Source: an optimization exercise on an open RTL-to-GDS flow (aim: small area and a short achievable clock period). Production flows keep margins and buffers that such runs may drop.
Where RTL was checked, it was by simulation tests only, not by an equivalence proof against the original.
Some runs may be left out. An edit can pass the tests and still lose a function that they never use.
The RTL of runs 3 and 5 to 7 was laid out without a check of its function.
Power is estimated from default activity; no workload was simulated.

$ cat design/flow/config.mk
export PLATFORM = sky130hd
export DESIGN_NAME = ALU_TOP
export DESIGN_NICKNAME = ALU_TOP
export VERILOG_FILES = /design/flow/design.v
export SDC_FILE = /design/flow/constraint.sdc
export NUM_CORES = 4
export LEC_CHECK = 0
export ABC_AREA = 1
export CAP_MARGIN = 20
export CORE_MARGIN = 2
export CORE_UTILIZATION = 40
export CTS_BUF_LIST = sky130_fd_sc_hd__clkbuf_8
export SLEW_MARGIN = 20
$ cat design/flow/constraint.sdc
create_clock -name core_clock -period 32.0 [get_ports {CLK}]
set_input_delay 6.4000 -clock core_clock [delete_from_list [all_inputs] [get_ports {CLK}]]
set_output_delay 6.4000 -clock core_clock [all_outputs]
set_load 0.01 [all_outputs]
$ cat design/flow/design.v
module ALU_TOP #(parameter Width = 16)
(
  input  [Width-1:0] A,
  input  [Width-1:0] B,
  input  [3:0]       ALU_FUN,
  input              CLK,
  input              RST,
  output [Width-1:0] Arith_OUT,
  output             Arith_Flag,
  output             Carry_OUT,
  output [Width-1:0] Logic_Out,
  output             Logic_Flag,
  output [Width-1:0] CMP_OUT,
  output             CMP_Flag,
  output             Shift_Flag,
  output [Width-1:0] Shift_OUT
);
  wire mul1 = (ALU_FUN == 4'b0010);
  wire div1 = (ALU_FUN == 4'b0011);
  wire s1 = ~ALU_FUN[2] & (ALU_FUN[0] | ALU_FUN[3]);
  wire [15:0] bx1 = B ^ {16{s1}};
  wire [16:0] bz1;
  assign bz1[0] = 1'b1;
  assign bz1[1] = bz1[0] & ~B[15];
  assign bz1[2] = bz1[1] & ~B[14];
  assign bz1[3] = bz1[2] & ~B[13];
  assign bz1[4] = bz1[3] & ~B[12];
  assign bz1[5] = bz1[4] & ~B[11];
  assign bz1[6] = bz1[5] & ~B[10];
  assign bz1[7] = bz1[6] & ~B[9];
  assign bz1[8] = bz1[7] & ~B[8];
  assign bz1[9] = bz1[8] & ~B[7];
  assign bz1[10] = bz1[9] & ~B[6];
  assign bz1[11] = bz1[10] & ~B[5];
  assign bz1[12] = bz1[11] & ~B[4];
  assign bz1[13] = bz1[12] & ~B[3];
  assign bz1[14] = bz1[13] & ~B[2];
  assign bz1[15] = bz1[14] & ~B[1];
  assign bz1[16] = bz1[15] & ~B[0];
  wire r15_a = A[15] & ~mul1;
  wire [0:0] r15_t = r15_a;
  wire [0:0] r15_p = r15_t ^ bx1[0:0];
  wire [0:0] r15_g = r15_t & bx1[0:0];
  wire r15_G1 = r15_g[0] | (r15_p[0] & s1);
  wire [0:0] r15_s;
  assign r15_s[0] = r15_p[0] ^ s1;
  wire r15_c = r15_G1;
  wire r15_sel = (mul1 & A[15]) | (div1 & bz1[15] & r15_c);
  wire [0:0] r15_r = r15_sel ? r15_s : r15_t;
  wire r14_a = A[14] & ~mul1;
  wire [1:0] r14_t = {r15_r[0:0], r14_a};
  wire [1:0] r14_p = r14_t ^ bx1[1:0];
  wire [1:0] r14_g = r14_t & bx1[1:0];
  wire r14_G1 = r14_g[0] | (r14_p[0] & s1);
  wire r14_G2 = r14_g[1] | (r14_p[1] & r14_G1);
  wire [1:0] r14_s;
  assign r14_s[0] = r14_p[0] ^ s1;
  assign r14_s[1] = r14_p[1] ^ r14_G1;
  wire r14_c = r14_G2;
  wire r14_sel = (mul1 & A[14]) | (div1 & bz1[14] & r14_c);
  wire [1:0] r14_r = r14_sel ? r14_s : r14_t;
  wire r13_a = A[13] & ~mul1;
  wire [2:0] r13_t = {r14_r[1:0], r13_a};
  wire [2:0] r13_p = r13_t ^ bx1[2:0];
  wire [2:0] r13_g = r13_t & bx1[2:0];
  wire r13_G1 = r13_g[0] | (r13_p[0] & s1);
  wire r13_G2 = r13_g[2] | (r13_p[2] & r13_g[1]);
  wire r13_P2 = r13_p[2] & r13_p[1];
  wire r13_G3 = r13_g[1] | (r13_p[1] & r13_G1);
  wire r13_G4 = r13_G2 | (r13_P2 & r13_G1);
  wire [2:0] r13_s;
  assign r13_s[0] = r13_p[0] ^ s1;
  assign r13_s[1] = r13_p[1] ^ r13_G1;
  assign r13_s[2] = r13_p[2] ^ r13_G3;
  wire r13_c = r13_G4;
  wire r13_sel = (mul1 & A[13]) | (div1 & bz1[13] & r13_c);
  wire [2:0] r13_r = r13_sel ? r13_s : r13_t;
  wire r12_a = A[12] & ~mul1;
  wire [3:0] r12_t = {r13_r[2:0], r12_a};
  wire [3:0] r12_p = r12_t ^ bx1[3:0];
  wire [3:0] r12_g = r12_t & bx1[3:0];
  wire r12_G1 = r12_g[0] | (r12_p[0] & s1);
  wire r12_G2 = r12_g[2] | (r12_p[2] & r12_g[1]);
  wire r12_P2 = r12_p[2] & r12_p[1];
  wire r12_G3 = r12_g[1] | (r12_p[1] & r12_G1);
  wire r12_G4 = r12_G2 | (r12_P2 & r12_G1);
  wire r12_G5 = r12_g[3] | (r12_p[3] & r12_G4);
  wire [3:0] r12_s;
  assign r12_s[0] = r12_p[0] ^ s1;
  assign r12_s[1] = r12_p[1] ^ r12_G1;
  assign r12_s[2] = r12_p[2] ^ r12_G3;
  assign r12_s[3] = r12_p[3] ^ r12_G4;
  wire r12_c = r12_G5;
  wire r12_sel = (mul1 & A[12]) | (div1 & bz1[12] & r12_c);
  wire [3:0] r12_r = r12_sel ? r12_s : r12_t;
  wire r11_a = A[11] & ~mul1;
  wire [4:0] r11_t = {r12_r[3:0], r11_a};
  wire [4:0] r11_p = r11_t ^ bx1[4:0];
  wire [4:0] r11_g = r11_t & bx1[4:0];
  wire r11_G1 = r11_g[0] | (r11_p[0] & s1);
  wire r11_G2 = r11_g[2] | (r11_p[2] & r11_g[1]);
  wire r11_P2 = r11_p[2] & r11_p[1];
  wire r11_G3 = r11_g[4] | (r11_p[4] & r11_g[3]);
  wire r11_P3 = r11_p[4] & r11_p[3];
  wire r11_G4 = r11_g[1] | (r11_p[1] & r11_G1);
  wire r11_G5 = r11_G2 | (r11_P2 & r11_G1);
  wire r11_G6 = r11_g[3] | (r11_p[3] & r11_G5);
  wire r11_G7 = r11_G3 | (r11_P3 & r11_G5);
  wire [4:0] r11_s;
  assign r11_s[0] = r11_p[0] ^ s1;
  assign r11_s[1] = r11_p[1] ^ r11_G1;
  assign r11_s[2] = r11_p[2] ^ r11_G4;
  assign r11_s[3] = r11_p[3] ^ r11_G5;
  assign r11_s[4] = r11_p[4] ^ r11_G6;
  wire r11_c = r11_G7;
  wire r11_sel = (mul1 & A[11]) | (div1 & bz1[11] & r11_c);
  wire [4:0] r11_r = r11_sel ? r11_s : r11_t;
  wire r10_a = A[10] & ~mul1;
  wire [5:0] r10_t = {r11_r[4:0], r10_a};
  wire [5:0] r10_p = r10_t ^ bx1[5:0];
  wire [5:0] r10_g = r10_t & bx1[5:0];
  wire r10_G1 = r10_g[0] | (r10_p[0] & s1);
  wire r10_G2 = r10_g[2] | (r10_p[2] & r10_g[1]);
  wire r10_P2 = r10_p[2] & r10_p[1];
  wire r10_G3 = r10_g[4] | (r10_p[4] & r10_g[3]);
  wire r10_P3 = r10_p[4] & r10_p[3];
  wire r10_G4 = r10_g[1] | (r10_p[1] & r10_G1);
  wire r10_G5 = r10_G2 | (r10_P2 & r10_G1);
  wire r10_G6 = r10_g[5] | (r10_p[5] & r10_G3);
  wire r10_P6 = r10_p[5] & r10_P3;
  wire r10_G7 = r10_g[3] | (r10_p[3] & r10_G5);
  wire r10_G8 = r10_G3 | (r10_P3 & r10_G5);
  wire r10_G9 = r10_G6 | (r10_P6 & r10_G5);
  wire [5:0] r10_s;
  assign r10_s[0] = r10_p[0] ^ s1;
  assign r10_s[1] = r10_p[1] ^ r10_G1;
  assign r10_s[2] = r10_p[2] ^ r10_G4;
  assign r10_s[3] = r10_p[3] ^ r10_G5;
  assign r10_s[4] = r10_p[4] ^ r10_G7;
  assign r10_s[5] = r10_p[5] ^ r10_G8;
  wire r10_c = r10_G9;
  wire r10_sel = (mul1 & A[10]) | (div1 & bz1[10] & r10_c);
  wire [5:0] r10_r = r10_sel ? r10_s : r10_t;
  wire r9_a = A[9] & ~mul1;
  wire [6:0] r9_t = {r10_r[5:0], r9_a};
  wire [6:0] r9_p = r9_t ^ bx1[6:0];
  wire [6:0] r9_g = r9_t & bx1[6:0];
  wire r9_G1 = r9_g[0] | (r9_p[0] & s1);
  wire r9_G2 = r9_g[2] | (r9_p[2] & r9_g[1]);
  wire r9_P2 = r9_p[2] & r9_p[1];
  wire r9_G3 = r9_g[4] | (r9_p[4] & r9_g[3]);
  wire r9_P3 = r9_p[4] & r9_p[3];
  wire r9_G4 = r9_g[6] | (r9_p[6] & r9_g[5]);
  wire r9_P4 = r9_p[6] & r9_p[5];
  wire r9_G5 = r9_g[1] | (r9_p[1] & r9_G1);
  wire r9_G6 = r9_G2 | (r9_P2 & r9_G1);
  wire r9_G7 = r9_g[5] | (r9_p[5] & r9_G3);
  wire r9_P7 = r9_p[5] & r9_P3;
  wire r9_G8 = r9_G4 | (r9_P4 & r9_G3);
  wire r9_P8 = r9_P4 & r9_P3;
  wire r9_G9 = r9_g[3] | (r9_p[3] & r9_G6);
  wire r9_G10 = r9_G3 | (r9_P3 & r9_G6);
  wire r9_G11 = r9_G7 | (r9_P7 & r9_G6);
  wire r9_G12 = r9_G8 | (r9_P8 & r9_G6);
  wire [6:0] r9_s;
  assign r9_s[0] = r9_p[0] ^ s1;
  assign r9_s[1] = r9_p[1] ^ r9_G1;
  assign r9_s[2] = r9_p[2] ^ r9_G5;
  assign r9_s[3] = r9_p[3] ^ r9_G6;
  assign r9_s[4] = r9_p[4] ^ r9_G9;
  assign r9_s[5] = r9_p[5] ^ r9_G10;
  assign r9_s[6] = r9_p[6] ^ r9_G11;
  wire r9_c = r9_G12;
  wire r9_sel = (mul1 & A[9]) | (div1 & bz1[9] & r9_c);
  wire [6:0] r9_r = r9_sel ? r9_s : r9_t;
  wire r8_a = A[8] & ~mul1;
  wire [7:0] r8_t = {r9_r[6:0], r8_a};
  wire [7:0] r8_p = r8_t ^ bx1[7:0];
  wire [7:0] r8_g = r8_t & bx1[7:0];
  wire r8_G1 = r8_g[0] | (r8_p[0] & s1);
  wire r8_G2 = r8_g[2] | (r8_p[2] & r8_g[1]);
  wire r8_P2 = r8_p[2] & r8_p[1];
  wire r8_G3 = r8_g[4] | (r8_p[4] & r8_g[3]);
  wire r8_P3 = r8_p[4] & r8_p[3];
  wire r8_G4 = r8_g[6] | (r8_p[6] & r8_g[5]);
  wire r8_P4 = r8_p[6] & r8_p[5];
  wire r8_G5 = r8_g[1] | (r8_p[1] & r8_G1);
  wire r8_G6 = r8_G2 | (r8_P2 & r8_G1);
  wire r8_G7 = r8_g[5] | (r8_p[5] & r8_G3);
  wire r8_P7 = r8_p[5] & r8_P3;
  wire r8_G8 = r8_G4 | (r8_P4 & r8_G3);
  wire r8_P8 = r8_P4 & r8_P3;
  wire r8_G9 = r8_g[3] | (r8_p[3] & r8_G6);
  wire r8_G10 = r8_G3 | (r8_P3 & r8_G6);
  wire r8_G11 = r8_G7 | (r8_P7 & r8_G6);
  wire r8_G12 = r8_G8 | (r8_P8 & r8_G6);
  wire r8_G13 = r8_g[7] | (r8_p[7] & r8_G12);
  wire [7:0] r8_s;
  assign r8_s[0] = r8_p[0] ^ s1;
  assign r8_s[1] = r8_p[1] ^ r8_G1;
  assign r8_s[2] = r8_p[2] ^ r8_G5;
  assign r8_s[3] = r8_p[3] ^ r8_G6;
  assign r8_s[4] = r8_p[4] ^ r8_G9;
  assign r8_s[5] = r8_p[5] ^ r8_G10;
  assign r8_s[6] = r8_p[6] ^ r8_G11;
  assign r8_s[7] = r8_p[7] ^ r8_G12;
  wire r8_c = r8_G13;
  wire r8_sel = (mul1 & A[8]) | (div1 & bz1[8] & r8_c);
  wire [7:0] r8_r = r8_sel ? r8_s : r8_t;
  wire r7_a = A[7] & ~mul1;
  wire [8:0] r7_t = {r8_r[7:0], r7_a};
  wire [8:0] r7_p = r7_t ^ bx1[8:0];
  wire [8:0] r7_g = r7_t & bx1[8:0];
  wire r7_G1 = r7_g[0] | (r7_p[0] & s1);
  wire r7_G2 = r7_g[2] | (r7_p[2] & r7_g[1]);
  wire r7_P2 = r7_p[2] & r7_p[1];
  wire r7_G3 = r7_g[4] | (r7_p[4] & r7_g[3]);
  wire r7_P3 = r7_p[4] & r7_p[3];
  wire r7_G4 = r7_g[6] | (r7_p[6] & r7_g[5]);
  wire r7_P4 = r7_p[6] & r7_p[5];
  wire r7_G5 = r7_g[8] | (r7_p[8] & r7_g[7]);
  wire r7_P5 = r7_p[8] & r7_p[7];
  wire r7_G6 = r7_g[1] | (r7_p[1] & r7_G1);
  wire r7_G7 = r7_G2 | (r7_P2 & r7_G1);
  wire r7_G8 = r7_g[5] | (r7_p[5] & r7_G3);
  wire r7_P8 = r7_p[5] & r7_P3;
  wire r7_G9 = r7_G4 | (r7_P4 & r7_G3);
  wire r7_P9 = r7_P4 & r7_P3;
  wire r7_G10 = r7_g[3] | (r7_p[3] & r7_G7);
  wire r7_G11 = r7_G3 | (r7_P3 & r7_G7);
  wire r7_G12 = r7_G8 | (r7_P8 & r7_G7);
  wire r7_G13 = r7_G9 | (r7_P9 & r7_G7);
  wire r7_G14 = r7_g[7] | (r7_p[7] & r7_G13);
  wire r7_G15 = r7_G5 | (r7_P5 & r7_G13);
  wire [8:0] r7_s;
  assign r7_s[0] = r7_p[0] ^ s1;
  assign r7_s[1] = r7_p[1] ^ r7_G1;
  assign r7_s[2] = r7_p[2] ^ r7_G6;
  assign r7_s[3] = r7_p[3] ^ r7_G7;
  assign r7_s[4] = r7_p[4] ^ r7_G10;
  assign r7_s[5] = r7_p[5] ^ r7_G11;
  assign r7_s[6] = r7_p[6] ^ r7_G12;
  assign r7_s[7] = r7_p[7] ^ r7_G13;
  assign r7_s[8] = r7_p[8] ^ r7_G14;
  wire r7_c = r7_G15;
  wire r7_sel = (mul1 & A[7]) | (div1 & bz1[7] & r7_c);
  wire [8:0] r7_r = r7_sel ? r7_s : r7_t;
  wire r6_a = A[6] & ~mul1;
  wire [9:0] r6_t = {r7_r[8:0], r6_a};
  wire [9:0] r6_p = r6_t ^ bx1[9:0];
  wire [9:0] r6_g = r6_t & bx1[9:0];
  wire r6_G1 = r6_g[0] | (r6_p[0] & s1);
  wire r6_G2 = r6_g[2] | (r6_p[2] & r6_g[1]);
  wire r6_P2 = r6_p[2] & r6_p[1];
  wire r6_G3 = r6_g[4] | (r6_p[4] & r6_g[3]);
  wire r6_P3 = r6_p[4] & r6_p[3];
  wire r6_G4 = r6_g[6] | (r6_p[6] & r6_g[5]);
  wire r6_P4 = r6_p[6] & r6_p[5];
  wire r6_G5 = r6_g[8] | (r6_p[8] & r6_g[7]);
  wire r6_P5 = r6_p[8] & r6_p[7];
  wire r6_G6 = r6_g[1] | (r6_p[1] & r6_G1);
  wire r6_G7 = r6_G2 | (r6_P2 & r6_G1);
  wire r6_G8 = r6_g[5] | (r6_p[5] & r6_G3);
  wire r6_P8 = r6_p[5] & r6_P3;
  wire r6_G9 = r6_G4 | (r6_P4 & r6_G3);
  wire r6_P9 = r6_P4 & r6_P3;
  wire r6_G10 = r6_g[9] | (r6_p[9] & r6_G5);
  wire r6_P10 = r6_p[9] & r6_P5;
  wire r6_G11 = r6_g[3] | (r6_p[3] & r6_G7);
  wire r6_G12 = r6_G3 | (r6_P3 & r6_G7);
  wire r6_G13 = r6_G8 | (r6_P8 & r6_G7);
  wire r6_G14 = r6_G9 | (r6_P9 & r6_G7);
  wire r6_G15 = r6_g[7] | (r6_p[7] & r6_G14);
  wire r6_G16 = r6_G5 | (r6_P5 & r6_G14);
  wire r6_G17 = r6_G10 | (r6_P10 & r6_G14);
  wire [9:0] r6_s;
  assign r6_s[0] = r6_p[0] ^ s1;
  assign r6_s[1] = r6_p[1] ^ r6_G1;
  assign r6_s[2] = r6_p[2] ^ r6_G6;
  assign r6_s[3] = r6_p[3] ^ r6_G7;
  assign r6_s[4] = r6_p[4] ^ r6_G11;
  assign r6_s[5] = r6_p[5] ^ r6_G12;
  assign r6_s[6] = r6_p[6] ^ r6_G13;
  assign r6_s[7] = r6_p[7] ^ r6_G14;
  assign r6_s[8] = r6_p[8] ^ r6_G15;
  assign r6_s[9] = r6_p[9] ^ r6_G16;
  wire r6_c = r6_G17;
  wire r6_sel = (mul1 & A[6]) | (div1 & bz1[6] & r6_c);
  wire [9:0] r6_r = r6_sel ? r6_s : r6_t;
  reg [15:0]   BXr;   
  reg [5:0]  Alo;
  reg [9:0] Rr;    
  reg [15:6]   Qr;
  reg [1:0]    Fr;
  reg fA, fL, fC, fS;
  always @(posedge CLK) begin
    BXr <= bx1;
    Alo <= A[5:0];
    Rr  <= r6_r;
    Qr  <= {r15_sel, r14_sel, r13_sel, r12_sel, r11_sel, r10_sel, r9_sel, r8_sel, r7_sel, r6_sel};
    Fr  <= ALU_FUN[1:0];
  end
  always @(posedge CLK or negedge RST) begin
    if (!RST) begin
      fA <= 1'b0; fL <= 1'b0; fC <= 1'b0; fS <= 1'b0;
    end else begin
      fA <= (ALU_FUN[3:2] == 2'b00);
      fL <= (ALU_FUN[3:2] == 2'b01);
      fC <= (ALU_FUN[3:2] == 2'b10);
      fS <= (ALU_FUN[3:2] == 2'b11);
    end
  end
  wire add2 = fA & (Fr == 2'b00);
  wire sub2 = fA & (Fr == 2'b01);
  wire mul2 = fA & (Fr == 2'b10);
  wire div2 = fA & (Fr == 2'b11);
  wire sr = Fr[0] | fC;
  wire [16:0] bz2;
  assign bz2[0] = 1'b1;
  assign bz2[1] = bz2[0] & BXr[15];
  assign bz2[2] = bz2[1] & BXr[14];
  assign bz2[3] = bz2[2] & BXr[13];
  assign bz2[4] = bz2[3] & BXr[12];
  assign bz2[5] = bz2[4] & BXr[11];
  assign bz2[6] = bz2[5] & BXr[10];
  assign bz2[7] = bz2[6] & BXr[9];
  assign bz2[8] = bz2[7] & BXr[8];
  assign bz2[9] = bz2[8] & BXr[7];
  assign bz2[10] = bz2[9] & BXr[6];
  assign bz2[11] = bz2[10] & BXr[5];
  assign bz2[12] = bz2[11] & BXr[4];
  assign bz2[13] = bz2[12] & BXr[3];
  assign bz2[14] = bz2[13] & BXr[2];
  assign bz2[15] = bz2[14] & BXr[1];
  assign bz2[16] = bz2[15] & BXr[0];
  wire [15:0] Alo16 = {10'b0, Alo};
  wire r5_a = Alo16[5] & ~mul2;
  wire [10:0] r5_t = {Rr[9:0], r5_a};
  wire [10:0] r5_p = r5_t ^ BXr[10:0];
  wire [10:0] r5_g = r5_t & BXr[10:0];
  wire r5_G1 = r5_g[0] | (r5_p[0] & sr);
  wire r5_G2 = r5_g[2] | (r5_p[2] & r5_g[1]);
  wire r5_P2 = r5_p[2] & r5_p[1];
  wire r5_G3 = r5_g[4] | (r5_p[4] & r5_g[3]);
  wire r5_P3 = r5_p[4] & r5_p[3];
  wire r5_G4 = r5_g[6] | (r5_p[6] & r5_g[5]);
  wire r5_P4 = r5_p[6] & r5_p[5];
  wire r5_G5 = r5_g[8] | (r5_p[8] & r5_g[7]);
  wire r5_P5 = r5_p[8] & r5_p[7];
  wire r5_G6 = r5_g[10] | (r5_p[10] & r5_g[9]);
  wire r5_P6 = r5_p[10] & r5_p[9];
  wire r5_G7 = r5_g[1] | (r5_p[1] & r5_G1);
  wire r5_G8 = r5_G2 | (r5_P2 & r5_G1);
  wire r5_G9 = r5_g[5] | (r5_p[5] & r5_G3);
  wire r5_P9 = r5_p[5] & r5_P3;
  wire r5_G10 = r5_G4 | (r5_P4 & r5_G3);
  wire r5_P10 = r5_P4 & r5_P3;
  wire r5_G11 = r5_g[9] | (r5_p[9] & r5_G5);
  wire r5_P11 = r5_p[9] & r5_P5;
  wire r5_G12 = r5_G6 | (r5_P6 & r5_G5);
  wire r5_P12 = r5_P6 & r5_P5;
  wire r5_G13 = r5_g[3] | (r5_p[3] & r5_G8);
  wire r5_G14 = r5_G3 | (r5_P3 & r5_G8);
  wire r5_G15 = r5_G9 | (r5_P9 & r5_G8);
  wire r5_G16 = r5_G10 | (r5_P10 & r5_G8);
  wire r5_G17 = r5_g[7] | (r5_p[7] & r5_G16);
  wire r5_G18 = r5_G5 | (r5_P5 & r5_G16);
  wire r5_G19 = r5_G11 | (r5_P11 & r5_G16);
  wire r5_G20 = r5_G12 | (r5_P12 & r5_G16);
  wire [10:0] r5_s;
  assign r5_s[0] = r5_p[0] ^ sr;
  assign r5_s[1] = r5_p[1] ^ r5_G1;
  assign r5_s[2] = r5_p[2] ^ r5_G7;
  assign r5_s[3] = r5_p[3] ^ r5_G8;
  assign r5_s[4] = r5_p[4] ^ r5_G13;
  assign r5_s[5] = r5_p[5] ^ r5_G14;
  assign r5_s[6] = r5_p[6] ^ r5_G15;
  assign r5_s[7] = r5_p[7] ^ r5_G16;
  assign r5_s[8] = r5_p[8] ^ r5_G17;
  assign r5_s[9] = r5_p[9] ^ r5_G18;
  assign r5_s[10] = r5_p[10] ^ r5_G19;
  wire r5_c = r5_G20;
  wire r5_sel = (mul2 & Alo16[5]) | (div2 & bz2[5] & r5_c);
  wire [10:0] r5_r = r5_sel ? r5_s : r5_t;
  wire r4_a = Alo16[4] & ~mul2;
  wire [11:0] r4_t = {r5_r[10:0], r4_a};
  wire [11:0] r4_p = r4_t ^ BXr[11:0];
  wire [11:0] r4_g = r4_t & BXr[11:0];
  wire r4_G1 = r4_g[0] | (r4_p[0] & sr);
  wire r4_G2 = r4_g[2] | (r4_p[2] & r4_g[1]);
  wire r4_P2 = r4_p[2] & r4_p[1];
  wire r4_G3 = r4_g[4] | (r4_p[4] & r4_g[3]);
  wire r4_P3 = r4_p[4] & r4_p[3];
  wire r4_G4 = r4_g[6] | (r4_p[6] & r4_g[5]);
  wire r4_P4 = r4_p[6] & r4_p[5];
  wire r4_G5 = r4_g[8] | (r4_p[8] & r4_g[7]);
  wire r4_P5 = r4_p[8] & r4_p[7];
  wire r4_G6 = r4_g[10] | (r4_p[10] & r4_g[9]);
  wire r4_P6 = r4_p[10] & r4_p[9];
  wire r4_G7 = r4_g[1] | (r4_p[1] & r4_G1);
  wire r4_G8 = r4_G2 | (r4_P2 & r4_G1);
  wire r4_G9 = r4_g[5] | (r4_p[5] & r4_G3);
  wire r4_P9 = r4_p[5] & r4_P3;
  wire r4_G10 = r4_G4 | (r4_P4 & r4_G3);
  wire r4_P10 = r4_P4 & r4_P3;
  wire r4_G11 = r4_g[9] | (r4_p[9] & r4_G5);
  wire r4_P11 = r4_p[9] & r4_P5;
  wire r4_G12 = r4_G6 | (r4_P6 & r4_G5);
  wire r4_P12 = r4_P6 & r4_P5;
  wire r4_G13 = r4_g[3] | (r4_p[3] & r4_G8);
  wire r4_G14 = r4_G3 | (r4_P3 & r4_G8);
  wire r4_G15 = r4_G9 | (r4_P9 & r4_G8);
  wire r4_G16 = r4_G10 | (r4_P10 & r4_G8);
  wire r4_G17 = r4_g[11] | (r4_p[11] & r4_G12);
  wire r4_P17 = r4_p[11] & r4_P12;
  wire r4_G18 = r4_g[7] | (r4_p[7] & r4_G16);
  wire r4_G19 = r4_G5 | (r4_P5 & r4_G16);
  wire r4_G20 = r4_G11 | (r4_P11 & r4_G16);
  wire r4_G21 = r4_G12 | (r4_P12 & r4_G16);
  wire r4_G22 = r4_G17 | (r4_P17 & r4_G16);
  wire [11:0] r4_s;
  assign r4_s[0] = r4_p[0] ^ sr;
  assign r4_s[1] = r4_p[1] ^ r4_G1;
  assign r4_s[2] = r4_p[2] ^ r4_G7;
  assign r4_s[3] = r4_p[3] ^ r4_G8;
  assign r4_s[4] = r4_p[4] ^ r4_G13;
  assign r4_s[5] = r4_p[5] ^ r4_G14;
  assign r4_s[6] = r4_p[6] ^ r4_G15;
  assign r4_s[7] = r4_p[7] ^ r4_G16;
  assign r4_s[8] = r4_p[8] ^ r4_G18;
  assign r4_s[9] = r4_p[9] ^ r4_G19;
  assign r4_s[10] = r4_p[10] ^ r4_G20;
  assign r4_s[11] = r4_p[11] ^ r4_G21;
  wire r4_c = r4_G22;
  wire r4_sel = (mul2 & Alo16[4]) | (div2 & bz2[4] & r4_c);
  wire [11:0] r4_r = r4_sel ? r4_s : r4_t;
  wire r3_a = Alo16[3] & ~mul2;
  wire [12:0] r3_t = {r4_r[11:0], r3_a};
  wire [12:0] r3_p = r3_t ^ BXr[12:0];
  wire [12:0] r3_g = r3_t & BXr[12:0];
  wire r3_G1 = r3_g[0] | (r3_p[0] & sr);
  wire r3_G2 = r3_g[2] | (r3_p[2] & r3_g[1]);
  wire r3_P2 = r3_p[2] & r3_p[1];
  wire r3_G3 = r3_g[4] | (r3_p[4] & r3_g[3]);
  wire r3_P3 = r3_p[4] & r3_p[3];
  wire r3_G4 = r3_g[6] | (r3_p[6] & r3_g[5]);
  wire r3_P4 = r3_p[6] & r3_p[5];
  wire r3_G5 = r3_g[8] | (r3_p[8] & r3_g[7]);
  wire r3_P5 = r3_p[8] & r3_p[7];
  wire r3_G6 = r3_g[10] | (r3_p[10] & r3_g[9]);
  wire r3_P6 = r3_p[10] & r3_p[9];
  wire r3_G7 = r3_g[12] | (r3_p[12] & r3_g[11]);
  wire r3_P7 = r3_p[12] & r3_p[11];
  wire r3_G8 = r3_g[1] | (r3_p[1] & r3_G1);
  wire r3_G9 = r3_G2 | (r3_P2 & r3_G1);
  wire r3_G10 = r3_g[5] | (r3_p[5] & r3_G3);
  wire r3_P10 = r3_p[5] & r3_P3;
  wire r3_G11 = r3_G4 | (r3_P4 & r3_G3);
  wire r3_P11 = r3_P4 & r3_P3;
  wire r3_G12 = r3_g[9] | (r3_p[9] & r3_G5);
  wire r3_P12 = r3_p[9] & r3_P5;
  wire r3_G13 = r3_G6 | (r3_P6 & r3_G5);
  wire r3_P13 = r3_P6 & r3_P5;
  wire r3_G14 = r3_g[3] | (r3_p[3] & r3_G9);
  wire r3_G15 = r3_G3 | (r3_P3 & r3_G9);
  wire r3_G16 = r3_G10 | (r3_P10 & r3_G9);
  wire r3_G17 = r3_G11 | (r3_P11 & r3_G9);
  wire r3_G18 = r3_g[11] | (r3_p[11] & r3_G13);
  wire r3_P18 = r3_p[11] & r3_P13;
  wire r3_G19 = r3_G7 | (r3_P7 & r3_G13);
  wire r3_P19 = r3_P7 & r3_P13;
  wire r3_G20 = r3_g[7] | (r3_p[7] & r3_G17);
  wire r3_G21 = r3_G5 | (r3_P5 & r3_G17);
  wire r3_G22 = r3_G12 | (r3_P12 & r3_G17);
  wire r3_G23 = r3_G13 | (r3_P13 & r3_G17);
  wire r3_G24 = r3_G18 | (r3_P18 & r3_G17);
  wire r3_G25 = r3_G19 | (r3_P19 & r3_G17);
  wire [12:0] r3_s;
  assign r3_s[0] = r3_p[0] ^ sr;
  assign r3_s[1] = r3_p[1] ^ r3_G1;
  assign r3_s[2] = r3_p[2] ^ r3_G8;
  assign r3_s[3] = r3_p[3] ^ r3_G9;
  assign r3_s[4] = r3_p[4] ^ r3_G14;
  assign r3_s[5] = r3_p[5] ^ r3_G15;
  assign r3_s[6] = r3_p[6] ^ r3_G16;
  assign r3_s[7] = r3_p[7] ^ r3_G17;
  assign r3_s[8] = r3_p[8] ^ r3_G20;
  assign r3_s[9] = r3_p[9] ^ r3_G21;
  assign r3_s[10] = r3_p[10] ^ r3_G22;
  assign r3_s[11] = r3_p[11] ^ r3_G23;
  assign r3_s[12] = r3_p[12] ^ r3_G24;
  wire r3_c = r3_G25;
  wire r3_sel = (mul2 & Alo16[3]) | (div2 & bz2[3] & r3_c);
  wire [12:0] r3_r = r3_sel ? r3_s : r3_t;
  wire r2_a = Alo16[2] & ~mul2;
  wire [13:0] r2_t = {r3_r[12:0], r2_a};
  wire [13:0] r2_p = r2_t ^ BXr[13:0];
  wire [13:0] r2_g = r2_t & BXr[13:0];
  wire r2_G1 = r2_g[0] | (r2_p[0] & sr);
  wire r2_G2 = r2_g[2] | (r2_p[2] & r2_g[1]);
  wire r2_P2 = r2_p[2] & r2_p[1];
  wire r2_G3 = r2_g[4] | (r2_p[4] & r2_g[3]);
  wire r2_P3 = r2_p[4] & r2_p[3];
  wire r2_G4 = r2_g[6] | (r2_p[6] & r2_g[5]);
  wire r2_P4 = r2_p[6] & r2_p[5];
  wire r2_G5 = r2_g[8] | (r2_p[8] & r2_g[7]);
  wire r2_P5 = r2_p[8] & r2_p[7];
  wire r2_G6 = r2_g[10] | (r2_p[10] & r2_g[9]);
  wire r2_P6 = r2_p[10] & r2_p[9];
  wire r2_G7 = r2_g[12] | (r2_p[12] & r2_g[11]);
  wire r2_P7 = r2_p[12] & r2_p[11];
  wire r2_G8 = r2_g[1] | (r2_p[1] & r2_G1);
  wire r2_G9 = r2_G2 | (r2_P2 & r2_G1);
  wire r2_G10 = r2_g[5] | (r2_p[5] & r2_G3);
  wire r2_P10 = r2_p[5] & r2_P3;
  wire r2_G11 = r2_G4 | (r2_P4 & r2_G3);
  wire r2_P11 = r2_P4 & r2_P3;
  wire r2_G12 = r2_g[9] | (r2_p[9] & r2_G5);
  wire r2_P12 = r2_p[9] & r2_P5;
  wire r2_G13 = r2_G6 | (r2_P6 & r2_G5);
  wire r2_P13 = r2_P6 & r2_P5;
  wire r2_G14 = r2_g[13] | (r2_p[13] & r2_G7);
  wire r2_P14 = r2_p[13] & r2_P7;
  wire r2_G15 = r2_g[3] | (r2_p[3] & r2_G9);
  wire r2_G16 = r2_G3 | (r2_P3 & r2_G9);
  wire r2_G17 = r2_G10 | (r2_P10 & r2_G9);
  wire r2_G18 = r2_G11 | (r2_P11 & r2_G9);
  wire r2_G19 = r2_g[11] | (r2_p[11] & r2_G13);
  wire r2_P19 = r2_p[11] & r2_P13;
  wire r2_G20 = r2_G7 | (r2_P7 & r2_G13);
  wire r2_P20 = r2_P7 & r2_P13;
  wire r2_G21 = r2_G14 | (r2_P14 & r2_G13);
  wire r2_P21 = r2_P14 & r2_P13;
  wire r2_G22 = r2_g[7] | (r2_p[7] & r2_G18);
  wire r2_G23 = r2_G5 | (r2_P5 & r2_G18);
  wire r2_G24 = r2_G12 | (r2_P12 & r2_G18);
  wire r2_G25 = r2_G13 | (r2_P13 & r2_G18);
  wire r2_G26 = r2_G19 | (r2_P19 & r2_G18);
  wire r2_G27 = r2_G20 | (r2_P20 & r2_G18);
  wire r2_G28 = r2_G21 | (r2_P21 & r2_G18);
  wire [13:0] r2_s;
  assign r2_s[0] = r2_p[0] ^ sr;
  assign r2_s[1] = r2_p[1] ^ r2_G1;
  assign r2_s[2] = r2_p[2] ^ r2_G8;
  assign r2_s[3] = r2_p[3] ^ r2_G9;
  assign r2_s[4] = r2_p[4] ^ r2_G15;
  assign r2_s[5] = r2_p[5] ^ r2_G16;
  assign r2_s[6] = r2_p[6] ^ r2_G17;
  assign r2_s[7] = r2_p[7] ^ r2_G18;
  assign r2_s[8] = r2_p[8] ^ r2_G22;
  assign r2_s[9] = r2_p[9] ^ r2_G23;
  assign r2_s[10] = r2_p[10] ^ r2_G24;
  assign r2_s[11] = r2_p[11] ^ r2_G25;
  assign r2_s[12] = r2_p[12] ^ r2_G26;
  assign r2_s[13] = r2_p[13] ^ r2_G27;
  wire r2_c = r2_G28;
  wire r2_sel = (mul2 & Alo16[2]) | (div2 & bz2[2] & r2_c);
  wire [13:0] r2_r = r2_sel ? r2_s : r2_t;
  wire r1_a = Alo16[1] & ~mul2;
  wire [14:0] r1_t = {r2_r[13:0], r1_a};
  wire [14:0] r1_p = r1_t ^ BXr[14:0];
  wire [14:0] r1_g = r1_t & BXr[14:0];
  wire r1_G1 = r1_g[0] | (r1_p[0] & sr);
  wire r1_G2 = r1_g[2] | (r1_p[2] & r1_g[1]);
  wire r1_P2 = r1_p[2] & r1_p[1];
  wire r1_G3 = r1_g[4] | (r1_p[4] & r1_g[3]);
  wire r1_P3 = r1_p[4] & r1_p[3];
  wire r1_G4 = r1_g[6] | (r1_p[6] & r1_g[5]);
  wire r1_P4 = r1_p[6] & r1_p[5];
  wire r1_G5 = r1_g[8] | (r1_p[8] & r1_g[7]);
  wire r1_P5 = r1_p[8] & r1_p[7];
  wire r1_G6 = r1_g[10] | (r1_p[10] & r1_g[9]);
  wire r1_P6 = r1_p[10] & r1_p[9];
  wire r1_G7 = r1_g[12] | (r1_p[12] & r1_g[11]);
  wire r1_P7 = r1_p[12] & r1_p[11];
  wire r1_G8 = r1_g[14] | (r1_p[14] & r1_g[13]);
  wire r1_P8 = r1_p[14] & r1_p[13];
  wire r1_G9 = r1_g[1] | (r1_p[1] & r1_G1);
  wire r1_G10 = r1_G2 | (r1_P2 & r1_G1);
  wire r1_G11 = r1_g[5] | (r1_p[5] & r1_G3);
  wire r1_P11 = r1_p[5] & r1_P3;
  wire r1_G12 = r1_G4 | (r1_P4 & r1_G3);
  wire r1_P12 = r1_P4 & r1_P3;
  wire r1_G13 = r1_g[9] | (r1_p[9] & r1_G5);
  wire r1_P13 = r1_p[9] & r1_P5;
  wire r1_G14 = r1_G6 | (r1_P6 & r1_G5);
  wire r1_P14 = r1_P6 & r1_P5;
  wire r1_G15 = r1_g[13] | (r1_p[13] & r1_G7);
  wire r1_P15 = r1_p[13] & r1_P7;
  wire r1_G16 = r1_G8 | (r1_P8 & r1_G7);
  wire r1_P16 = r1_P8 & r1_P7;
  wire r1_G17 = r1_g[3] | (r1_p[3] & r1_G10);
  wire r1_G18 = r1_G3 | (r1_P3 & r1_G10);
  wire r1_G19 = r1_G11 | (r1_P11 & r1_G10);
  wire r1_G20 = r1_G12 | (r1_P12 & r1_G10);
  wire r1_G21 = r1_g[11] | (r1_p[11] & r1_G14);
  wire r1_P21 = r1_p[11] & r1_P14;
  wire r1_G22 = r1_G7 | (r1_P7 & r1_G14);
  wire r1_P22 = r1_P7 & r1_P14;
  wire r1_G23 = r1_G15 | (r1_P15 & r1_G14);
  wire r1_P23 = r1_P15 & r1_P14;
  wire r1_G24 = r1_G16 | (r1_P16 & r1_G14);
  wire r1_P24 = r1_P16 & r1_P14;
  wire r1_G25 = r1_g[7] | (r1_p[7] & r1_G20);
  wire r1_G26 = r1_G5 | (r1_P5 & r1_G20);
  wire r1_G27 = r1_G13 | (r1_P13 & r1_G20);
  wire r1_G28 = r1_G14 | (r1_P14 & r1_G20);
  wire r1_G29 = r1_G21 | (r1_P21 & r1_G20);
  wire r1_G30 = r1_G22 | (r1_P22 & r1_G20);
  wire r1_G31 = r1_G23 | (r1_P23 & r1_G20);
  wire r1_G32 = r1_G24 | (r1_P24 & r1_G20);
  wire [14:0] r1_s;
  assign r1_s[0] = r1_p[0] ^ sr;
  assign r1_s[1] = r1_p[1] ^ r1_G1;
  assign r1_s[2] = r1_p[2] ^ r1_G9;
  assign r1_s[3] = r1_p[3] ^ r1_G10;
  assign r1_s[4] = r1_p[4] ^ r1_G17;
  assign r1_s[5] = r1_p[5] ^ r1_G18;
  assign r1_s[6] = r1_p[6] ^ r1_G19;
  assign r1_s[7] = r1_p[7] ^ r1_G20;
  assign r1_s[8] = r1_p[8] ^ r1_G25;
  assign r1_s[9] = r1_p[9] ^ r1_G26;
  assign r1_s[10] = r1_p[10] ^ r1_G27;
  assign r1_s[11] = r1_p[11] ^ r1_G28;
  assign r1_s[12] = r1_p[12] ^ r1_G29;
  assign r1_s[13] = r1_p[13] ^ r1_G30;
  assign r1_s[14] = r1_p[14] ^ r1_G31;
  wire r1_c = r1_G32;
  wire r1_sel = (mul2 & Alo16[1]) | (div2 & bz2[1] & r1_c);
  wire [14:0] r1_r = r1_sel ? r1_s : r1_t;
  wire r0_a = Alo16[0] & ~mul2;
  wire [15:0] r0_t = {r1_r[14:0], r0_a};
  wire [15:0] r0_p = r0_t ^ BXr[15:0];
  wire [15:0] r0_g = r0_t & BXr[15:0];
  wire r0_G1 = r0_g[0] | (r0_p[0] & sr);
  wire r0_G2 = r0_g[2] | (r0_p[2] & r0_g[1]);
  wire r0_P2 = r0_p[2] & r0_p[1];
  wire r0_G3 = r0_g[4] | (r0_p[4] & r0_g[3]);
  wire r0_P3 = r0_p[4] & r0_p[3];
  wire r0_G4 = r0_g[6] | (r0_p[6] & r0_g[5]);
  wire r0_P4 = r0_p[6] & r0_p[5];
  wire r0_G5 = r0_g[8] | (r0_p[8] & r0_g[7]);
  wire r0_P5 = r0_p[8] & r0_p[7];
  wire r0_G6 = r0_g[10] | (r0_p[10] & r0_g[9]);
  wire r0_P6 = r0_p[10] & r0_p[9];
  wire r0_G7 = r0_g[12] | (r0_p[12] & r0_g[11]);
  wire r0_P7 = r0_p[12] & r0_p[11];
  wire r0_G8 = r0_g[14] | (r0_p[14] & r0_g[13]);
  wire r0_P8 = r0_p[14] & r0_p[13];
  wire r0_G9 = r0_g[1] | (r0_p[1] & r0_G1);
  wire r0_G10 = r0_G2 | (r0_P2 & r0_G1);
  wire r0_G11 = r0_g[5] | (r0_p[5] & r0_G3);
  wire r0_P11 = r0_p[5] & r0_P3;
  wire r0_G12 = r0_G4 | (r0_P4 & r0_G3);
  wire r0_P12 = r0_P4 & r0_P3;
  wire r0_G13 = r0_g[9] | (r0_p[9] & r0_G5);
  wire r0_P13 = r0_p[9] & r0_P5;
  wire r0_G14 = r0_G6 | (r0_P6 & r0_G5);
  wire r0_P14 = r0_P6 & r0_P5;
  wire r0_G15 = r0_g[13] | (r0_p[13] & r0_G7);
  wire r0_P15 = r0_p[13] & r0_P7;
  wire r0_G16 = r0_G8 | (r0_P8 & r0_G7);
  wire r0_P16 = r0_P8 & r0_P7;
  wire r0_G17 = r0_g[3] | (r0_p[3] & r0_G10);
  wire r0_G18 = r0_G3 | (r0_P3 & r0_G10);
  wire r0_G19 = r0_G11 | (r0_P11 & r0_G10);
  wire r0_G20 = r0_G12 | (r0_P12 & r0_G10);
  wire r0_G21 = r0_g[11] | (r0_p[11] & r0_G14);
  wire r0_P21 = r0_p[11] & r0_P14;
  wire r0_G22 = r0_G7 | (r0_P7 & r0_G14);
  wire r0_P22 = r0_P7 & r0_P14;
  wire r0_G23 = r0_G15 | (r0_P15 & r0_G14);
  wire r0_P23 = r0_P15 & r0_P14;
  wire r0_G24 = r0_G16 | (r0_P16 & r0_G14);
  wire r0_P24 = r0_P16 & r0_P14;
  wire r0_G25 = r0_g[7] | (r0_p[7] & r0_G20);
  wire r0_G26 = r0_G5 | (r0_P5 & r0_G20);
  wire r0_G27 = r0_G13 | (r0_P13 & r0_G20);
  wire r0_G28 = r0_G14 | (r0_P14 & r0_G20);
  wire r0_G29 = r0_G21 | (r0_P21 & r0_G20);
  wire r0_G30 = r0_G22 | (r0_P22 & r0_G20);
  wire r0_G31 = r0_G23 | (r0_P23 & r0_G20);
  wire r0_G32 = r0_G24 | (r0_P24 & r0_G20);
  wire r0_G33 = r0_g[15] | (r0_p[15] & r0_G32);
  wire [15:0] r0_s;
  assign r0_s[0] = r0_p[0] ^ sr;
  assign r0_s[1] = r0_p[1] ^ r0_G1;
  assign r0_s[2] = r0_p[2] ^ r0_G9;
  assign r0_s[3] = r0_p[3] ^ r0_G10;
  assign r0_s[4] = r0_p[4] ^ r0_G17;
  assign r0_s[5] = r0_p[5] ^ r0_G18;
  assign r0_s[6] = r0_p[6] ^ r0_G19;
  assign r0_s[7] = r0_p[7] ^ r0_G20;
  assign r0_s[8] = r0_p[8] ^ r0_G25;
  assign r0_s[9] = r0_p[9] ^ r0_G26;
  assign r0_s[10] = r0_p[10] ^ r0_G27;
  assign r0_s[11] = r0_p[11] ^ r0_G28;
  assign r0_s[12] = r0_p[12] ^ r0_G29;
  assign r0_s[13] = r0_p[13] ^ r0_G30;
  assign r0_s[14] = r0_p[14] ^ r0_G31;
  assign r0_s[15] = r0_p[15] ^ r0_G32;
  wire r0_c = r0_G33;
  wire r0_sel = (mul2 & Alo16[0]) | (div2 & bz2[0] & r0_c) | add2 | sub2;
  wire r0_rsel = (mul2 & Alo16[0]) | add2 | sub2;
  wire [15:0] r0_r = r0_rsel ? r0_s : r0_t;
  wire [15:0] Ar = {Rr, Alo};    
  assign Arith_OUT  = div2 ? {Qr, r5_sel, r4_sel, r3_sel, r2_sel, r1_sel, r0_sel} : (fA ? r0_r : 16'b0);
  assign Arith_Flag = fA;
  assign Carry_OUT  = add2 & r0_c;
  reg [15:0] lo;    
  always @(*) begin
    case (Fr)
      2'b00: lo = Ar & BXr;
      2'b01: lo = Ar | BXr;
      2'b10: lo = ~(Ar & BXr);
      default: lo = ~(Ar | BXr);
    endcase
  end
  assign Logic_Out  = fL ? lo : 16'b0;
  assign Logic_Flag = fL;
  wire eq = &(r0_t ^ BXr);
  wire ge = r0_c;
  wire gt = ge & ~eq;
  wire lt = ~ge;
  wire [1:0] cmp = (Fr == 2'b01) ? {1'b0, eq} :
                   (Fr == 2'b10) ? {gt, 1'b0} :
                   (Fr == 2'b11) ? {lt, lt} : 2'b00;
  assign CMP_OUT  = {14'b0, fC ? cmp : 2'b00};
  assign CMP_Flag = fC;
  reg [15:0] sh;
  always @(*) begin
    case (Fr)
      2'b00: sh = Ar >> 1;
      2'b01: sh = Ar << 1;
      2'b10: sh = BXr >> 1;      
      default: sh = BXr << 1;
    endcase
  end
  assign Shift_OUT  = fS ? sh : 16'b0;
  assign Shift_Flag = fS;
endmodule
$ cat design/flow/flow/run.sh
#!/bin/bash
# The standard layout, with the smallest buffer on the ports.
export BUFFER_PORTS_ARGS="-buffer_cell sky130_fd_sc_hd__buf_1"
bash standard.sh > standard.log 2>&1
$ cat design/flow/standard.sh
#!/bin/bash
# synth_recipe.tcl (not shown) runs the flow's synth.tcl, then flattens the netlist and writes it again
# the make line also repeats each setting of config.mk as NAME=value (left out here)
make -C /OpenROAD-flow-scripts/flow DESIGN_CONFIG=/design/flow/config.mk WORK_HOME=/design/flow/orfs CLKGATE_MAP_FILE= SYNTH_SCRIPT=/design/flow/synth_recipe.tcl "${@:-finish}"
Fig. 1: run 1, congestion heat map
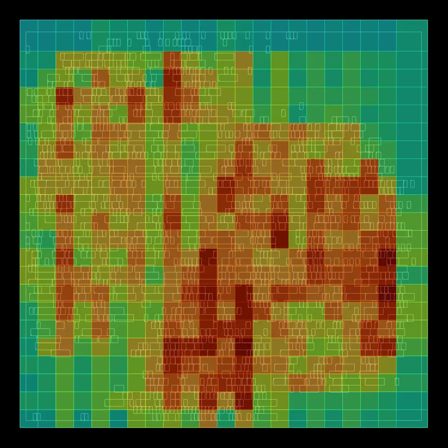
met3 layer usage reported by global route: 2.42%
global routing usage summed across all routing layers: 26.0%
most used routing layer in global routing: met2

Fig. 2: run 1, layout detail
Window x 58 to 98, y 58 to 98 um. Cells in gray, sequential cells in the stronger gray; small squares are vias.
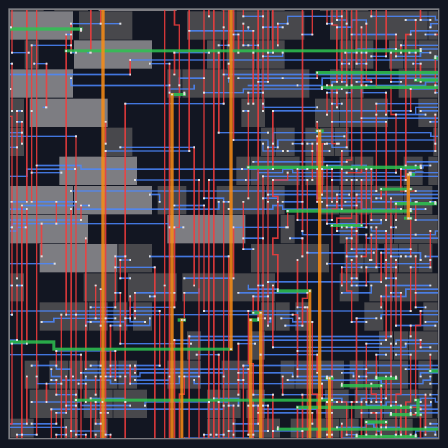
- M3: green
- M2: red
- M1: blue
- M4: orange
- sequential cells in the window: 10
- cells with their middle in the window: 127
- most frequent: nand2_1 (28), inv_1 (18), ha_1 (14)
- netlist names of flops here include: `BXr` (6), `Rr` (3)

Fig. 3: run 1, sequential cells grouped by signal name
Drawn at 2 px/um. Other sequential cells in the stronger gray, the rest of the logic in the fainter gray.
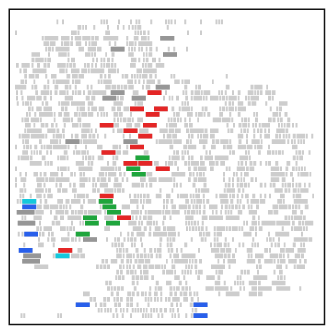
- `BXr`: red (flops 16)
- `Fr`: cyan (flops 2)
- `Rr`: green (flops 10)
- `Alo`: blue (flops 6)
- not colored: 14

==> qor.csv, run 1 <==
stage,metric,value,unit
setup_path,Critical Path Fanout Max,22,
layout,"leading cell types in the layout, fill and taps excluded","371 x sky130_fd_sc_hd__nand2_1, 176 x sky130_fd_sc_hd__inv_1, 118 x sky130_fd_sc_hd__ha_1",
synthesis,flop and latch count out of synthesis,48,
routing,met3 routed WL,1770,um
sta,RSZ-0062 raised after global routing,no,
routing,iteration count of the initial detailed-routing pass,5,
clock_network,post-cts repair resize count,0,
sta,slew at the pin closest to its max-slew limit,896,ps
floorplanning,row count,55,
layout,post-route standard cell area excluding fillers,10100,sq um
routing,routed via count divided by cell count,5.30,
sta,maximum clock rate,43.6,MHz
routing,met1 routed wirelength after detailed routing,13700,um
place,routability-driven placement congestion ratio,0.954,
setup_path,critical path startpoint,ALU_FUN[2],
floorplanning,top-level I/O count,107,
synthesis,post-synthesis instance total,1408,
synthesis,post-synthesis cell area,9350,sq um
sta,Relative slew margins,39.7,%
routing,sum of routed wire length over all layers,31800,um
sta,endpoints failing setup,0,
layout,register bank with the most flops,BXr,
routing,DRC violations left,0,
floorplanning,initial standard-cell utilization of the core,41.1,%
setup_path,CP endpoint kind,flop,
worst_hold_path,HP Class,primary input to async pin,
routing,via count,9570,
synthesis,synthesized-area fraction occupied by xor and xnor cells,7.87,%
sta,Tmin final,22950,ps
synthesis,Most used DFF post-synth,sky130_fd_sc_hd__dfxtp_1,
power_and_ir_drop,leakage dissipation,5.18,nW
setup_path,cell repeated most along the worst path,sky130_fd_sc_hd__nand2_1,
synthesis,Post-Synth Simple-Gate Area,28.9,%
global_routing,first-pass GRT wire length,49300,um
synthesis,post-synth cell types,58,
setup_path,delay of the slowest cell on the worst path,440,ps
floorplanning,die outline width,157,um
clock_network,TritonCTS buffer count,5,
routing,detailed router's first-iteration violation count,857,
synthesis,top cell types by occurrence after synthesis,"371 x sky130_fd_sc_hd__nand2_1, 175 x sky130_fd_sc_hd__inv_1, 118 x sky130_fd_sc_hd__ha_1",
clock_network,clock input transition at the sequential cells of the worst setup and hold paths,100,ps
synthesis,"Warnings, synthesis",1,
layout,layout cells sized above 1,7.64,%
clock_network,clock tree root driver cell,sky130_fd_sc_hd__clkbuf_8,
layout,number of nets in the finished design,1692,
sta,worst hold slack after final layout,5890,ps
place,half-perimeter wire length of the detailed placement result,26100,um
synthesis,multiplexer share of the synthesized area,0,%
setup_path,startpoint-to-endpoint class of the critical path,primary input to flop,
place,count of buffers inserted at the top-level ports,92,
synthesis,most repeated cell in the gate-level netlist after synthesis,sky130_fd_sc_hd__nand2_1,
synthesis,portion of the post-synthesis area used by sequential elements,10.5,%
clock_network,number of clock sinks,48,
routing,highest metal layer with signal wires,met4,
clock_network,maximum buffer depth of the clock tree,2,
synthesis,share of flip-flops with an asynchronous set or reset after synthesis,8.33,%
synthesis,biggest area consumer among synthesized cells,sky130_fd_sc_hd__ha_1,
place,total placed instance area,10000,sq um
status,status,timing/DRC/antenna clean,
routing,number of nets still failing antenna checks after routing,0,
clock_network,Post-CTS Hold Fix Bufs,0,
synthesis,fraction of the mapped netlist area in compound gates,16.7,%
floorplanning,Die Height,157,um
layout,number of flip-flops in the largest register,16,
setup_path,destination of the critical timing path,Rr[5],
routing,routed wire length per instance,17.6,um
global_routing,maximum number of pins on one net before global-route repair,43,
sta,final worst path period share,71.7,%
synthesis,area fraction of the dominant cell type after synthesis,15.8,%
global_routing,overflow left after global routing,0,
global_routing,vias in the first global route,9134,
global_routing,number of antenna violations at the first check in global routing,0,
layout,Ant. Diodes,0,
setup_path,Critical Path AT,23190,ps
layout,largest registers,"BXr: 16 flops, Qr: 10 flops, Rr: 10 flops",
clock_network,TritonCTS clock tree,built,
synthesis,"EDFF count, synth",0,
job,number of maximum-capacitance violations,0,
synthesis,cells taking the most area after synthesis,"sky130_fd_sc_hd__ha_1 16%, sky130_fd_sc_hd__nand2_1 15%, sky130_fd_sc_hd__dfxtp_1 9.4%, sky130_fd_sc_hd__fa_1 9.4%, sky130_fd_sc_hd__inv_1 7.0%",
sta,final hold violations,0,
power_and_ir_drop,maximum ir drop on the vdd rail,0.0258,mV
floorplanning,Total Die Area,24600,sq um
synthesis,adder-cell area share of the yosys netlist,25.4,%
-- run 1: through the flow --
stage	instances	util, %	total power, mW	setup WS (ps)
after floorplan	1421	-	0.284	11380
after global placement	1798	43.9	0.353	9030
after detailed placement	1798	43.9	0.355	8880
after CTS	1806	44.3	0.394	9170
after global routing	1806	44.3	0.437	7510
final	1806	44.3	0.396	9050
-- run 1: critical path: cells and delay by family --
family	cells	cell delay [ps]
xor gates and xnor gates	1	270
and+or+nand+nor	52	5560
AOI/OAI and AO/OA	30	5250
adders and majority gates	11	3370
buffers and inverters	16	2280
-- run 1: per-layer routing --
metal  global-route usage [%]  vias to the layer above
li1                         -                     4764
met1                     34.3                     4407
met2                     44.7                      338
met3                     2.42                       61
met4                     8.48                        0
met5                        0                        -
-- run 1: final cells by class --
class | instances | area [sq um]
clock buffers | 5 | 68.8
fillers | 2443 | 12700
repair buffers | 110 | 480
well taps | 313 | 392
flip-flops and latches | 48 | 981
inverters | 192 | 726
clock inverters | 3 | 20.0
multi-input cells | 1135 | 7430
-- run 1: power breakdown --
part / switching (mW) / total, mW / internal, mW
registers: 0.0113 / 0.0762 / 0.0650
logic: 0.172 / 0.282 / 0.110
clock network: 0.0231 / 0.0384 / 0.0153
Fig. 4: run 1, routed clock nets over the placement
Drawn at 4 px/um.
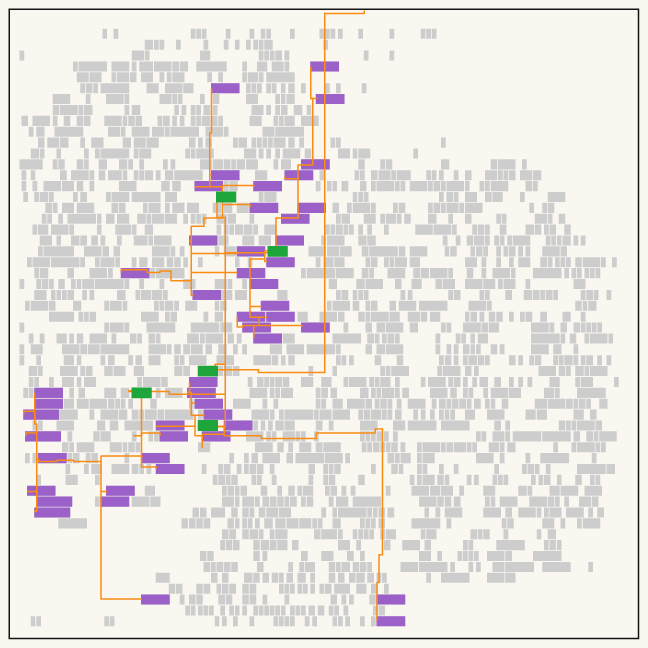

==> inputs of run 2 (changes only) <==
--- a/design/flow/config.mk
+++ b/design/flow/config.mk
@@ -9,5 +9,5 @@
 export CAP_MARGIN = 20
 export CORE_MARGIN = 2
 export CORE_UTILIZATION = 40
-export CTS_BUF_LIST = sky130_fd_sc_hd__clkbuf_8
+export CTS_BUF_LIST = sky130_fd_sc_hd__clkbuf_4 sky130_fd_sc_hd__clkbuf_8
 export SLEW_MARGIN = 20
Fig. 5: run 2, routed clock nets over the placement
Drawn at 4 px/um.
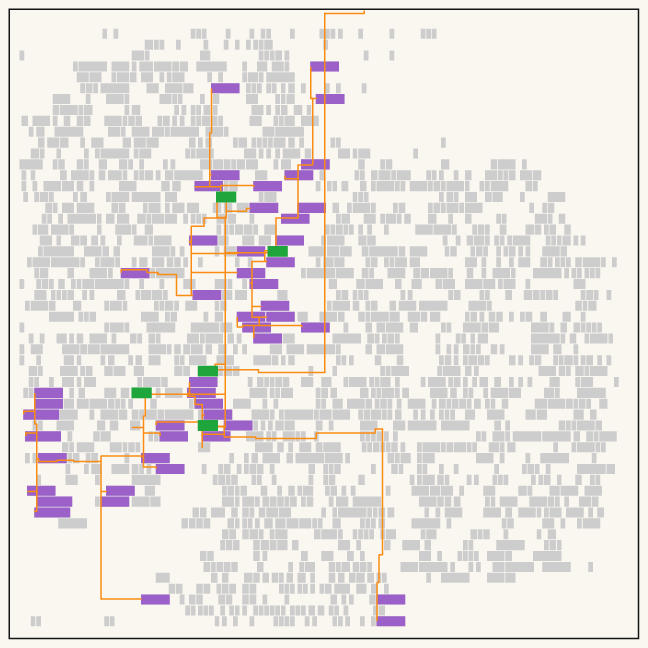
- clock wires: orange (length 772 um)
- flip-flops: purple (count 48)
- clock-net drivers: green (count 5)
- routed clock nets: 6

Fig. 6: run 2, routed metal, one color a layer
Drawn at 3 px/um.
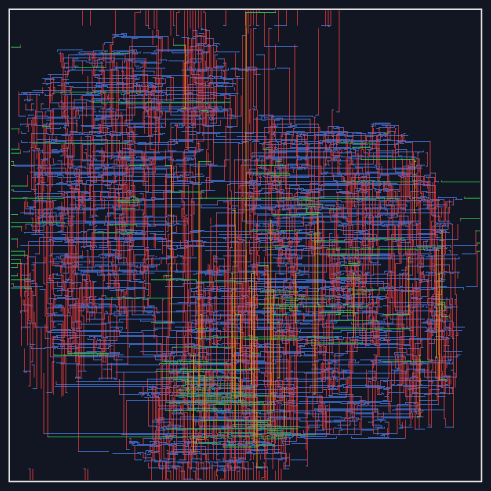
- M4: orange (wire length 998 um)
- M2: red (wire length 15,300 um)
- M1: blue (wire length 13,800 um)
- M3: green (wire length 1,710 um)

Fig. 7: run 2, clock wiring as the flow saved it
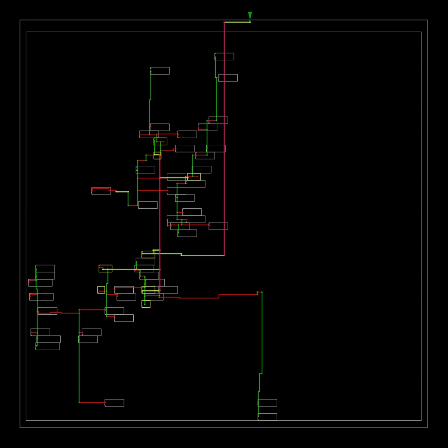
final sequential cell count: 48
power of the clock network: 0.0394 mW
TritonCTS buffer count: 5
clock tree buffer count of the final layout: 6
number of clock sinks: 48

Fig. 8: run 2, layout detail
Window x 58 to 98, y 58 to 98 um. Cells in gray, sequential cells in the stronger gray; small squares are vias.
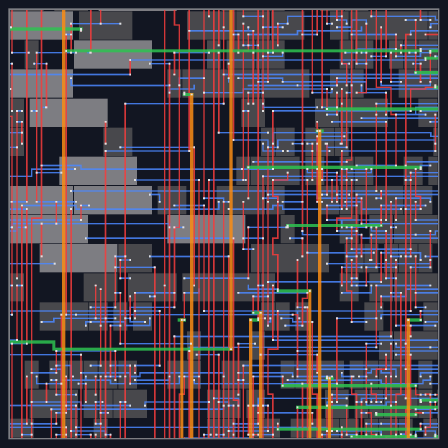
- M2: red
- M1: blue
- M3: green
- M4: orange
- sequential cells in the window: 10
- netlist names of flops here include: `BXr` (6), `Rr` (3)
- most frequent: nand2_1 (28), inv_1 (18), ha_1 (14)
- cells with their middle in the window: 127

==> qor.csv, run 2 <==
stage,metric,value,unit,change
routing,routed wire length per instance,17.6,um,about the same
global_routing,global routing usage summed across all routing layers,26.0,%,about the same
routing,via count,9589,,"was 9,570"
job,number of maximum-capacitance violations,0,,unchanged
place,total placed instance area,10000,sq um,unchanged
clock_network,clock input transition at the sequential cells of the worst setup and hold paths,100,ps,about the same
synthesis,Most used DFF post-synth,sky130_fd_sc_hd__dfxtp_1,,unchanged
power_and_ir_drop,internal power summed over all cells,0.191,mW,was 0.190 mW
power_and_ir_drop,power share of the combinational group,70.9,%,was 71.1%
setup_path,startpoint-to-endpoint class of the critical path,primary input to flop,,unchanged
synthesis,post-synth cell types,58,,unchanged
global_routing,overflow left after global routing,0,,unchanged
synthesis,post-synthesis cell area,9350,sq um,unchanged
layout,layout cells sized above 1,7.70,%,was 7.64%
floorplanning,Die Height,157,um,unchanged
synthesis,"EDFF count, synth",0,,unchanged
place,placement-stage worst setup slack,8880,ps,unchanged
floorplanning,CORE AREA,22800,sq um,unchanged
synthesis,share of flip-flops with an asynchronous set or reset after synthesis,8.33,%,unchanged
layout,Ant. Diodes,0,,unchanged
layout,number of nets in the finished design,1692,,unchanged
power_and_ir_drop,maximum ir drop on the vdd rail,0.0258,mV,about the same
layout,Finished Core Util,44.3,%,about the same
global_routing,GR met2 Demand/Resource,44.8,%,was 44.7%
power_and_ir_drop,Psw,0.206,mW,about the same
synthesis,most repeated cell in the gate-level netlist after synthesis,sky130_fd_sc_hd__nand2_1,,unchanged
synthesis,top cell types by occurrence after synthesis,"371 x sky130_fd_sc_hd__nand2_1, 175 x sky130_fd_sc_hd__inv_1, 118 x sky130_fd_sc_hd__ha_1",,unchanged
floorplanning,row count,55,,unchanged
power_and_ir_drop,power share of the sequential group,19.2,%,about the same
layout,"leading cell types in the layout, fill and taps excluded","371 x sky130_fd_sc_hd__nand2_1, 175 x sky130_fd_sc_hd__inv_1, 118 x sky130_fd_sc_hd__ha_1",,"was 371 x sky130_fd_sc_hd__nand2_1, 176 x sky130_fd_sc_hd__inv_1, 118 x sky130_fd_sc_hd__ha_1"
status,status,timing/DRC/antenna clean,,unchanged
power_and_ir_drop,Biggest consumer,combinational cells,,unchanged
synthesis,"Warnings, synthesis",1,,unchanged
layout,largest registers,"BXr: 16 flops, Qr: 10 flops, Rr: 10 flops",,unchanged
sta,worst hold slack after final layout,5890,ps,about the same
floorplanning,die outline width,157,um,unchanged
place,half-perimeter wire length of the detailed placement result,26100,um,unchanged
setup_path,Critical Path Fanout Max,22,,unchanged
setup_path,critical path data required time,32240,ps,about the same
sta,slew at the pin closest to its max-slew limit,889,ps,was 896 ps
sta,Relative slew margins,40.2,%,was 39.7%
routing,number of nets still failing antenna checks after routing,0,,unchanged
sta,Tmin final,22960,ps,"was 22,950 ps"
power_and_ir_drop,power density normalized to cell area,39.3,nW/um^2,about the same
setup_path,Critical Path AT,23200,ps,"was 23,190 ps"
synthesis,area fraction of the dominant cell type after synthesis,15.8,%,unchanged
sta,RSZ-0062 raised after global routing,no,,unchanged
clock_network,TritonCTS clock tree,built,,unchanged
clock_network,clock tree root driver cell,sky130_fd_sc_hd__clkbuf_8,,unchanged
layout,Reg area,981,sq um,unchanged
layout,"commonest non-fill, non-tap cell in the layout",sky130_fd_sc_hd__nand2_1,,unchanged
worst_hold_path,HP Class,primary input to async pin,,unchanged
setup_path,delay of the slowest cell on the worst path,450,ps,was 440 ps
floorplanning,initial standard-cell utilization of the core,41.1,%,unchanged
layout,fin cells,1806,,unchanged
setup_path,CP bufs+invs,16,,unchanged
place,post-placement cell count,1798,,unchanged
floorplanning,Total Die Area,24600,sq um,unchanged
power_and_ir_drop,leakage dissipation,5.18,nW,about the same
routing,detailed router's first-iteration violation count,905,,was 857
sta,endpoints failing setup,0,,unchanged
global_routing,maximum number of pins on one net before global-route repair,43,,unchanged
global_routing,met1 usage in global routing,34.2,%,was 34.3%
clock_network,Post-CTS Hold Fix Bufs,0,,unchanged
synthesis,portion of the post-synthesis area used by sequential elements,10.5,%,unchanged
global_routing,most used routing layer in global routing,met2,,unchanged
place,count of buffers inserted at the top-level ports,92,,unchanged
synthesis,post-synthesis instance total,1408,,unchanged
routing,DRC violations left,0,,unchanged
routing,iteration count of the initial detailed-routing pass,5,,unchanged
global_routing,vias in the first global route,9143,,"was 9,134"
place,routability-driven placement congestion ratio,0.954,,unchanged
sta,final hold violations,0,,unchanged
clock_network,maximum buffer depth of the clock tree,2,,unchanged
setup_path,CP endpoint kind,flop,,unchanged
routing,routed via count divided by cell count,5.31,,was 5.30
power_and_ir_drop,Comb power,0.282,mW,about the same
layout,area used by multi-input combinational logic,7430,sq um,unchanged
setup_path,"CP delay by family, top",simple AND/OR/NAND/NOR gates,,unchanged
global_routing,met3 layer usage reported by global route,2.48,%,was 2.42%
synthesis,flop and latch count out of synthesis,48,,unchanged
routing,sum of routed wire length over all layers,31800,um,about the same
global_routing,first-pass GRT wire length,49400,um,"was 49,300 um"
floorplanning,top-level I/O count,107,,unchanged
power_and_ir_drop,power in sequential cells,0.0762,mW,about the same
power_and_ir_drop,overall power,0.397,mW,was 0.396 mW
global_routing,number of antenna violations at the first check in global routing,0,,unchanged
power_and_ir_drop,switching fraction of total power,51.9,%,was 52.0%
layout,post-route standard cell area excluding fillers,10100,sq um,about the same
sta,maximum clock rate,43.6,MHz,about the same
synthesis,cells taking the most area after synthesis,"sky130_fd_sc_hd__ha_1 16%, sky130_fd_sc_hd__nand2_1 15%, sky130_fd_sc_hd__dfxtp_1 9.4%, sky130_fd_sc_hd__fa_1 9.4%, sky130_fd_sc_hd__inv_1 7.0%",,unchanged
layout,fill cell total of the finished layout,2441,,"was 2,443"
power_and_ir_drop,share of power burned in the clock network,9.9,%,was 9.7%
sta,Final Worst Setup Slack,9040,ps,was 9050 ps
layout,number of flip-flops in the largest register,16,,unchanged
synthesis,biggest area consumer among synthesized cells,sky130_fd_sc_hd__ha_1,,unchanged
layout,register bank with the most flops,BXr,,unchanged
sta,final worst path period share,71.8,%,was 71.7%
setup_path,cell repeated most along the worst path,sky130_fd_sc_hd__nand2_1,,unchanged
clock_network,post-cts repair resize count,0,,unchanged
[run 2: cell count changes in the layout (fill, tap and decap cells not counted), sizes merged]
cell    previous run  this run
clkbuf             5         6
inv              192       191
[run 2: cell type report]
| class | instances | area share, % |
|---|---|---|
| clock buffers | 6 | 0.756 |
| clock inverters | 2 | 0.161 |
| inverters | 192 | 7.19 |
| multi-input cells | 1135 | 73.6 |
| flip-flops and latches | 48 | 9.71 |
| well taps | 313 | 3.88 |
| repair buffers | 110 | 4.76 |
[run 2: cells by family after synthesis]
| family | share of synthesized area (%) |
|---|---|
| AOI/OAI and AO/OA | 16.7 |
| DFF | 10.5 |
| buffers and inverters | 10.6 |
| xor gates and xnor gates | 7.87 |
| and+or+nand+nor | 28.9 |
| other | 0.0401 |
| adders and majority gates | 25.4 |
[run 2: path summary, 6_finish.rpt]
check	start	to	slack (ps)	cells after the start
min	RST	fC	5890	1
max in group asynchronous	RST	fL	25930	1
min in group core_clock	A[0]	Alo[0]	6170	1
max	ALU_FUN[2]	Rr[5]	9040	110
[run 2: metal layers]
layer	part of all wire, %	wire length, um
met1	43	13800
met2	48	15300
met3	5.4	1710
met4	3.1	997
met5	0	0
Fig. 9: run 2, sequential cells grouped by signal name
Drawn at 2 px/um. Other sequential cells in the stronger gray, the rest of the logic in the fainter gray.
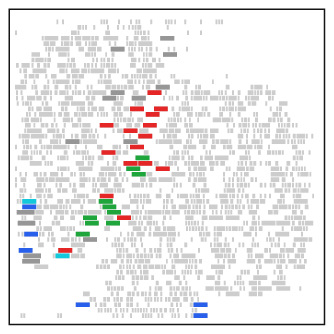

==> inputs of run 3 (changes only) <==
--- a/design/flow/design.v
+++ b/design/flow/design.v
@@ -707,15 +707,9 @@
   assign Arith_OUT  = div2 ? {Qr, r5_sel, r4_sel, r3_sel, r2_sel, r1_sel, r0_sel} : (fA ? r0_r : 16'b0);
   assign Arith_Flag = fA;
   assign Carry_OUT  = add2 & r0_c;
-  reg [15:0] lo;    
-  always @(*) begin
-    case (Fr)
-      2'b00: lo = Ar & BXr;
-      2'b01: lo = Ar | BXr;
-      2'b10: lo = ~(Ar & BXr);
-      default: lo = ~(Ar | BXr);
-    endcase
-  end
+  wire [15:0] lg = r0_t & BXr;
+  wire [15:0] lp = r0_t ^ BXr;
+  wire [15:0] lo = {16{Fr[1]}} ^ (Fr[0] ? (lg | lp) : lg);
   assign Logic_Out  = fL ? lo : 16'b0;
   assign Logic_Flag = fL;
   wire eq = &(r0_t ^ BXr);
--- a/design/flow/config.mk
+++ b/design/flow/config.mk
@@ -9,5 +9,4 @@
 export CAP_MARGIN = 20
 export CORE_MARGIN = 2
 export CORE_UTILIZATION = 40
-export CTS_BUF_LIST = sky130_fd_sc_hd__clkbuf_4 sky130_fd_sc_hd__clkbuf_8
 export SLEW_MARGIN = 20
Fig. 10: run 3, sequential cells grouped by signal name
Drawn at 2 px/um. Other sequential cells in the stronger gray, the rest of the logic in the fainter gray.
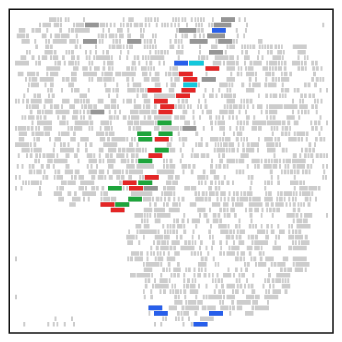
- `BXr`: red (flops 16)
- `Fr`: cyan (flops 2)
- `Rr`: green (flops 10; where middle)
- `Alo`: blue (flops 6)
- not colored: 14

Fig. 11: run 3, congestion heat map
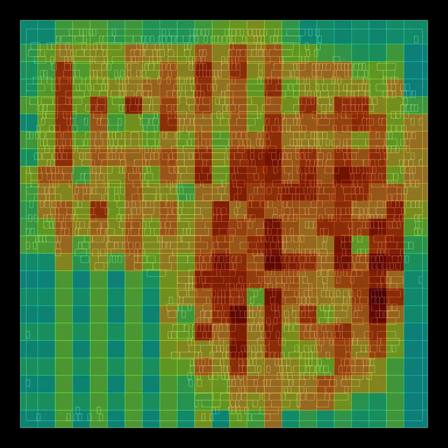
routed wire length per instance: 17.9 um
global routing usage summed across all routing layers: 25.8%
met1 usage in global routing: 32.6%

==> qor.csv, run 3 <==
stage,metric,value,unit,change
layout,share of final layout cell area taken by clock buffers and inverters,1.82,%,was 0.917%
layout,number of inverters outside the clock class in the layout,211,,was 192
synthesis,area fraction of the dominant cell type after synthesis,17.0,%,was 15.8%
global_routing,most used routing layer in global routing,met2,,unchanged
layout,Ant. Diodes,1,,was 0
clock_network,maximum buffer depth of the clock tree,2,,unchanged
synthesis,most repeated cell in the gate-level netlist after synthesis,sky130_fd_sc_hd__nand2_1,,unchanged
sta,worst hold slack after final layout,5930,ps,was 5890 ps
layout,fill cell total of the finished layout,2604,,"was 2,441"
floorplanning,Total Die Area,26000,sq um,"was 24,600 sq um"
setup_path,cell repeated most along the worst path,sky130_fd_sc_hd__nand2_1,,unchanged
synthesis,share of flip-flops with an asynchronous set or reset after synthesis,8.33,%,unchanged
routing,DRC violations left,0,,unchanged
floorplanning,CORE AREA,24300,sq um,"was 22,800 sq um"
floorplanning,number of tap instances,324,,was 313
synthesis,cells taking the most area after synthesis,"sky130_fd_sc_hd__ha_1 17%, sky130_fd_sc_hd__nand2_1 15%, sky130_fd_sc_hd__dfxtp_1 8.9%, sky130_fd_sc_hd__fa_1 8.9%, sky130_fd_sc_hd__inv_1 7.0%",,"was sky130_fd_sc_hd__ha_1 16%, sky130_fd_sc_hd__nand2_1 15%, sky130_fd_sc_hd__dfxtp_1 9.4%, sky130_fd_sc_hd__fa_1 9.4%, sky130_fd_sc_hd__inv_1 7.0%"
routing,highest metal layer with signal wires,met5,,was met4
global_routing,vias in the first global route,9645,,"was 9,143"
worst_hold_path,HP Class,primary input to async pin,,unchanged
place,total placed instance area,10500,sq um,"was 10,000 sq um"
power_and_ir_drop,maximum ir drop on the vdd rail,0.0257,mV,was 0.0258 mV
setup_path,CP bufs+invs,15,,was 16
clock_network,htree depth,2,,unchanged
global_routing,met3 layer usage reported by global route,2.72,%,was 2.48%
clock_network,TritonCTS clock tree,built,,unchanged
sta,final hold violations,0,,unchanged
floorplanning,row count,57,,was 55
routing,sum of routed wire length over all layers,33600,um,"was 31,800 um"
setup_path,Critical Path Fanout Max,36,,was 22
layout,Finished Core Util,43.8,%,was 44.3%
layout,fin cells,1881,,"was 1,806"
synthesis,synthesized area per cell,6.67,sq um,was 6.64 sq um
sta,Relative slew margins,28.7,%,was 40.2%
synthesis,flop and latch count out of synthesis,48,,unchanged
global_routing,first-pass GRT wire length,52300,um,"was 49,400 um"
clock_network,clock tree root driver cell,sky130_fd_sc_hd__clkbuf_16,,was sky130_fd_sc_hd__clkbuf_8
layout,layout cells sized above 1,8.29,%,was 7.70%
sta,slew at the pin closest to its max-slew limit,1070,ps,was 889 ps
layout,area used by multi-input combinational logic,7870,sq um,was 7430 sq um
layout,clock tree buffer count of the final layout,5,,was 6
synthesis,biggest area consumer among synthesized cells,sky130_fd_sc_hd__ha_1,,unchanged
power_and_ir_drop,overall power,0.451,mW,was 0.397 mW
layout,number of nets in the finished design,1771,,"was 1,692"
clock_network,number of clock sinks,48,,unchanged
place,half-perimeter wire length of the detailed placement result,28000,um,"was 26,100 um"
synthesis,top cell types by occurrence after synthesis,"400 x sky130_fd_sc_hd__nand2_1, 185 x sky130_fd_sc_hd__inv_1, 134 x sky130_fd_sc_hd__ha_1",,"was 371 x sky130_fd_sc_hd__nand2_1, 175 x sky130_fd_sc_hd__inv_1, 118 x sky130_fd_sc_hd__ha_1"
global_routing,number of antenna violations at the first check in global routing,2,,was 0
synthesis,post-synth cell types,61,,was 58
layout,layout buffer count excluding clock buffers,99,,was 110
clock_network,post-cts repair resize count,0,,unchanged
place,routability-driven placement congestion ratio,0.977,,was 0.954
status,status,timing/DRC/antenna clean,,unchanged
routing,via count,10074,,"was 9,589"
routing,iteration count of the initial detailed-routing pass,5,,unchanged
sta,Final Worst Setup Slack,9320,ps,was 9040 ps
layout,final-layout non-clock buffer area share,3.73,%,was 4.76%
place,count of buffers inserted at the top-level ports,92,,unchanged
power_and_ir_drop,leakage dissipation,5.59,nW,was 5.18 nW
layout,multi-input gate share of total cell area,73.8,%,was 73.6%
synthesis,"Warnings, synthesis",1,,unchanged
setup_path,Crit-path slowest cell,sky130_fd_sc_hd__dfxtp_2,,was sky130_fd_sc_hd__nand2_1
layout,number of multi-input logic gates,1190,,"was 1,135"
floorplanning,die outline width,161,um,was 157 um
synthesis,post-synthesis cell area,9880,sq um,was 9350 sq um
layout,Area Overhead vs Synth,7.85,%,was 7.99%
setup_path,Critical Path AT,16280,ps,"was 23,200 ps"
place,post-placement cell count,1872,,"was 1,798"
synthesis,"EDFF count, synth",0,,unchanged
clock_network,clock input transition at the sequential cells of the worst setup and hold paths,70,ps,was 100 ps
layout,Reg area,982,sq um,was 981 sq um
sta,RSZ-0062 raised after global routing,no,,unchanged
layout,"leading cell types in the layout, fill and taps excluded","400 x sky130_fd_sc_hd__nand2_1, 185 x sky130_fd_sc_hd__inv_1, 134 x sky130_fd_sc_hd__ha_1",,"was 371 x sky130_fd_sc_hd__nand2_1, 175 x sky130_fd_sc_hd__inv_1, 118 x sky130_fd_sc_hd__ha_1"
global_routing,maximum number of pins on one net before global-route repair,45,,was 43
setup_path,CP endpoint kind,output pin,,was flop
sta,maximum clock rate,44.1,MHz,was 43.6 MHz
floorplanning,Die Height,161,um,was 157 um
floorplanning,initial standard-cell utilization of the core,40.6,%,was 41.1%
routing,met3 routed WL,2060,um,was 1710 um
clock_network,TritonCTS buffer count,5,,unchanged
setup_path,startpoint kind of the worst setup timing path,flop,,was primary input
layout,proportion of cell area occupied by registers,9.22,%,was 9.71%
layout,post-route standard cell area excluding fillers,10700,sq um,"was 10,100 sq um"
synthesis,portion of the post-synthesis area used by sequential elements,9.93,%,was 10.5%
layout,number of flip-flops in the largest register,16,,unchanged
layout,"commonest non-fill, non-tap cell in the layout",sky130_fd_sc_hd__nand2_1,,unchanged
global_routing,overflow left after global routing,0,,unchanged
power_and_ir_drop,power density normalized to cell area,42.3,nW/um^2,was 39.3 nW/um^2
synthesis,post-synthesis instance total,1482,,"was 1,408"
setup_path,"CP delay by family, top",compound AO/OA/AOI/OAI gates,,was simple AND/OR/NAND/NOR gates
clock_network,post-CTS setup buffer count,0,,unchanged
sta,endpoints failing setup,0,,unchanged
sta,Tmin final,22680,ps,"was 22,960 ps"
setup_path,delay of the slowest cell on the worst path,700,ps,was 450 ps
routing,routed via count divided by cell count,5.36,,was 5.31
place,placement-stage worst setup slack,9420,ps,was 8880 ps
routing,met1 routed wirelength after detailed routing,14200,um,"was 13,800 um"
layout,final sequential cell count,48,,unchanged
routing,number of nets still failing antenna checks after routing,0,,unchanged
sta,total count of max-transition violations in the final report,0,,unchanged
setup_path,critical path startpoint,Fr[1],,was ALU_FUN[2]
synthesis,Most used DFF post-synth,sky130_fd_sc_hd__dfxtp_1,,unchanged
routing,routed length on met2,15800,um,"was 15,300 um"
clock_network,Post-CTS Hold Fix Bufs,0,,unchanged
routing,detailed router's first-iteration violation count,760,,was 905
setup_path,critical path data required time,25600,ps,"was 32,240 ps"
sta,final total negative setup slack,0,ps,unchanged
job,number of maximum-capacitance violations,0,,unchanged
layout,register bank with the most flops,BXr,,unchanged
setup_path,startpoint-to-endpoint class of the critical path,flop to output pin,,was primary input to flop
layout,cell class with the largest area share,multi-input gates,,unchanged
sta,final worst path period share,70.9,%,was 71.8%
global_routing,GR met2 Demand/Resource,44.5,%,was 44.8%
layout,largest registers,"BXr: 16 flops, Qr: 10 flops, Rr: 10 flops",,unchanged
floorplanning,top-level I/O count,107,,unchanged
Fig. 12: run 3, routed metal, one color a layer
Drawn at 3 px/um.
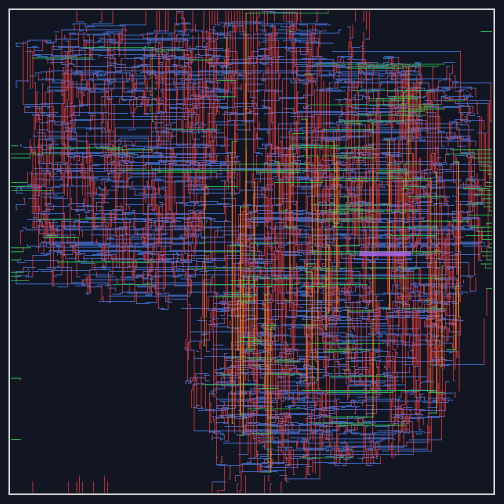
- M4: orange (wire length 1,600 um)
- M1: blue (wire length 14,200 um)
- M2: red (wire length 15,800 um)
- M5: purple (wire length 15.6 um)
- M3: green (wire length 2,060 um)

Fig. 13: run 3, routed clock nets over the placement
Drawn at 4 px/um.
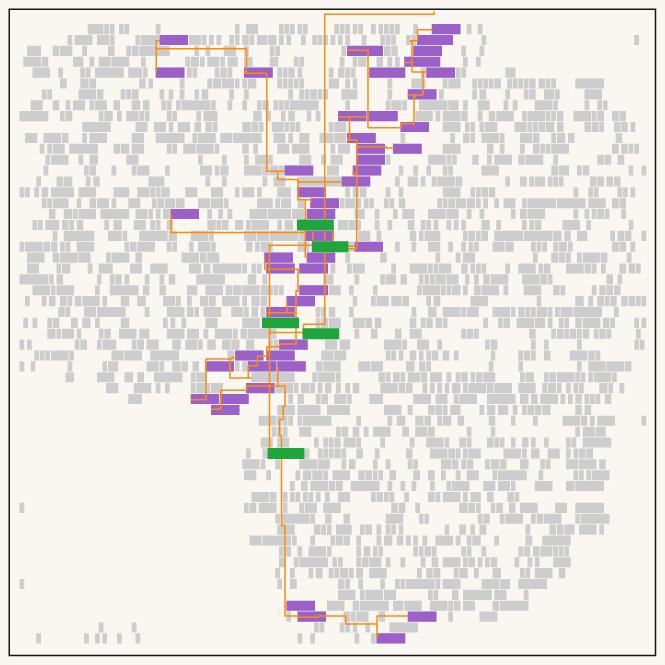
- clock wires: orange (length 735 um)
- clock-net drivers: green (count 5)
- flip-flops: purple (count 48)
- routed clock nets: 6

-- run 3: power by group --
| part | total [mW] | switching (mW) | internal, mW | leakage [nW] |
|---|---|---|---|---|
| sequential | 0.0806 | 0.0153 | 0.0653 | 0.419 |
| combinational | 0.300 | 0.185 | 0.115 | 5.08 |
| clock | 0.0701 | 0.0250 | 0.0451 | 0.0944 |
-- run 3: cell families (layout without fill, tap and decap cells) --
family	after synthesis	after routing	share of synthesized area, %
buf+inv	257	318	10.9
simple gates	672	672	30.5
compound gates	243	243	15.4
other cells	1	15	0.0379
fa+ha+maj	178	178	25.9
xor+xnor	83	83	7.36
flops	48	48	9.93
-- run 3: worst max path at each step --
| stage | to | depth (start not counted) | slack, ps |
|---|---|---|---|
| 5_1_grt | Arith_OUT[15] | 96 | 7540 |
| 2_1_floorplan | Rr[8] | 101 | 12220 |
| 3_3_place_gp | Rr[8] | 112 | 9810 |
| 3_5_place_dp | Arith_OUT[15] | 98 | 9420 |
| 4_1_cts | Arith_OUT[15] | 96 | 9060 |
| 6_report | Arith_OUT[15] | 98 | 9320 |
Fig. 14: run 3, clock wiring as the flow saved it
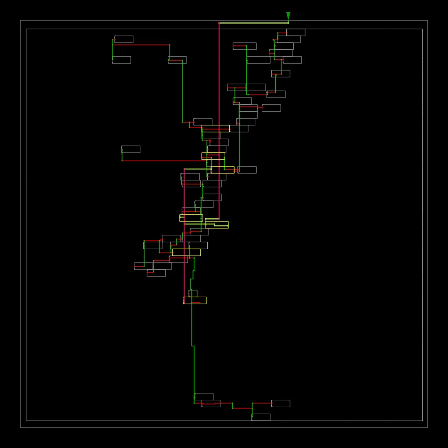

==> inputs of run 4 (changes only) <==
--- a/design/flow/design.v
+++ b/design/flow/design.v
@@ -707,9 +707,15 @@
   assign Arith_OUT  = div2 ? {Qr, r5_sel, r4_sel, r3_sel, r2_sel, r1_sel, r0_sel} : (fA ? r0_r : 16'b0);
   assign Arith_Flag = fA;
   assign Carry_OUT  = add2 & r0_c;
-  wire [15:0] lg = r0_t & BXr;
-  wire [15:0] lp = r0_t ^ BXr;
-  wire [15:0] lo = {16{Fr[1]}} ^ (Fr[0] ? (lg | lp) : lg);
+  reg [15:0] lo;    
+  always @(*) begin
+    case (Fr)
+      2'b00: lo = Ar & BXr;
+      2'b01: lo = Ar | BXr;
+      2'b10: lo = ~(Ar & BXr);
+      default: lo = ~(Ar | BXr);
+    endcase
+  end
   assign Logic_Out  = fL ? lo : 16'b0;
   assign Logic_Flag = fL;
   wire eq = &(r0_t ^ BXr);
==> design/flow/flow/run.sh (replaced) <==
#!/bin/bash
# The standard layout, with two changes: synthesis leaves the adders to abc
# (no full/half-adder cells are extracted; registers are untouched), and the
# ports are buffered with the smallest buffer.
export BUFFER_PORTS_ARGS="-buffer_cell sky130_fd_sc_hd__buf_1"
bash standard.sh ADDER_MAP_FILE= finish > standard.log 2>&1
--- a/design/flow/config.mk
+++ b/design/flow/config.mk
@@ -9,4 +9,5 @@
 export CAP_MARGIN = 20
 export CORE_MARGIN = 2
 export CORE_UTILIZATION = 40
+export CTS_BUF_LIST = sky130_fd_sc_hd__clkbuf_8
 export SLEW_MARGIN = 20
Fig. 15: run 4, clock wiring as the flow saved it
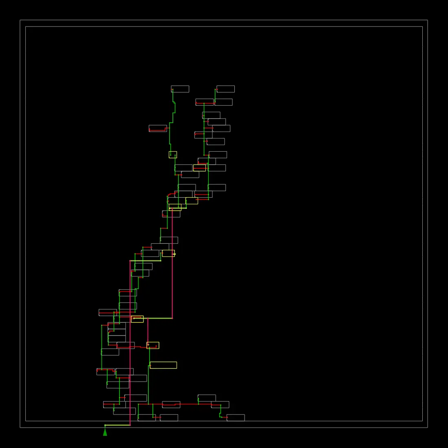
power of the clock network: 0.0474 mW

Fig. 16: run 4, routed metal, one color a layer
Drawn at 3 px/um.
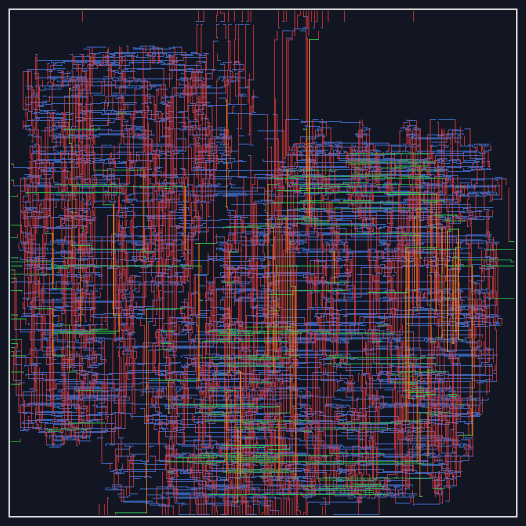
- M1: blue (wire length 16,600 um)
- M3: green (wire length 2,400 um)
- M4: orange (wire length 1,580 um)
- M2: red (wire length 19,600 um)

Fig. 17: run 4, congestion heat map
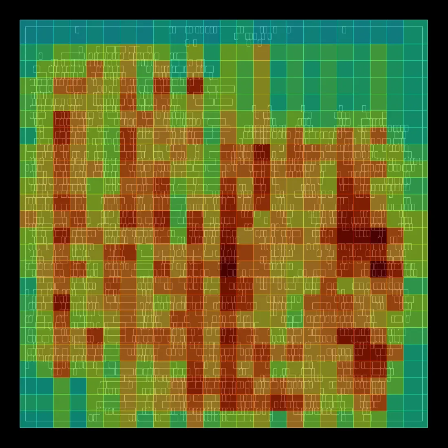
global routing usage summed across all routing layers: 27.4%
met3 layer usage reported by global route: 2.57%
GR met2 Demand/Resource: 50.0%

Fig. 18: run 4, sequential cells grouped by signal name
Drawn at 2 px/um. Other sequential cells in the stronger gray, the rest of the logic in the fainter gray.
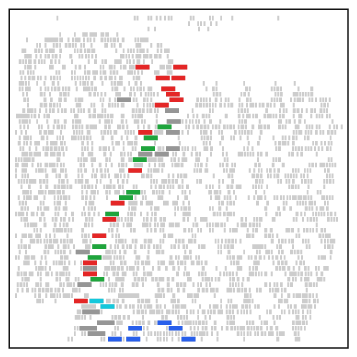
- `Alo`: blue (flops 6; where bottom middle)
- `Fr`: cyan (flops 2)
- `Rr`: green (flops 10)
- `BXr`: red (flops 16)
- not colored: 14

==> qor.csv, run 4 <==
stage,metric,value,unit,change
synthesis,post-synthesis cell area,10800,sq um,was 9880 sq um
routing,detailed router's first-iteration violation count,1128,,was 760
sta,total count of max-transition violations in the final report,0,,unchanged
layout,largest registers,"BXr: 16 flops, Qr: 10 flops, Rr: 10 flops",,unchanged
floorplanning,row count,60,,was 57
layout,area used by multi-input combinational logic,8410,sq um,was 7870 sq um
clock_network,htree depth,2,,unchanged
routing,routed wire length per instance,16.0,um,was 17.9 um
clock_network,clock tree root driver cell,sky130_fd_sc_hd__clkbuf_8,,was sky130_fd_sc_hd__clkbuf_16
place,routability-driven placement congestion ratio,0.953,,was 0.977
synthesis,share of flip-flops with an asynchronous set or reset after synthesis,8.33,%,unchanged
global_routing,number of antenna violations at the first check in global routing,0,,was 2
synthesis,area fraction of the dominant cell type after synthesis,27.2,%,was 17.0%
routing,via count,13323,,"was 10,074"
floorplanning,top-level I/O count,107,,unchanged
layout,fin cells,2517,,"was 1,881"
layout,layout cells sized above 1,7.86,%,was 8.29%
sta,maximum clock rate,50.3,MHz,was 44.1 MHz
routing,routed via count divided by cell count,5.29,,was 5.36
layout,Ant. Diodes,0,,was 1
synthesis,fraction of the mapped netlist area in compound gates,14.1,%,was 15.4%
clock_network,TritonCTS clock tree,built,,unchanged
sta,final worst path period share,62.1,%,was 70.9%
routing,met3 routed WL,2400,um,was 2060 um
global_routing,first-pass GRT wire length,62100,um,"was 52,300 um"
setup_path,Critical Path Fanout Max,36,,unchanged
global_routing,met1 usage in global routing,33.1,%,was 32.6%
synthesis,post-synth cell types,58,,was 61
synthesis,biggest area consumer among synthesized cells,sky130_fd_sc_hd__nand2_1,,was sky130_fd_sc_hd__ha_1
setup_path,delay of the slowest cell on the worst path,1020,ps,was 700 ps
layout,"commonest non-fill, non-tap cell in the layout",sky130_fd_sc_hd__nand2_1,,unchanged
place,half-perimeter wire length of the detailed placement result,32800,um,"was 28,000 um"
synthesis,"EDFF count, synth",0,,unchanged
synthesis,Post-Synth Simple-Gate Area,55.4,%,was 30.5%
routing,met1 routed wirelength after detailed routing,16600,um,"was 14,200 um"
clock_network,post-cts repair resize count,0,,unchanged
routing,sum of routed wire length over all layers,40200,um,"was 33,600 um"
synthesis,flop and latch count out of synthesis,48,,unchanged
place,count of buffers inserted at the top-level ports,92,,unchanged
clock_network,post-CTS setup buffer count,0,,unchanged
job,number of maximum-capacitance violations,0,,unchanged
power_and_ir_drop,maximum ir drop on the vdd rail,0.0239,mV,was 0.0257 mV
synthesis,main combinational cell family by area after synthesis,simple AND/OR/NAND/NOR gates,,unchanged
setup_path,cell repeated most along the worst path,sky130_fd_sc_hd__nand2_1,,unchanged
synthesis,top cell types by occurrence after synthesis,"785 x sky130_fd_sc_hd__nand2_1, 266 x sky130_fd_sc_hd__nand3_1, 254 x sky130_fd_sc_hd__inv_1",,"was 400 x sky130_fd_sc_hd__nand2_1, 185 x sky130_fd_sc_hd__inv_1, 134 x sky130_fd_sc_hd__ha_1"
synthesis,synthesized area per cell,5.13,sq um,was 6.67 sq um
global_routing,vias in the first global route,11897,,"was 9,645"
global_routing,maximum number of pins on one net before global-route repair,38,,was 45
sta,RSZ-0062 raised after global routing,no,,unchanged
setup_path,startpoint-to-endpoint class of the critical path,flop to output pin,,unchanged
layout,Reg area,981,sq um,was 982 sq um
clock_network,number of clock sinks,48,,unchanged
layout,number of flip-flops in the largest register,16,,unchanged
routing,DRC violations left,0,,unchanged
setup_path,critical path startpoint,Fr[1],,unchanged
setup_path,CP endpoint kind,output pin,,unchanged
synthesis,Most used DFF post-synth,sky130_fd_sc_hd__dfxtp_1,,unchanged
clock_network,TritonCTS buffer count,5,,unchanged
power_and_ir_drop,leakage dissipation,6.53,nW,was 5.59 nW
routing,highest metal layer with signal wires,met4,,was met5
setup_path,startpoint kind of the worst setup timing path,flop,,unchanged
floorplanning,Total Die Area,28400,sq um,"was 26,000 sq um"
routing,routed length on met2,19600,um,"was 15,800 um"
status,status,timing/DRC/antenna clean,,unchanged
synthesis,multiplexer share of the synthesized area,0.0923,%,was 0%
layout,fill cell total of the finished layout,3062,,"was 2,604"
sta,Relative slew margins,30.0,%,was 28.7%
floorplanning,die outline width,169,um,was 161 um
floorplanning,initial standard-cell utilization of the core,40.4,%,was 40.6%
power_and_ir_drop,power density normalized to cell area,37.8,nW/um^2,was 42.3 nW/um^2
layout,number of nets in the finished design,2213,,"was 1,771"
synthesis,most repeated cell in the gate-level netlist after synthesis,sky130_fd_sc_hd__nand2_1,,unchanged
clock_network,clock input transition at the sequential cells of the worst setup and hold paths,90,ps,was 70 ps
place,post-placement cell count,2509,,"was 1,872"
sta,slew at the pin closest to its max-slew limit,1050,ps,was 1070 ps
global_routing,overflow left after global routing,0,,unchanged
synthesis,synthesized-area fraction occupied by xor and xnor cells,7.35,%,was 7.36%
synthesis,cells taking the most area after synthesis,"sky130_fd_sc_hd__nand2_1 27%, sky130_fd_sc_hd__nand3_1 12%, sky130_fd_sc_hd__inv_1 8.8%, sky130_fd_sc_hd__dfxtp_1 8.1%, sky130_fd_sc_hd__xor2_1 6.3%",,"was sky130_fd_sc_hd__ha_1 17%, sky130_fd_sc_hd__nand2_1 15%, sky130_fd_sc_hd__dfxtp_1 8.9%, sky130_fd_sc_hd__fa_1 8.9%, sky130_fd_sc_hd__inv_1 7.0%"
setup_path,critical path data required time,25600,ps,about the same
synthesis,portion of the post-synthesis area used by sequential elements,9.05,%,was 9.93%
synthesis,"Warnings, synthesis",1,,unchanged
worst_hold_path,HP Class,primary input to async pin,,unchanged
layout,Area Overhead vs Synth,5.89,%,was 7.85%
clock_network,Post-CTS Hold Fix Bufs,0,,unchanged
synthesis,adder-cell area share of the yosys netlist,0.0923,%,was 25.9%
floorplanning,CORE AREA,26800,sq um,"was 24,300 sq um"
sta,final total negative setup slack,0,ps,unchanged
sta,final hold violations,0,,unchanged
layout,register bank with the most flops,BXr,,unchanged
layout,"leading cell types in the layout, fill and taps excluded","785 x sky130_fd_sc_hd__nand2_1, 266 x sky130_fd_sc_hd__nand3_1, 254 x sky130_fd_sc_hd__inv_1",,"was 400 x sky130_fd_sc_hd__nand2_1, 185 x sky130_fd_sc_hd__inv_1, 134 x sky130_fd_sc_hd__ha_1"
setup_path,Critical Path AT,13470,ps,"was 16,280 ps"
routing,number of nets still failing antenna checks after routing,0,,unchanged
setup_path,Crit-path slowest cell,sky130_fd_sc_hd__dfxtp_1,,was sky130_fd_sc_hd__dfxtp_2
global_routing,most used routing layer in global routing,met2,,unchanged
clock_network,maximum buffer depth of the clock tree,2,,unchanged
sta,Tmin final,19870,ps,"was 22,680 ps"
floorplanning,Die Height,169,um,was 161 um
setup_path,destination of the critical timing path,Arith_OUT[0],,was Arith_OUT[15]
sta,endpoints failing setup,0,,unchanged
routing,iteration count of the initial detailed-routing pass,6,,was 5
synthesis,post-synthesis instance total,2115,,"was 1,482"
[run 4: changes by cell type in the layout (fill, tap and decap cells not counted), sizes merged, moves of 44 or more]
cell	change
fa	-44
ha	-134
nand2	+440
nor2	+107
nand3	+153
inv	+68
[run 4: stage by stage]
step                      setup WS, ps  hold WS, ps  util [%]  power, mW  instance area, sq um
after floorplan                  17270         6100         -      0.309                 10900
after global placement           13100         6230      42.4      0.380                 11400
after detailed placement         12800         6240      42.4      0.382                 11400
after CTS                        12440         5900      42.8      0.430                 11500
after global routing             10640         5900      42.8      0.475                 11500
final                            12130         5900      42.8      0.434                 11500
[run 4: power breakdown]
group	internal [mW]	switching, mW
logic	0.0985	0.209
clock network	0.0256	0.0218
registers	0.0648	0.0147
[run 4: worst max-delay path, delay by kind of cell (launching register included)]
kind	cells	cell delay (ps)
AOI/OAI and AO/OA	14	2740
buffers and inverters	5	860
DFF	1	1020
and+or+nand+nor	50	8500
[run 4: cell type report]
type / instances / area share (%)
clock buffers: 6 / 0.719
clock inverters: 2 / 0.338
inverters: 290 / 9.55
multi-input cells: 1725 / 73.3
flip-flops and latches: 48 / 8.55
well taps: 341 / 3.72
repair buffers: 105 / 3.86
Fig. 19: run 4, routed clock nets over the placement
Drawn at 4 px/um.
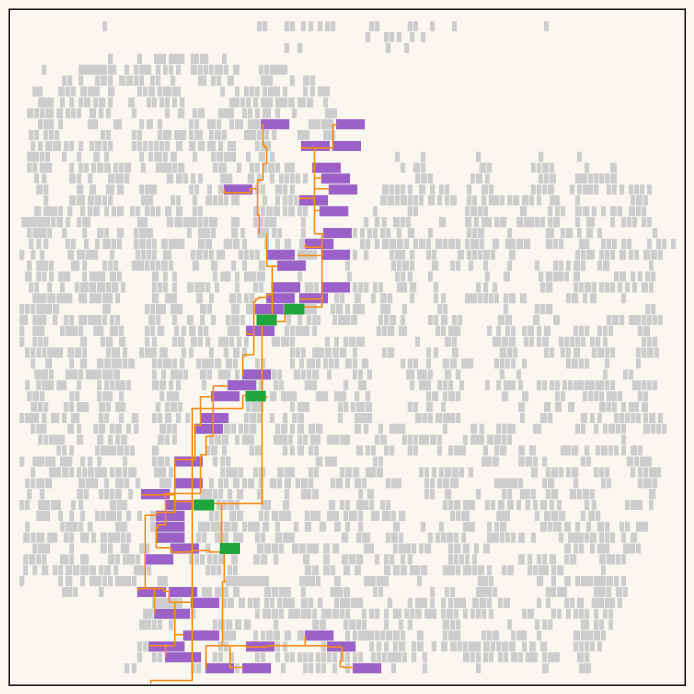

==> inputs of run 5 (changes only) <==
--- a/design/flow/design.v
+++ b/design/flow/design.v
@@ -245,59 +245,17 @@
   wire r7_c = r7_G15;
   wire r7_sel = (mul1 & A[7]) | (div1 & bz1[7] & r7_c);
   wire [8:0] r7_r = r7_sel ? r7_s : r7_t;
-  wire r6_a = A[6] & ~mul1;
-  wire [9:0] r6_t = {r7_r[8:0], r6_a};
-  wire [9:0] r6_p = r6_t ^ bx1[9:0];
-  wire [9:0] r6_g = r6_t & bx1[9:0];
-  wire r6_G1 = r6_g[0] | (r6_p[0] & s1);
-  wire r6_G2 = r6_g[2] | (r6_p[2] & r6_g[1]);
-  wire r6_P2 = r6_p[2] & r6_p[1];
-  wire r6_G3 = r6_g[4] | (r6_p[4] & r6_g[3]);
-  wire r6_P3 = r6_p[4] & r6_p[3];
-  wire r6_G4 = r6_g[6] | (r6_p[6] & r6_g[5]);
-  wire r6_P4 = r6_p[6] & r6_p[5];
-  wire r6_G5 = r6_g[8] | (r6_p[8] & r6_g[7]);
-  wire r6_P5 = r6_p[8] & r6_p[7];
-  wire r6_G6 = r6_g[1] | (r6_p[1] & r6_G1);
-  wire r6_G7 = r6_G2 | (r6_P2 & r6_G1);
-  wire r6_G8 = r6_g[5] | (r6_p[5] & r6_G3);
-  wire r6_P8 = r6_p[5] & r6_P3;
-  wire r6_G9 = r6_G4 | (r6_P4 & r6_G3);
-  wire r6_P9 = r6_P4 & r6_P3;
-  wire r6_G10 = r6_g[9] | (r6_p[9] & r6_G5);
-  wire r6_P10 = r6_p[9] & r6_P5;
-  wire r6_G11 = r6_g[3] | (r6_p[3] & r6_G7);
-  wire r6_G12 = r6_G3 | (r6_P3 & r6_G7);
-  wire r6_G13 = r6_G8 | (r6_P8 & r6_G7);
-  wire r6_G14 = r6_G9 | (r6_P9 & r6_G7);
-  wire r6_G15 = r6_g[7] | (r6_p[7] & r6_G14);
-  wire r6_G16 = r6_G5 | (r6_P5 & r6_G14);
-  wire r6_G17 = r6_G10 | (r6_P10 & r6_G14);
-  wire [9:0] r6_s;
-  assign r6_s[0] = r6_p[0] ^ s1;
-  assign r6_s[1] = r6_p[1] ^ r6_G1;
-  assign r6_s[2] = r6_p[2] ^ r6_G6;
-  assign r6_s[3] = r6_p[3] ^ r6_G7;
-  assign r6_s[4] = r6_p[4] ^ r6_G11;
-  assign r6_s[5] = r6_p[5] ^ r6_G12;
-  assign r6_s[6] = r6_p[6] ^ r6_G13;
-  assign r6_s[7] = r6_p[7] ^ r6_G14;
-  assign r6_s[8] = r6_p[8] ^ r6_G15;
-  assign r6_s[9] = r6_p[9] ^ r6_G16;
-  wire r6_c = r6_G17;
-  wire r6_sel = (mul1 & A[6]) | (div1 & bz1[6] & r6_c);
-  wire [9:0] r6_r = r6_sel ? r6_s : r6_t;
   reg [15:0]   BXr;   
-  reg [5:0]  Alo;
-  reg [9:0] Rr;    
-  reg [15:6]   Qr;
+  reg [6:0]  Alo;
+  reg [8:0] Rr;    
+  reg [15:7]   Qr;
   reg [1:0]    Fr;
   reg fA, fL, fC, fS;
   always @(posedge CLK) begin
     BXr <= bx1;
-    Alo <= A[5:0];
-    Rr  <= r6_r;
-    Qr  <= {r15_sel, r14_sel, r13_sel, r12_sel, r11_sel, r10_sel, r9_sel, r8_sel, r7_sel, r6_sel};
+    Alo <= A[6:0];
+    Rr  <= r7_r;
+    Qr  <= {r15_sel, r14_sel, r13_sel, r12_sel, r11_sel, r10_sel, r9_sel, r8_sel, r7_sel};
     Fr  <= ALU_FUN[1:0];
   end
   always @(posedge CLK or negedge RST) begin
@@ -333,9 +291,51 @@
   assign bz2[14] = bz2[13] & BXr[2];
   assign bz2[15] = bz2[14] & BXr[1];
   assign bz2[16] = bz2[15] & BXr[0];
-  wire [15:0] Alo16 = {10'b0, Alo};
+  wire [15:0] Alo16 = {9'b0, Alo};
+  wire r6_a = Alo16[6] & ~mul2;
+  wire [9:0] r6_t = {Rr[8:0], r6_a};
+  wire [9:0] r6_p = r6_t ^ BXr[9:0];
+  wire [9:0] r6_g = r6_t & BXr[9:0];
+  wire r6_G1 = r6_g[0] | (r6_p[0] & sr);
+  wire r6_G2 = r6_g[2] | (r6_p[2] & r6_g[1]);
+  wire r6_P2 = r6_p[2] & r6_p[1];
+  wire r6_G3 = r6_g[4] | (r6_p[4] & r6_g[3]);
+  wire r6_P3 = r6_p[4] & r6_p[3];
+  wire r6_G4 = r6_g[6] | (r6_p[6] & r6_g[5]);
+  wire r6_P4 = r6_p[6] & r6_p[5];
+  wire r6_G5 = r6_g[8] | (r6_p[8] & r6_g[7]);
+  wire r6_P5 = r6_p[8] & r6_p[7];
+  wire r6_G6 = r6_g[1] | (r6_p[1] & r6_G1);
+  wire r6_G7 = r6_G2 | (r6_P2 & r6_G1);
+  wire r6_G8 = r6_g[5] | (r6_p[5] & r6_G3);
+  wire r6_P8 = r6_p[5] & r6_P3;
+  wire r6_G9 = r6_G4 | (r6_P4 & r6_G3);
+  wire r6_P9 = r6_P4 & r6_P3;
+  wire r6_G10 = r6_g[9] | (r6_p[9] & r6_G5);
+  wire r6_P10 = r6_p[9] & r6_P5;
+  wire r6_G11 = r6_g[3] | (r6_p[3] & r6_G7);
+  wire r6_G12 = r6_G3 | (r6_P3 & r6_G7);
+  wire r6_G13 = r6_G8 | (r6_P8 & r6_G7);
+  wire r6_G14 = r6_G9 | (r6_P9 & r6_G7);
+  wire r6_G15 = r6_g[7] | (r6_p[7] & r6_G14);
+  wire r6_G16 = r6_G5 | (r6_P5 & r6_G14);
+  wire r6_G17 = r6_G10 | (r6_P10 & r6_G14);
+  wire [9:0] r6_s;
+  assign r6_s[0] = r6_p[0] ^ sr;
+  assign r6_s[1] = r6_p[1] ^ r6_G1;
+  assign r6_s[2] = r6_p[2] ^ r6_G6;
+  assign r6_s[3] = r6_p[3] ^ r6_G7;
+  assign r6_s[4] = r6_p[4] ^ r6_G11;
+  assign r6_s[5] = r6_p[5] ^ r6_G12;
+  assign r6_s[6] = r6_p[6] ^ r6_G13;
+  assign r6_s[7] = r6_p[7] ^ r6_G14;
+  assign r6_s[8] = r6_p[8] ^ r6_G15;
+  assign r6_s[9] = r6_p[9] ^ r6_G16;
+  wire r6_c = r6_G17;
+  wire r6_sel = (mul2 & Alo16[6]) | (div2 & bz2[6] & r6_c);
+  wire [9:0] r6_r = r6_sel ? r6_s : r6_t;
   wire r5_a = Alo16[5] & ~mul2;
-  wire [10:0] r5_t = {Rr[9:0], r5_a};
+  wire [10:0] r5_t = {r6_r[9:0], r5_a};
   wire [10:0] r5_p = r5_t ^ BXr[10:0];
   wire [10:0] r5_g = r5_t & BXr[10:0];
   wire r5_G1 = r5_g[0] | (r5_p[0] & sr);
@@ -704,7 +704,7 @@
   wire r0_rsel = (mul2 & Alo16[0]) | add2 | sub2;
   wire [15:0] r0_r = r0_rsel ? r0_s : r0_t;
   wire [15:0] Ar = {Rr, Alo};    
-  assign Arith_OUT  = div2 ? {Qr, r5_sel, r4_sel, r3_sel, r2_sel, r1_sel, r0_sel} : (fA ? r0_r : 16'b0);
+  assign Arith_OUT  = div2 ? {Qr, r6_sel, r5_sel, r4_sel, r3_sel, r2_sel, r1_sel, r0_sel} : (fA ? r0_r : 16'b0);
   assign Arith_Flag = fA;
   assign Carry_OUT  = add2 & r0_c;
   reg [15:0] lo;    
==> design/flow/run.sh (new file) <==
#!/bin/bash
# synth_recipe.tcl (not shown) runs the flow's synth.tcl, then flattens the netlist and writes it again
# the make line also repeats each setting of config.mk as NAME=value (left out here)
make -C /OpenROAD-flow-scripts/flow DESIGN_CONFIG=/design/flow/config.mk WORK_HOME=/design/flow/orfs CLKGATE_MAP_FILE= SYNTH_SCRIPT=/design/flow/synth_recipe.tcl finish
--- a/design/flow/config.mk
+++ b/design/flow/config.mk
@@ -9,5 +9,4 @@
 export CAP_MARGIN = 20
 export CORE_MARGIN = 2
 export CORE_UTILIZATION = 40
-export CTS_BUF_LIST = sky130_fd_sc_hd__clkbuf_8
 export SLEW_MARGIN = 20
removed: design/flow/flow/run.sh
removed: design/flow/standard.sh
Fig. 20: run 5, routed clock nets over the placement
Drawn at 4 px/um.
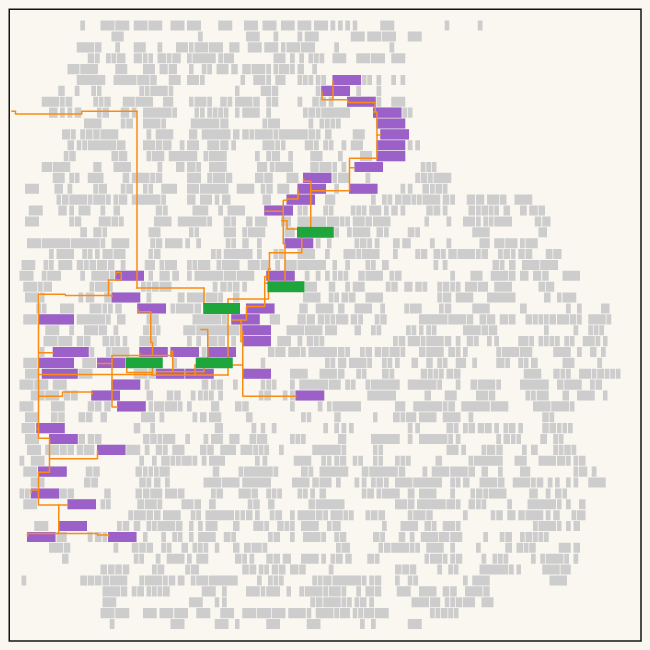
- clock-net drivers: green (count 5)
- flip-flops: purple (count 47)
- clock wires: orange (length 649 um)
- routed clock nets: 6

Fig. 21: run 5, clock wiring as the flow saved it
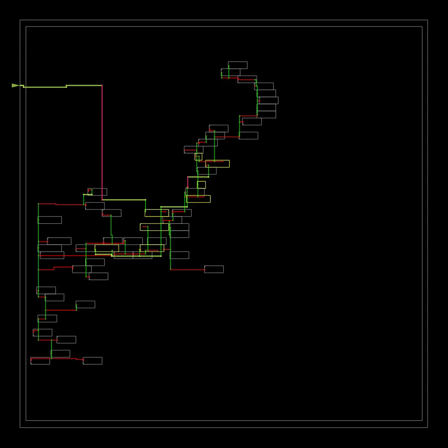
final sequential cell count: 47
clock tree buffer count of the final layout: 5
number of clock sinks: 47

Fig. 22: run 5, sequential cells grouped by signal name
Drawn at 2 px/um. Other sequential cells in the stronger gray, the rest of the logic in the fainter gray.
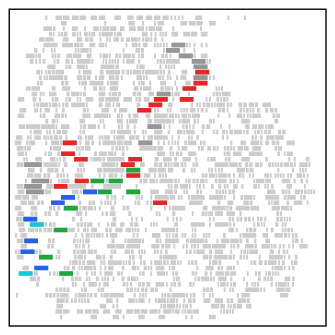
- `Alo`: blue (flops 7)
- `Rr`: green (flops 9; where left middle)
- `Fr`: cyan (flops 2)
- `BXr`: red (flops 16)

Fig. 23: run 5, routed metal, one color a layer
Drawn at 3 px/um.
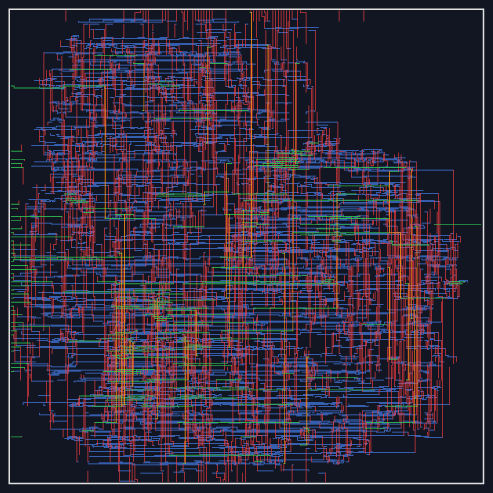
- M1: blue (wire length 14,500 um)
- M2: red (wire length 13,700 um)
- M4: orange (wire length 1,110 um)
- M3: green (wire length 2,000 um)

==> qor.csv, run 5 <==
stage,metric,value,unit,change
clock_network,TritonCTS clock tree,built,,unchanged
setup_path,destination of the critical timing path,CMP_OUT[0],,was Arith_OUT[0]
routing,via count,9643,,"was 13,323"
setup_path,delay of the slowest cell on the worst path,760,ps,was 1020 ps
synthesis,main combinational cell family by area after synthesis,simple AND/OR/NAND/NOR gates,,unchanged
setup_path,"CP delay by family, top",simple AND/OR/NAND/NOR gates,,unchanged
routing,number of nets still failing antenna checks after routing,0,,unchanged
routing,detailed router's first-iteration violation count,846,,"was 1,128"
power_and_ir_drop,Psw,0.204,mW,was 0.245 mW
routing,routed wire length per instance,16.8,um,was 16.0 um
sta,slew at the pin closest to its max-slew limit,1050,ps,about the same
synthesis,"EDFF count, synth",0,,unchanged
layout,post-route standard cell area excluding fillers,10800,sq um,"was 11,500 sq um"
layout,number of flip-flops in the largest register,16,,unchanged
global_routing,overflow left after global routing,0,,unchanged
layout,"leading cell types in the layout, fill and taps excluded","407 x sky130_fd_sc_hd__nand2_1, 183 x sky130_fd_sc_hd__inv_1, 148 x sky130_fd_sc_hd__nand3_1",,"was 785 x sky130_fd_sc_hd__nand2_1, 266 x sky130_fd_sc_hd__nand3_1, 254 x sky130_fd_sc_hd__inv_1"
synthesis,post-synthesis cell area,9430,sq um,"was 10,800 sq um"
clock_network,Post-CTS Hold Fix Bufs,0,,unchanged
layout,fin cells,1861,,"was 2,517"
sta,RSZ-0062 raised after global routing,no,,unchanged
setup_path,critical path data required time,25600,ps,about the same
floorplanning,Die Height,158,um,was 169 um
floorplanning,top-level I/O count,107,,unchanged
layout,register bank with the most flops,BXr,,unchanged
synthesis,biggest area consumer among synthesized cells,sky130_fd_sc_hd__nand2_1,,unchanged
setup_path,Critical Path Fanout Max,44,,was 36
routing,sum of routed wire length over all layers,31300,um,"was 40,200 um"
power_and_ir_drop,leakage dissipation,5.55,nW,was 6.53 nW
synthesis,post-synthesis instance total,1463,,"was 2,115"
global_routing,first-pass GRT wire length,49100,um,"was 62,100 um"
synthesis,flop and latch count out of synthesis,47,,was 48
power_and_ir_drop,power density normalized to cell area,38.8,nW/um^2,was 37.8 nW/um^2
clock_network,post-cts repair resize count,0,,unchanged
place,placement-stage worst setup slack,7150,ps,"was 12,800 ps"
layout,number of nets in the finished design,1742,,"was 2,213"
global_routing,vias in the first global route,9028,,"was 11,897"
setup_path,startpoint kind of the worst setup timing path,flop,,unchanged
clock_network,maximum buffer depth of the clock tree,2,,unchanged
power_and_ir_drop,power share of the combinational group,67.6,%,was 70.8%
layout,Area Overhead vs Synth,14.7,%,was 5.89%
power_and_ir_drop,share of power burned in the clock network,14.5,%,was 10.9%
floorplanning,CORE AREA,23300,sq um,"was 26,800 sq um"
synthesis,Most used DFF post-synth,sky130_fd_sc_hd__dfxtp_1,,unchanged
routing,iteration count of the initial detailed-routing pass,7,,was 6
routing,routed via count divided by cell count,5.18,,was 5.29
power_and_ir_drop,overall power,0.420,mW,was 0.434 mW
place,routability-driven placement congestion ratio,0.935,,was 0.953
synthesis,synthesized area per cell,6.45,sq um,was 5.13 sq um
floorplanning,die outline width,158,um,was 169 um
global_routing,global routing usage summed across all routing layers,25.6,%,was 27.4%
sta,maximum clock rate,39.4,MHz,was 50.3 MHz
power_and_ir_drop,maximum ir drop on the vdd rail,0.0321,mV,was 0.0239 mV
floorplanning,Total Die Area,24800,sq um,"was 28,400 sq um"
sta,final worst path period share,79.4,%,was 62.1%
place,total placed instance area,10700,sq um,"was 11,400 sq um"
floorplanning,row count,56,,was 60
sta,final total negative setup slack,0,ps,unchanged
synthesis,adder-cell area share of the yosys netlist,25.4,%,was 0.0923%
setup_path,Crit-path slowest cell,sky130_fd_sc_hd__a21oi_1,,was sky130_fd_sc_hd__dfxtp_1
status,status,timing/DRC/antenna clean,,unchanged
synthesis,multiplexer share of the synthesized area,0,%,was 0.0923%
setup_path,Critical Path AT,19010,ps,"was 13,470 ps"
==> run 5: changes by cell type in the layout (fill, tap and decap cells not counted), sizes merged, moves of 25 or more <==
cell / previous run / this run
ha: 0 / 118
clkdlybuf4s50: 0 / 92
inv: 279 / 195
o21ai: 93 / 68
nand2: 859 / 419
xor2: 78 / 42
buf: 105 / 14
fa: 0 / 45
nand3: 279 / 151
nor2: 166 / 76
==> run 5: power by group through the flow <==
| stage | Sequential [mW] | Combinational (mW) | Clock (mW) |
|---|---|---|---|
| finish | 0.0752 | 0.284 | 0.0608 |
| global route | 0.0757 | 0.323 | 0.0645 |
| CTS | 0.0750 | 0.282 | 0.0616 |
| detailed placement | 0.0763 | 0.280 | 0 |
| global placement | 0.0763 | 0.280 | 0 |
| floorplan | 0.0725 | 0.207 | 0 |
==> run 5: area by class of cell <==
type	count	area, sq um
clock inverter	3	46.3
sequential	47	961
tap	319	399
inverter	194	731
multi-input combinational	1187	7530
fill	2403	12500
timing repair buffer	106	1030
clock buffer	5	125
==> run 5: metal layers <==
layer | global-route usage [%] | vias up
met5 | 0 | -
met4 | 8.01 | 0
met3 | 2.52 | 68
met2 | 40.8 | 373
met1 | 36.4 | 4306
li1 | - | 4896
Fig. 24: run 5, layout detail
Window x 59 to 99, y 59 to 99 um. Cells in gray, sequential cells in the stronger gray; small squares are vias.
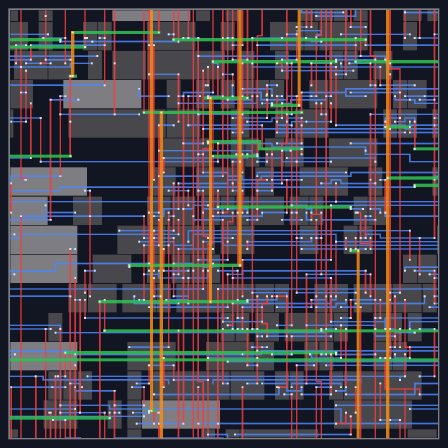

==> inputs of run 6 (changes only) <==
--- a/design/flow/design.v
+++ b/design/flow/design.v
@@ -17,8 +17,7 @@
 );
   wire mul1 = (ALU_FUN == 4'b0010);
   wire div1 = (ALU_FUN == 4'b0011);
-  wire s1 = ~ALU_FUN[2] & (ALU_FUN[0] | ALU_FUN[3]);
-  wire [15:0] bx1 = B ^ {16{s1}};
+  wire [15:0] bx1 = B ^ {16{ALU_FUN[0]}};
   wire [16:0] bz1;
   assign bz1[0] = 1'b1;
   assign bz1[1] = bz1[0] & ~B[15];
@@ -41,9 +40,9 @@
   wire [0:0] r15_t = r15_a;
   wire [0:0] r15_p = r15_t ^ bx1[0:0];
   wire [0:0] r15_g = r15_t & bx1[0:0];
-  wire r15_G1 = r15_g[0] | (r15_p[0] & s1);
+  wire r15_G1 = r15_g[0] | (r15_p[0] & ALU_FUN[0]);
   wire [0:0] r15_s;
-  assign r15_s[0] = r15_p[0] ^ s1;
+  assign r15_s[0] = r15_p[0] ^ ALU_FUN[0];
   wire r15_c = r15_G1;
   wire r15_sel = (mul1 & A[15]) | (div1 & bz1[15] & r15_c);
   wire [0:0] r15_r = r15_sel ? r15_s : r15_t;
@@ -51,10 +50,10 @@
   wire [1:0] r14_t = {r15_r[0:0], r14_a};
   wire [1:0] r14_p = r14_t ^ bx1[1:0];
   wire [1:0] r14_g = r14_t & bx1[1:0];
-  wire r14_G1 = r14_g[0] | (r14_p[0] & s1);
+  wire r14_G1 = r14_g[0] | (r14_p[0] & ALU_FUN[0]);
   wire r14_G2 = r14_g[1] | (r14_p[1] & r14_G1);
   wire [1:0] r14_s;
-  assign r14_s[0] = r14_p[0] ^ s1;
+  assign r14_s[0] = r14_p[0] ^ ALU_FUN[0];
   assign r14_s[1] = r14_p[1] ^ r14_G1;
   wire r14_c = r14_G2;
   wire r14_sel = (mul1 & A[14]) | (div1 & bz1[14] & r14_c);
@@ -63,13 +62,13 @@
   wire [2:0] r13_t = {r14_r[1:0], r13_a};
   wire [2:0] r13_p = r13_t ^ bx1[2:0];
   wire [2:0] r13_g = r13_t & bx1[2:0];
-  wire r13_G1 = r13_g[0] | (r13_p[0] & s1);
+  wire r13_G1 = r13_g[0] | (r13_p[0] & ALU_FUN[0]);
   wire r13_G2 = r13_g[2] | (r13_p[2] & r13_g[1]);
   wire r13_P2 = r13_p[2] & r13_p[1];
   wire r13_G3 = r13_g[1] | (r13_p[1] & r13_G1);
   wire r13_G4 = r13_G2 | (r13_P2 & r13_G1);
   wire [2:0] r13_s;
-  assign r13_s[0] = r13_p[0] ^ s1;
+  assign r13_s[0] = r13_p[0] ^ ALU_FUN[0];
   assign r13_s[1] = r13_p[1] ^ r13_G1;
   assign r13_s[2] = r13_p[2] ^ r13_G3;
   wire r13_c = r13_G4;
@@ -79,14 +78,14 @@
   wire [3:0] r12_t = {r13_r[2:0], r12_a};
   wire [3:0] r12_p = r12_t ^ bx1[3:0];
   wire [3:0] r12_g = r12_t & bx1[3:0];
-  wire r12_G1 = r12_g[0] | (r12_p[0] & s1);
+  wire r12_G1 = r12_g[0] | (r12_p[0] & ALU_FUN[0]);
   wire r12_G2 = r12_g[2] | (r12_p[2] & r12_g[1]);
   wire r12_P2 = r12_p[2] & r12_p[1];
   wire r12_G3 = r12_g[1] | (r12_p[1] & r12_G1);
   wire r12_G4 = r12_G2 | (r12_P2 & r12_G1);
   wire r12_G5 = r12_g[3] | (r12_p[3] & r12_G4);
   wire [3:0] r12_s;
-  assign r12_s[0] = r12_p[0] ^ s1;
+  assign r12_s[0] = r12_p[0] ^ ALU_FUN[0];
   assign r12_s[1] = r12_p[1] ^ r12_G1;
   assign r12_s[2] = r12_p[2] ^ r12_G3;
   assign r12_s[3] = r12_p[3] ^ r12_G4;
@@ -97,7 +96,7 @@
   wire [4:0] r11_t = {r12_r[3:0], r11_a};
   wire [4:0] r11_p = r11_t ^ bx1[4:0];
   wire [4:0] r11_g = r11_t & bx1[4:0];
-  wire r11_G1 = r11_g[0] | (r11_p[0] & s1);
+  wire r11_G1 = r11_g[0] | (r11_p[0] & ALU_FUN[0]);
   wire r11_G2 = r11_g[2] | (r11_p[2] & r11_g[1]);
   wire r11_P2 = r11_p[2] & r11_p[1];
   wire r11_G3 = r11_g[4] | (r11_p[4] & r11_g[3]);
@@ -107,7 +106,7 @@
   wire r11_G6 = r11_g[3] | (r11_p[3] & r11_G5);
   wire r11_G7 = r11_G3 | (r11_P3 & r11_G5);
   wire [4:0] r11_s;
-  assign r11_s[0] = r11_p[0] ^ s1;
+  assign r11_s[0] = r11_p[0] ^ ALU_FUN[0];
   assign r11_s[1] = r11_p[1] ^ r11_G1;
   assign r11_s[2] = r11_p[2] ^ r11_G4;
   assign r11_s[3] = r11_p[3] ^ r11_G5;
@@ -119,7 +118,7 @@
   wire [5:0] r10_t = {r11_r[4:0], r10_a};
   wire [5:0] r10_p = r10_t ^ bx1[5:0];
   wire [5:0] r10_g = r10_t & bx1[5:0];
-  wire r10_G1 = r10_g[0] | (r10_p[0] & s1);
+  wire r10_G1 = r10_g[0] | (r10_p[0] & ALU_FUN[0]);
   wire r10_G2 = r10_g[2] | (r10_p[2] & r10_g[1]);
   wire r10_P2 = r10_p[2] & r10_p[1];
   wire r10_G3 = r10_g[4] | (r10_p[4] & r10_g[3]);
@@ -132,7 +131,7 @@
   wire r10_G8 = r10_G3 | (r10_P3 & r10_G5);
   wire r10_G9 = r10_G6 | (r10_P6 & r10_G5);
   wire [5:0] r10_s;
-  assign r10_s[0] = r10_p[0] ^ s1;
+  assign r10_s[0] = r10_p[0] ^ ALU_FUN[0];
   assign r10_s[1] = r10_p[1] ^ r10_G1;
   assign r10_s[2] = r10_p[2] ^ r10_G4;
   assign r10_s[3] = r10_p[3] ^ r10_G5;
@@ -145,7 +144,7 @@
   wire [6:0] r9_t = {r10_r[5:0], r9_a};
   wire [6:0] r9_p = r9_t ^ bx1[6:0];
   wire [6:0] r9_g = r9_t & bx1[6:0];
-  wire r9_G1 = r9_g[0] | (r9_p[0] & s1);
+  wire r9_G1 = r9_g[0] | (r9_p[0] & ALU_FUN[0]);
   wire r9_G2 = r9_g[2] | (r9_p[2] & r9_g[1]);
   wire r9_P2 = r9_p[2] & r9_p[1];
   wire r9_G3 = r9_g[4] | (r9_p[4] & r9_g[3]);
@@ -163,7 +162,7 @@
   wire r9_G11 = r9_G7 | (r9_P7 & r9_G6);
   wire r9_G12 = r9_G8 | (r9_P8 & r9_G6);
   wire [6:0] r9_s;
-  assign r9_s[0] = r9_p[0] ^ s1;
+  assign r9_s[0] = r9_p[0] ^ ALU_FUN[0];
   assign r9_s[1] = r9_p[1] ^ r9_G1;
   assign r9_s[2] = r9_p[2] ^ r9_G5;
   assign r9_s[3] = r9_p[3] ^ r9_G6;
@@ -177,7 +176,7 @@
   wire [7:0] r8_t = {r9_r[6:0], r8_a};
   wire [7:0] r8_p = r8_t ^ bx1[7:0];
   wire [7:0] r8_g = r8_t & bx1[7:0];
-  wire r8_G1 = r8_g[0] | (r8_p[0] & s1);
+  wire r8_G1 = r8_g[0] | (r8_p[0] & ALU_FUN[0]);
   wire r8_G2 = r8_g[2] | (r8_p[2] & r8_g[1]);
   wire r8_P2 = r8_p[2] & r8_p[1];
   wire r8_G3 = r8_g[4] | (r8_p[4] & r8_g[3]);
@@ -196,7 +195,7 @@
   wire r8_G12 = r8_G8 | (r8_P8 & r8_G6);
   wire r8_G13 = r8_g[7] | (r8_p[7] & r8_G12);
   wire [7:0] r8_s;
-  assign r8_s[0] = r8_p[0] ^ s1;
+  assign r8_s[0] = r8_p[0] ^ ALU_FUN[0];
   assign r8_s[1] = r8_p[1] ^ r8_G1;
   assign r8_s[2] = r8_p[2] ^ r8_G5;
   assign r8_s[3] = r8_p[3] ^ r8_G6;
@@ -211,7 +210,7 @@
   wire [8:0] r7_t = {r8_r[7:0], r7_a};
   wire [8:0] r7_p = r7_t ^ bx1[8:0];
   wire [8:0] r7_g = r7_t & bx1[8:0];
-  wire r7_G1 = r7_g[0] | (r7_p[0] & s1);
+  wire r7_G1 = r7_g[0] | (r7_p[0] & ALU_FUN[0]);
   wire r7_G2 = r7_g[2] | (r7_p[2] & r7_g[1]);
   wire r7_P2 = r7_p[2] & r7_p[1];
   wire r7_G3 = r7_g[4] | (r7_p[4] & r7_g[3]);
@@ -233,7 +232,7 @@
   wire r7_G14 = r7_g[7] | (r7_p[7] & r7_G13);
   wire r7_G15 = r7_G5 | (r7_P5 & r7_G13);
   wire [8:0] r7_s;
-  assign r7_s[0] = r7_p[0] ^ s1;
+  assign r7_s[0] = r7_p[0] ^ ALU_FUN[0];
   assign r7_s[1] = r7_p[1] ^ r7_G1;
   assign r7_s[2] = r7_p[2] ^ r7_G6;
   assign r7_s[3] = r7_p[3] ^ r7_G7;
@@ -272,7 +271,7 @@
   wire sub2 = fA & (Fr == 2'b01);
   wire mul2 = fA & (Fr == 2'b10);
   wire div2 = fA & (Fr == 2'b11);
-  wire sr = Fr[0] | fC;
+  wire [15:0] Br = BXr ^ {16{Fr[0]}};
   wire [16:0] bz2;
   assign bz2[0] = 1'b1;
   assign bz2[1] = bz2[0] & BXr[15];
@@ -296,7 +295,7 @@
   wire [9:0] r6_t = {Rr[8:0], r6_a};
   wire [9:0] r6_p = r6_t ^ BXr[9:0];
   wire [9:0] r6_g = r6_t & BXr[9:0];
-  wire r6_G1 = r6_g[0] | (r6_p[0] & sr);
+  wire r6_G1 = r6_g[0] | (r6_p[0] & Fr[0]);
   wire r6_G2 = r6_g[2] | (r6_p[2] & r6_g[1]);
   wire r6_P2 = r6_p[2] & r6_p[1];
   wire r6_G3 = r6_g[4] | (r6_p[4] & r6_g[3]);
@@ -321,7 +320,7 @@
   wire r6_G16 = r6_G5 | (r6_P5 & r6_G14);
   wire r6_G17 = r6_G10 | (r6_P10 & r6_G14);
   wire [9:0] r6_s;
-  assign r6_s[0] = r6_p[0] ^ sr;
+  assign r6_s[0] = r6_p[0] ^ Fr[0];
   assign r6_s[1] = r6_p[1] ^ r6_G1;
   assign r6_s[2] = r6_p[2] ^ r6_G6;
   assign r6_s[3] = r6_p[3] ^ r6_G7;
@@ -338,7 +337,7 @@
   wire [10:0] r5_t = {r6_r[9:0], r5_a};
   wire [10:0] r5_p = r5_t ^ BXr[10:0];
   wire [10:0] r5_g = r5_t & BXr[10:0];
-  wire r5_G1 = r5_g[0] | (r5_p[0] & sr);
+  wire r5_G1 = r5_g[0] | (r5_p[0] & Fr[0]);
   wire r5_G2 = r5_g[2] | (r5_p[2] & r5_g[1]);
   wire r5_P2 = r5_p[2] & r5_p[1];
   wire r5_G3 = r5_g[4] | (r5_p[4] & r5_g[3]);
@@ -368,7 +367,7 @@
   wire r5_G19 = r5_G11 | (r5_P11 & r5_G16);
   wire r5_G20 = r5_G12 | (r5_P12 & r5_G16);
   wire [10:0] r5_s;
-  assign r5_s[0] = r5_p[0] ^ sr;
+  assign r5_s[0] = r5_p[0] ^ Fr[0];
   assign r5_s[1] = r5_p[1] ^ r5_G1;
   assign r5_s[2] = r5_p[2] ^ r5_G7;
   assign r5_s[3] = r5_p[3] ^ r5_G8;
@@ -386,7 +385,7 @@
   wire [11:0] r4_t = {r5_r[10:0], r4_a};
   wire [11:0] r4_p = r4_t ^ BXr[11:0];
   wire [11:0] r4_g = r4_t & BXr[11:0];
-  wire r4_G1 = r4_g[0] | (r4_p[0] & sr);
+  wire r4_G1 = r4_g[0] | (r4_p[0] & Fr[0]);
   wire r4_G2 = r4_g[2] | (r4_p[2] & r4_g[1]);
   wire r4_P2 = r4_p[2] & r4_p[1];
   wire r4_G3 = r4_g[4] | (r4_p[4] & r4_g[3]);
@@ -419,7 +418,7 @@
   wire r4_G21 = r4_G12 | (r4_P12 & r4_G16);
   wire r4_G22 = r4_G17 | (r4_P17 & r4_G16);
   wire [11:0] r4_s;
-  assign r4_s[0] = r4_p[0] ^ sr;
+  assign r4_s[0] = r4_p[0] ^ Fr[0];
   assign r4_s[1] = r4_p[1] ^ r4_G1;
   assign r4_s[2] = r4_p[2] ^ r4_G7;
   assign r4_s[3] = r4_p[3] ^ r4_G8;
@@ -438,7 +437,7 @@
   wire [12:0] r3_t = {r4_r[11:0], r3_a};
   wire [12:0] r3_p = r3_t ^ BXr[12:0];
   wire [12:0] r3_g = r3_t & BXr[12:0];
-  wire r3_G1 = r3_g[0] | (r3_p[0] & sr);
+  wire r3_G1 = r3_g[0] | (r3_p[0] & Fr[0]);
   wire r3_G2 = r3_g[2] | (r3_p[2] & r3_g[1]);
   wire r3_P2 = r3_p[2] & r3_p[1];
   wire r3_G3 = r3_g[4] | (r3_p[4] & r3_g[3]);
@@ -476,7 +475,7 @@
   wire r3_G24 = r3_G18 | (r3_P18 & r3_G17);
   wire r3_G25 = r3_G19 | (r3_P19 & r3_G17);
   wire [12:0] r3_s;
-  assign r3_s[0] = r3_p[0] ^ sr;
+  assign r3_s[0] = r3_p[0] ^ Fr[0];
   assign r3_s[1] = r3_p[1] ^ r3_G1;
   assign r3_s[2] = r3_p[2] ^ r3_G8;
   assign r3_s[3] = r3_p[3] ^ r3_G9;
@@ -496,7 +495,7 @@
   wire [13:0] r2_t = {r3_r[12:0], r2_a};
   wire [13:0] r2_p = r2_t ^ BXr[13:0];
   wire [13:0] r2_g = r2_t & BXr[13:0];
-  wire r2_G1 = r2_g[0] | (r2_p[0] & sr);
+  wire r2_G1 = r2_g[0] | (r2_p[0] & Fr[0]);
   wire r2_G2 = r2_g[2] | (r2_p[2] & r2_g[1]);
   wire r2_P2 = r2_p[2] & r2_p[1];
   wire r2_G3 = r2_g[4] | (r2_p[4] & r2_g[3]);
@@ -539,7 +538,7 @@
   wire r2_G27 = r2_G20 | (r2_P20 & r2_G18);
   wire r2_G28 = r2_G21 | (r2_P21 & r2_G18);
   wire [13:0] r2_s;
-  assign r2_s[0] = r2_p[0] ^ sr;
+  assign r2_s[0] = r2_p[0] ^ Fr[0];
   assign r2_s[1] = r2_p[1] ^ r2_G1;
   assign r2_s[2] = r2_p[2] ^ r2_G8;
   assign r2_s[3] = r2_p[3] ^ r2_G9;
@@ -560,7 +559,7 @@
   wire [14:0] r1_t = {r2_r[13:0], r1_a};
   wire [14:0] r1_p = r1_t ^ BXr[14:0];
   wire [14:0] r1_g = r1_t & BXr[14:0];
-  wire r1_G1 = r1_g[0] | (r1_p[0] & sr);
+  wire r1_G1 = r1_g[0] | (r1_p[0] & Fr[0]);
   wire r1_G2 = r1_g[2] | (r1_p[2] & r1_g[1]);
   wire r1_P2 = r1_p[2] & r1_p[1];
   wire r1_G3 = r1_g[4] | (r1_p[4] & r1_g[3]);
@@ -610,7 +609,7 @@
   wire r1_G31 = r1_G23 | (r1_P23 & r1_G20);
   wire r1_G32 = r1_G24 | (r1_P24 & r1_G20);
   wire [14:0] r1_s;
-  assign r1_s[0] = r1_p[0] ^ sr;
+  assign r1_s[0] = r1_p[0] ^ Fr[0];
   assign r1_s[1] = r1_p[1] ^ r1_G1;
   assign r1_s[2] = r1_p[2] ^ r1_G9;
   assign r1_s[3] = r1_p[3] ^ r1_G10;
@@ -632,7 +631,7 @@
   wire [15:0] r0_t = {r1_r[14:0], r0_a};
   wire [15:0] r0_p = r0_t ^ BXr[15:0];
   wire [15:0] r0_g = r0_t & BXr[15:0];
-  wire r0_G1 = r0_g[0] | (r0_p[0] & sr);
+  wire r0_G1 = r0_g[0] | (r0_p[0] & Fr[0]);
   wire r0_G2 = r0_g[2] | (r0_p[2] & r0_g[1]);
   wire r0_P2 = r0_p[2] & r0_p[1];
   wire r0_G3 = r0_g[4] | (r0_p[4] & r0_g[3]);
@@ -683,7 +682,7 @@
   wire r0_G32 = r0_G24 | (r0_P24 & r0_G20);
   wire r0_G33 = r0_g[15] | (r0_p[15] & r0_G32);
   wire [15:0] r0_s;
-  assign r0_s[0] = r0_p[0] ^ sr;
+  assign r0_s[0] = r0_p[0] ^ Fr[0];
   assign r0_s[1] = r0_p[1] ^ r0_G1;
   assign r0_s[2] = r0_p[2] ^ r0_G9;
   assign r0_s[3] = r0_p[3] ^ r0_G10;
@@ -707,21 +706,20 @@
   assign Arith_OUT  = div2 ? {Qr, r6_sel, r5_sel, r4_sel, r3_sel, r2_sel, r1_sel, r0_sel} : (fA ? r0_r : 16'b0);
   assign Arith_Flag = fA;
   assign Carry_OUT  = add2 & r0_c;
-  reg [15:0] lo;    
+  reg [15:0] lo;
   always @(*) begin
     case (Fr)
-      2'b00: lo = Ar & BXr;
-      2'b01: lo = Ar | BXr;
-      2'b10: lo = ~(Ar & BXr);
-      default: lo = ~(Ar | BXr);
+      2'b00: lo = Ar & Br;
+      2'b01: lo = Ar | Br;
+      2'b10: lo = ~(Ar & Br);
+      default: lo = ~(Ar | Br);
     endcase
   end
   assign Logic_Out  = fL ? lo : 16'b0;
   assign Logic_Flag = fL;
-  wire eq = &(r0_t ^ BXr);
-  wire ge = r0_c;
-  wire gt = ge & ~eq;
-  wire lt = ~ge;
+  wire eq = (Ar == Br);
+  wire gt = (Ar > Br);
+  wire lt = ~eq & ~gt;
   wire [1:0] cmp = (Fr == 2'b01) ? {1'b0, eq} :
                    (Fr == 2'b10) ? {gt, 1'b0} :
                    (Fr == 2'b11) ? {lt, lt} : 2'b00;
@@ -732,8 +730,8 @@
     case (Fr)
       2'b00: sh = Ar >> 1;
       2'b01: sh = Ar << 1;
-      2'b10: sh = BXr >> 1;      
-      default: sh = BXr << 1;
+      2'b10: sh = Br >> 1;
+      default: sh = Br << 1;
     endcase
   end
   assign Shift_OUT  = fS ? sh : 16'b0;
Fig. 25: run 6, layout detail
Window x 63 to 103, y 63 to 103 um. Cells in gray, sequential cells in the stronger gray; small squares are vias.
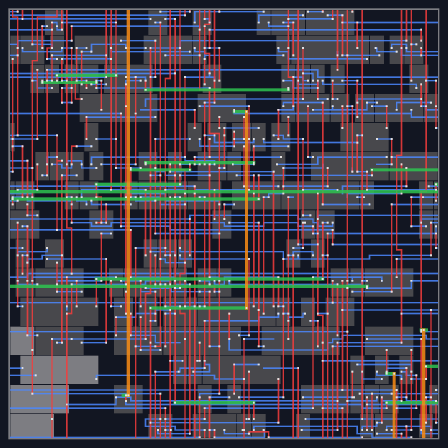
- M4: orange
- M2: red
- M3: green
- M1: blue
- cells with their middle in the window: 127
- netlist names of flops here include: `BXr` (3)
- sequential cells in the window: 3
- most frequent: nand2_1 (36), nand3_1 (15), ha_1 (13)

Fig. 26: run 6, routed clock nets over the placement
Drawn at 4 px/um.
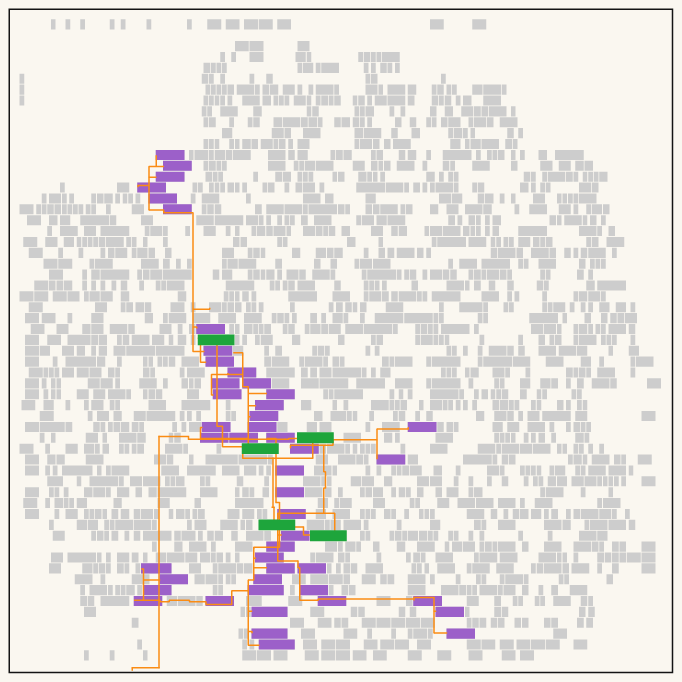
- clock wires: orange (length 630 um)
- clock-net drivers: green (count 5)
- flip-flops: purple (count 47)
- routed clock nets: 6

Fig. 27: run 6, clock wiring as the flow saved it
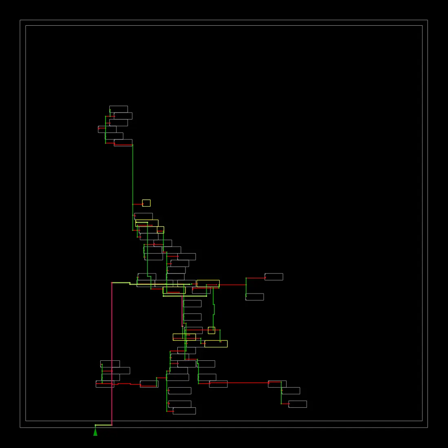
power of the clock network: 0.0526 mW

Fig. 28: run 6, routed metal, one color a layer
Drawn at 3 px/um.
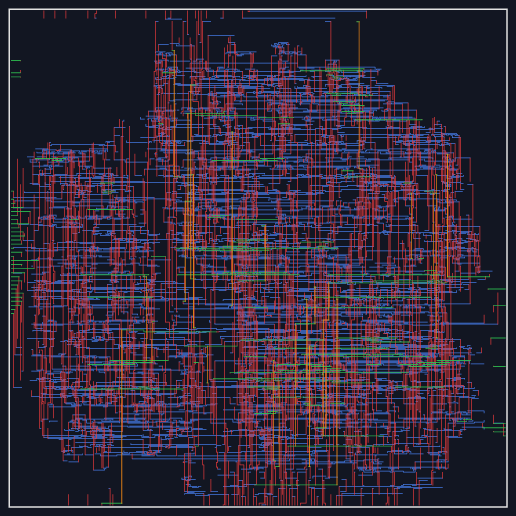
- M3: green (wire length 1,560 um)
- M2: red (wire length 15,600 um)
- M4: orange (wire length 934 um)
- M1: blue (wire length 14,500 um)

==> qor.csv, run 6 <==
stage,metric,value,unit,change
clock_network,clock input transition at the sequential cells of the worst setup and hold paths,70,ps,was 80 ps
synthesis,synthesized-area fraction occupied by xor and xnor cells,7.56,%,was 6.96%
layout,Finished Core Util,45.5,%,was 46.4%
power_and_ir_drop,power share of the combinational group,69.1,%,was 67.6%
synthesis,synthesized area per cell,6.69,sq um,was 6.45 sq um
layout,number of flip-flops in the largest register,16,,unchanged
layout,proportion of cell area occupied by registers,8.18,%,was 8.88%
setup_path,Critical Path AT,17620,ps,"was 19,010 ps"
layout,layout buffer count excluding clock buffers,102,,was 106
power_and_ir_drop,power density normalized to cell area,35.5,nW/um^2,was 38.8 nW/um^2
floorplanning,top-level I/O count,107,,unchanged
setup_path,CP endpoint kind,output pin,,unchanged
sta,final total negative setup slack,0,ps,unchanged
clock_network,clock tree root driver cell,sky130_fd_sc_hd__clkbuf_16,,unchanged
layout,"leading cell types in the layout, fill and taps excluded","393 x sky130_fd_sc_hd__nand2_1, 195 x sky130_fd_sc_hd__inv_1, 164 x sky130_fd_sc_hd__ha_1",,"was 407 x sky130_fd_sc_hd__nand2_1, 183 x sky130_fd_sc_hd__inv_1, 148 x sky130_fd_sc_hd__nand3_1"
sta,final hold violations,0,,unchanged
routing,sum of routed wire length over all layers,32600,um,"was 31,300 um"
floorplanning,Die Height,165,um,was 158 um
clock_network,Post-CTS Hold Fix Bufs,0,,unchanged
synthesis,multiplexer share of the synthesized area,0.216,%,was 0%
global_routing,number of antenna violations at the first check in global routing,0,,unchanged
layout,cell class with the largest area share,multi-input gates,,unchanged
clock_network,maximum buffer depth of the clock tree,2,,unchanged
synthesis,flop and latch count out of synthesis,47,,unchanged
layout,share of final layout cell area taken by clock buffers and inverters,1.27,%,was 1.58%
synthesis,share of flip-flops with an asynchronous set or reset after synthesis,8.51,%,unchanged
clock_network,number of clock sinks,47,,unchanged
power_and_ir_drop,leakage dissipation,6.08,nW,was 5.55 nW
clock_network,post-CTS setup buffer count,0,,unchanged
routing,detailed router's first-iteration violation count,757,,was 846
synthesis,post-synthesis cell area,10400,sq um,was 9430 sq um
clock_network,TritonCTS buffer count,5,,unchanged
clock_network,post-cts repair resize count,0,,unchanged
place,total placed instance area,11600,sq um,"was 10,700 sq um"
setup_path,Crit-path slowest cell,sky130_fd_sc_hd__a21oi_2,,was sky130_fd_sc_hd__a21oi_1
layout,number of multi-input logic gates,1261,,"was 1,187"
layout,final-layout non-clock buffer area share,8.46,%,was 9.48%
sta,Tmin final,24020,ps,"was 25,410 ps"
place,half-perimeter wire length of the detailed placement result,26900,um,"was 26,000 um"
global_routing,maximum number of pins on one net before global-route repair,57,,was 45
layout,register bank with the most flops,BXr,,unchanged
synthesis,main combinational cell family by area after synthesis,simple AND/OR/NAND/NOR gates,,unchanged
setup_path,cell repeated most along the worst path,sky130_fd_sc_hd__nand2_1,,unchanged
setup_path,critical path startpoint,Fr[1],,unchanged
power_and_ir_drop,switching fraction of total power,49.4,%,was 48.5%
setup_path,Critical Path Fanout Max,48,,was 44
floorplanning,number of tap instances,335,,was 319
layout,Ant. Diodes,0,,unchanged
layout,"commonest non-fill, non-tap cell in the layout",sky130_fd_sc_hd__nand2_1,,unchanged
sta,final worst path period share,75.0,%,was 79.4%
layout,area used by multi-input combinational logic,8420,sq um,was 7530 sq um
routing,DRC violations left,0,,unchanged
layout,Area Overhead vs Synth,12.9,%,was 14.7%
power_and_ir_drop,maximum ir drop on the vdd rail,0.0225,mV,was 0.0321 mV
power_and_ir_drop,Psw,0.207,mW,was 0.204 mW
synthesis,adder-cell area share of the yosys netlist,28.3,%,was 25.4%
layout,number of inverters outside the clock class in the layout,218,,was 194
layout,post-route standard cell area excluding fillers,11800,sq um,"was 10,800 sq um"
layout,multi-input gate share of total cell area,71.5,%,was 69.6%
power_and_ir_drop,internal power summed over all cells,0.211,mW,was 0.216 mW
routing,iteration count of the initial detailed-routing pass,5,,was 7
floorplanning,row count,59,,was 56
setup_path,destination of the critical timing path,Arith_OUT[15],,was CMP_OUT[0]
synthesis,"Warnings, synthesis",1,,unchanged
status,status,timing/DRC/antenna clean,,unchanged
synthesis,area fraction of the dominant cell type after synthesis,19.7,%,was 16.2%
sta,RSZ-0062 raised after global routing,no,,unchanged
job,number of maximum-capacitance violations,0,,unchanged
synthesis,Most used DFF post-synth,sky130_fd_sc_hd__dfxtp_1,,unchanged
layout,clock tree buffer count of the final layout,5,,unchanged
sta,endpoints failing setup,0,,unchanged
floorplanning,die outline width,165,um,was 158 um
layout,fill cell total of the finished layout,2714,,"was 2,403"
routing,routed wire length per instance,16.5,um,was 16.8 um
layout,layout cells sized above 1,6.78,%,was 6.36%
sta,worst hold slack after final layout,6300,ps,was 6290 ps
place,count of buffers inserted at the top-level ports,92,,unchanged
setup_path,critical path data required time,25600,ps,about the same
clock_network,TritonCTS clock tree,built,,unchanged
setup_path,startpoint kind of the worst setup timing path,flop,,unchanged
place,routability-driven placement congestion ratio,0.921,,was 0.935
floorplanning,CORE AREA,25800,sq um,"was 23,300 sq um"
synthesis,biggest area consumer among synthesized cells,sky130_fd_sc_hd__ha_1,,was sky130_fd_sc_hd__nand2_1
synthesis,Post-Synth Simple-Gate Area,29.4,%,was 33.3%
layout,final sequential cell count,47,,unchanged
power_and_ir_drop,overall power,0.418,mW,was 0.420 mW
clock_network,htree depth,2,,unchanged
layout,largest registers,"BXr: 16 flops, Qr: 9 flops, Rr: 9 flops",,unchanged
worst_hold_path,HP Class,primary input to async pin,,unchanged
global_routing,global routing usage summed across all routing layers,24.6,%,was 25.6%
floorplanning,Total Die Area,27400,sq um,"was 24,800 sq um"
setup_path,startpoint-to-endpoint class of the critical path,flop to output pin,,unchanged
routing,via count,10301,,"was 9,643"
routing,routed via count divided by cell count,5.23,,was 5.18
sta,maximum clock rate,41.6,MHz,was 39.4 MHz
global_routing,overflow left after global routing,0,,unchanged
synthesis,portion of the post-synthesis area used by sequential elements,9.22,%,was 10.2%
synthesis,fraction of the mapped netlist area in compound gates,14.7,%,was 13.7%
global_routing,vias in the first global route,10058,,"was 9,028"
sta,slew at the pin closest to its max-slew limit,988,ps,was 1050 ps
floorplanning,initial standard-cell utilization of the core,40.3,%,was 40.4%
synthesis,cells taking the most area after synthesis,"sky130_fd_sc_hd__ha_1 20%, sky130_fd_sc_hd__nand2_1 14%, sky130_fd_sc_hd__fa_1 8.6%, sky130_fd_sc_hd__dfxtp_1 8.3%, sky130_fd_sc_hd__inv_1 7.0%",,"was sky130_fd_sc_hd__nand2_1 16%, sky130_fd_sc_hd__ha_1 16%, sky130_fd_sc_hd__fa_1 9.5%, sky130_fd_sc_hd__dfxtp_1 9.1%, sky130_fd_sc_hd__nand3_1 7.9%"
layout,Reg area,962,sq um,was 961 sq um
sta,Relative slew margins,33.9,%,was 29.2%
power_and_ir_drop,power share of the sequential group,18.3,%,was 17.9%
setup_path,delay of the slowest cell on the worst path,590,ps,was 760 ps
power_and_ir_drop,share of power burned in the clock network,12.6,%,was 14.5%
synthesis,post-synth cell types,57,,was 56
routing,number of nets still failing antenna checks after routing,0,,unchanged
global_routing,first-pass GRT wire length,52500,um,"was 49,100 um"
synthesis,most repeated cell in the gate-level netlist after synthesis,sky130_fd_sc_hd__nand2_1,,unchanged
layout,number of nets in the finished design,1882,,"was 1,742"
synthesis,top cell types by occurrence after synthesis,"393 x sky130_fd_sc_hd__nand2_1, 195 x sky130_fd_sc_hd__inv_1, 164 x sky130_fd_sc_hd__ha_1",,"was 407 x sky130_fd_sc_hd__nand2_1, 183 x sky130_fd_sc_hd__inv_1, 148 x sky130_fd_sc_hd__nand3_1"
synthesis,post-synthesis instance total,1559,,"was 1,463"
sta,total count of max-transition violations in the final report,0,,unchanged
synthesis,"EDFF count, synth",0,,unchanged
## run 6: power groups by stage
| stage | clock [mW] | combinational, mW | sequential [mW] |
|---|---|---|---|
| 2_1_floorplan | 0 | 0.213 | 0.0726 |
| 3_3_place_gp | 0 | 0.284 | 0.0774 |
| 3_5_place_dp | 0 | 0.286 | 0.0776 |
| 4_1_cts | 0.0538 | 0.288 | 0.0762 |
| 5_1_grt | 0.0565 | 0.330 | 0.0769 |
| 6_report | 0.0526 | 0.289 | 0.0765 |
## run 6: metrics by stage
stage	worst slack, ps	std cells
6_report	7980	1971
5_1_grt	5800	1971
4_1_cts	8130	1971
3_5_place_dp	8520	1963
3_3_place_gp	9240	1963
2_1_floorplan	12240	1572
## run 6: critical path: cells and delay by family, from the launching register on
family | cells | cell delay (ps)
buffers and inverters | 15 | 3080
adder cells (fa/ha/maj) | 8 | 2700
AND/OR/NAND/NOR | 61 | 6900
flip-flops | 1 | 550
AO/OA/AOI/OAI | 23 | 4040
## run 6: per-layer routing
layer | GRT usage, % | up-vias | part of all wire, %
met5 | 0 | - | 0
met4 | 7.13 | 0 | 2.9
met3 | 2.35 | 52 | 4.8
met2 | 43.0 | 306 | 48
met1 | 32.1 | 4741 | 45
li1 | - | 5202 | -
Fig. 29: run 6, congestion heat map
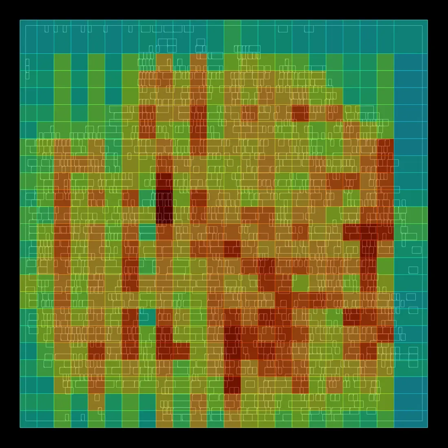

## Run 7: files that changed since run 6, shown whole
removed: design/flow/run.sh
==> design/flow/design.v <==
module ALU_TOP #(parameter Width = 16)
(
  input  [Width-1:0] A,
  input  [Width-1:0] B,
  input  [3:0]       ALU_FUN,
  input              CLK,
  input              RST,
  output [Width-1:0] Arith_OUT,
  output             Arith_Flag,
  output             Carry_OUT,
  output [Width-1:0] Logic_Out,
  output             Logic_Flag,
  output [Width-1:0] CMP_OUT,
  output             CMP_Flag,
  output             Shift_Flag,
  output [Width-1:0] Shift_OUT
);
  wire mul1 = (ALU_FUN == 4'b0010);
  wire div1 = (ALU_FUN == 4'b0011);
  wire s1 = ~ALU_FUN[2] & (ALU_FUN[0] | ALU_FUN[3]);
  wire [15:0] bx1 = B ^ {16{s1}};
  wire [16:0] bz1;
  assign bz1[0] = 1'b1;
  assign bz1[1] = bz1[0] & ~B[15];
  assign bz1[2] = bz1[1] & ~B[14];
  assign bz1[3] = bz1[2] & ~B[13];
  assign bz1[4] = bz1[3] & ~B[12];
  assign bz1[5] = bz1[4] & ~B[11];
  assign bz1[6] = bz1[5] & ~B[10];
  assign bz1[7] = bz1[6] & ~B[9];
  assign bz1[8] = bz1[7] & ~B[8];
  assign bz1[9] = bz1[8] & ~B[7];
  assign bz1[10] = bz1[9] & ~B[6];
  assign bz1[11] = bz1[10] & ~B[5];
  assign bz1[12] = bz1[11] & ~B[4];
  assign bz1[13] = bz1[12] & ~B[3];
  assign bz1[14] = bz1[13] & ~B[2];
  assign bz1[15] = bz1[14] & ~B[1];
  assign bz1[16] = bz1[15] & ~B[0];
  wire r15_a = A[15] & ~mul1;
  wire [0:0] r15_t = r15_a;
  wire [0:0] r15_p = r15_t ^ bx1[0:0];
  wire [0:0] r15_g = r15_t & bx1[0:0];
  wire r15_G1 = r15_g[0] | (r15_p[0] & s1);
  wire [0:0] r15_s;
  assign r15_s[0] = r15_p[0] ^ s1;
  wire r15_c = r15_G1;
  wire r15_sel = (mul1 & A[15]) | (div1 & bz1[15] & r15_c);
  wire [0:0] r15_r = r15_sel ? r15_s : r15_t;
  wire r14_a = A[14] & ~mul1;
  wire [1:0] r14_t = {r15_r[0:0], r14_a};
  wire [1:0] r14_p = r14_t ^ bx1[1:0];
  wire [1:0] r14_g = r14_t & bx1[1:0];
  wire r14_G1 = r14_g[0] | (r14_p[0] & s1);
  wire r14_G2 = r14_g[1] | (r14_p[1] & r14_G1);
  wire [1:0] r14_s;
  assign r14_s[0] = r14_p[0] ^ s1;
  assign r14_s[1] = r14_p[1] ^ r14_G1;
  wire r14_c = r14_G2;
  wire r14_sel = (mul1 & A[14]) | (div1 & bz1[14] & r14_c);
  wire [1:0] r14_r = r14_sel ? r14_s : r14_t;
  wire r13_a = A[13] & ~mul1;
  wire [2:0] r13_t = {r14_r[1:0], r13_a};
  wire [2:0] r13_p = r13_t ^ bx1[2:0];
  wire [2:0] r13_g = r13_t & bx1[2:0];
  wire r13_G1 = r13_g[0] | (r13_p[0] & s1);
  wire r13_G2 = r13_g[2] | (r13_p[2] & r13_g[1]);
  wire r13_P2 = r13_p[2] & r13_p[1];
  wire r13_G3 = r13_G2 | (r13_P2 & r13_G1);
  wire r13_G4 = r13_g[1] | (r13_p[1] & r13_G1);
  wire [2:0] r13_s;
  assign r13_s[0] = r13_p[0] ^ s1;
  assign r13_s[1] = r13_p[1] ^ r13_G1;
  assign r13_s[2] = r13_p[2] ^ r13_G4;
  wire r13_c = r13_G3;
  wire r13_sel = (mul1 & A[13]) | (div1 & bz1[13] & r13_c);
  wire [2:0] r13_r = r13_sel ? r13_s : r13_t;
  wire r12_a = A[12] & ~mul1;
  wire [3:0] r12_t = {r13_r[2:0], r12_a};
  wire [3:0] r12_p = r12_t ^ bx1[3:0];
  wire [3:0] r12_g = r12_t & bx1[3:0];
  wire r12_G1 = r12_g[0] | (r12_p[0] & s1);
  wire r12_G2 = r12_g[2] | (r12_p[2] & r12_g[1]);
  wire r12_P2 = r12_p[2] & r12_p[1];
  wire r12_G3 = r12_G2 | (r12_P2 & r12_G1);
  wire r12_G4 = r12_g[1] | (r12_p[1] & r12_G1);
  wire r12_G5 = r12_g[3] | (r12_p[3] & r12_G3);
  wire [3:0] r12_s;
  assign r12_s[0] = r12_p[0] ^ s1;
  assign r12_s[1] = r12_p[1] ^ r12_G1;
  assign r12_s[2] = r12_p[2] ^ r12_G4;
  assign r12_s[3] = r12_p[3] ^ r12_G3;
  wire r12_c = r12_G5;
  wire r12_sel = (mul1 & A[12]) | (div1 & bz1[12] & r12_c);
  wire [3:0] r12_r = r12_sel ? r12_s : r12_t;
  wire r11_a = A[11] & ~mul1;
  wire [4:0] r11_t = {r12_r[3:0], r11_a};
  wire [4:0] r11_p = r11_t ^ bx1[4:0];
  wire [4:0] r11_g = r11_t & bx1[4:0];
  wire r11_G1 = r11_g[0] | (r11_p[0] & s1);
  wire r11_G2 = r11_g[2] | (r11_p[2] & r11_g[1]);
  wire r11_P2 = r11_p[2] & r11_p[1];
  wire r11_G3 = r11_g[4] | (r11_p[4] & r11_g[3]);
  wire r11_P3 = r11_p[4] & r11_p[3];
  wire r11_G4 = r11_G2 | (r11_P2 & r11_G1);
  wire r11_G5 = r11_G3 | (r11_P3 & r11_G4);
  wire r11_G6 = r11_g[1] | (r11_p[1] & r11_G1);
  wire r11_G7 = r11_g[3] | (r11_p[3] & r11_G4);
  wire [4:0] r11_s;
  assign r11_s[0] = r11_p[0] ^ s1;
  assign r11_s[1] = r11_p[1] ^ r11_G1;
  assign r11_s[2] = r11_p[2] ^ r11_G6;
  assign r11_s[3] = r11_p[3] ^ r11_G4;
  assign r11_s[4] = r11_p[4] ^ r11_G7;
  wire r11_c = r11_G5;
  wire r11_sel = (mul1 & A[11]) | (div1 & bz1[11] & r11_c);
  wire [4:0] r11_r = r11_sel ? r11_s : r11_t;
  wire r10_a = A[10] & ~mul1;
  wire [5:0] r10_t = {r11_r[4:0], r10_a};
  wire [5:0] r10_p = r10_t ^ bx1[5:0];
  wire [5:0] r10_g = r10_t & bx1[5:0];
  wire r10_G1 = r10_g[0] | (r10_p[0] & s1);
  wire r10_G2 = r10_g[2] | (r10_p[2] & r10_g[1]);
  wire r10_P2 = r10_p[2] & r10_p[1];
  wire r10_G3 = r10_g[4] | (r10_p[4] & r10_g[3]);
  wire r10_P3 = r10_p[4] & r10_p[3];
  wire r10_G4 = r10_G2 | (r10_P2 & r10_G1);
  wire r10_G5 = r10_G3 | (r10_P3 & r10_G4);
  wire r10_G6 = r10_g[1] | (r10_p[1] & r10_G1);
  wire r10_G7 = r10_g[3] | (r10_p[3] & r10_G4);
  wire r10_G8 = r10_g[5] | (r10_p[5] & r10_G5);
  wire [5:0] r10_s;
  assign r10_s[0] = r10_p[0] ^ s1;
  assign r10_s[1] = r10_p[1] ^ r10_G1;
  assign r10_s[2] = r10_p[2] ^ r10_G6;
  assign r10_s[3] = r10_p[3] ^ r10_G4;
  assign r10_s[4] = r10_p[4] ^ r10_G7;
  assign r10_s[5] = r10_p[5] ^ r10_G5;
  wire r10_c = r10_G8;
  wire r10_sel = (mul1 & A[10]) | (div1 & bz1[10] & r10_c);
  wire [5:0] r10_r = r10_sel ? r10_s : r10_t;
  wire r9_a = A[9] & ~mul1;
  wire [6:0] r9_t = {r10_r[5:0], r9_a};
  wire [6:0] r9_p = r9_t ^ bx1[6:0];
  wire [6:0] r9_g = r9_t & bx1[6:0];
  wire r9_G1 = r9_g[0] | (r9_p[0] & s1);
  wire r9_G2 = r9_g[2] | (r9_p[2] & r9_g[1]);
  wire r9_P2 = r9_p[2] & r9_p[1];
  wire r9_G3 = r9_g[4] | (r9_p[4] & r9_g[3]);
  wire r9_P3 = r9_p[4] & r9_p[3];
  wire r9_G4 = r9_g[6] | (r9_p[6] & r9_g[5]);
  wire r9_P4 = r9_p[6] & r9_p[5];
  wire r9_G5 = r9_G2 | (r9_P2 & r9_G1);
  wire r9_G6 = r9_G4 | (r9_P4 & r9_G3);
  wire r9_P6 = r9_P4 & r9_P3;
  wire r9_G7 = r9_G6 | (r9_P6 & r9_G5);
  wire r9_G8 = r9_G3 | (r9_P3 & r9_G5);
  wire r9_G9 = r9_g[1] | (r9_p[1] & r9_G1);
  wire r9_G10 = r9_g[3] | (r9_p[3] & r9_G5);
  wire r9_G11 = r9_g[5] | (r9_p[5] & r9_G8);
  wire [6:0] r9_s;
  assign r9_s[0] = r9_p[0] ^ s1;
  assign r9_s[1] = r9_p[1] ^ r9_G1;
  assign r9_s[2] = r9_p[2] ^ r9_G9;
  assign r9_s[3] = r9_p[3] ^ r9_G5;
  assign r9_s[4] = r9_p[4] ^ r9_G10;
  assign r9_s[5] = r9_p[5] ^ r9_G8;
  assign r9_s[6] = r9_p[6] ^ r9_G11;
  wire r9_c = r9_G7;
  wire r9_sel = (mul1 & A[9]) | (div1 & bz1[9] & r9_c);
  wire [6:0] r9_r = r9_sel ? r9_s : r9_t;
  wire r8_a = A[8] & ~mul1;
  wire [7:0] r8_t = {r9_r[6:0], r8_a};
  wire [7:0] r8_p = r8_t ^ bx1[7:0];
  wire [7:0] r8_g = r8_t & bx1[7:0];
  wire r8_G1 = r8_g[0] | (r8_p[0] & s1);
  wire r8_G2 = r8_g[2] | (r8_p[2] & r8_g[1]);
  wire r8_P2 = r8_p[2] & r8_p[1];
  wire r8_G3 = r8_g[4] | (r8_p[4] & r8_g[3]);
  wire r8_P3 = r8_p[4] & r8_p[3];
  wire r8_G4 = r8_g[6] | (r8_p[6] & r8_g[5]);
  wire r8_P4 = r8_p[6] & r8_p[5];
  wire r8_G5 = r8_G2 | (r8_P2 & r8_G1);
  wire r8_G6 = r8_G4 | (r8_P4 & r8_G3);
  wire r8_P6 = r8_P4 & r8_P3;
  wire r8_G7 = r8_G6 | (r8_P6 & r8_G5);
  wire r8_G8 = r8_G3 | (r8_P3 & r8_G5);
  wire r8_G9 = r8_g[1] | (r8_p[1] & r8_G1);
  wire r8_G10 = r8_g[3] | (r8_p[3] & r8_G5);
  wire r8_G11 = r8_g[5] | (r8_p[5] & r8_G8);
  wire r8_G12 = r8_g[7] | (r8_p[7] & r8_G7);
  wire [7:0] r8_s;
  assign r8_s[0] = r8_p[0] ^ s1;
  assign r8_s[1] = r8_p[1] ^ r8_G1;
  assign r8_s[2] = r8_p[2] ^ r8_G9;
  assign r8_s[3] = r8_p[3] ^ r8_G5;
  assign r8_s[4] = r8_p[4] ^ r8_G10;
  assign r8_s[5] = r8_p[5] ^ r8_G8;
  assign r8_s[6] = r8_p[6] ^ r8_G11;
  assign r8_s[7] = r8_p[7] ^ r8_G7;
  wire r8_c = r8_G12;
  wire r8_sel = (mul1 & A[8]) | (div1 & bz1[8] & r8_c);
  wire [7:0] r8_r = r8_sel ? r8_s : r8_t;
  reg [15:0]   BXr;   
  reg [7:0]  Alo;
  reg [7:0] Rr;    
  reg [15:8]   Qr;
  reg [1:0]    Fr;
  reg fA, fL, fC, fS;
  always @(posedge CLK) begin
    BXr <= bx1;
    Alo <= A[7:0];
    Rr  <= r8_r;
    Qr  <= {r15_sel, r14_sel, r13_sel, r12_sel, r11_sel, r10_sel, r9_sel, r8_sel};
    Fr  <= ALU_FUN[1:0];
  end
  always @(posedge CLK or negedge RST) begin
    if (!RST) begin
      fA <= 1'b0; fL <= 1'b0; fC <= 1'b0; fS <= 1'b0;
    end else begin
      fA <= (ALU_FUN[3:2] == 2'b00);
      fL <= (ALU_FUN[3:2] == 2'b01);
      fC <= (ALU_FUN[3:2] == 2'b10);
      fS <= (ALU_FUN[3:2] == 2'b11);
    end
  end
  wire add2 = fA & (Fr == 2'b00);
  wire sub2 = fA & (Fr == 2'b01);
  wire mul2 = fA & (Fr == 2'b10);
  wire div2 = fA & (Fr == 2'b11);
  wire sr = Fr[0] | fC;
  wire [16:0] bz2;
  assign bz2[0] = 1'b1;
  assign bz2[1] = bz2[0] & BXr[15];
  assign bz2[2] = bz2[1] & BXr[14];
  assign bz2[3] = bz2[2] & BXr[13];
  assign bz2[4] = bz2[3] & BXr[12];
  assign bz2[5] = bz2[4] & BXr[11];
  assign bz2[6] = bz2[5] & BXr[10];
  assign bz2[7] = bz2[6] & BXr[9];
  assign bz2[8] = bz2[7] & BXr[8];
  assign bz2[9] = bz2[8] & BXr[7];
  assign bz2[10] = bz2[9] & BXr[6];
  assign bz2[11] = bz2[10] & BXr[5];
  assign bz2[12] = bz2[11] & BXr[4];
  assign bz2[13] = bz2[12] & BXr[3];
  assign bz2[14] = bz2[13] & BXr[2];
  assign bz2[15] = bz2[14] & BXr[1];
  assign bz2[16] = bz2[15] & BXr[0];
  wire [15:0] Alo16 = {8'b0, Alo};
  wire r7_a = Alo16[7] & ~mul2;
  wire [8:0] r7_t = {Rr[7:0], r7_a};
  wire [8:0] r7_p = r7_t ^ BXr[8:0];
  wire [8:0] r7_g = r7_t & BXr[8:0];
  wire r7_G1 = r7_g[0] | (r7_p[0] & sr);
  wire r7_G2 = r7_g[2] | (r7_p[2] & r7_g[1]);
  wire r7_P2 = r7_p[2] & r7_p[1];
  wire r7_G3 = r7_g[4] | (r7_p[4] & r7_g[3]);
  wire r7_P3 = r7_p[4] & r7_p[3];
  wire r7_G4 = r7_g[6] | (r7_p[6] & r7_g[5]);
  wire r7_P4 = r7_p[6] & r7_p[5];
  wire r7_G5 = r7_g[8] | (r7_p[8] & r7_g[7]);
  wire r7_P5 = r7_p[8] & r7_p[7];
  wire r7_G6 = r7_G2 | (r7_P2 & r7_G1);
  wire r7_G7 = r7_G4 | (r7_P4 & r7_G3);
  wire r7_P7 = r7_P4 & r7_P3;
  wire r7_G8 = r7_G7 | (r7_P7 & r7_G6);
  wire r7_G9 = r7_G3 | (r7_P3 & r7_G6);
  wire r7_G10 = r7_G5 | (r7_P5 & r7_G8);
  wire r7_G11 = r7_g[1] | (r7_p[1] & r7_G1);
  wire r7_G12 = r7_g[3] | (r7_p[3] & r7_G6);
  wire r7_G13 = r7_g[5] | (r7_p[5] & r7_G9);
  wire r7_G14 = r7_g[7] | (r7_p[7] & r7_G8);
  wire [8:0] r7_s;
  assign r7_s[0] = r7_p[0] ^ sr;
  assign r7_s[1] = r7_p[1] ^ r7_G1;
  assign r7_s[2] = r7_p[2] ^ r7_G11;
  assign r7_s[3] = r7_p[3] ^ r7_G6;
  assign r7_s[4] = r7_p[4] ^ r7_G12;
  assign r7_s[5] = r7_p[5] ^ r7_G9;
  assign r7_s[6] = r7_p[6] ^ r7_G13;
  assign r7_s[7] = r7_p[7] ^ r7_G8;
  assign r7_s[8] = r7_p[8] ^ r7_G14;
  wire r7_c = r7_G10;
  wire r7_sel = (mul2 & Alo16[7]) | (div2 & bz2[7] & r7_c);
  wire [8:0] r7_r = r7_sel ? r7_s : r7_t;
  wire r6_a = Alo16[6] & ~mul2;
  wire [9:0] r6_t = {r7_r[8:0], r6_a};
  wire [9:0] r6_p = r6_t ^ BXr[9:0];
  wire [9:0] r6_g = r6_t & BXr[9:0];
  wire r6_G1 = r6_g[0] | (r6_p[0] & sr);
  wire r6_G2 = r6_g[2] | (r6_p[2] & r6_g[1]);
  wire r6_P2 = r6_p[2] & r6_p[1];
  wire r6_G3 = r6_g[4] | (r6_p[4] & r6_g[3]);
  wire r6_P3 = r6_p[4] & r6_p[3];
  wire r6_G4 = r6_g[6] | (r6_p[6] & r6_g[5]);
  wire r6_P4 = r6_p[6] & r6_p[5];
  wire r6_G5 = r6_g[8] | (r6_p[8] & r6_g[7]);
  wire r6_P5 = r6_p[8] & r6_p[7];
  wire r6_G6 = r6_G2 | (r6_P2 & r6_G1);
  wire r6_G7 = r6_G4 | (r6_P4 & r6_G3);
  wire r6_P7 = r6_P4 & r6_P3;
  wire r6_G8 = r6_G7 | (r6_P7 & r6_G6);
  wire r6_G9 = r6_G3 | (r6_P3 & r6_G6);
  wire r6_G10 = r6_G5 | (r6_P5 & r6_G8);
  wire r6_G11 = r6_g[1] | (r6_p[1] & r6_G1);
  wire r6_G12 = r6_g[3] | (r6_p[3] & r6_G6);
  wire r6_G13 = r6_g[5] | (r6_p[5] & r6_G9);
  wire r6_G14 = r6_g[7] | (r6_p[7] & r6_G8);
  wire r6_G15 = r6_g[9] | (r6_p[9] & r6_G10);
  wire [9:0] r6_s;
  assign r6_s[0] = r6_p[0] ^ sr;
  assign r6_s[1] = r6_p[1] ^ r6_G1;
  assign r6_s[2] = r6_p[2] ^ r6_G11;
  assign r6_s[3] = r6_p[3] ^ r6_G6;
  assign r6_s[4] = r6_p[4] ^ r6_G12;
  assign r6_s[5] = r6_p[5] ^ r6_G9;
  assign r6_s[6] = r6_p[6] ^ r6_G13;
  assign r6_s[7] = r6_p[7] ^ r6_G8;
  assign r6_s[8] = r6_p[8] ^ r6_G14;
  assign r6_s[9] = r6_p[9] ^ r6_G10;
  wire r6_c = r6_G15;
  wire r6_sel = (mul2 & Alo16[6]) | (div2 & bz2[6] & r6_c);
  wire [9:0] r6_r = r6_sel ? r6_s : r6_t;
  wire r5_a = Alo16[5] & ~mul2;
  wire [10:0] r5_t = {r6_r[9:0], r5_a};
  wire [10:0] r5_p = r5_t ^ BXr[10:0];
  wire [10:0] r5_g = r5_t & BXr[10:0];
  wire r5_G1 = r5_g[0] | (r5_p[0] & sr);
  wire r5_G2 = r5_g[2] | (r5_p[2] & r5_g[1]);
  wire r5_P2 = r5_p[2] & r5_p[1];
  wire r5_G3 = r5_g[4] | (r5_p[4] & r5_g[3]);
  wire r5_P3 = r5_p[4] & r5_p[3];
  wire r5_G4 = r5_g[6] | (r5_p[6] & r5_g[5]);
  wire r5_P4 = r5_p[6] & r5_p[5];
  wire r5_G5 = r5_g[8] | (r5_p[8] & r5_g[7]);
  wire r5_P5 = r5_p[8] & r5_p[7];
  wire r5_G6 = r5_g[10] | (r5_p[10] & r5_g[9]);
  wire r5_P6 = r5_p[10] & r5_p[9];
  wire r5_G7 = r5_G2 | (r5_P2 & r5_G1);
  wire r5_G8 = r5_G4 | (r5_P4 & r5_G3);
  wire r5_P8 = r5_P4 & r5_P3;
  wire r5_G9 = r5_G6 | (r5_P6 & r5_G5);
  wire r5_P9 = r5_P6 & r5_P5;
  wire r5_G10 = r5_G8 | (r5_P8 & r5_G7);
  wire r5_G11 = r5_G9 | (r5_P9 & r5_G10);
  wire r5_G12 = r5_G3 | (r5_P3 & r5_G7);
  wire r5_G13 = r5_G5 | (r5_P5 & r5_G10);
  wire r5_G14 = r5_g[1] | (r5_p[1] & r5_G1);
  wire r5_G15 = r5_g[3] | (r5_p[3] & r5_G7);
  wire r5_G16 = r5_g[5] | (r5_p[5] & r5_G12);
  wire r5_G17 = r5_g[7] | (r5_p[7] & r5_G10);
  wire r5_G18 = r5_g[9] | (r5_p[9] & r5_G13);
  wire [10:0] r5_s;
  assign r5_s[0] = r5_p[0] ^ sr;
  assign r5_s[1] = r5_p[1] ^ r5_G1;
  assign r5_s[2] = r5_p[2] ^ r5_G14;
  assign r5_s[3] = r5_p[3] ^ r5_G7;
  assign r5_s[4] = r5_p[4] ^ r5_G15;
  assign r5_s[5] = r5_p[5] ^ r5_G12;
  assign r5_s[6] = r5_p[6] ^ r5_G16;
  assign r5_s[7] = r5_p[7] ^ r5_G10;
  assign r5_s[8] = r5_p[8] ^ r5_G17;
  assign r5_s[9] = r5_p[9] ^ r5_G13;
  assign r5_s[10] = r5_p[10] ^ r5_G18;
  wire r5_c = r5_G11;
  wire r5_sel = (mul2 & Alo16[5]) | (div2 & bz2[5] & r5_c);
  wire [10:0] r5_r = r5_sel ? r5_s : r5_t;
  wire r4_a = Alo16[4] & ~mul2;
  wire [11:0] r4_t = {r5_r[10:0], r4_a};
  wire [11:0] r4_p = r4_t ^ BXr[11:0];
  wire [11:0] r4_g = r4_t & BXr[11:0];
  wire r4_G1 = r4_g[0] | (r4_p[0] & sr);
  wire r4_G2 = r4_g[2] | (r4_p[2] & r4_g[1]);
  wire r4_P2 = r4_p[2] & r4_p[1];
  wire r4_G3 = r4_g[4] | (r4_p[4] & r4_g[3]);
  wire r4_P3 = r4_p[4] & r4_p[3];
  wire r4_G4 = r4_g[6] | (r4_p[6] & r4_g[5]);
  wire r4_P4 = r4_p[6] & r4_p[5];
  wire r4_G5 = r4_g[8] | (r4_p[8] & r4_g[7]);
  wire r4_P5 = r4_p[8] & r4_p[7];
  wire r4_G6 = r4_g[10] | (r4_p[10] & r4_g[9]);
  wire r4_P6 = r4_p[10] & r4_p[9];
  wire r4_G7 = r4_G2 | (r4_P2 & r4_G1);
  wire r4_G8 = r4_G4 | (r4_P4 & r4_G3);
  wire r4_P8 = r4_P4 & r4_P3;
  wire r4_G9 = r4_G6 | (r4_P6 & r4_G5);
  wire r4_P9 = r4_P6 & r4_P5;
  wire r4_G10 = r4_G8 | (r4_P8 & r4_G7);
  wire r4_G11 = r4_G9 | (r4_P9 & r4_G10);
  wire r4_G12 = r4_G3 | (r4_P3 & r4_G7);
  wire r4_G13 = r4_G5 | (r4_P5 & r4_G10);
  wire r4_G14 = r4_g[1] | (r4_p[1] & r4_G1);
  wire r4_G15 = r4_g[3] | (r4_p[3] & r4_G7);
  wire r4_G16 = r4_g[5] | (r4_p[5] & r4_G12);
  wire r4_G17 = r4_g[7] | (r4_p[7] & r4_G10);
  wire r4_G18 = r4_g[9] | (r4_p[9] & r4_G13);
  wire r4_G19 = r4_g[11] | (r4_p[11] & r4_G11);
  wire [11:0] r4_s;
  assign r4_s[0] = r4_p[0] ^ sr;
  assign r4_s[1] = r4_p[1] ^ r4_G1;
  assign r4_s[2] = r4_p[2] ^ r4_G14;
  assign r4_s[3] = r4_p[3] ^ r4_G7;
  assign r4_s[4] = r4_p[4] ^ r4_G15;
  assign r4_s[5] = r4_p[5] ^ r4_G12;
  assign r4_s[6] = r4_p[6] ^ r4_G16;
  assign r4_s[7] = r4_p[7] ^ r4_G10;
  assign r4_s[8] = r4_p[8] ^ r4_G17;
  assign r4_s[9] = r4_p[9] ^ r4_G13;
  assign r4_s[10] = r4_p[10] ^ r4_G18;
  assign r4_s[11] = r4_p[11] ^ r4_G11;
  wire r4_c = r4_G19;
  wire r4_sel = (mul2 & Alo16[4]) | (div2 & bz2[4] & r4_c);
  wire [11:0] r4_r = r4_sel ? r4_s : r4_t;
  wire r3_a = Alo16[3] & ~mul2;
  wire [12:0] r3_t = {r4_r[11:0], r3_a};
  wire [12:0] r3_p = r3_t ^ BXr[12:0];
  wire [12:0] r3_g = r3_t & BXr[12:0];
  wire r3_G1 = r3_g[0] | (r3_p[0] & sr);
  wire r3_G2 = r3_g[2] | (r3_p[2] & r3_g[1]);
  wire r3_P2 = r3_p[2] & r3_p[1];
  wire r3_G3 = r3_g[4] | (r3_p[4] & r3_g[3]);
  wire r3_P3 = r3_p[4] & r3_p[3];
  wire r3_G4 = r3_g[6] | (r3_p[6] & r3_g[5]);
  wire r3_P4 = r3_p[6] & r3_p[5];
  wire r3_G5 = r3_g[8] | (r3_p[8] & r3_g[7]);
  wire r3_P5 = r3_p[8] & r3_p[7];
  wire r3_G6 = r3_g[10] | (r3_p[10] & r3_g[9]);
  wire r3_P6 = r3_p[10] & r3_p[9];
  wire r3_G7 = r3_g[12] | (r3_p[12] & r3_g[11]);
  wire r3_P7 = r3_p[12] & r3_p[11];
  wire r3_G8 = r3_G2 | (r3_P2 & r3_G1);
  wire r3_G9 = r3_G4 | (r3_P4 & r3_G3);
  wire r3_P9 = r3_P4 & r3_P3;
  wire r3_G10 = r3_G6 | (r3_P6 & r3_G5);
  wire r3_P10 = r3_P6 & r3_P5;
  wire r3_G11 = r3_G9 | (r3_P9 & r3_G8);
  wire r3_G12 = r3_G10 | (r3_P10 & r3_G11);
  wire r3_G13 = r3_G3 | (r3_P3 & r3_G8);
  wire r3_G14 = r3_G5 | (r3_P5 & r3_G11);
  wire r3_G15 = r3_G7 | (r3_P7 & r3_G12);
  wire r3_G16 = r3_g[1] | (r3_p[1] & r3_G1);
  wire r3_G17 = r3_g[3] | (r3_p[3] & r3_G8);
  wire r3_G18 = r3_g[5] | (r3_p[5] & r3_G13);
  wire r3_G19 = r3_g[7] | (r3_p[7] & r3_G11);
  wire r3_G20 = r3_g[9] | (r3_p[9] & r3_G14);
  wire r3_G21 = r3_g[11] | (r3_p[11] & r3_G12);
  wire [12:0] r3_s;
  assign r3_s[0] = r3_p[0] ^ sr;
  assign r3_s[1] = r3_p[1] ^ r3_G1;
  assign r3_s[2] = r3_p[2] ^ r3_G16;
  assign r3_s[3] = r3_p[3] ^ r3_G8;
  assign r3_s[4] = r3_p[4] ^ r3_G17;
  assign r3_s[5] = r3_p[5] ^ r3_G13;
  assign r3_s[6] = r3_p[6] ^ r3_G18;
  assign r3_s[7] = r3_p[7] ^ r3_G11;
  assign r3_s[8] = r3_p[8] ^ r3_G19;
  assign r3_s[9] = r3_p[9] ^ r3_G14;
  assign r3_s[10] = r3_p[10] ^ r3_G20;
  assign r3_s[11] = r3_p[11] ^ r3_G12;
  assign r3_s[12] = r3_p[12] ^ r3_G21;
  wire r3_c = r3_G15;
  wire r3_sel = (mul2 & Alo16[3]) | (div2 & bz2[3] & r3_c);
  wire [12:0] r3_r = r3_sel ? r3_s : r3_t;
  wire r2_a = Alo16[2] & ~mul2;
  wire [13:0] r2_t = {r3_r[12:0], r2_a};
  wire [13:0] r2_p = r2_t ^ BXr[13:0];
  wire [13:0] r2_g = r2_t & BXr[13:0];
  wire r2_G1 = r2_g[0] | (r2_p[0] & sr);
  wire r2_G2 = r2_g[2] | (r2_p[2] & r2_g[1]);
  wire r2_P2 = r2_p[2] & r2_p[1];
  wire r2_G3 = r2_g[4] | (r2_p[4] & r2_g[3]);
  wire r2_P3 = r2_p[4] & r2_p[3];
  wire r2_G4 = r2_g[6] | (r2_p[6] & r2_g[5]);
  wire r2_P4 = r2_p[6] & r2_p[5];
  wire r2_G5 = r2_g[8] | (r2_p[8] & r2_g[7]);
  wire r2_P5 = r2_p[8] & r2_p[7];
  wire r2_G6 = r2_g[10] | (r2_p[10] & r2_g[9]);
  wire r2_P6 = r2_p[10] & r2_p[9];
  wire r2_G7 = r2_g[12] | (r2_p[12] & r2_g[11]);
  wire r2_P7 = r2_p[12] & r2_p[11];
  wire r2_G8 = r2_G2 | (r2_P2 & r2_G1);
  wire r2_G9 = r2_G4 | (r2_P4 & r2_G3);
  wire r2_P9 = r2_P4 & r2_P3;
  wire r2_G10 = r2_G6 | (r2_P6 & r2_G5);
  wire r2_P10 = r2_P6 & r2_P5;
  wire r2_G11 = r2_G9 | (r2_P9 & r2_G8);
  wire r2_G12 = r2_G10 | (r2_P10 & r2_G11);
  wire r2_G13 = r2_G3 | (r2_P3 & r2_G8);
  wire r2_G14 = r2_G5 | (r2_P5 & r2_G11);
  wire r2_G15 = r2_G7 | (r2_P7 & r2_G12);
  wire r2_G16 = r2_g[1] | (r2_p[1] & r2_G1);
  wire r2_G17 = r2_g[3] | (r2_p[3] & r2_G8);
  wire r2_G18 = r2_g[5] | (r2_p[5] & r2_G13);
  wire r2_G19 = r2_g[7] | (r2_p[7] & r2_G11);
  wire r2_G20 = r2_g[9] | (r2_p[9] & r2_G14);
  wire r2_G21 = r2_g[11] | (r2_p[11] & r2_G12);
  wire r2_G22 = r2_g[13] | (r2_p[13] & r2_G15);
  wire [13:0] r2_s;
  assign r2_s[0] = r2_p[0] ^ sr;
  assign r2_s[1] = r2_p[1] ^ r2_G1;
  assign r2_s[2] = r2_p[2] ^ r2_G16;
  assign r2_s[3] = r2_p[3] ^ r2_G8;
  assign r2_s[4] = r2_p[4] ^ r2_G17;
  assign r2_s[5] = r2_p[5] ^ r2_G13;
  assign r2_s[6] = r2_p[6] ^ r2_G18;
  assign r2_s[7] = r2_p[7] ^ r2_G11;
  assign r2_s[8] = r2_p[8] ^ r2_G19;
  assign r2_s[9] = r2_p[9] ^ r2_G14;
  assign r2_s[10] = r2_p[10] ^ r2_G20;
  assign r2_s[11] = r2_p[11] ^ r2_G12;
  assign r2_s[12] = r2_p[12] ^ r2_G21;
  assign r2_s[13] = r2_p[13] ^ r2_G15;
  wire r2_c = r2_G22;
  wire r2_sel = (mul2 & Alo16[2]) | (div2 & bz2[2] & r2_c);
  wire [13:0] r2_r = r2_sel ? r2_s : r2_t;
  wire r1_a = Alo16[1] & ~mul2;
  wire [14:0] r1_t = {r2_r[13:0], r1_a};
  wire [14:0] r1_p = r1_t ^ BXr[14:0];
  wire [14:0] r1_g = r1_t & BXr[14:0];
  wire r1_G1 = r1_g[0] | (r1_p[0] & sr);
  wire r1_G2 = r1_g[2] | (r1_p[2] & r1_g[1]);
  wire r1_P2 = r1_p[2] & r1_p[1];
  wire r1_G3 = r1_g[4] | (r1_p[4] & r1_g[3]);
  wire r1_P3 = r1_p[4] & r1_p[3];
  wire r1_G4 = r1_g[6] | (r1_p[6] & r1_g[5]);
  wire r1_P4 = r1_p[6] & r1_p[5];
  wire r1_G5 = r1_g[8] | (r1_p[8] & r1_g[7]);
  wire r1_P5 = r1_p[8] & r1_p[7];
  wire r1_G6 = r1_g[10] | (r1_p[10] & r1_g[9]);
  wire r1_P6 = r1_p[10] & r1_p[9];
  wire r1_G7 = r1_g[12] | (r1_p[12] & r1_g[11]);
  wire r1_P7 = r1_p[12] & r1_p[11];
  wire r1_G8 = r1_g[14] | (r1_p[14] & r1_g[13]);
  wire r1_P8 = r1_p[14] & r1_p[13];
  wire r1_G9 = r1_G2 | (r1_P2 & r1_G1);
  wire r1_G10 = r1_G4 | (r1_P4 & r1_G3);
  wire r1_P10 = r1_P4 & r1_P3;
  wire r1_G11 = r1_G6 | (r1_P6 & r1_G5);
  wire r1_P11 = r1_P6 & r1_P5;
  wire r1_G12 = r1_G8 | (r1_P8 & r1_G7);
  wire r1_P12 = r1_P8 & r1_P7;
  wire r1_G13 = r1_G10 | (r1_P10 & r1_G9);
  wire r1_G14 = r1_G12 | (r1_P12 & r1_G11);
  wire r1_P14 = r1_P12 & r1_P11;
  wire r1_G15 = r1_G14 | (r1_P14 & r1_G13);
  wire r1_G16 = r1_G11 | (r1_P11 & r1_G13);
  wire r1_G17 = r1_G3 | (r1_P3 & r1_G9);
  wire r1_G18 = r1_G5 | (r1_P5 & r1_G13);
  wire r1_G19 = r1_G7 | (r1_P7 & r1_G16);
  wire r1_G20 = r1_g[1] | (r1_p[1] & r1_G1);
  wire r1_G21 = r1_g[3] | (r1_p[3] & r1_G9);
  wire r1_G22 = r1_g[5] | (r1_p[5] & r1_G17);
  wire r1_G23 = r1_g[7] | (r1_p[7] & r1_G13);
  wire r1_G24 = r1_g[9] | (r1_p[9] & r1_G18);
  wire r1_G25 = r1_g[11] | (r1_p[11] & r1_G16);
  wire r1_G26 = r1_g[13] | (r1_p[13] & r1_G19);
  wire [14:0] r1_s;
  assign r1_s[0] = r1_p[0] ^ sr;
  assign r1_s[1] = r1_p[1] ^ r1_G1;
  assign r1_s[2] = r1_p[2] ^ r1_G20;
  assign r1_s[3] = r1_p[3] ^ r1_G9;
  assign r1_s[4] = r1_p[4] ^ r1_G21;
  assign r1_s[5] = r1_p[5] ^ r1_G17;
  assign r1_s[6] = r1_p[6] ^ r1_G22;
  assign r1_s[7] = r1_p[7] ^ r1_G13;
  assign r1_s[8] = r1_p[8] ^ r1_G23;
  assign r1_s[9] = r1_p[9] ^ r1_G18;
  assign r1_s[10] = r1_p[10] ^ r1_G24;
  assign r1_s[11] = r1_p[11] ^ r1_G16;
  assign r1_s[12] = r1_p[12] ^ r1_G25;
  assign r1_s[13] = r1_p[13] ^ r1_G19;
  assign r1_s[14] = r1_p[14] ^ r1_G26;
  wire r1_c = r1_G15;
  wire r1_sel = (mul2 & Alo16[1]) | (div2 & bz2[1] & r1_c);
  wire [14:0] r1_r = r1_sel ? r1_s : r1_t;
  wire r0_a = Alo16[0] & ~mul2;
  wire [15:0] r0_t = {r1_r[14:0], r0_a};
  wire [15:0] r0_p = r0_t ^ BXr[15:0];
  wire [15:0] r0_g = r0_t & BXr[15:0];
  wire r0_G1 = r0_g[0] | (r0_p[0] & sr);
  wire r0_G2 = r0_g[2] | (r0_p[2] & r0_g[1]);
  wire r0_P2 = r0_p[2] & r0_p[1];
  wire r0_G3 = r0_g[4] | (r0_p[4] & r0_g[3]);
  wire r0_P3 = r0_p[4] & r0_p[3];
  wire r0_G4 = r0_g[6] | (r0_p[6] & r0_g[5]);
  wire r0_P4 = r0_p[6] & r0_p[5];
  wire r0_G5 = r0_g[8] | (r0_p[8] & r0_g[7]);
  wire r0_P5 = r0_p[8] & r0_p[7];
  wire r0_G6 = r0_g[10] | (r0_p[10] & r0_g[9]);
  wire r0_P6 = r0_p[10] & r0_p[9];
  wire r0_G7 = r0_g[12] | (r0_p[12] & r0_g[11]);
  wire r0_P7 = r0_p[12] & r0_p[11];
  wire r0_G8 = r0_g[14] | (r0_p[14] & r0_g[13]);
  wire r0_P8 = r0_p[14] & r0_p[13];
  wire r0_G9 = r0_G2 | (r0_P2 & r0_G1);
  wire r0_G10 = r0_G4 | (r0_P4 & r0_G3);
  wire r0_P10 = r0_P4 & r0_P3;
  wire r0_G11 = r0_G6 | (r0_P6 & r0_G5);
  wire r0_P11 = r0_P6 & r0_P5;
  wire r0_G12 = r0_G8 | (r0_P8 & r0_G7);
  wire r0_P12 = r0_P8 & r0_P7;
  wire r0_G13 = r0_G10 | (r0_P10 & r0_G9);
  wire r0_G14 = r0_G12 | (r0_P12 & r0_G11);
  wire r0_P14 = r0_P12 & r0_P11;
  wire r0_G15 = r0_G14 | (r0_P14 & r0_G13);
  wire r0_G16 = r0_G11 | (r0_P11 & r0_G13);
  wire r0_G17 = r0_G3 | (r0_P3 & r0_G9);
  wire r0_G18 = r0_G5 | (r0_P5 & r0_G13);
  wire r0_G19 = r0_G7 | (r0_P7 & r0_G16);
  wire r0_G20 = r0_g[1] | (r0_p[1] & r0_G1);
  wire r0_G21 = r0_g[3] | (r0_p[3] & r0_G9);
  wire r0_G22 = r0_g[5] | (r0_p[5] & r0_G17);
  wire r0_G23 = r0_g[7] | (r0_p[7] & r0_G13);
  wire r0_G24 = r0_g[9] | (r0_p[9] & r0_G18);
  wire r0_G25 = r0_g[11] | (r0_p[11] & r0_G16);
  wire r0_G26 = r0_g[13] | (r0_p[13] & r0_G19);
  wire r0_G27 = r0_g[15] | (r0_p[15] & r0_G15);
  wire [15:0] r0_s;
  assign r0_s[0] = r0_p[0] ^ sr;
  assign r0_s[1] = r0_p[1] ^ r0_G1;
  assign r0_s[2] = r0_p[2] ^ r0_G20;
  assign r0_s[3] = r0_p[3] ^ r0_G9;
  assign r0_s[4] = r0_p[4] ^ r0_G21;
  assign r0_s[5] = r0_p[5] ^ r0_G17;
  assign r0_s[6] = r0_p[6] ^ r0_G22;
  assign r0_s[7] = r0_p[7] ^ r0_G13;
  assign r0_s[8] = r0_p[8] ^ r0_G23;
  assign r0_s[9] = r0_p[9] ^ r0_G18;
  assign r0_s[10] = r0_p[10] ^ r0_G24;
  assign r0_s[11] = r0_p[11] ^ r0_G16;
  assign r0_s[12] = r0_p[12] ^ r0_G25;
  assign r0_s[13] = r0_p[13] ^ r0_G19;
  assign r0_s[14] = r0_p[14] ^ r0_G26;
  assign r0_s[15] = r0_p[15] ^ r0_G15;
  wire r0_c = r0_G27;
  wire r0_sel = (mul2 & Alo16[0]) | (div2 & bz2[0] & r0_c) | add2 | sub2;
  wire r0_rsel = (mul2 & Alo16[0]) | add2 | sub2;
  wire [15:0] r0_r = r0_rsel ? r0_s : r0_t;
  wire [15:0] Ar = {Rr, Alo};    
  assign Arith_OUT  = div2 ? {Qr, r7_sel, r6_sel, r5_sel, r4_sel, r3_sel, r2_sel, r1_sel, r0_sel} : (fA ? r0_r : 16'b0);
  assign Arith_Flag = fA;
  assign Carry_OUT  = add2 & r0_c;
  reg [15:0] lo;    
  always @(*) begin
    case (Fr)
      2'b00: lo = Ar & BXr;
      2'b01: lo = Ar | BXr;
      2'b10: lo = ~(Ar & BXr);
      default: lo = ~(Ar | BXr);
    endcase
  end
  assign Logic_Out  = fL ? lo : 16'b0;
  assign Logic_Flag = fL;
  wire eq = &(r0_t ^ BXr);
  wire ge = r0_c;
  wire gt = ge & ~eq;
  wire lt = ~ge;
  wire [1:0] cmp = (Fr == 2'b01) ? {1'b0, eq} :
                   (Fr == 2'b10) ? {gt, 1'b0} :
                   (Fr == 2'b11) ? {lt, lt} : 2'b00;
  assign CMP_OUT  = {14'b0, fC ? cmp : 2'b00};
  assign CMP_Flag = fC;
  reg [15:0] sh;
  always @(*) begin
    case (Fr)
      2'b00: sh = Ar >> 1;
      2'b01: sh = Ar << 1;
      2'b10: sh = BXr >> 1;      
      default: sh = BXr << 1;
    endcase
  end
  assign Shift_OUT  = fS ? sh : 16'b0;
  assign Shift_Flag = fS;
endmodule
==> design/flow/flow/run.sh <==
#!/bin/bash
# The standard layout, with two changes: synthesis leaves the adders to abc
# (no full/half-adder cells are extracted; registers are untouched), and the
# ports are buffered with the smallest buffer.
export BUFFER_PORTS_ARGS="-buffer_cell sky130_fd_sc_hd__buf_1"
bash standard.sh ADDER_MAP_FILE= finish > standard.log 2>&1
==> design/flow/standard.sh <==
#!/bin/bash
# synth_recipe.tcl (not shown) runs the flow's synth.tcl, then flattens the netlist and writes it again
# the make line also repeats each setting of config.mk as NAME=value (left out here)
make -C /OpenROAD-flow-scripts/flow DESIGN_CONFIG=/design/flow/config.mk WORK_HOME=/design/flow/orfs CLKGATE_MAP_FILE= SYNTH_SCRIPT=/design/flow/synth_recipe.tcl "${@:-finish}"
==> design/flow/config.mk <==
export PLATFORM = sky130hd
export DESIGN_NAME = ALU_TOP
export DESIGN_NICKNAME = ALU_TOP
export VERILOG_FILES = /design/flow/design.v
export SDC_FILE = /design/flow/constraint.sdc
export NUM_CORES = 4
export LEC_CHECK = 0
export ABC_AREA = 1
export CAP_MARGIN = 20
export CORE_MARGIN = 2
export CORE_UTILIZATION = 40
export CTS_BUF_LIST = sky130_fd_sc_hd__clkbuf_8
export SLEW_MARGIN = 20
Fig. 30: run 7, congestion heat map
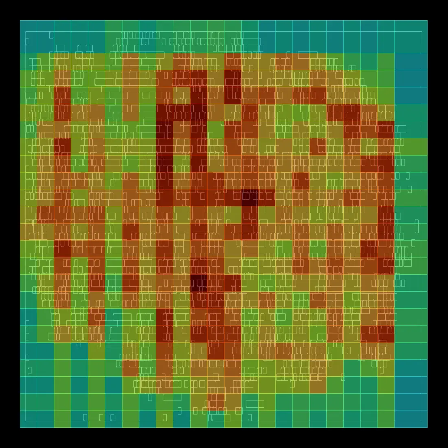
met3 layer usage reported by global route: 3.97%
Finished Core Util: 43.0%
met1 usage in global routing: 36.5%

Fig. 31: run 7, layout detail
Window x 63 to 103, y 63 to 103 um. Cells in gray, sequential cells in the stronger gray; small squares are vias.
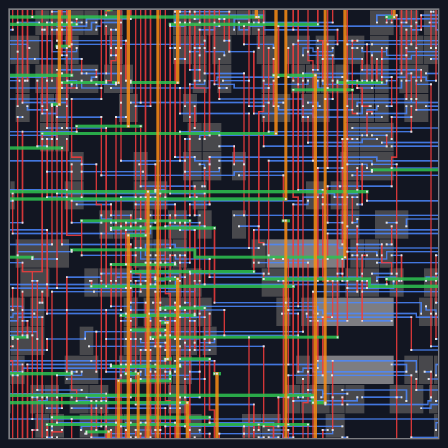
- M3: green
- M1: blue
- M2: red
- M4: orange
- sequential cells in the window: 3
- netlist names of flops here include: `Alo` (3)
- cells with their middle in the window: 148
- most frequent: nand2_1 (42), inv_1 (18), a21oi_1 (18)

==> qor.csv, run 7 <==
stage,metric,value,unit,change
synthesis,flop and latch count out of synthesis,46,,was 47
routing,routed length on met2,17400,um,"was 15,600 um"
clock_network,TritonCTS buffer count,5,,unchanged
floorplanning,Die Height,165,um,about the same
layout,layout cells sized above 1,7.61,%,was 6.78%
clock_network,htree depth,2,,unchanged
sta,final hold violations,0,,unchanged
clock_network,TritonCTS clock tree,built,,unchanged
routing,iteration count of the initial detailed-routing pass,6,,was 5
sta,total count of max-transition violations in the final report,0,,unchanged
sta,worst hold slack after final layout,5900,ps,was 6300 ps
routing,detailed router's first-iteration violation count,1139,,was 757
routing,sum of routed wire length over all layers,38800,um,"was 32,600 um"
place,total placed instance area,10800,sq um,"was 11,600 sq um"
global_routing,number of antenna violations at the first check in global routing,0,,unchanged
global_routing,vias in the first global route,11215,,"was 10,058"
synthesis,cells taking the most area after synthesis,"sky130_fd_sc_hd__nand2_1 28%, sky130_fd_sc_hd__nand3_1 12%, sky130_fd_sc_hd__dfxtp_1 8.1%, sky130_fd_sc_hd__inv_1 7.3%, sky130_fd_sc_hd__xor2_1 6.2%",,"was sky130_fd_sc_hd__ha_1 20%, sky130_fd_sc_hd__nand2_1 14%, sky130_fd_sc_hd__fa_1 8.6%, sky130_fd_sc_hd__dfxtp_1 8.3%, sky130_fd_sc_hd__inv_1 7.0%"
floorplanning,initial standard-cell utilization of the core,40.9,%,was 40.3%
synthesis,most repeated cell in the gate-level netlist after synthesis,sky130_fd_sc_hd__nand2_1,,unchanged
routing,number of nets still failing antenna checks after routing,0,,unchanged
worst_hold_path,HP Class,primary input to async pin,,unchanged
sta,final total negative setup slack,0,ps,unchanged
routing,routed wire length per instance,16.2,um,was 16.5 um
global_routing,maximum number of pins on one net before global-route repair,46,,was 57
routing,routed via count divided by cell count,5.35,,was 5.23
global_routing,GR met2 Demand/Resource,46.5,%,was 43.0%
layout,"commonest non-fill, non-tap cell in the layout",sky130_fd_sc_hd__nand2_1,,unchanged
sta,Relative slew margins,38.3,%,was 33.9%
routing,DRC violations left,0,,unchanged
sta,maximum clock rate,49.4,MHz,was 41.6 MHz
clock_network,Post-CTS Hold Fix Bufs,0,,unchanged
clock_network,clock input transition at the sequential cells of the worst setup and hold paths,100,ps,was 70 ps
setup_path,"CP delay by family, top",simple AND/OR/NAND/NOR gates,,unchanged
setup_path,Critical Path AT,13850,ps,"was 17,620 ps"
layout,post-route standard cell area excluding fillers,10900,sq um,"was 11,800 sq um"
sta,Tmin final,20250,ps,"was 24,020 ps"
layout,fill cell total of the finished layout,2867,,"was 2,714"
synthesis,share of flip-flops with an asynchronous set or reset after synthesis,8.70,%,was 8.51%
sta,endpoints failing setup,0,,unchanged
place,routability-driven placement congestion ratio,0.992,,was 0.921
global_routing,overflow left after global routing,0,,unchanged
setup_path,CP endpoint kind,output pin,,unchanged
synthesis,synthesized area per cell,5.16,sq um,was 6.69 sq um
power_and_ir_drop,power density normalized to cell area,39.0,nW/um^2,was 35.5 nW/um^2
layout,number of flip-flops in the largest register,16,,unchanged
setup_path,cell repeated most along the worst path,sky130_fd_sc_hd__nand2_1,,unchanged
synthesis,main combinational cell family by area after synthesis,simple AND/OR/NAND/NOR gates,,unchanged
layout,Ant. Diodes,0,,unchanged
sta,final worst path period share,63.3,%,was 75.0%
setup_path,startpoint-to-endpoint class of the critical path,flop to output pin,,unchanged
synthesis,multiplexer share of the synthesized area,0,%,was 0.216%
synthesis,synthesized-area fraction occupied by xor and xnor cells,8.44,%,was 7.56%
synthesis,Post-Synth Simple-Gate Area,54.6,%,was 29.4%
routing,highest metal layer with signal wires,met4,,unchanged
synthesis,Most used DFF post-synth,sky130_fd_sc_hd__dfxtp_1,,unchanged
routing,via count,12803,,"was 10,301"
floorplanning,row count,58,,was 59
setup_path,startpoint kind of the worst setup timing path,flop,,unchanged
floorplanning,die outline width,165,um,about the same
clock_network,post-cts repair resize count,0,,unchanged
setup_path,delay of the slowest cell on the worst path,870,ps,was 590 ps
synthesis,"EDFF count, synth",0,,unchanged
routing,met1 routed wirelength after detailed routing,16400,um,"was 14,500 um"
clock_network,maximum buffer depth of the clock tree,2,,unchanged
synthesis,adder-cell area share of the yosys netlist,0.0965,%,was 28.3%
sta,RSZ-0062 raised after global routing,no,,unchanged
synthesis,portion of the post-synthesis area used by sequential elements,9.07,%,was 9.22%
synthesis,post-synthesis cell area,10400,sq um,about the same
layout,register bank with the most flops,BXr,,unchanged
power_and_ir_drop,maximum ir drop on the vdd rail,0.0174,mV,was 0.0225 mV
global_routing,most used routing layer in global routing,met2,,unchanged
layout,"leading cell types in the layout, fill and taps excluded","782 x sky130_fd_sc_hd__nand2_1, 245 x sky130_fd_sc_hd__nand3_1, 201 x sky130_fd_sc_hd__inv_1",,"was 393 x sky130_fd_sc_hd__nand2_1, 195 x sky130_fd_sc_hd__inv_1, 164 x sky130_fd_sc_hd__ha_1"
layout,Reg area,942,sq um,was 962 sq um
status,status,timing/DRC/antenna clean,,unchanged
job,number of maximum-capacitance violations,0,,unchanged
place,placement-stage worst setup slack,12420,ps,was 8520 ps
synthesis,area fraction of the dominant cell type after synthesis,28.3,%,was 19.7%
synthesis,post-synthesis instance total,2009,,"was 1,559"
routing,met3 routed WL,3240,um,was 1560 um
synthesis,biggest area consumer among synthesized cells,sky130_fd_sc_hd__nand2_1,,was sky130_fd_sc_hd__ha_1
clock_network,post-CTS setup buffer count,0,,unchanged
global_routing,global routing usage summed across all routing layers,28.2,%,was 24.6%
layout,number of nets in the finished design,2101,,"was 1,882"
global_routing,first-pass GRT wire length,59700,um,"was 52,500 um"
sta,Final Worst Setup Slack,11750,ps,was 7980 ps
setup_path,Crit-path slowest cell,sky130_fd_sc_hd__dfxtp_2,,was sky130_fd_sc_hd__a21oi_2
layout,area used by multi-input combinational logic,8060,sq um,was 8420 sq um
sta,slew at the pin closest to its max-slew limit,922,ps,was 988 ps
synthesis,fraction of the mapped netlist area in compound gates,14.0,%,was 14.7%
setup_path,Critical Path Fanout Max,45,,was 48
place,count of buffers inserted at the top-level ports,92,,unchanged
floorplanning,top-level I/O count,107,,unchanged
setup_path,CP bufs+invs,4,,was 15
synthesis,top cell types by occurrence after synthesis,"782 x sky130_fd_sc_hd__nand2_1, 245 x sky130_fd_sc_hd__nand3_1, 201 x sky130_fd_sc_hd__inv_1",,"was 393 x sky130_fd_sc_hd__nand2_1, 195 x sky130_fd_sc_hd__inv_1, 164 x sky130_fd_sc_hd__ha_1"
synthesis,post-synth cell types,56,,was 57
clock_network,clock tree root driver cell,sky130_fd_sc_hd__clkbuf_8,,was sky130_fd_sc_hd__clkbuf_16
synthesis,"Warnings, synthesis",1,,unchanged
place,half-perimeter wire length of the detailed placement result,30500,um,"was 26,900 um"
setup_path,critical path data required time,25600,ps,about the same
power_and_ir_drop,leakage dissipation,6.02,nW,was 6.08 nW
floorplanning,CORE AREA,25300,sq um,"was 25,800 sq um"
floorplanning,Total Die Area,27200,sq um,"was 27,400 sq um"
layout,Area Overhead vs Synth,4.95,%,was 12.9%
Fig. 32: run 7, routed clock nets over the placement
Drawn at 4 px/um.
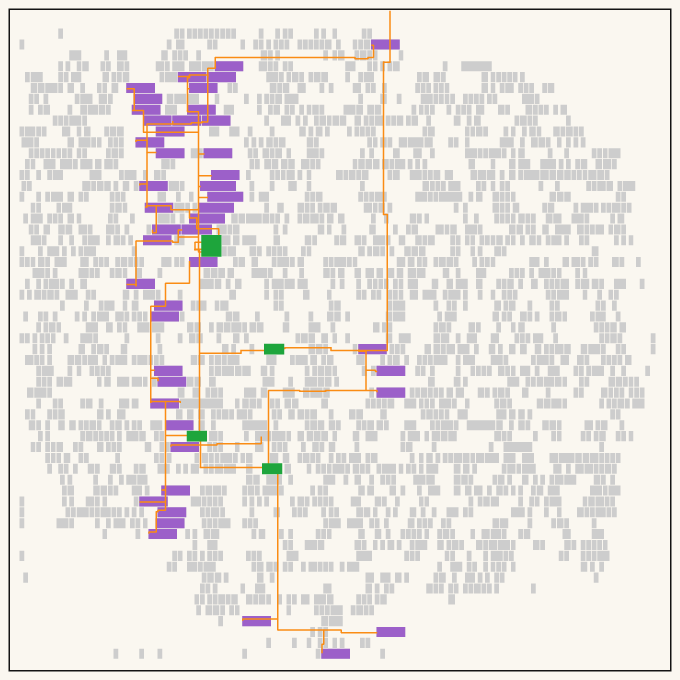
- clock-net drivers: green (count 5)
- clock wires: orange (length 778 um)
- flip-flops: purple (count 46)
- routed clock nets: 6

Fig. 33: run 7, clock wiring as the flow saved it
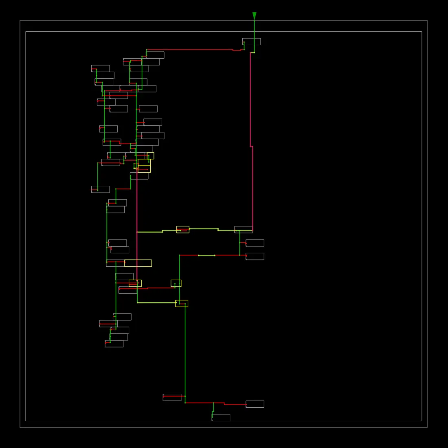
number of clock sinks: 46
final sequential cell count: 46
power of the clock network: 0.0481 mW

run 7: changes by cell type after synthesis, sizes merged, moves of 8 or more:
cell,change
and2,-15
buf,+20
fa,-45
ha,-164
inv,+19
nand2,+429
nand3,+130
nand3b,+10
nand4,+8
nor2,+55
o21ai,+13
or2,-14
xnor2,-17
xor2,+27
run 7: stage by stage:
stage / util, % / std cells / power (mW)
floorplan: - / 2022 / 0.304
global placement: 42.5 / 2386 / 0.370
detailed placement: 42.5 / 2386 / 0.371
CTS: 43.0 / 2394 / 0.420
global route: 43.0 / 2394 / 0.465
finish: 43.0 / 2394 / 0.425
run 7: cell type report:
class	count	area share, %
multi-input cells	1663	74.0
flip-flops and latches	46	8.66
inverters	243	8.43
repair buffers	104	4.00
well taps	330	3.79
clock buffers	5	0.632
clock inverters	3	0.448
run 7: worst paths after layout:
kind / start / to / slack, ps / depth (start not counted)
max: Fr[0] / Carry_OUT / 11750 / 97
min: RST / fS / 5900 / 1
max in group asynchronous: RST / fC / 25890 / 1
min in group core_clock: A[5] / Alo[5] / 6160 / 1
run 7: power breakdown:
group          switching (mW)  internal (mW)
combinational           0.206         0.0976
clock                  0.0243         0.0239
sequential             0.0111         0.0620
Fig. 34: run 7, routed metal, one color a layer
Drawn at 3 px/um.
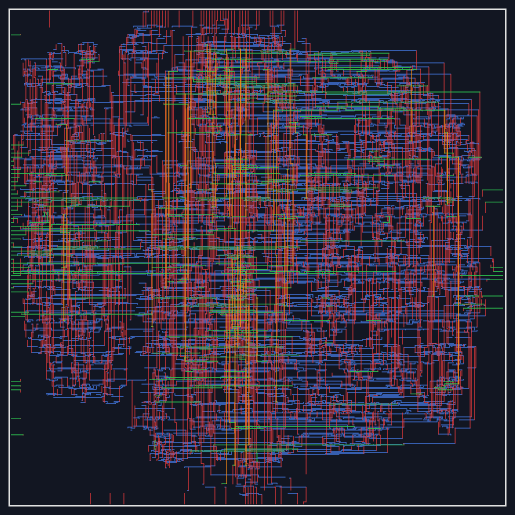

==> inputs of run 8 (changes only) <==
--- a/design/flow/design.v
+++ b/design/flow/design.v
@@ -201,17 +201,53 @@
   wire r8_c = r8_G12;
   wire r8_sel = (mul1 & A[8]) | (div1 & bz1[8] & r8_c);
   wire [7:0] r8_r = r8_sel ? r8_s : r8_t;
+  wire r7_a = A[7] & ~mul1;
+  wire [8:0] r7_t = {r8_r[7:0], r7_a};
+  wire [8:0] r7_p = r7_t ^ bx1[8:0];
+  wire [8:0] r7_g = r7_t & bx1[8:0];
+  wire r7_G1 = r7_g[0] | (r7_p[0] & s1);
+  wire r7_G2 = r7_g[2] | (r7_p[2] & r7_g[1]);
+  wire r7_P2 = r7_p[2] & r7_p[1];
+  wire r7_G3 = r7_g[4] | (r7_p[4] & r7_g[3]);
+  wire r7_P3 = r7_p[4] & r7_p[3];
+  wire r7_G4 = r7_g[6] | (r7_p[6] & r7_g[5]);
+  wire r7_P4 = r7_p[6] & r7_p[5];
+  wire r7_G5 = r7_g[8] | (r7_p[8] & r7_g[7]);
+  wire r7_P5 = r7_p[8] & r7_p[7];
+  wire r7_G6 = r7_G2 | (r7_P2 & r7_G1);
+  wire r7_G7 = r7_G4 | (r7_P4 & r7_G3);
+  wire r7_P7 = r7_P4 & r7_P3;
+  wire r7_G8 = r7_G7 | (r7_P7 & r7_G6);
+  wire r7_G9 = r7_G3 | (r7_P3 & r7_G6);
+  wire r7_G10 = r7_G5 | (r7_P5 & r7_G8);
+  wire r7_G11 = r7_g[1] | (r7_p[1] & r7_G1);
+  wire r7_G12 = r7_g[3] | (r7_p[3] & r7_G6);
+  wire r7_G13 = r7_g[5] | (r7_p[5] & r7_G9);
+  wire r7_G14 = r7_g[7] | (r7_p[7] & r7_G8);
+  wire [8:0] r7_s;
+  assign r7_s[0] = r7_p[0] ^ s1;
+  assign r7_s[1] = r7_p[1] ^ r7_G1;
+  assign r7_s[2] = r7_p[2] ^ r7_G11;
+  assign r7_s[3] = r7_p[3] ^ r7_G6;
+  assign r7_s[4] = r7_p[4] ^ r7_G12;
+  assign r7_s[5] = r7_p[5] ^ r7_G9;
+  assign r7_s[6] = r7_p[6] ^ r7_G13;
+  assign r7_s[7] = r7_p[7] ^ r7_G8;
+  assign r7_s[8] = r7_p[8] ^ r7_G14;
+  wire r7_c = r7_G10;
+  wire r7_sel = (mul1 & A[7]) | (div1 & bz1[7] & r7_c);
+  wire [8:0] r7_r = r7_sel ? r7_s : r7_t;
   reg [15:0]   BXr;   
-  reg [7:0]  Alo;
-  reg [7:0] Rr;    
-  reg [15:8]   Qr;
+  reg [6:0]  Alo;
+  reg [8:0] Rr;    
+  reg [15:7]   Qr;
   reg [1:0]    Fr;
   reg fA, fL, fC, fS;
   always @(posedge CLK) begin
     BXr <= bx1;
-    Alo <= A[7:0];
-    Rr  <= r8_r;
-    Qr  <= {r15_sel, r14_sel, r13_sel, r12_sel, r11_sel, r10_sel, r9_sel, r8_sel};
+    Alo <= A[6:0];
+    Rr  <= r7_r;
+    Qr  <= {r15_sel, r14_sel, r13_sel, r12_sel, r11_sel, r10_sel, r9_sel, r8_sel, r7_sel};
     Fr  <= ALU_FUN[1:0];
   end
   always @(posedge CLK or negedge RST) begin
@@ -247,45 +283,9 @@
   assign bz2[14] = bz2[13] & BXr[2];
   assign bz2[15] = bz2[14] & BXr[1];
   assign bz2[16] = bz2[15] & BXr[0];
-  wire [15:0] Alo16 = {8'b0, Alo};
-  wire r7_a = Alo16[7] & ~mul2;
-  wire [8:0] r7_t = {Rr[7:0], r7_a};
-  wire [8:0] r7_p = r7_t ^ BXr[8:0];
-  wire [8:0] r7_g = r7_t & BXr[8:0];
-  wire r7_G1 = r7_g[0] | (r7_p[0] & sr);
-  wire r7_G2 = r7_g[2] | (r7_p[2] & r7_g[1]);
-  wire r7_P2 = r7_p[2] & r7_p[1];
-  wire r7_G3 = r7_g[4] | (r7_p[4] & r7_g[3]);
-  wire r7_P3 = r7_p[4] & r7_p[3];
-  wire r7_G4 = r7_g[6] | (r7_p[6] & r7_g[5]);
-  wire r7_P4 = r7_p[6] & r7_p[5];
-  wire r7_G5 = r7_g[8] | (r7_p[8] & r7_g[7]);
-  wire r7_P5 = r7_p[8] & r7_p[7];
-  wire r7_G6 = r7_G2 | (r7_P2 & r7_G1);
-  wire r7_G7 = r7_G4 | (r7_P4 & r7_G3);
-  wire r7_P7 = r7_P4 & r7_P3;
-  wire r7_G8 = r7_G7 | (r7_P7 & r7_G6);
-  wire r7_G9 = r7_G3 | (r7_P3 & r7_G6);
-  wire r7_G10 = r7_G5 | (r7_P5 & r7_G8);
-  wire r7_G11 = r7_g[1] | (r7_p[1] & r7_G1);
-  wire r7_G12 = r7_g[3] | (r7_p[3] & r7_G6);
-  wire r7_G13 = r7_g[5] | (r7_p[5] & r7_G9);
-  wire r7_G14 = r7_g[7] | (r7_p[7] & r7_G8);
-  wire [8:0] r7_s;
-  assign r7_s[0] = r7_p[0] ^ sr;
-  assign r7_s[1] = r7_p[1] ^ r7_G1;
-  assign r7_s[2] = r7_p[2] ^ r7_G11;
-  assign r7_s[3] = r7_p[3] ^ r7_G6;
-  assign r7_s[4] = r7_p[4] ^ r7_G12;
-  assign r7_s[5] = r7_p[5] ^ r7_G9;
-  assign r7_s[6] = r7_p[6] ^ r7_G13;
-  assign r7_s[7] = r7_p[7] ^ r7_G8;
-  assign r7_s[8] = r7_p[8] ^ r7_G14;
-  wire r7_c = r7_G10;
-  wire r7_sel = (mul2 & Alo16[7]) | (div2 & bz2[7] & r7_c);
-  wire [8:0] r7_r = r7_sel ? r7_s : r7_t;
+  wire [15:0] Alo16 = {9'b0, Alo};
   wire r6_a = Alo16[6] & ~mul2;
-  wire [9:0] r6_t = {r7_r[8:0], r6_a};
+  wire [9:0] r6_t = {Rr[8:0], r6_a};
   wire [9:0] r6_p = r6_t ^ BXr[9:0];
   wire [9:0] r6_g = r6_t & BXr[9:0];
   wire r6_G1 = r6_g[0] | (r6_p[0] & sr);
@@ -638,7 +638,7 @@
   wire r0_rsel = (mul2 & Alo16[0]) | add2 | sub2;
   wire [15:0] r0_r = r0_rsel ? r0_s : r0_t;
   wire [15:0] Ar = {Rr, Alo};    
-  assign Arith_OUT  = div2 ? {Qr, r7_sel, r6_sel, r5_sel, r4_sel, r3_sel, r2_sel, r1_sel, r0_sel} : (fA ? r0_r : 16'b0);
+  assign Arith_OUT  = div2 ? {Qr, r6_sel, r5_sel, r4_sel, r3_sel, r2_sel, r1_sel, r0_sel} : (fA ? r0_r : 16'b0);
   assign Arith_Flag = fA;
   assign Carry_OUT  = add2 & r0_c;
   reg [15:0] lo;    
--- a/design/flow/config.mk
+++ b/design/flow/config.mk
@@ -8,6 +8,6 @@
 export ABC_AREA = 1
 export CAP_MARGIN = 20
 export CORE_MARGIN = 2
-export CORE_UTILIZATION = 40
+export CORE_UTILIZATION = 55
 export CTS_BUF_LIST = sky130_fd_sc_hd__clkbuf_8
 export SLEW_MARGIN = 20
Fig. 35: run 8, routed metal, one color a layer
Drawn at 3 px/um.
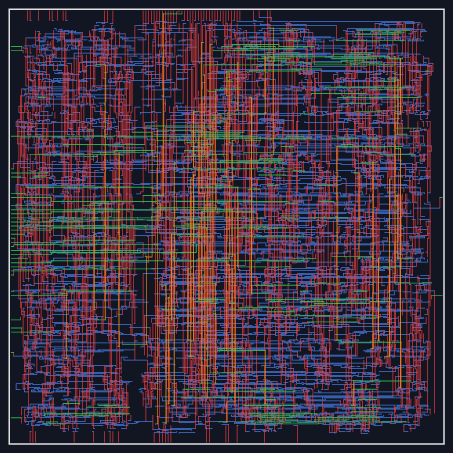
- M4: orange (wire length 2,270 um)
- M3: green (wire length 3,110 um)
- M1: blue (wire length 15,200 um)
- M2: red (wire length 17,200 um)

Fig. 36: run 8, layout detail
Window x 52 to 92, y 52 to 92 um. Cells in gray, sequential cells in the stronger gray; small squares are vias.
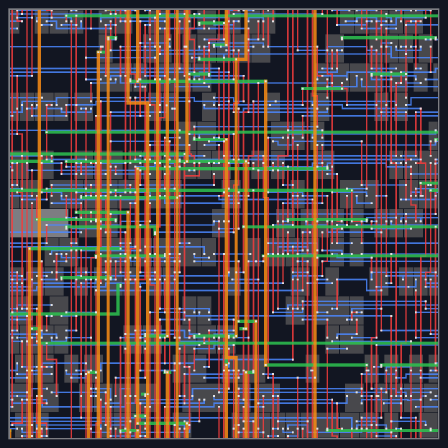
- M3: green
- M4: orange
- M1: blue
- M2: red
- most frequent: nand2_1 (52), a21oi_1 (27), o21ai_0 (24)
- sequential cells in the window: 1
- netlist names of flops here include: `Alo` (1)
- cells with their middle in the window: 178

==> qor.csv, run 8 <==
stage,metric,value,unit,change
setup_path,startpoint kind of the worst setup timing path,flop,,unchanged
power_and_ir_drop,Psw,0.237,mW,was 0.241 mW
setup_path,startpoint-to-endpoint class of the critical path,flop to output pin,,unchanged
layout,"commonest non-fill, non-tap cell in the layout",sky130_fd_sc_hd__nand2_1,,unchanged
power_and_ir_drop,maximum ir drop on the vdd rail,0.0182,mV,was 0.0174 mV
layout,share of final layout cell area taken by clock buffers and inverters,0.770,%,was 1.08%
clock_network,post-cts repair resize count,0,,unchanged
clock_network,clock tree root driver cell,sky130_fd_sc_hd__clkbuf_8,,unchanged
synthesis,flop and latch count out of synthesis,47,,was 46
routing,routed length on met2,17200,um,"was 17,400 um"
synthesis,cells taking the most area after synthesis,"sky130_fd_sc_hd__nand2_1 27%, sky130_fd_sc_hd__nand3_1 13%, sky130_fd_sc_hd__inv_1 8.2%, sky130_fd_sc_hd__dfxtp_1 7.9%, sky130_fd_sc_hd__xor2_1 5.6%",,"was sky130_fd_sc_hd__nand2_1 28%, sky130_fd_sc_hd__nand3_1 12%, sky130_fd_sc_hd__dfxtp_1 8.1%, sky130_fd_sc_hd__inv_1 7.3%, sky130_fd_sc_hd__xor2_1 6.2%"
power_and_ir_drop,leakage dissipation,6.43,nW,was 6.02 nW
layout,number of flip-flops in the largest register,16,,unchanged
global_routing,overflow left after global routing,0,,unchanged
worst_hold_path,HP Class,primary input to async pin,,unchanged
floorplanning,row count,51,,was 58
synthesis,biggest area consumer among synthesized cells,sky130_fd_sc_hd__nand2_1,,unchanged
global_routing,number of antenna violations at the first check in global routing,0,,unchanged
sta,endpoints failing setup,0,,unchanged
setup_path,CP endpoint kind,output pin,,unchanged
synthesis,multiplexer share of the synthesized area,0,%,unchanged
synthesis,post-synthesis cell area,10800,sq um,"was 10,400 sq um"
clock_network,TritonCTS buffer count,5,,unchanged
place,half-perimeter wire length of the detailed placement result,30500,um,about the same
floorplanning,initial standard-cell utilization of the core,55.9,%,was 40.9%
sta,RSZ-0062 raised after global routing,no,,unchanged
routing,met1 routed wirelength after detailed routing,15200,um,"was 16,400 um"
synthesis,post-synth cell types,59,,was 56
routing,highest metal layer with signal wires,met4,,unchanged
synthesis,Most used DFF post-synth,sky130_fd_sc_hd__dfxtp_1,,unchanged
synthesis,"Warnings, synthesis",1,,unchanged
floorplanning,Total Die Area,20900,sq um,"was 27,200 sq um"
synthesis,synthesized area per cell,5.16,sq um,about the same
global_routing,first-pass GRT wire length,58300,um,"was 59,700 um"
layout,"leading cell types in the layout, fill and taps excluded","781 x sky130_fd_sc_hd__nand2_1, 291 x sky130_fd_sc_hd__nand3_1, 237 x sky130_fd_sc_hd__inv_1",,"was 782 x sky130_fd_sc_hd__nand2_1, 245 x sky130_fd_sc_hd__nand3_1, 201 x sky130_fd_sc_hd__inv_1"
synthesis,top cell types by occurrence after synthesis,"781 x sky130_fd_sc_hd__nand2_1, 291 x sky130_fd_sc_hd__nand3_1, 236 x sky130_fd_sc_hd__inv_1",,"was 782 x sky130_fd_sc_hd__nand2_1, 245 x sky130_fd_sc_hd__nand3_1, 201 x sky130_fd_sc_hd__inv_1"
clock_network,maximum buffer depth of the clock tree,2,,unchanged
layout,number of nets in the finished design,2197,,"was 2,101"
routing,met3 routed WL,3110,um,was 3240 um
floorplanning,Die Height,144,um,was 165 um
routing,number of nets still failing antenna checks after routing,0,,unchanged
layout,fin cells,2425,,"was 2,394"
floorplanning,die outline width,144,um,was 165 um
sta,final worst path period share,58.2,%,was 63.3%
status,status,timing/DRC/antenna clean,,unchanged
clock_network,clock input transition at the sequential cells of the worst setup and hold paths,90,ps,was 100 ps
synthesis,main combinational cell family by area after synthesis,simple AND/OR/NAND/NOR gates,,unchanged
job,number of maximum-capacitance violations,0,,unchanged
layout,layout cells sized above 1,8.15,%,was 7.61%
layout,number of multi-input logic gates,1724,,"was 1,663"
power_and_ir_drop,power share of the combinational group,73.4,%,was 71.5%
sta,Final Worst Setup Slack,13370,ps,"was 11,750 ps"
routing,iteration count of the initial detailed-routing pass,6,,unchanged
layout,largest registers,"BXr: 16 flops, Qr: 9 flops, Rr: 9 flops",,
layout,area used by multi-input combinational logic,8360,sq um,was 8060 sq um
layout,Finished Core Util,57.8,%,was 43.0%
layout,proportion of cell area occupied by registers,8.57,%,was 8.66%
layout,clock tree buffer count of the final layout,5,,unchanged
routing,detailed router's first-iteration violation count,973,,"was 1,139"
place,post-placement cell count,2417,,"was 2,386"
routing,via count,13194,,"was 12,803"
place,count of buffers inserted at the top-level ports,92,,unchanged
global_routing,vias in the first global route,11588,,"was 11,215"
power_and_ir_drop,power density normalized to cell area,37.0,nW/um^2,was 39.0 nW/um^2
sta,final total negative setup slack,0,ps,unchanged
sta,worst hold slack after final layout,5910,ps,was 5900 ps
setup_path,Critical Path AT,12230,ps,"was 13,850 ps"
setup_path,delay of the slowest cell on the worst path,510,ps,was 870 ps
synthesis,post-synthesis instance total,2103,,"was 2,009"
layout,layout buffer count excluding clock buffers,103,,was 104
layout,Ant. Diodes,0,,unchanged
synthesis,synthesized-area fraction occupied by xor and xnor cells,7.82,%,was 8.44%
setup_path,Critical Path Fanout Max,43,,was 45
sta,total count of max-transition violations in the final report,0,,unchanged
layout,fill cell total of the finished layout,2166,,"was 2,867"
synthesis,area fraction of the dominant cell type after synthesis,27.0,%,was 28.3%
setup_path,cell repeated most along the worst path,sky130_fd_sc_hd__nand2_1,,unchanged
clock_network,htree depth,2,,unchanged
layout,cell class with the largest area share,multi-input gates,,unchanged
power_and_ir_drop,internal power summed over all cells,0.177,mW,was 0.183 mW
synthesis,Post-Synth Simple-Gate Area,55.8,%,was 54.6%
floorplanning,number of tap instances,265,,was 330
power_and_ir_drop,share of power burned in the clock network,8.3,%,was 11.3%
sta,slew at the pin closest to its max-slew limit,1050,ps,was 922 ps
place,routability-driven placement congestion ratio,0.979,,was 0.992
routing,sum of routed wire length over all layers,37800,um,"was 38,800 um"
place,placement-stage worst setup slack,13920,ps,"was 12,420 ps"
layout,register bank with the most flops,BXr,,unchanged
sta,maximum clock rate,53.7,MHz,was 49.4 MHz
routing,routed via count divided by cell count,5.44,,was 5.35
place,total placed instance area,11100,sq um,"was 10,800 sq um"
layout,Reg area,961,sq um,was 942 sq um
power_and_ir_drop,power share of the sequential group,18.3,%,was 17.2%
synthesis,adder-cell area share of the yosys netlist,0,%,was 0.0965%
synthesis,share of flip-flops with an asynchronous set or reset after synthesis,8.51,%,was 8.70%
synthesis,fraction of the mapped netlist area in compound gates,13.0,%,was 14.0%
layout,final-layout non-clock buffer area share,3.82,%,was 4.00%
clock_network,post-CTS setup buffer count,0,,unchanged
floorplanning,top-level I/O count,107,,unchanged
power_and_ir_drop,overall power,0.415,mW,was 0.425 mW
layout,post-route standard cell area excluding fillers,11200,sq um,"was 10,900 sq um"
routing,routed wire length per instance,15.6,um,was 16.2 um
global_routing,maximum number of pins on one net before global-route repair,46,,unchanged
sta,final hold violations,0,,unchanged
sta,Tmin final,18630,ps,"was 20,250 ps"
setup_path,critical path data required time,25600,ps,about the same
layout,multi-input gate share of total cell area,74.5,%,was 74.0%
floorplanning,CORE AREA,19400,sq um,"was 25,300 sq um"
sta,Relative slew margins,29.8,%,was 38.3%
setup_path,Crit-path slowest cell,sky130_fd_sc_hd__nor4_2,,was sky130_fd_sc_hd__dfxtp_2
synthesis,most repeated cell in the gate-level netlist after synthesis,sky130_fd_sc_hd__nand2_1,,unchanged
routing,DRC violations left,0,,unchanged
synthesis,portion of the post-synthesis area used by sequential elements,8.86,%,was 9.07%
power_and_ir_drop,switching fraction of total power,57.3,%,was 56.8%
synthesis,"EDFF count, synth",0,,unchanged
clock_network,Post-CTS Hold Fix Bufs,0,,unchanged
global_routing,global routing usage summed across all routing layers,35.7,%,was 28.2%
layout,Area Overhead vs Synth,3.39,%,was 4.95%
layout,number of inverters outside the clock class in the layout,278,,was 243
clock_network,TritonCTS clock tree,built,,unchanged
Fig. 37: run 8, routed clock nets over the placement
Drawn at 4 px/um.
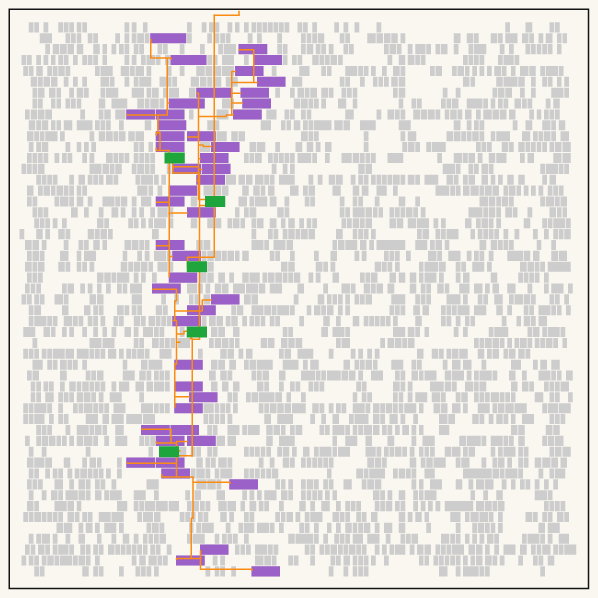
- clock-net drivers: green (count 5)
- flip-flops: purple (count 47)
- clock wires: orange (length 533 um)
- routed clock nets: 6

Fig. 38: run 8, clock wiring as the flow saved it
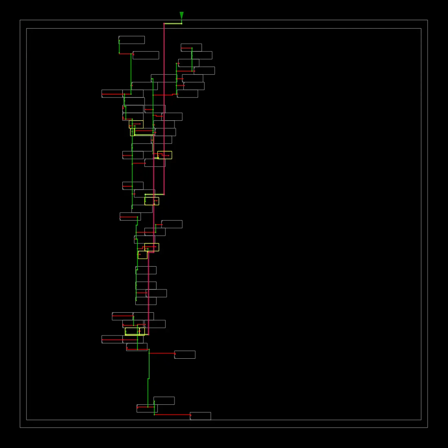
final sequential cell count: 47
number of clock sinks: 47
power of the clock network: 0.0345 mW

[run 8: worst paths after layout]
check,start,to,slack [ps],cells past startpoint
worst max-delay path,Fr[0],Carry_OUT,13370,82
max in group asynchronous,RST,fA,25890,1
min in group core_clock,A[4],Alo[4],6190,1
worst min-delay path,RST,fS,5910,1
[run 8: power by group through the flow]
stage	logic, mW	registers, mW	clock network, mW
final	0.304	0.0757	0.0345
after global routing	0.343	0.0761	0.0377
after CTS	0.299	0.0751	0.0358
after detailed placement	0.298	0.0765	0
after global placement	0.296	0.0765	0
after floorplan	0.240	0.0682	0
[run 8: cell families after synthesis]
group                     Yosys count
and+or+nand+nor                  1373
buffers and inverters             345
AOI/OAI and AO/OA                 241
xor gates and xnor gates           96
DFF                                47
other                               1
[run 8: layer usage]
metal	vias up	GRT usage, %
li1	6765	-
met1	5799	42.5
met2	510	60.9
met3	120	6.26
met4	0	19.3
met5	-	0
[run 8: critical path, delay by kind of cell, from the launching register on]
family / cells / cell delay (ps)
flops: 1 / 310
buf+inv: 7 / 900
compound gates: 6 / 1420
simple gates: 69 / 9230
Fig. 39: run 8, sequential cells grouped by signal name
Drawn at 2 px/um. Other sequential cells in the stronger gray, the rest of the logic in the fainter gray.
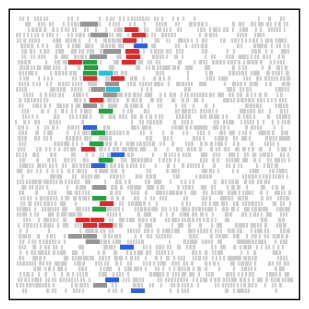

==> inputs of run 9 (changes only) <==
==> design/flow/flow/run.sh (replaced) <==
#!/bin/bash
# The standard layout, with two changes: synthesis leaves the adders to abc
# (no full/half-adder cells are extracted; registers are untouched), and the
# ports are buffered with the smallest buffer.
export BUFFER_PORTS_ARGS="-buffer_cell sky130_fd_sc_hd__buf_1"
bash standard.sh ADDER_MAP_FILE= SETUP_SLACK_MARGIN=14 finish > standard.log 2>&1
--- a/design/flow/config.mk
+++ b/design/flow/config.mk
@@ -8,6 +8,6 @@
 export ABC_AREA = 1
 export CAP_MARGIN = 20
 export CORE_MARGIN = 2
-export CORE_UTILIZATION = 55
+export CORE_UTILIZATION = 40
 export CTS_BUF_LIST = sky130_fd_sc_hd__clkbuf_8
 export SLEW_MARGIN = 20
Fig. 40: run 9, sequential cells grouped by signal name
Drawn at 2 px/um. Other sequential cells in the stronger gray, the rest of the logic in the fainter gray.
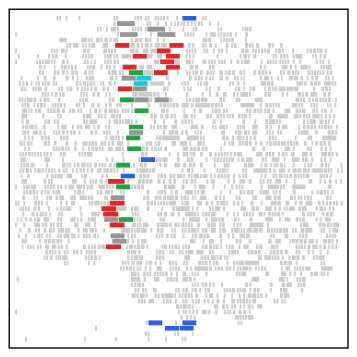
- `Fr`: cyan (flops 2)
- `Alo`: blue (flops 7)
- `Rr`: green (flops 9)
- `BXr`: red (flops 16)

Fig. 41: run 9, congestion heat map
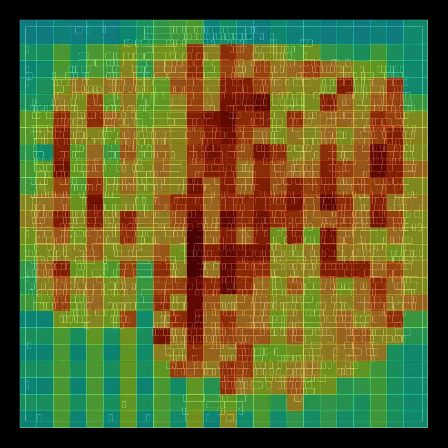
global routing usage summed across all routing layers: 27.3%
met3 layer usage reported by global route: 4.61%
GR met2 Demand/Resource: 46.6%
Finished Core Util: 43.8%

==> qor.csv, run 9 <==
stage,metric,value,unit,change
clock_network,Post-CTS Hold Fix Bufs,0,,unchanged
clock_network,number of clock sinks,47,,unchanged
sta,Relative slew margins,21.0,%,was 29.8%
floorplanning,Die Height,169,um,was 144 um
power_and_ir_drop,power in sequential cells,0.0764,mW,was 0.0757 mW
job,number of maximum-capacitance violations,0,,unchanged
routing,DRC violations left,0,,unchanged
floorplanning,die outline width,169,um,was 144 um
power_and_ir_drop,power share of the sequential group,17.8,%,was 18.3%
layout,"leading cell types in the layout, fill and taps excluded","776 x sky130_fd_sc_hd__nand2_1, 288 x sky130_fd_sc_hd__nand3_1, 236 x sky130_fd_sc_hd__inv_1",,"was 781 x sky130_fd_sc_hd__nand2_1, 291 x sky130_fd_sc_hd__nand3_1, 237 x sky130_fd_sc_hd__inv_1"
floorplanning,CORE AREA,26800,sq um,"was 19,400 sq um"
layout,number of nets in the finished design,2219,,"was 2,197"
clock_network,TritonCTS clock tree,built,,unchanged
global_routing,number of antenna violations at the first check in global routing,1,,was 0
setup_path,critical path data required time,25600,ps,about the same
place,half-perimeter wire length of the detailed placement result,32400,um,"was 30,500 um"
setup_path,Critical Path AT,10830,ps,"was 12,230 ps"
clock_network,maximum buffer depth of the clock tree,2,,unchanged
sta,final total negative setup slack,0,ps,unchanged
floorplanning,row count,60,,was 51
synthesis,"Warnings, synthesis",1,,unchanged
layout,register bank with the most flops,BXr,,unchanged
power_and_ir_drop,maximum ir drop on the vdd rail,0.0181,mV,was 0.0182 mV
synthesis,post-synthesis cell area,10800,sq um,unchanged
synthesis,most repeated cell in the gate-level netlist after synthesis,sky130_fd_sc_hd__nand2_1,,unchanged
layout,Area Overhead vs Synth,8.17,%,was 3.39%
synthesis,post-synth cell types,59,,unchanged
place,post-placement cell count,2495,,"was 2,417"
sta,RSZ-0062 raised after global routing,no,,unchanged
layout,post-route standard cell area excluding fillers,11700,sq um,"was 11,200 sq um"
synthesis,post-synthesis instance total,2103,,unchanged
layout,number of flip-flops in the largest register,16,,unchanged
setup_path,Crit-path slowest cell,sky130_fd_sc_hd__dfxtp_1,,was sky130_fd_sc_hd__nor4_2
setup_path,startpoint kind of the worst setup timing path,flop,,unchanged
synthesis,synthesized area per cell,5.16,sq um,unchanged
global_routing,first-pass GRT wire length,61200,um,"was 58,300 um"
power_and_ir_drop,power of the clock network,0.0380,mW,was 0.0345 mW
global_routing,overflow left after global routing,0,,unchanged
floorplanning,initial standard-cell utilization of the core,40.5,%,was 55.9%
sta,Final Worst Setup Slack,14770,ps,"was 13,370 ps"
routing,routed wire length per instance,16.2,um,was 15.6 um
routing,number of nets still failing antenna checks after routing,0,,unchanged
routing,routed via count divided by cell count,5.34,,was 5.44
synthesis,top cell types by occurrence after synthesis,"781 x sky130_fd_sc_hd__nand2_1, 291 x sky130_fd_sc_hd__nand3_1, 236 x sky130_fd_sc_hd__inv_1",,unchanged
sta,worst hold slack after final layout,5900,ps,was 5910 ps
setup_path,startpoint-to-endpoint class of the critical path,flop to output pin,,unchanged
setup_path,Levels on crit path,78,,was 82
setup_path,cell repeated most along the worst path,sky130_fd_sc_hd__nand2_1,,unchanged
layout,"commonest non-fill, non-tap cell in the layout",sky130_fd_sc_hd__nand2_1,,unchanged
global_routing,maximum number of pins on one net before global-route repair,46,,unchanged
synthesis,biggest area consumer among synthesized cells,sky130_fd_sc_hd__nand2_1,,unchanged
sta,slew at the pin closest to its max-slew limit,1180,ps,was 1050 ps
sta,total count of max-transition violations in the final report,0,,unchanged
power_and_ir_drop,power share of the combinational group,73.4,%,about the same
sta,Tmin final,17230,ps,"was 18,630 ps"
power_and_ir_drop,switching fraction of total power,57.4,%,was 57.3%
sta,maximum clock rate,58.1,MHz,was 53.7 MHz
place,placement-stage worst setup slack,13850,ps,"was 13,920 ps"
synthesis,portion of the post-synthesis area used by sequential elements,8.86,%,unchanged
synthesis,"EDFF count, synth",0,,unchanged
synthesis,flop and latch count out of synthesis,47,,unchanged
sta,endpoints failing setup,0,,unchanged
sta,final hold violations,0,,unchanged
power_and_ir_drop,Biggest consumer,combinational cells,,unchanged
power_and_ir_drop,Comb power,0.316,mW,was 0.304 mW
power_and_ir_drop,overall power,0.430,mW,was 0.415 mW
setup_path,CP bufs+invs,7,,unchanged
power_and_ir_drop,internal power summed over all cells,0.183,mW,was 0.177 mW
power_and_ir_drop,power density normalized to cell area,36.6,nW/um^2,was 37.0 nW/um^2
setup_path,critical path startpoint,BXr[11],,was Fr[0]
power_and_ir_drop,share of power burned in the clock network,8.8,%,was 8.3%
routing,iteration count of the initial detailed-routing pass,8,,was 6
place,routability-driven placement congestion ratio,0.985,,was 0.979
synthesis,cells taking the most area after synthesis,"sky130_fd_sc_hd__nand2_1 27%, sky130_fd_sc_hd__nand3_1 13%, sky130_fd_sc_hd__inv_1 8.2%, sky130_fd_sc_hd__dfxtp_1 7.9%, sky130_fd_sc_hd__xor2_1 5.6%",,unchanged
place,count of buffers inserted at the top-level ports,92,,unchanged
routing,sum of routed wire length over all layers,40900,um,"was 37,800 um"
synthesis,area fraction of the dominant cell type after synthesis,27.0,%,unchanged
layout,layout cells sized above 1,10.1,%,was 8.15%
layout,largest registers,"BXr: 16 flops, Qr: 9 flops, Rr: 9 flops",,unchanged
clock_network,TritonCTS buffer count,5,,unchanged
worst_hold_path,HP Class,primary input to async pin,,unchanged
synthesis,Most used DFF post-synth,sky130_fd_sc_hd__dfxtp_1,,unchanged
layout,fin cells,2523,,"was 2,425"
power_and_ir_drop,leakage dissipation,6.61,nW,was 6.43 nW
clock_network,clock input transition at the sequential cells of the worst setup and hold paths,90,ps,about the same
clock_network,clock tree root driver cell,sky130_fd_sc_hd__clkbuf_8,,unchanged
place,total placed instance area,11200,sq um,"was 11,100 sq um"
global_routing,vias in the first global route,11732,,"was 11,588"
setup_path,destination of the critical timing path,Arith_OUT[0],,was Carry_OUT
clock_network,htree depth,2,,unchanged
setup_path,"CP delay by family, top",simple AND/OR/NAND/NOR gates,,unchanged
setup_path,delay of the slowest cell on the worst path,810,ps,was 510 ps
sta,final worst path period share,53.8,%,was 58.2%
routing,detailed router's first-iteration violation count,1234,,was 973
routing,via count,13470,,"was 13,194"
status,status,timing/DRC/antenna clean,,unchanged
floorplanning,Total Die Area,28400,sq um,"was 20,900 sq um"
setup_path,CP endpoint kind,output pin,,unchanged
synthesis,share of flip-flops with an asynchronous set or reset after synthesis,8.51,%,unchanged
setup_path,Critical Path Fanout Max,17,,was 43
power_and_ir_drop,Psw,0.247,mW,was 0.237 mW
floorplanning,top-level I/O count,107,,unchanged
Fig. 42: run 9, routed clock nets over the placement
Drawn at 4 px/um.
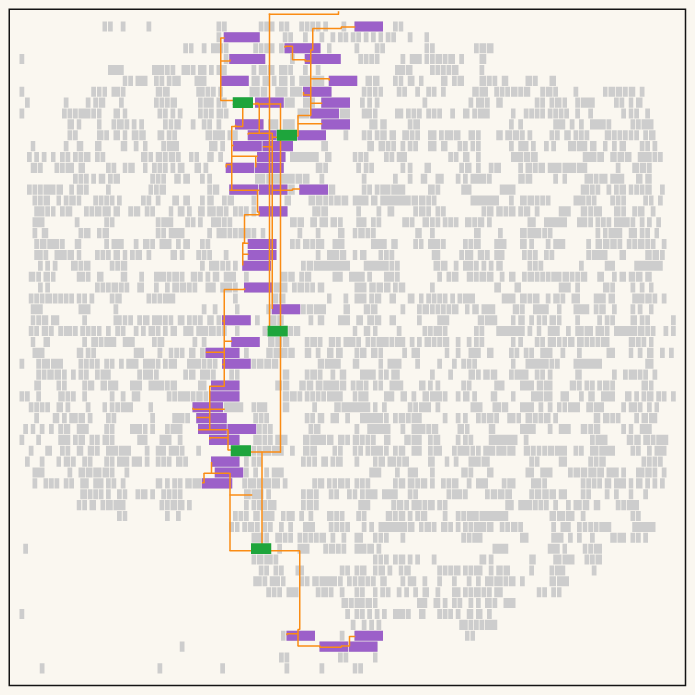
- clock-net drivers: green (count 5)
- clock wires: orange (length 662 um)
- flip-flops: purple (count 47)
- routed clock nets: 6

Fig. 43: run 9, routed metal, one color a layer
Drawn at 3 px/um.
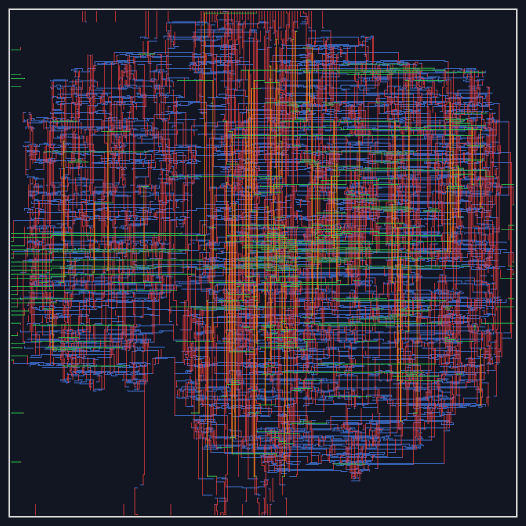
- M4: orange (wire length 2,350 um)
- M3: green (wire length 3,310 um)
- M1: blue (wire length 16,400 um)
- M2: red (wire length 18,800 um)

-- run 9: layout make-up --
| class | count | area, sq um |
|---|---|---|
| inverters | 278 | 1050 |
| clock inverters | 1 | 8.76 |
| repair buffers | 119 | 591 |
| multi-input cells | 1730 | 8600 |
| flip-flops and latches | 47 | 972 |
| clock buffers | 6 | 82.6 |
| well taps | 341 | 427 |
| fillers | 3065 | 15100 |
| diodes | 1 | 2.50 |
-- run 9: kinds of logic (layout without fill, tap and decap cells) --
group                     after synthesis  count (layout)  synth area share (%)
and+or+nand+nor                      1373            1379                  55.8
buffers and inverters                 345             404                  14.5
AOI/OAI and AO/OA                     241             241                  13.0
xor gates and xnor gates               96              96                  7.82
DFF                                    47              47                  8.86
other                                   1              15                0.0346
-- run 9: per-layer routing --
metal	GRT usage (%)	vias to the layer above	wire length, um
met5	0	-	0
met1	32.6	5967	16400
met3	4.61	132	3310
met4	14.9	0	2350
met2	46.6	531	18800
li1	-	6840	-
-- run 9: repair_timing --
item | 4_1_cts | 5_1_grt
pin swaps | 0 | 10
setup endpoints to repair | 16 | 19
resized for setup | 4 | 45
gates cloned | 0 | 7
buffers inserted | 0 | 13
Fig. 44: run 9, clock wiring as the flow saved it
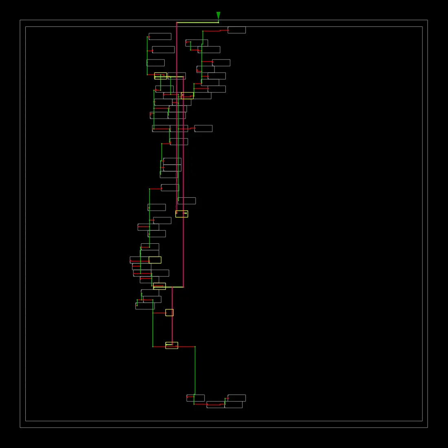

==> inputs of run 10 (changes only) <==
==> design/flow/flow/run.sh (replaced) <==
#!/bin/bash
# The standard layout, with two changes: synthesis leaves the adders to abc
# (no full/half-adder cells are extracted; registers are untouched), and the
# ports are buffered with the smallest buffer.
export BUFFER_PORTS_ARGS="-buffer_cell sky130_fd_sc_hd__buf_1"
bash standard.sh ADDER_MAP_FILE= SETUP_SLACK_MARGIN=15 finish > standard.log 2>&1
Fig. 45: run 10, clock wiring as the flow saved it
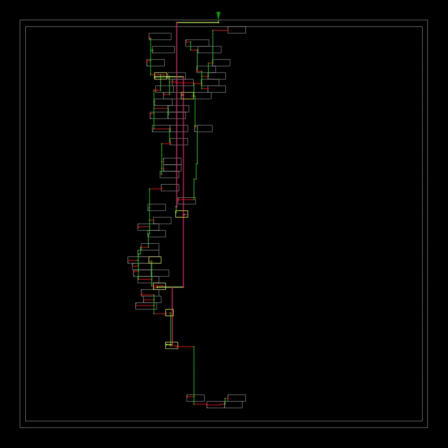
power of the clock network: 0.0383 mW
clock tree buffer count of the final layout: 6

Fig. 46: run 10, routed clock nets over the placement
Drawn at 4 px/um.
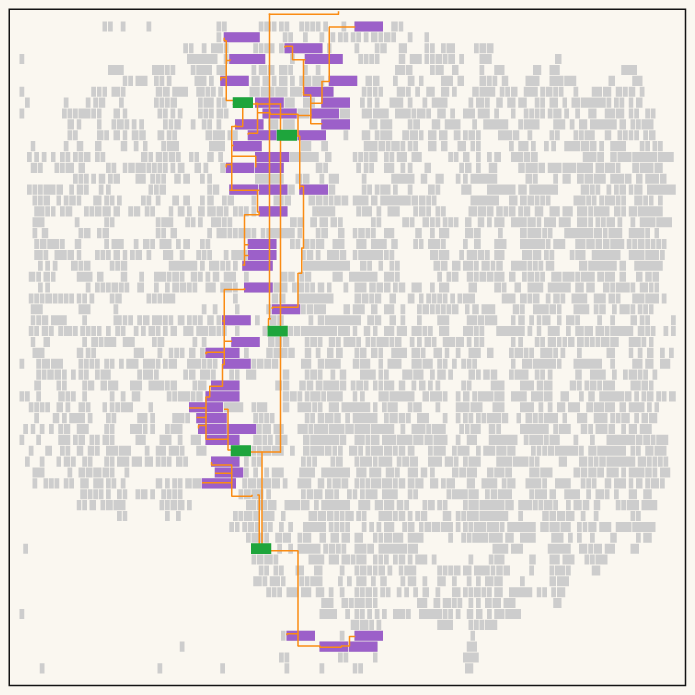
- flip-flops: purple (count 47)
- clock wires: orange (length 659 um)
- clock-net drivers: green (count 5)
- routed clock nets: 6

==> qor.csv, run 10 <==
stage,metric,value,unit,change
floorplanning,Die Height,169,um,unchanged
sta,worst hold slack after final layout,5890,ps,was 5900 ps
synthesis,flop and latch count out of synthesis,47,,unchanged
clock_network,maximum buffer depth of the clock tree,2,,unchanged
setup_path,Crit-path slowest cell,sky130_fd_sc_hd__dfxtp_1,,unchanged
power_and_ir_drop,maximum ir drop on the vdd rail,0.0172,mV,was 0.0181 mV
worst_hold_path,HP Class,primary input to async pin,,unchanged
sta,RSZ-0062 raised after global routing,yes,,was no
place,placement-stage worst setup slack,13850,ps,unchanged
global_routing,overflow left after global routing,0,,unchanged
clock_network,clock tree root driver cell,sky130_fd_sc_hd__clkbuf_8,,unchanged
job,number of maximum-capacitance violations,0,,unchanged
layout,"leading cell types in the layout, fill and taps excluded","660 x sky130_fd_sc_hd__nand2_1, 250 x sky130_fd_sc_hd__nand3_1, 230 x sky130_fd_sc_hd__inv_1",,"was 776 x sky130_fd_sc_hd__nand2_1, 288 x sky130_fd_sc_hd__nand3_1, 236 x sky130_fd_sc_hd__inv_1"
power_and_ir_drop,power in sequential cells,0.0762,mW,was 0.0764 mW
setup_path,cell repeated most along the worst path,sky130_fd_sc_hd__nand2_2,,was sky130_fd_sc_hd__nand2_1
status,status,timing/DRC/antenna clean,,unchanged
place,total placed instance area,11200,sq um,unchanged
floorplanning,initial standard-cell utilization of the core,40.5,%,unchanged
global_routing,met3 layer usage reported by global route,4.68,%,was 4.61%
place,half-perimeter wire length of the detailed placement result,32400,um,unchanged
global_routing,maximum number of pins on one net before global-route repair,46,,unchanged
setup_path,CP endpoint kind,output pin,,unchanged
setup_path,delay of the slowest cell on the worst path,820,ps,was 810 ps
synthesis,"EDFF count, synth",0,,unchanged
power_and_ir_drop,switching fraction of total power,56.8,%,was 57.4%
sta,final worst path period share,52.4,%,was 53.8%
clock_network,clock input transition at the sequential cells of the worst setup and hold paths,100,ps,was 90 ps
power_and_ir_drop,leakage dissipation,7.50,nW,was 6.61 nW
sta,final total negative setup slack,0,ps,unchanged
floorplanning,Total Die Area,28400,sq um,unchanged
power_and_ir_drop,power share of the combinational group,77.0,%,was 73.4%
setup_path,startpoint kind of the worst setup timing path,flop,,unchanged
power_and_ir_drop,internal power summed over all cells,0.215,mW,was 0.183 mW
global_routing,global routing usage summed across all routing layers,27.7,%,was 27.3%
routing,routed wire length per instance,16.8,um,was 16.2 um
sta,endpoints failing setup,0,,unchanged
place,post-placement cell count,2495,,unchanged
layout,area used by multi-input combinational logic,9870,sq um,was 8600 sq um
routing,routed via count divided by cell count,5.43,,was 5.34
synthesis,biggest area consumer among synthesized cells,sky130_fd_sc_hd__nand2_1,,unchanged
synthesis,most repeated cell in the gate-level netlist after synthesis,sky130_fd_sc_hd__nand2_1,,unchanged
global_routing,number of antenna violations at the first check in global routing,1,,unchanged
clock_network,Post-CTS Hold Fix Bufs,0,,unchanged
layout,"commonest non-fill, non-tap cell in the layout",sky130_fd_sc_hd__nand2_1,,unchanged
global_routing,first-pass GRT wire length,62000,um,"was 61,200 um"
layout,number of nets in the finished design,2317,,"was 2,219"
setup_path,Critical Path Fanout Max,9,,was 17
power_and_ir_drop,Biggest consumer,combinational cells,,unchanged
setup_path,critical path data required time,25600,ps,about the same
routing,highest metal layer with signal wires,met4,,unchanged
setup_path,startpoint-to-endpoint class of the critical path,flop to output pin,,unchanged
routing,DRC violations left,0,,unchanged
sta,Final Worst Setup Slack,15230,ps,"was 14,770 ps"
sta,Relative slew margins,5.49,%,was 21.0%
clock_network,TritonCTS buffer count,5,,unchanged
layout,Area Overhead vs Synth,27.1,%,was 8.17%
layout,Finished Core Util,51.4,%,was 43.8%
power_and_ir_drop,share of power burned in the clock network,7.7,%,was 8.8%
layout,fin cells,2621,,"was 2,523"
sta,slew at the pin closest to its max-slew limit,1410,ps,was 1180 ps
synthesis,top cell types by occurrence after synthesis,"781 x sky130_fd_sc_hd__nand2_1, 291 x sky130_fd_sc_hd__nand3_1, 236 x sky130_fd_sc_hd__inv_1",,unchanged
synthesis,post-synthesis instance total,2103,,unchanged
setup_path,CP bufs+invs,11,,was 7
routing,sum of routed wire length over all layers,43900,um,"was 40,900 um"
power_and_ir_drop,power density normalized to cell area,36.0,nW/um^2,was 36.6 nW/um^2
floorplanning,die outline width,169,um,unchanged
synthesis,"Warnings, synthesis",1,,unchanged
floorplanning,row count,60,,unchanged
routing,number of nets still failing antenna checks after routing,0,,unchanged
layout,fill cell total of the finished layout,2861,,"was 3,065"
place,count of buffers inserted at the top-level ports,92,,unchanged
sta,Tmin final,16770,ps,"was 17,230 ps"
synthesis,area fraction of the dominant cell type after synthesis,27.0,%,unchanged
power_and_ir_drop,power share of the sequential group,15.3,%,was 17.8%
power_and_ir_drop,overall power,0.497,mW,was 0.430 mW
power_and_ir_drop,Psw,0.282,mW,was 0.247 mW
clock_network,htree depth,2,,unchanged
synthesis,Most used DFF post-synth,sky130_fd_sc_hd__dfxtp_1,,unchanged
floorplanning,CORE AREA,26800,sq um,unchanged
global_routing,most used routing layer in global routing,met2,,unchanged
routing,detailed router's first-iteration violation count,1234,,unchanged
sta,total count of max-transition violations in the final report,0,,unchanged
routing,met3 routed WL,3900,um,was 3310 um
layout,number of flip-flops in the largest register,16,,unchanged
global_routing,GR met2 Demand/Resource,47.3,%,was 46.6%
synthesis,share of flip-flops with an asynchronous set or reset after synthesis,8.51,%,unchanged
layout,largest registers,"BXr: 16 flops, Qr: 9 flops, Rr: 9 flops",,unchanged
layout,register bank with the most flops,BXr,,unchanged
layout,post-route standard cell area excluding fillers,13800,sq um,"was 11,700 sq um"
setup_path,"CP delay by family, top",simple AND/OR/NAND/NOR gates,,unchanged
power_and_ir_drop,Comb power,0.383,mW,was 0.316 mW
layout,layout cells sized above 1,23.6,%,was 10.1%
synthesis,post-synthesis cell area,10800,sq um,unchanged
routing,iteration count of the initial detailed-routing pass,10,,was 8
synthesis,post-synth cell types,59,,unchanged
synthesis,portion of the post-synthesis area used by sequential elements,8.86,%,unchanged
setup_path,Critical Path AT,10370,ps,"was 10,830 ps"
clock_network,number of clock sinks,47,,unchanged
floorplanning,top-level I/O count,107,,unchanged
sta,final hold violations,0,,unchanged
synthesis,synthesized area per cell,5.16,sq um,unchanged
global_routing,vias in the first global route,11912,,"was 11,732"
synthesis,cells taking the most area after synthesis,"sky130_fd_sc_hd__nand2_1 27%, sky130_fd_sc_hd__nand3_1 13%, sky130_fd_sc_hd__inv_1 8.2%, sky130_fd_sc_hd__dfxtp_1 7.9%, sky130_fd_sc_hd__xor2_1 5.6%",,unchanged
routing,routed length on met2,20600,um,"was 18,800 um"
routing,met1 routed wirelength after detailed routing,16800,um,"was 16,400 um"
global_routing,met1 usage in global routing,32.8,%,was 32.6%
routing,via count,14238,,"was 13,470"
place,routability-driven placement congestion ratio,0.985,,unchanged
clock_network,TritonCTS clock tree,built,,unchanged
sta,maximum clock rate,59.6,MHz,was 58.1 MHz
layout,Reg area,993,sq um,was 972 sq um
Fig. 47: run 10, layout detail
Window x 64 to 104, y 64 to 104 um. Cells in gray, sequential cells in the stronger gray; small squares are vias.
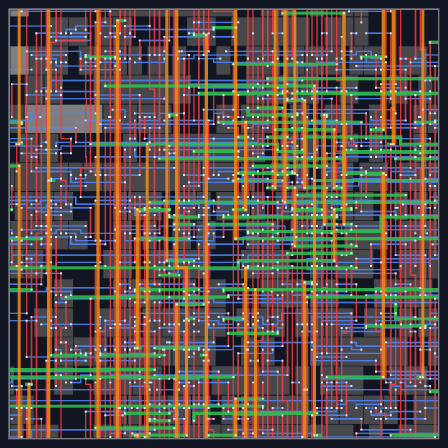
- M3: green
- M2: red
- M1: blue
- M4: orange
- sequential cells in the window: 1
- most frequent: nand2_1 (32), a21oi_1 (32), o21ai_0 (27)
- cells with their middle in the window: 174
- netlist names of flops here include: `Alo` (1)

Fig. 48: run 10, sequential cells grouped by signal name
Drawn at 2 px/um. Other sequential cells in the stronger gray, the rest of the logic in the fainter gray.
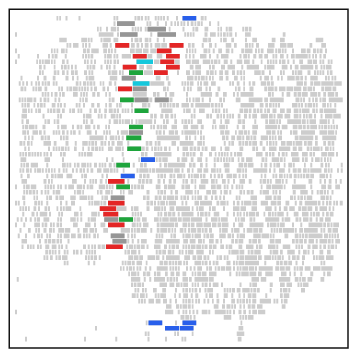
- `Fr`: cyan (flops 2)
- `BXr`: red (flops 16)
- `Rr`: green (flops 9)
- `Alo`: blue (flops 7)
- not colored: 13

## run 10: cell count changes in the layout (fill, tap and decap cells not counted), sizes merged
cell and change:
buf +78, bufbuf +1, clkbuf +6, clkinv +2
clkinvlp +2, inv -4, nand2 +13
## run 10: repair_timing
action,4_1_cts,5_1_grt
gates cloned,4,19
resized for setup,33,341
pin swaps,8,98
endpoints found under the setup margin,19,29
buffers inserted,9,86
## run 10: cell type report
class	count	area share, %
Timing Repair Buffer	204	9.58
Sequential cell	47	7.21
Antenna cell	1	0.0181
Tap cell	341	3.09
Clock buffer	6	0.599
Clock inverter	1	0.0635
Inverter	278	7.84
Multi-Input combinational cell	1743	71.6
## run 10: final timing paths
path	startpoint	to	cells past startpoint	slack (ps)
worst max-delay path	BXr[11]	Carry_OUT	79	15230
min in group core_clock	A[0]	Alo[0]	1	6170
worst min-delay path	RST	fA	1	5890
max in group asynchronous	RST	fC	1	25900
## run 10: kinds of logic after synthesis
| group | count (synthesis) | share of synthesized area (%) |
|---|---|---|
| buf+inv | 345 | 14.5 |
| xor+xnor | 96 | 7.82 |
| flops | 47 | 8.86 |
| compound gates | 241 | 13.0 |
| other cells | 1 | 0.0346 |
| simple gates | 1373 | 55.8 |
Fig. 49: run 10, congestion heat map
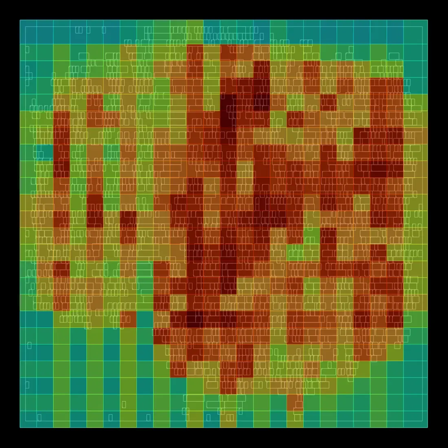

==> inputs of run 11 (changes only) <==
--- a/design/flow/config.mk
+++ b/design/flow/config.mk
@@ -11,3 +11,4 @@
 export CORE_UTILIZATION = 40
 export CTS_BUF_LIST = sky130_fd_sc_hd__clkbuf_8
 export SLEW_MARGIN = 20
+export TNS_END_PERCENT = 0
Fig. 50: run 11, congestion heat map
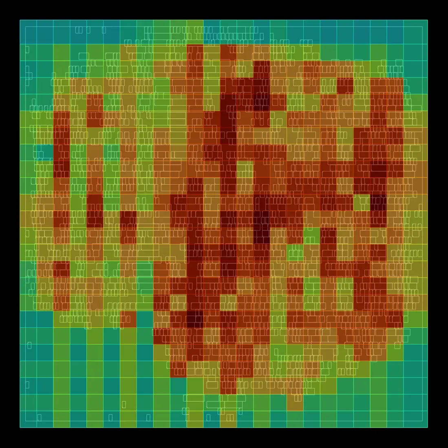
Finished Core Util: 49.7%
met3 layer usage reported by global route: 4.68%

Fig. 51: run 11, clock wiring as the flow saved it
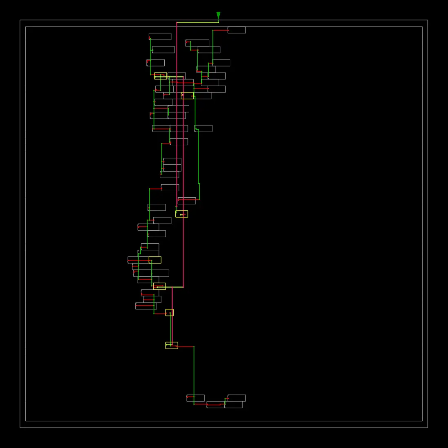
power of the clock network: 0.0385 mW

==> qor.csv, run 11 <==
stage,metric,value,unit,change
clock_network,Post-CTS Hold Fix Bufs,0,,unchanged
routing,routed via count divided by cell count,5.39,,was 5.43
sta,slew at the pin closest to its max-slew limit,1490,ps,was 1410 ps
layout,"commonest non-fill, non-tap cell in the layout",sky130_fd_sc_hd__nand2_1,,unchanged
synthesis,Most used DFF post-synth,sky130_fd_sc_hd__dfxtp_1,,unchanged
setup_path,CP endpoint kind,output pin,,unchanged
setup_path,cell repeated most along the worst path,sky130_fd_sc_hd__nand2_2,,unchanged
routing,routed wire length per instance,16.7,um,was 16.8 um
sta,total count of max-transition violations in the final report,1,,was 0
layout,register bank with the most flops,BXr,,unchanged
setup_path,CP bufs+invs,9,,was 11
floorplanning,row count,60,,unchanged
global_routing,first-pass GRT wire length,62000,um,unchanged
floorplanning,initial standard-cell utilization of the core,40.5,%,unchanged
layout,"leading cell types in the layout, fill and taps excluded","680 x sky130_fd_sc_hd__nand2_1, 260 x sky130_fd_sc_hd__nand3_1, 232 x sky130_fd_sc_hd__inv_1",,"was 660 x sky130_fd_sc_hd__nand2_1, 250 x sky130_fd_sc_hd__nand3_1, 230 x sky130_fd_sc_hd__inv_1"
layout,proportion of cell area occupied by registers,7.45,%,was 7.21%
clock_network,clock input transition at the sequential cells of the worst setup and hold paths,100,ps,about the same
setup_path,startpoint-to-endpoint class of the critical path,flop to output pin,,unchanged
layout,area used by multi-input combinational logic,9590,sq um,was 9870 sq um
synthesis,top cell types by occurrence after synthesis,"781 x sky130_fd_sc_hd__nand2_1, 291 x sky130_fd_sc_hd__nand3_1, 236 x sky130_fd_sc_hd__inv_1",,unchanged
synthesis,post-synth cell types,59,,unchanged
place,count of buffers inserted at the top-level ports,92,,unchanged
synthesis,most repeated cell in the gate-level netlist after synthesis,sky130_fd_sc_hd__nand2_1,,unchanged
global_routing,met1 usage in global routing,32.8,%,unchanged
synthesis,"EDFF count, synth",0,,unchanged
setup_path,Crit-path slowest cell,sky130_fd_sc_hd__dfxtp_1,,unchanged
synthesis,post-synthesis cell area,10800,sq um,unchanged
synthesis,"Warnings, synthesis",1,,unchanged
layout,fill cell total of the finished layout,2916,,"was 2,861"
routing,number of nets still failing antenna checks after routing,0,,unchanged
clock_network,maximum buffer depth of the clock tree,2,,unchanged
setup_path,critical path data required time,25600,ps,about the same
layout,number of inverters outside the clock class in the layout,278,,unchanged
clock_network,TritonCTS buffer count,5,,unchanged
layout,number of flip-flops in the largest register,16,,unchanged
layout,cell class with the largest area share,multi-input gates,,unchanged
routing,via count,14011,,"was 14,238"
sta,Tmin final,16860,ps,"was 16,770 ps"
layout,Area Overhead vs Synth,22.8,%,was 27.1%
job,number of maximum-capacitance violations,1,,was 0
routing,detailed router's first-iteration violation count,1443,,"was 1,234"
routing,DRC violations left,0,,unchanged
clock_network,number of clock sinks,47,,unchanged
floorplanning,CORE AREA,26800,sq um,unchanged
synthesis,biggest area consumer among synthesized cells,sky130_fd_sc_hd__nand2_1,,unchanged
global_routing,GR met2 Demand/Resource,47.3,%,unchanged
synthesis,cells taking the most area after synthesis,"sky130_fd_sc_hd__nand2_1 27%, sky130_fd_sc_hd__nand3_1 13%, sky130_fd_sc_hd__inv_1 8.2%, sky130_fd_sc_hd__dfxtp_1 7.9%, sky130_fd_sc_hd__xor2_1 5.6%",,unchanged
floorplanning,die outline width,169,um,unchanged
routing,highest metal layer with signal wires,met4,,unchanged
synthesis,post-synthesis instance total,2103,,unchanged
sta,final hold violations,0,,unchanged
status,checks that blocked a clean result,"max-capacitance violations, max-slew violations",,
status,status,"complete, but fails checks",,was timing/DRC/antenna clean
global_routing,vias in the first global route,11912,,unchanged
global_routing,number of antenna violations at the first check in global routing,1,,unchanged
sta,Relative slew margins,-0.187,%,was 5.49%
floorplanning,Total Die Area,28400,sq um,unchanged
worst_hold_path,HP Class,primary input to async pin,,unchanged
clock_network,clock tree root driver cell,sky130_fd_sc_hd__clkbuf_8,,unchanged
sta,RSZ-0062 raised after global routing,yes,,unchanged
Fig. 52: run 11, sequential cells grouped by signal name
Drawn at 2 px/um. Other sequential cells in the stronger gray, the rest of the logic in the fainter gray.
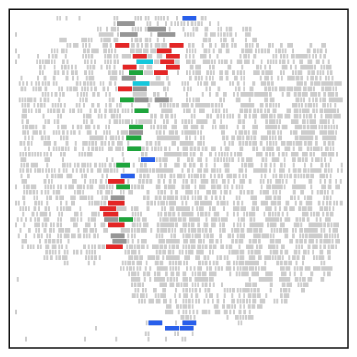
- `Rr`: green (flops 9)
- `BXr`: red (flops 16)
- `Fr`: cyan (flops 2)
- `Alo`: blue (flops 7)
- not colored: 13

Fig. 53: run 11, routed clock nets over the placement
Drawn at 4 px/um.
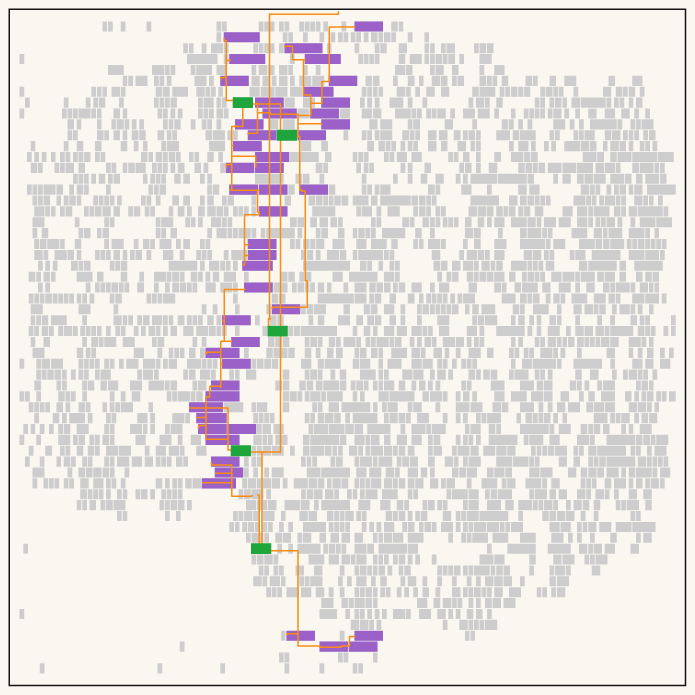
- clock wires: orange (length 668 um)
- flip-flops: purple (count 47)
- clock-net drivers: green (count 5)
- routed clock nets: 6

[run 11: cell families (layout without fill, tap and decap cells)]
family                    Yosys count  in the layout  share of synthesized area [%]
DFF                                47             47                           8.86
and+or+nand+nor                  1373           1392                           55.8
AOI/OAI and AO/OA                 241            241                           13.0
xor gates and xnor gates           96             96                           7.82
other                               1             16                         0.0346
buffers and inverters             345            468                           14.5
[run 11: final timing paths]
check,cells after the start,to,from
max,82,Carry_OUT,BXr[11]
min,1,fC,RST
max in group asynchronous,1,fA,RST
min in group core_clock,1,Alo[0],A[0]
[run 11: stage by stage]
step | hold WS (ps) | cells | power, mW | area, sq um
6_report | 5890 | 2601 | 0.480 | 13300
5_1_grt | 5890 | 2599 | 0.520 | 13300
4_1_cts | 5880 | 2515 | 0.423 | 11600
3_5_place_dp | 6240 | 2495 | 0.378 | 11200
3_3_place_gp | 6240 | 2495 | 0.376 | 11200
2_1_floorplan | 6100 | 2116 | 0.308 | 10900
[run 11: report_power, final]
part	internal [mW]	switching, mW	total (mW)
combinational	0.125	0.240	0.365
clock	0.0174	0.0211	0.0385
sequential	0.0636	0.0123	0.0758
Fig. 54: run 11, layout detail
Window x 64 to 104, y 64 to 104 um. Cells in gray, sequential cells in the stronger gray; small squares are vias.
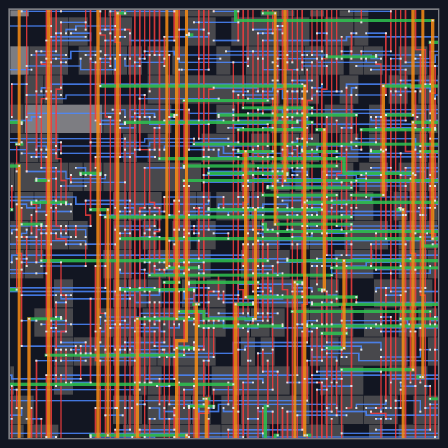

==> inputs of run 12 (changes only) <==
==> design/flow/flow/run.sh (replaced) <==
#!/bin/bash
# The standard layout, with two changes: synthesis leaves the adders to abc
# (no full/half-adder cells are extracted; registers are untouched), and the
# ports are buffered with the smallest buffer.
export BUFFER_PORTS_ARGS="-buffer_cell sky130_fd_sc_hd__buf_1"
bash standard.sh ADDER_MAP_FILE= SETUP_SLACK_MARGIN=16 finish > standard.log 2>&1
--- a/design/flow/config.mk
+++ b/design/flow/config.mk
@@ -11,4 +11,3 @@
 export CORE_UTILIZATION = 40
 export CTS_BUF_LIST = sky130_fd_sc_hd__clkbuf_8
 export SLEW_MARGIN = 20
-export TNS_END_PERCENT = 0
Fig. 55: run 12, layout detail
Window x 64 to 104, y 64 to 104 um. Cells in gray, sequential cells in the stronger gray; small squares are vias.
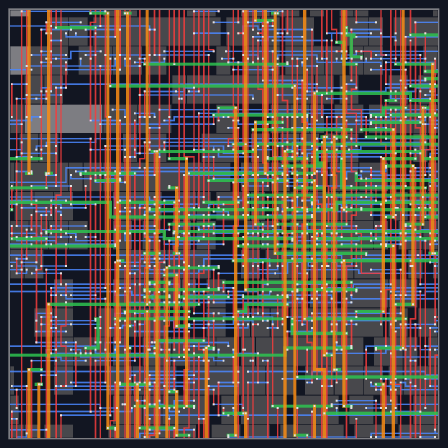
- M2: red
- M4: orange
- M1: blue
- M3: green
- sequential cells in the window: 1
- most frequent: a21oi_1 (32), nand2_1 (27), o21ai_0 (27)
- netlist names of flops here include: `Alo` (1)
- cells with their middle in the window: 173

Fig. 56: run 12, routed metal, one color a layer
Drawn at 3 px/um.
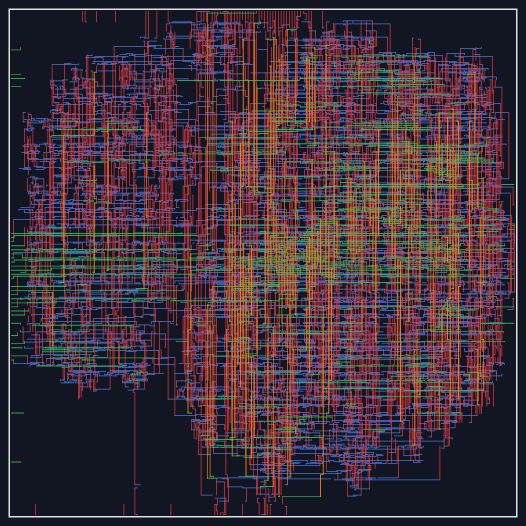
- M2: red (wire length 23.2 mm)
- M3: green (wire length 4,920 um)
- M1: blue (wire length 17,800 um)
- M4: orange (wire length 4,370 um)

==> qor.csv, run 12 <==
stage,metric,value,unit,change
status,status,timing/DRC/antenna clean,,"was complete, but fails checks"
sta,total count of max-transition violations in the final report,0,,was 1
global_routing,met1 usage in global routing,35.1,%,was 32.8%
synthesis,area fraction of the dominant cell type after synthesis,27.0,%,unchanged
floorplanning,Die Height,169,um,unchanged
global_routing,number of antenna violations at the first check in global routing,2,,was 1
synthesis,post-synth cell types,59,,unchanged
power_and_ir_drop,leakage dissipation,8.63,nW,was 7.31 nW
layout,number of multi-input logic gates,1747,,"was 1,743"
global_routing,vias in the first global route,13955,,"was 11,912"
power_and_ir_drop,maximum ir drop on the vdd rail,0.0177,mV,was 0.0171 mV
routing,routed via count divided by cell count,5.65,,was 5.39
power_and_ir_drop,switching fraction of total power,55.7,%,was 57.1%
sta,final worst path period share,52.3,%,was 52.7%
place,routability-driven placement congestion ratio,0.985,,unchanged
layout,area used by multi-input combinational logic,10900,sq um,was 9590 sq um
routing,met1 routed wirelength after detailed routing,17800,um,"was 16,800 um"
synthesis,most repeated cell in the gate-level netlist after synthesis,sky130_fd_sc_hd__nand2_1,,unchanged
sta,worst hold slack after final layout,5890,ps,about the same
layout,clock tree buffer count of the final layout,6,,unchanged
layout,share of final layout cell area taken by clock buffers and inverters,0.570,%,was 0.686%
synthesis,Post-Synth Simple-Gate Area,55.8,%,unchanged
clock_network,clock tree root driver cell,sky130_fd_sc_hd__clkbuf_8,,unchanged
floorplanning,row count,60,,unchanged
clock_network,htree depth,2,,unchanged
floorplanning,initial standard-cell utilization of the core,40.5,%,unchanged
setup_path,critical path data required time,25600,ps,about the same
synthesis,"Warnings, synthesis",1,,unchanged
sta,slew at the pin closest to its max-slew limit,988,ps,was 1490 ps
routing,number of nets still failing antenna checks after routing,0,,unchanged
clock_network,number of clock sinks,47,,unchanged
floorplanning,CORE AREA,26800,sq um,unchanged
setup_path,destination of the critical timing path,Arith_OUT[8],,was Carry_OUT
synthesis,biggest area consumer among synthesized cells,sky130_fd_sc_hd__nand2_1,,unchanged
routing,via count,15633,,"was 14,011"
power_and_ir_drop,power share of the combinational group,80.9,%,was 76.2%
synthesis,main combinational cell family by area after synthesis,simple AND/OR/NAND/NOR gates,,unchanged
layout,fin cells,2769,,"was 2,601"
routing,sum of routed wire length over all layers,50300,um,"was 43,400 um"
sta,final total negative setup slack,0,ps,unchanged
setup_path,Critical Path AT,10350,ps,"was 10,460 ps"
synthesis,post-synthesis instance total,2103,,unchanged
layout,final sequential cell count,47,,unchanged
routing,highest metal layer with signal wires,met4,,unchanged
synthesis,share of flip-flops with an asynchronous set or reset after synthesis,8.51,%,unchanged
setup_path,Critical Path Fanout Max,8,,was 9
power_and_ir_drop,power density normalized to cell area,36.9,nW/um^2,was 36.0 nW/um^2
layout,cell class with the largest area share,multi-input gates,,unchanged
global_routing,maximum number of pins on one net before global-route repair,24,,was 46
layout,post-route standard cell area excluding fillers,16000,sq um,"was 13,300 sq um"
job,number of maximum-capacitance violations,0,,was 1
synthesis,synthesized area per cell,5.16,sq um,unchanged
global_routing,GR met2 Demand/Resource,54.0,%,was 47.3%
global_routing,first-pass GRT wire length,71500,um,"was 62,000 um"
sta,RSZ-0062 raised after global routing,yes,,unchanged
synthesis,multiplexer share of the synthesized area,0,%,unchanged
layout,Reg area,995,sq um,was 992 sq um
setup_path,cell repeated most along the worst path,sky130_fd_sc_hd__nand2_2,,unchanged
power_and_ir_drop,power in sequential cells,0.0745,mW,was 0.0758 mW
setup_path,delay of the slowest cell on the worst path,480,ps,was 830 ps
layout,fill cell total of the finished layout,2488,,"was 2,916"
worst_hold_path,HP Class,primary input to async pin,,unchanged
sta,Relative slew margins,34.0,%,was -0.187%
layout,number of nets in the finished design,2464,,"was 2,296"
global_routing,global routing usage summed across all routing layers,31.7,%,was 27.7%
place,half-perimeter wire length of the detailed placement result,32400,um,unchanged
synthesis,post-synthesis cell area,10800,sq um,unchanged
power_and_ir_drop,share of power burned in the clock network,6.5,%,was 8.0%
setup_path,startpoint kind of the worst setup timing path,flop,,unchanged
global_routing,most used routing layer in global routing,met2,,unchanged
layout,final-layout non-clock buffer area share,15.6,%,was 8.56%
layout,layout cells sized above 1,36.2,%,was 20.9%
setup_path,"CP delay by family, top",simple AND/OR/NAND/NOR gates,,unchanged
routing,routed wire length per instance,18.2,um,was 16.7 um
layout,layout buffer count excluding clock buffers,347,,was 183
routing,detailed router's first-iteration violation count,1624,,"was 1,443"
layout,"commonest non-fill, non-tap cell in the layout",sky130_fd_sc_hd__nand2_1,,unchanged
sta,endpoints failing setup,0,,unchanged
synthesis,Most used DFF post-synth,sky130_fd_sc_hd__dfxtp_1,,unchanged
setup_path,CP bufs+invs,6,,was 9
global_routing,overflow left after global routing,0,,unchanged
place,count of buffers inserted at the top-level ports,92,,unchanged
clock_network,TritonCTS buffer count,5,,unchanged
floorplanning,Total Die Area,28400,sq um,unchanged
layout,register bank with the most flops,BXr,,unchanged
synthesis,synthesized-area fraction occupied by xor and xnor cells,7.82,%,unchanged
layout,Ant. Diodes,2,,unchanged
floorplanning,number of tap instances,341,,unchanged
layout,proportion of cell area occupied by registers,6.21,%,was 7.45%
Fig. 57: run 12, clock wiring as the flow saved it
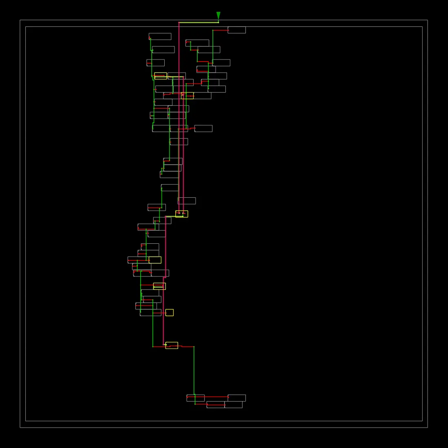
power of the clock network: 0.0387 mW

Fig. 58: run 12, routed clock nets over the placement
Drawn at 4 px/um.
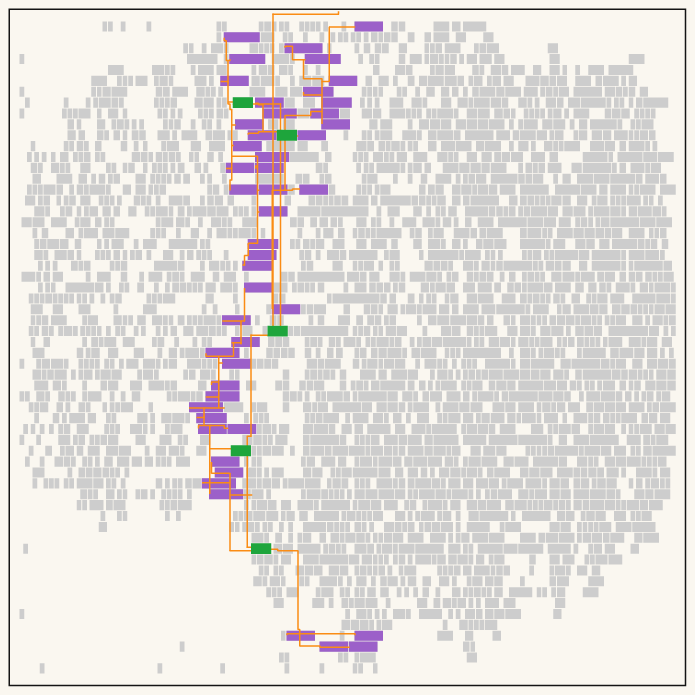
- clock wires: orange (length 686 um)
- flip-flops: purple (count 47)
- clock-net drivers: green (count 5)
- routed clock nets: 6

==> run 12: timing repair <==
action	4_1_cts	5_1_grt
pin swaps	132	129
endpoints found under the setup margin	29	29
buffers inserted	171	67
hold buffers	0	0
gates resized for setup	382	280
cloned	21	6
==> run 12: through the flow <==
step | power, mW | util, % | setup WS [ps]
5_1_grt | 0.629 | 59.8 | 14780
4_1_cts | 0.512 | 53.8 | 15870
3_3_place_gp | 0.376 | 41.9 | 14240
2_1_floorplan | 0.308 | - | 17340
6_report | 0.592 | 59.8 | 15250
3_5_place_dp | 0.378 | 41.9 | 13850
==> run 12: worst min path at each step <==
stage / from / endpoint / slack (ps) / depth (start not counted)
finish: RST / fC / 5890 / 1
global route: RST / fC / 5890 / 1
CTS: RST / fC / 5880 / 1
detailed placement: RST / fA / 6240 / 1
global placement: RST / fC / 6240 / 1
floorplan: RST / fA / 6100 / 0
==> run 12: kinds of logic (layout without fill, tap and decap cells) <==
group,after synthesis,in the layout
DFF,47,47
and+or+nand+nor,1373,1396
xor gates and xnor gates,96,96
buffers and inverters,345,632
other,1,16
AOI/OAI and AO/OA,241,241

-- static timing again, ports no longer ideal --
The flow's constraints put no driver on any port. The routed layouts listed below were extracted and timed again, unchanged, in two steps. Step 1, drivers: a clkbuf_16 drives CLK and a buf_2 each remaining input, both assumed. Step 2 adds t to the input delays and takes it off the output delays; t is the mean of the earliest and latest rising clock arrival at the registers after step 1. Input paths then give back, and output paths get back, about the clock's delay inside the block. Three values: ideal ports, drivers, drivers and shift; two values: the first two.
| run | t, ns | setup WS [ns] | slew at the worst register clock pin (ns) |
|---|---|---|---|
| run 1 | 0.352 | 9.047 / 9.069 / 8.717 | 0.10 / 0.10 |
| run 2 | 0.351 | 9.039 / 9.060 / 8.709 | 0.10 / 0.10 |
| run 3 | 0.332 | 9.323 / 9.283 / 9.614 | 0.08 / 0.08 |
| run 4 | 0.340 | 12.130 / 12.097 / 12.436 | 0.10 / 0.10 |
| run 5 | 0.327 | 6.588 / 6.549 / 6.876 | 0.08 / 0.08 |
| run 6 | 0.327 | 7.984 / 7.945 / 8.271 | 0.07 / 0.07 |
| run 7 | 0.357 | 11.754 / 11.715 / 12.072 | 0.11 / 0.11 |
| run 8 | 0.331 | 13.371 / 13.338 / 13.668 | 0.09 / 0.09 |
| run 9 | 0.348 | 14.775 / 14.741 / 15.088 | 0.09 / 0.09 |
| run 10 | 0.350 | 15.234 / 15.199 / 15.549 | 0.10 / 0.10 |
| run 11 | 0.350 | 15.140 / 15.105 / 15.456 | 0.10 / 0.10 |
| run 12 | 0.353 | 15.254 / 15.218 / 15.571 | 0.09 / 0.09 |
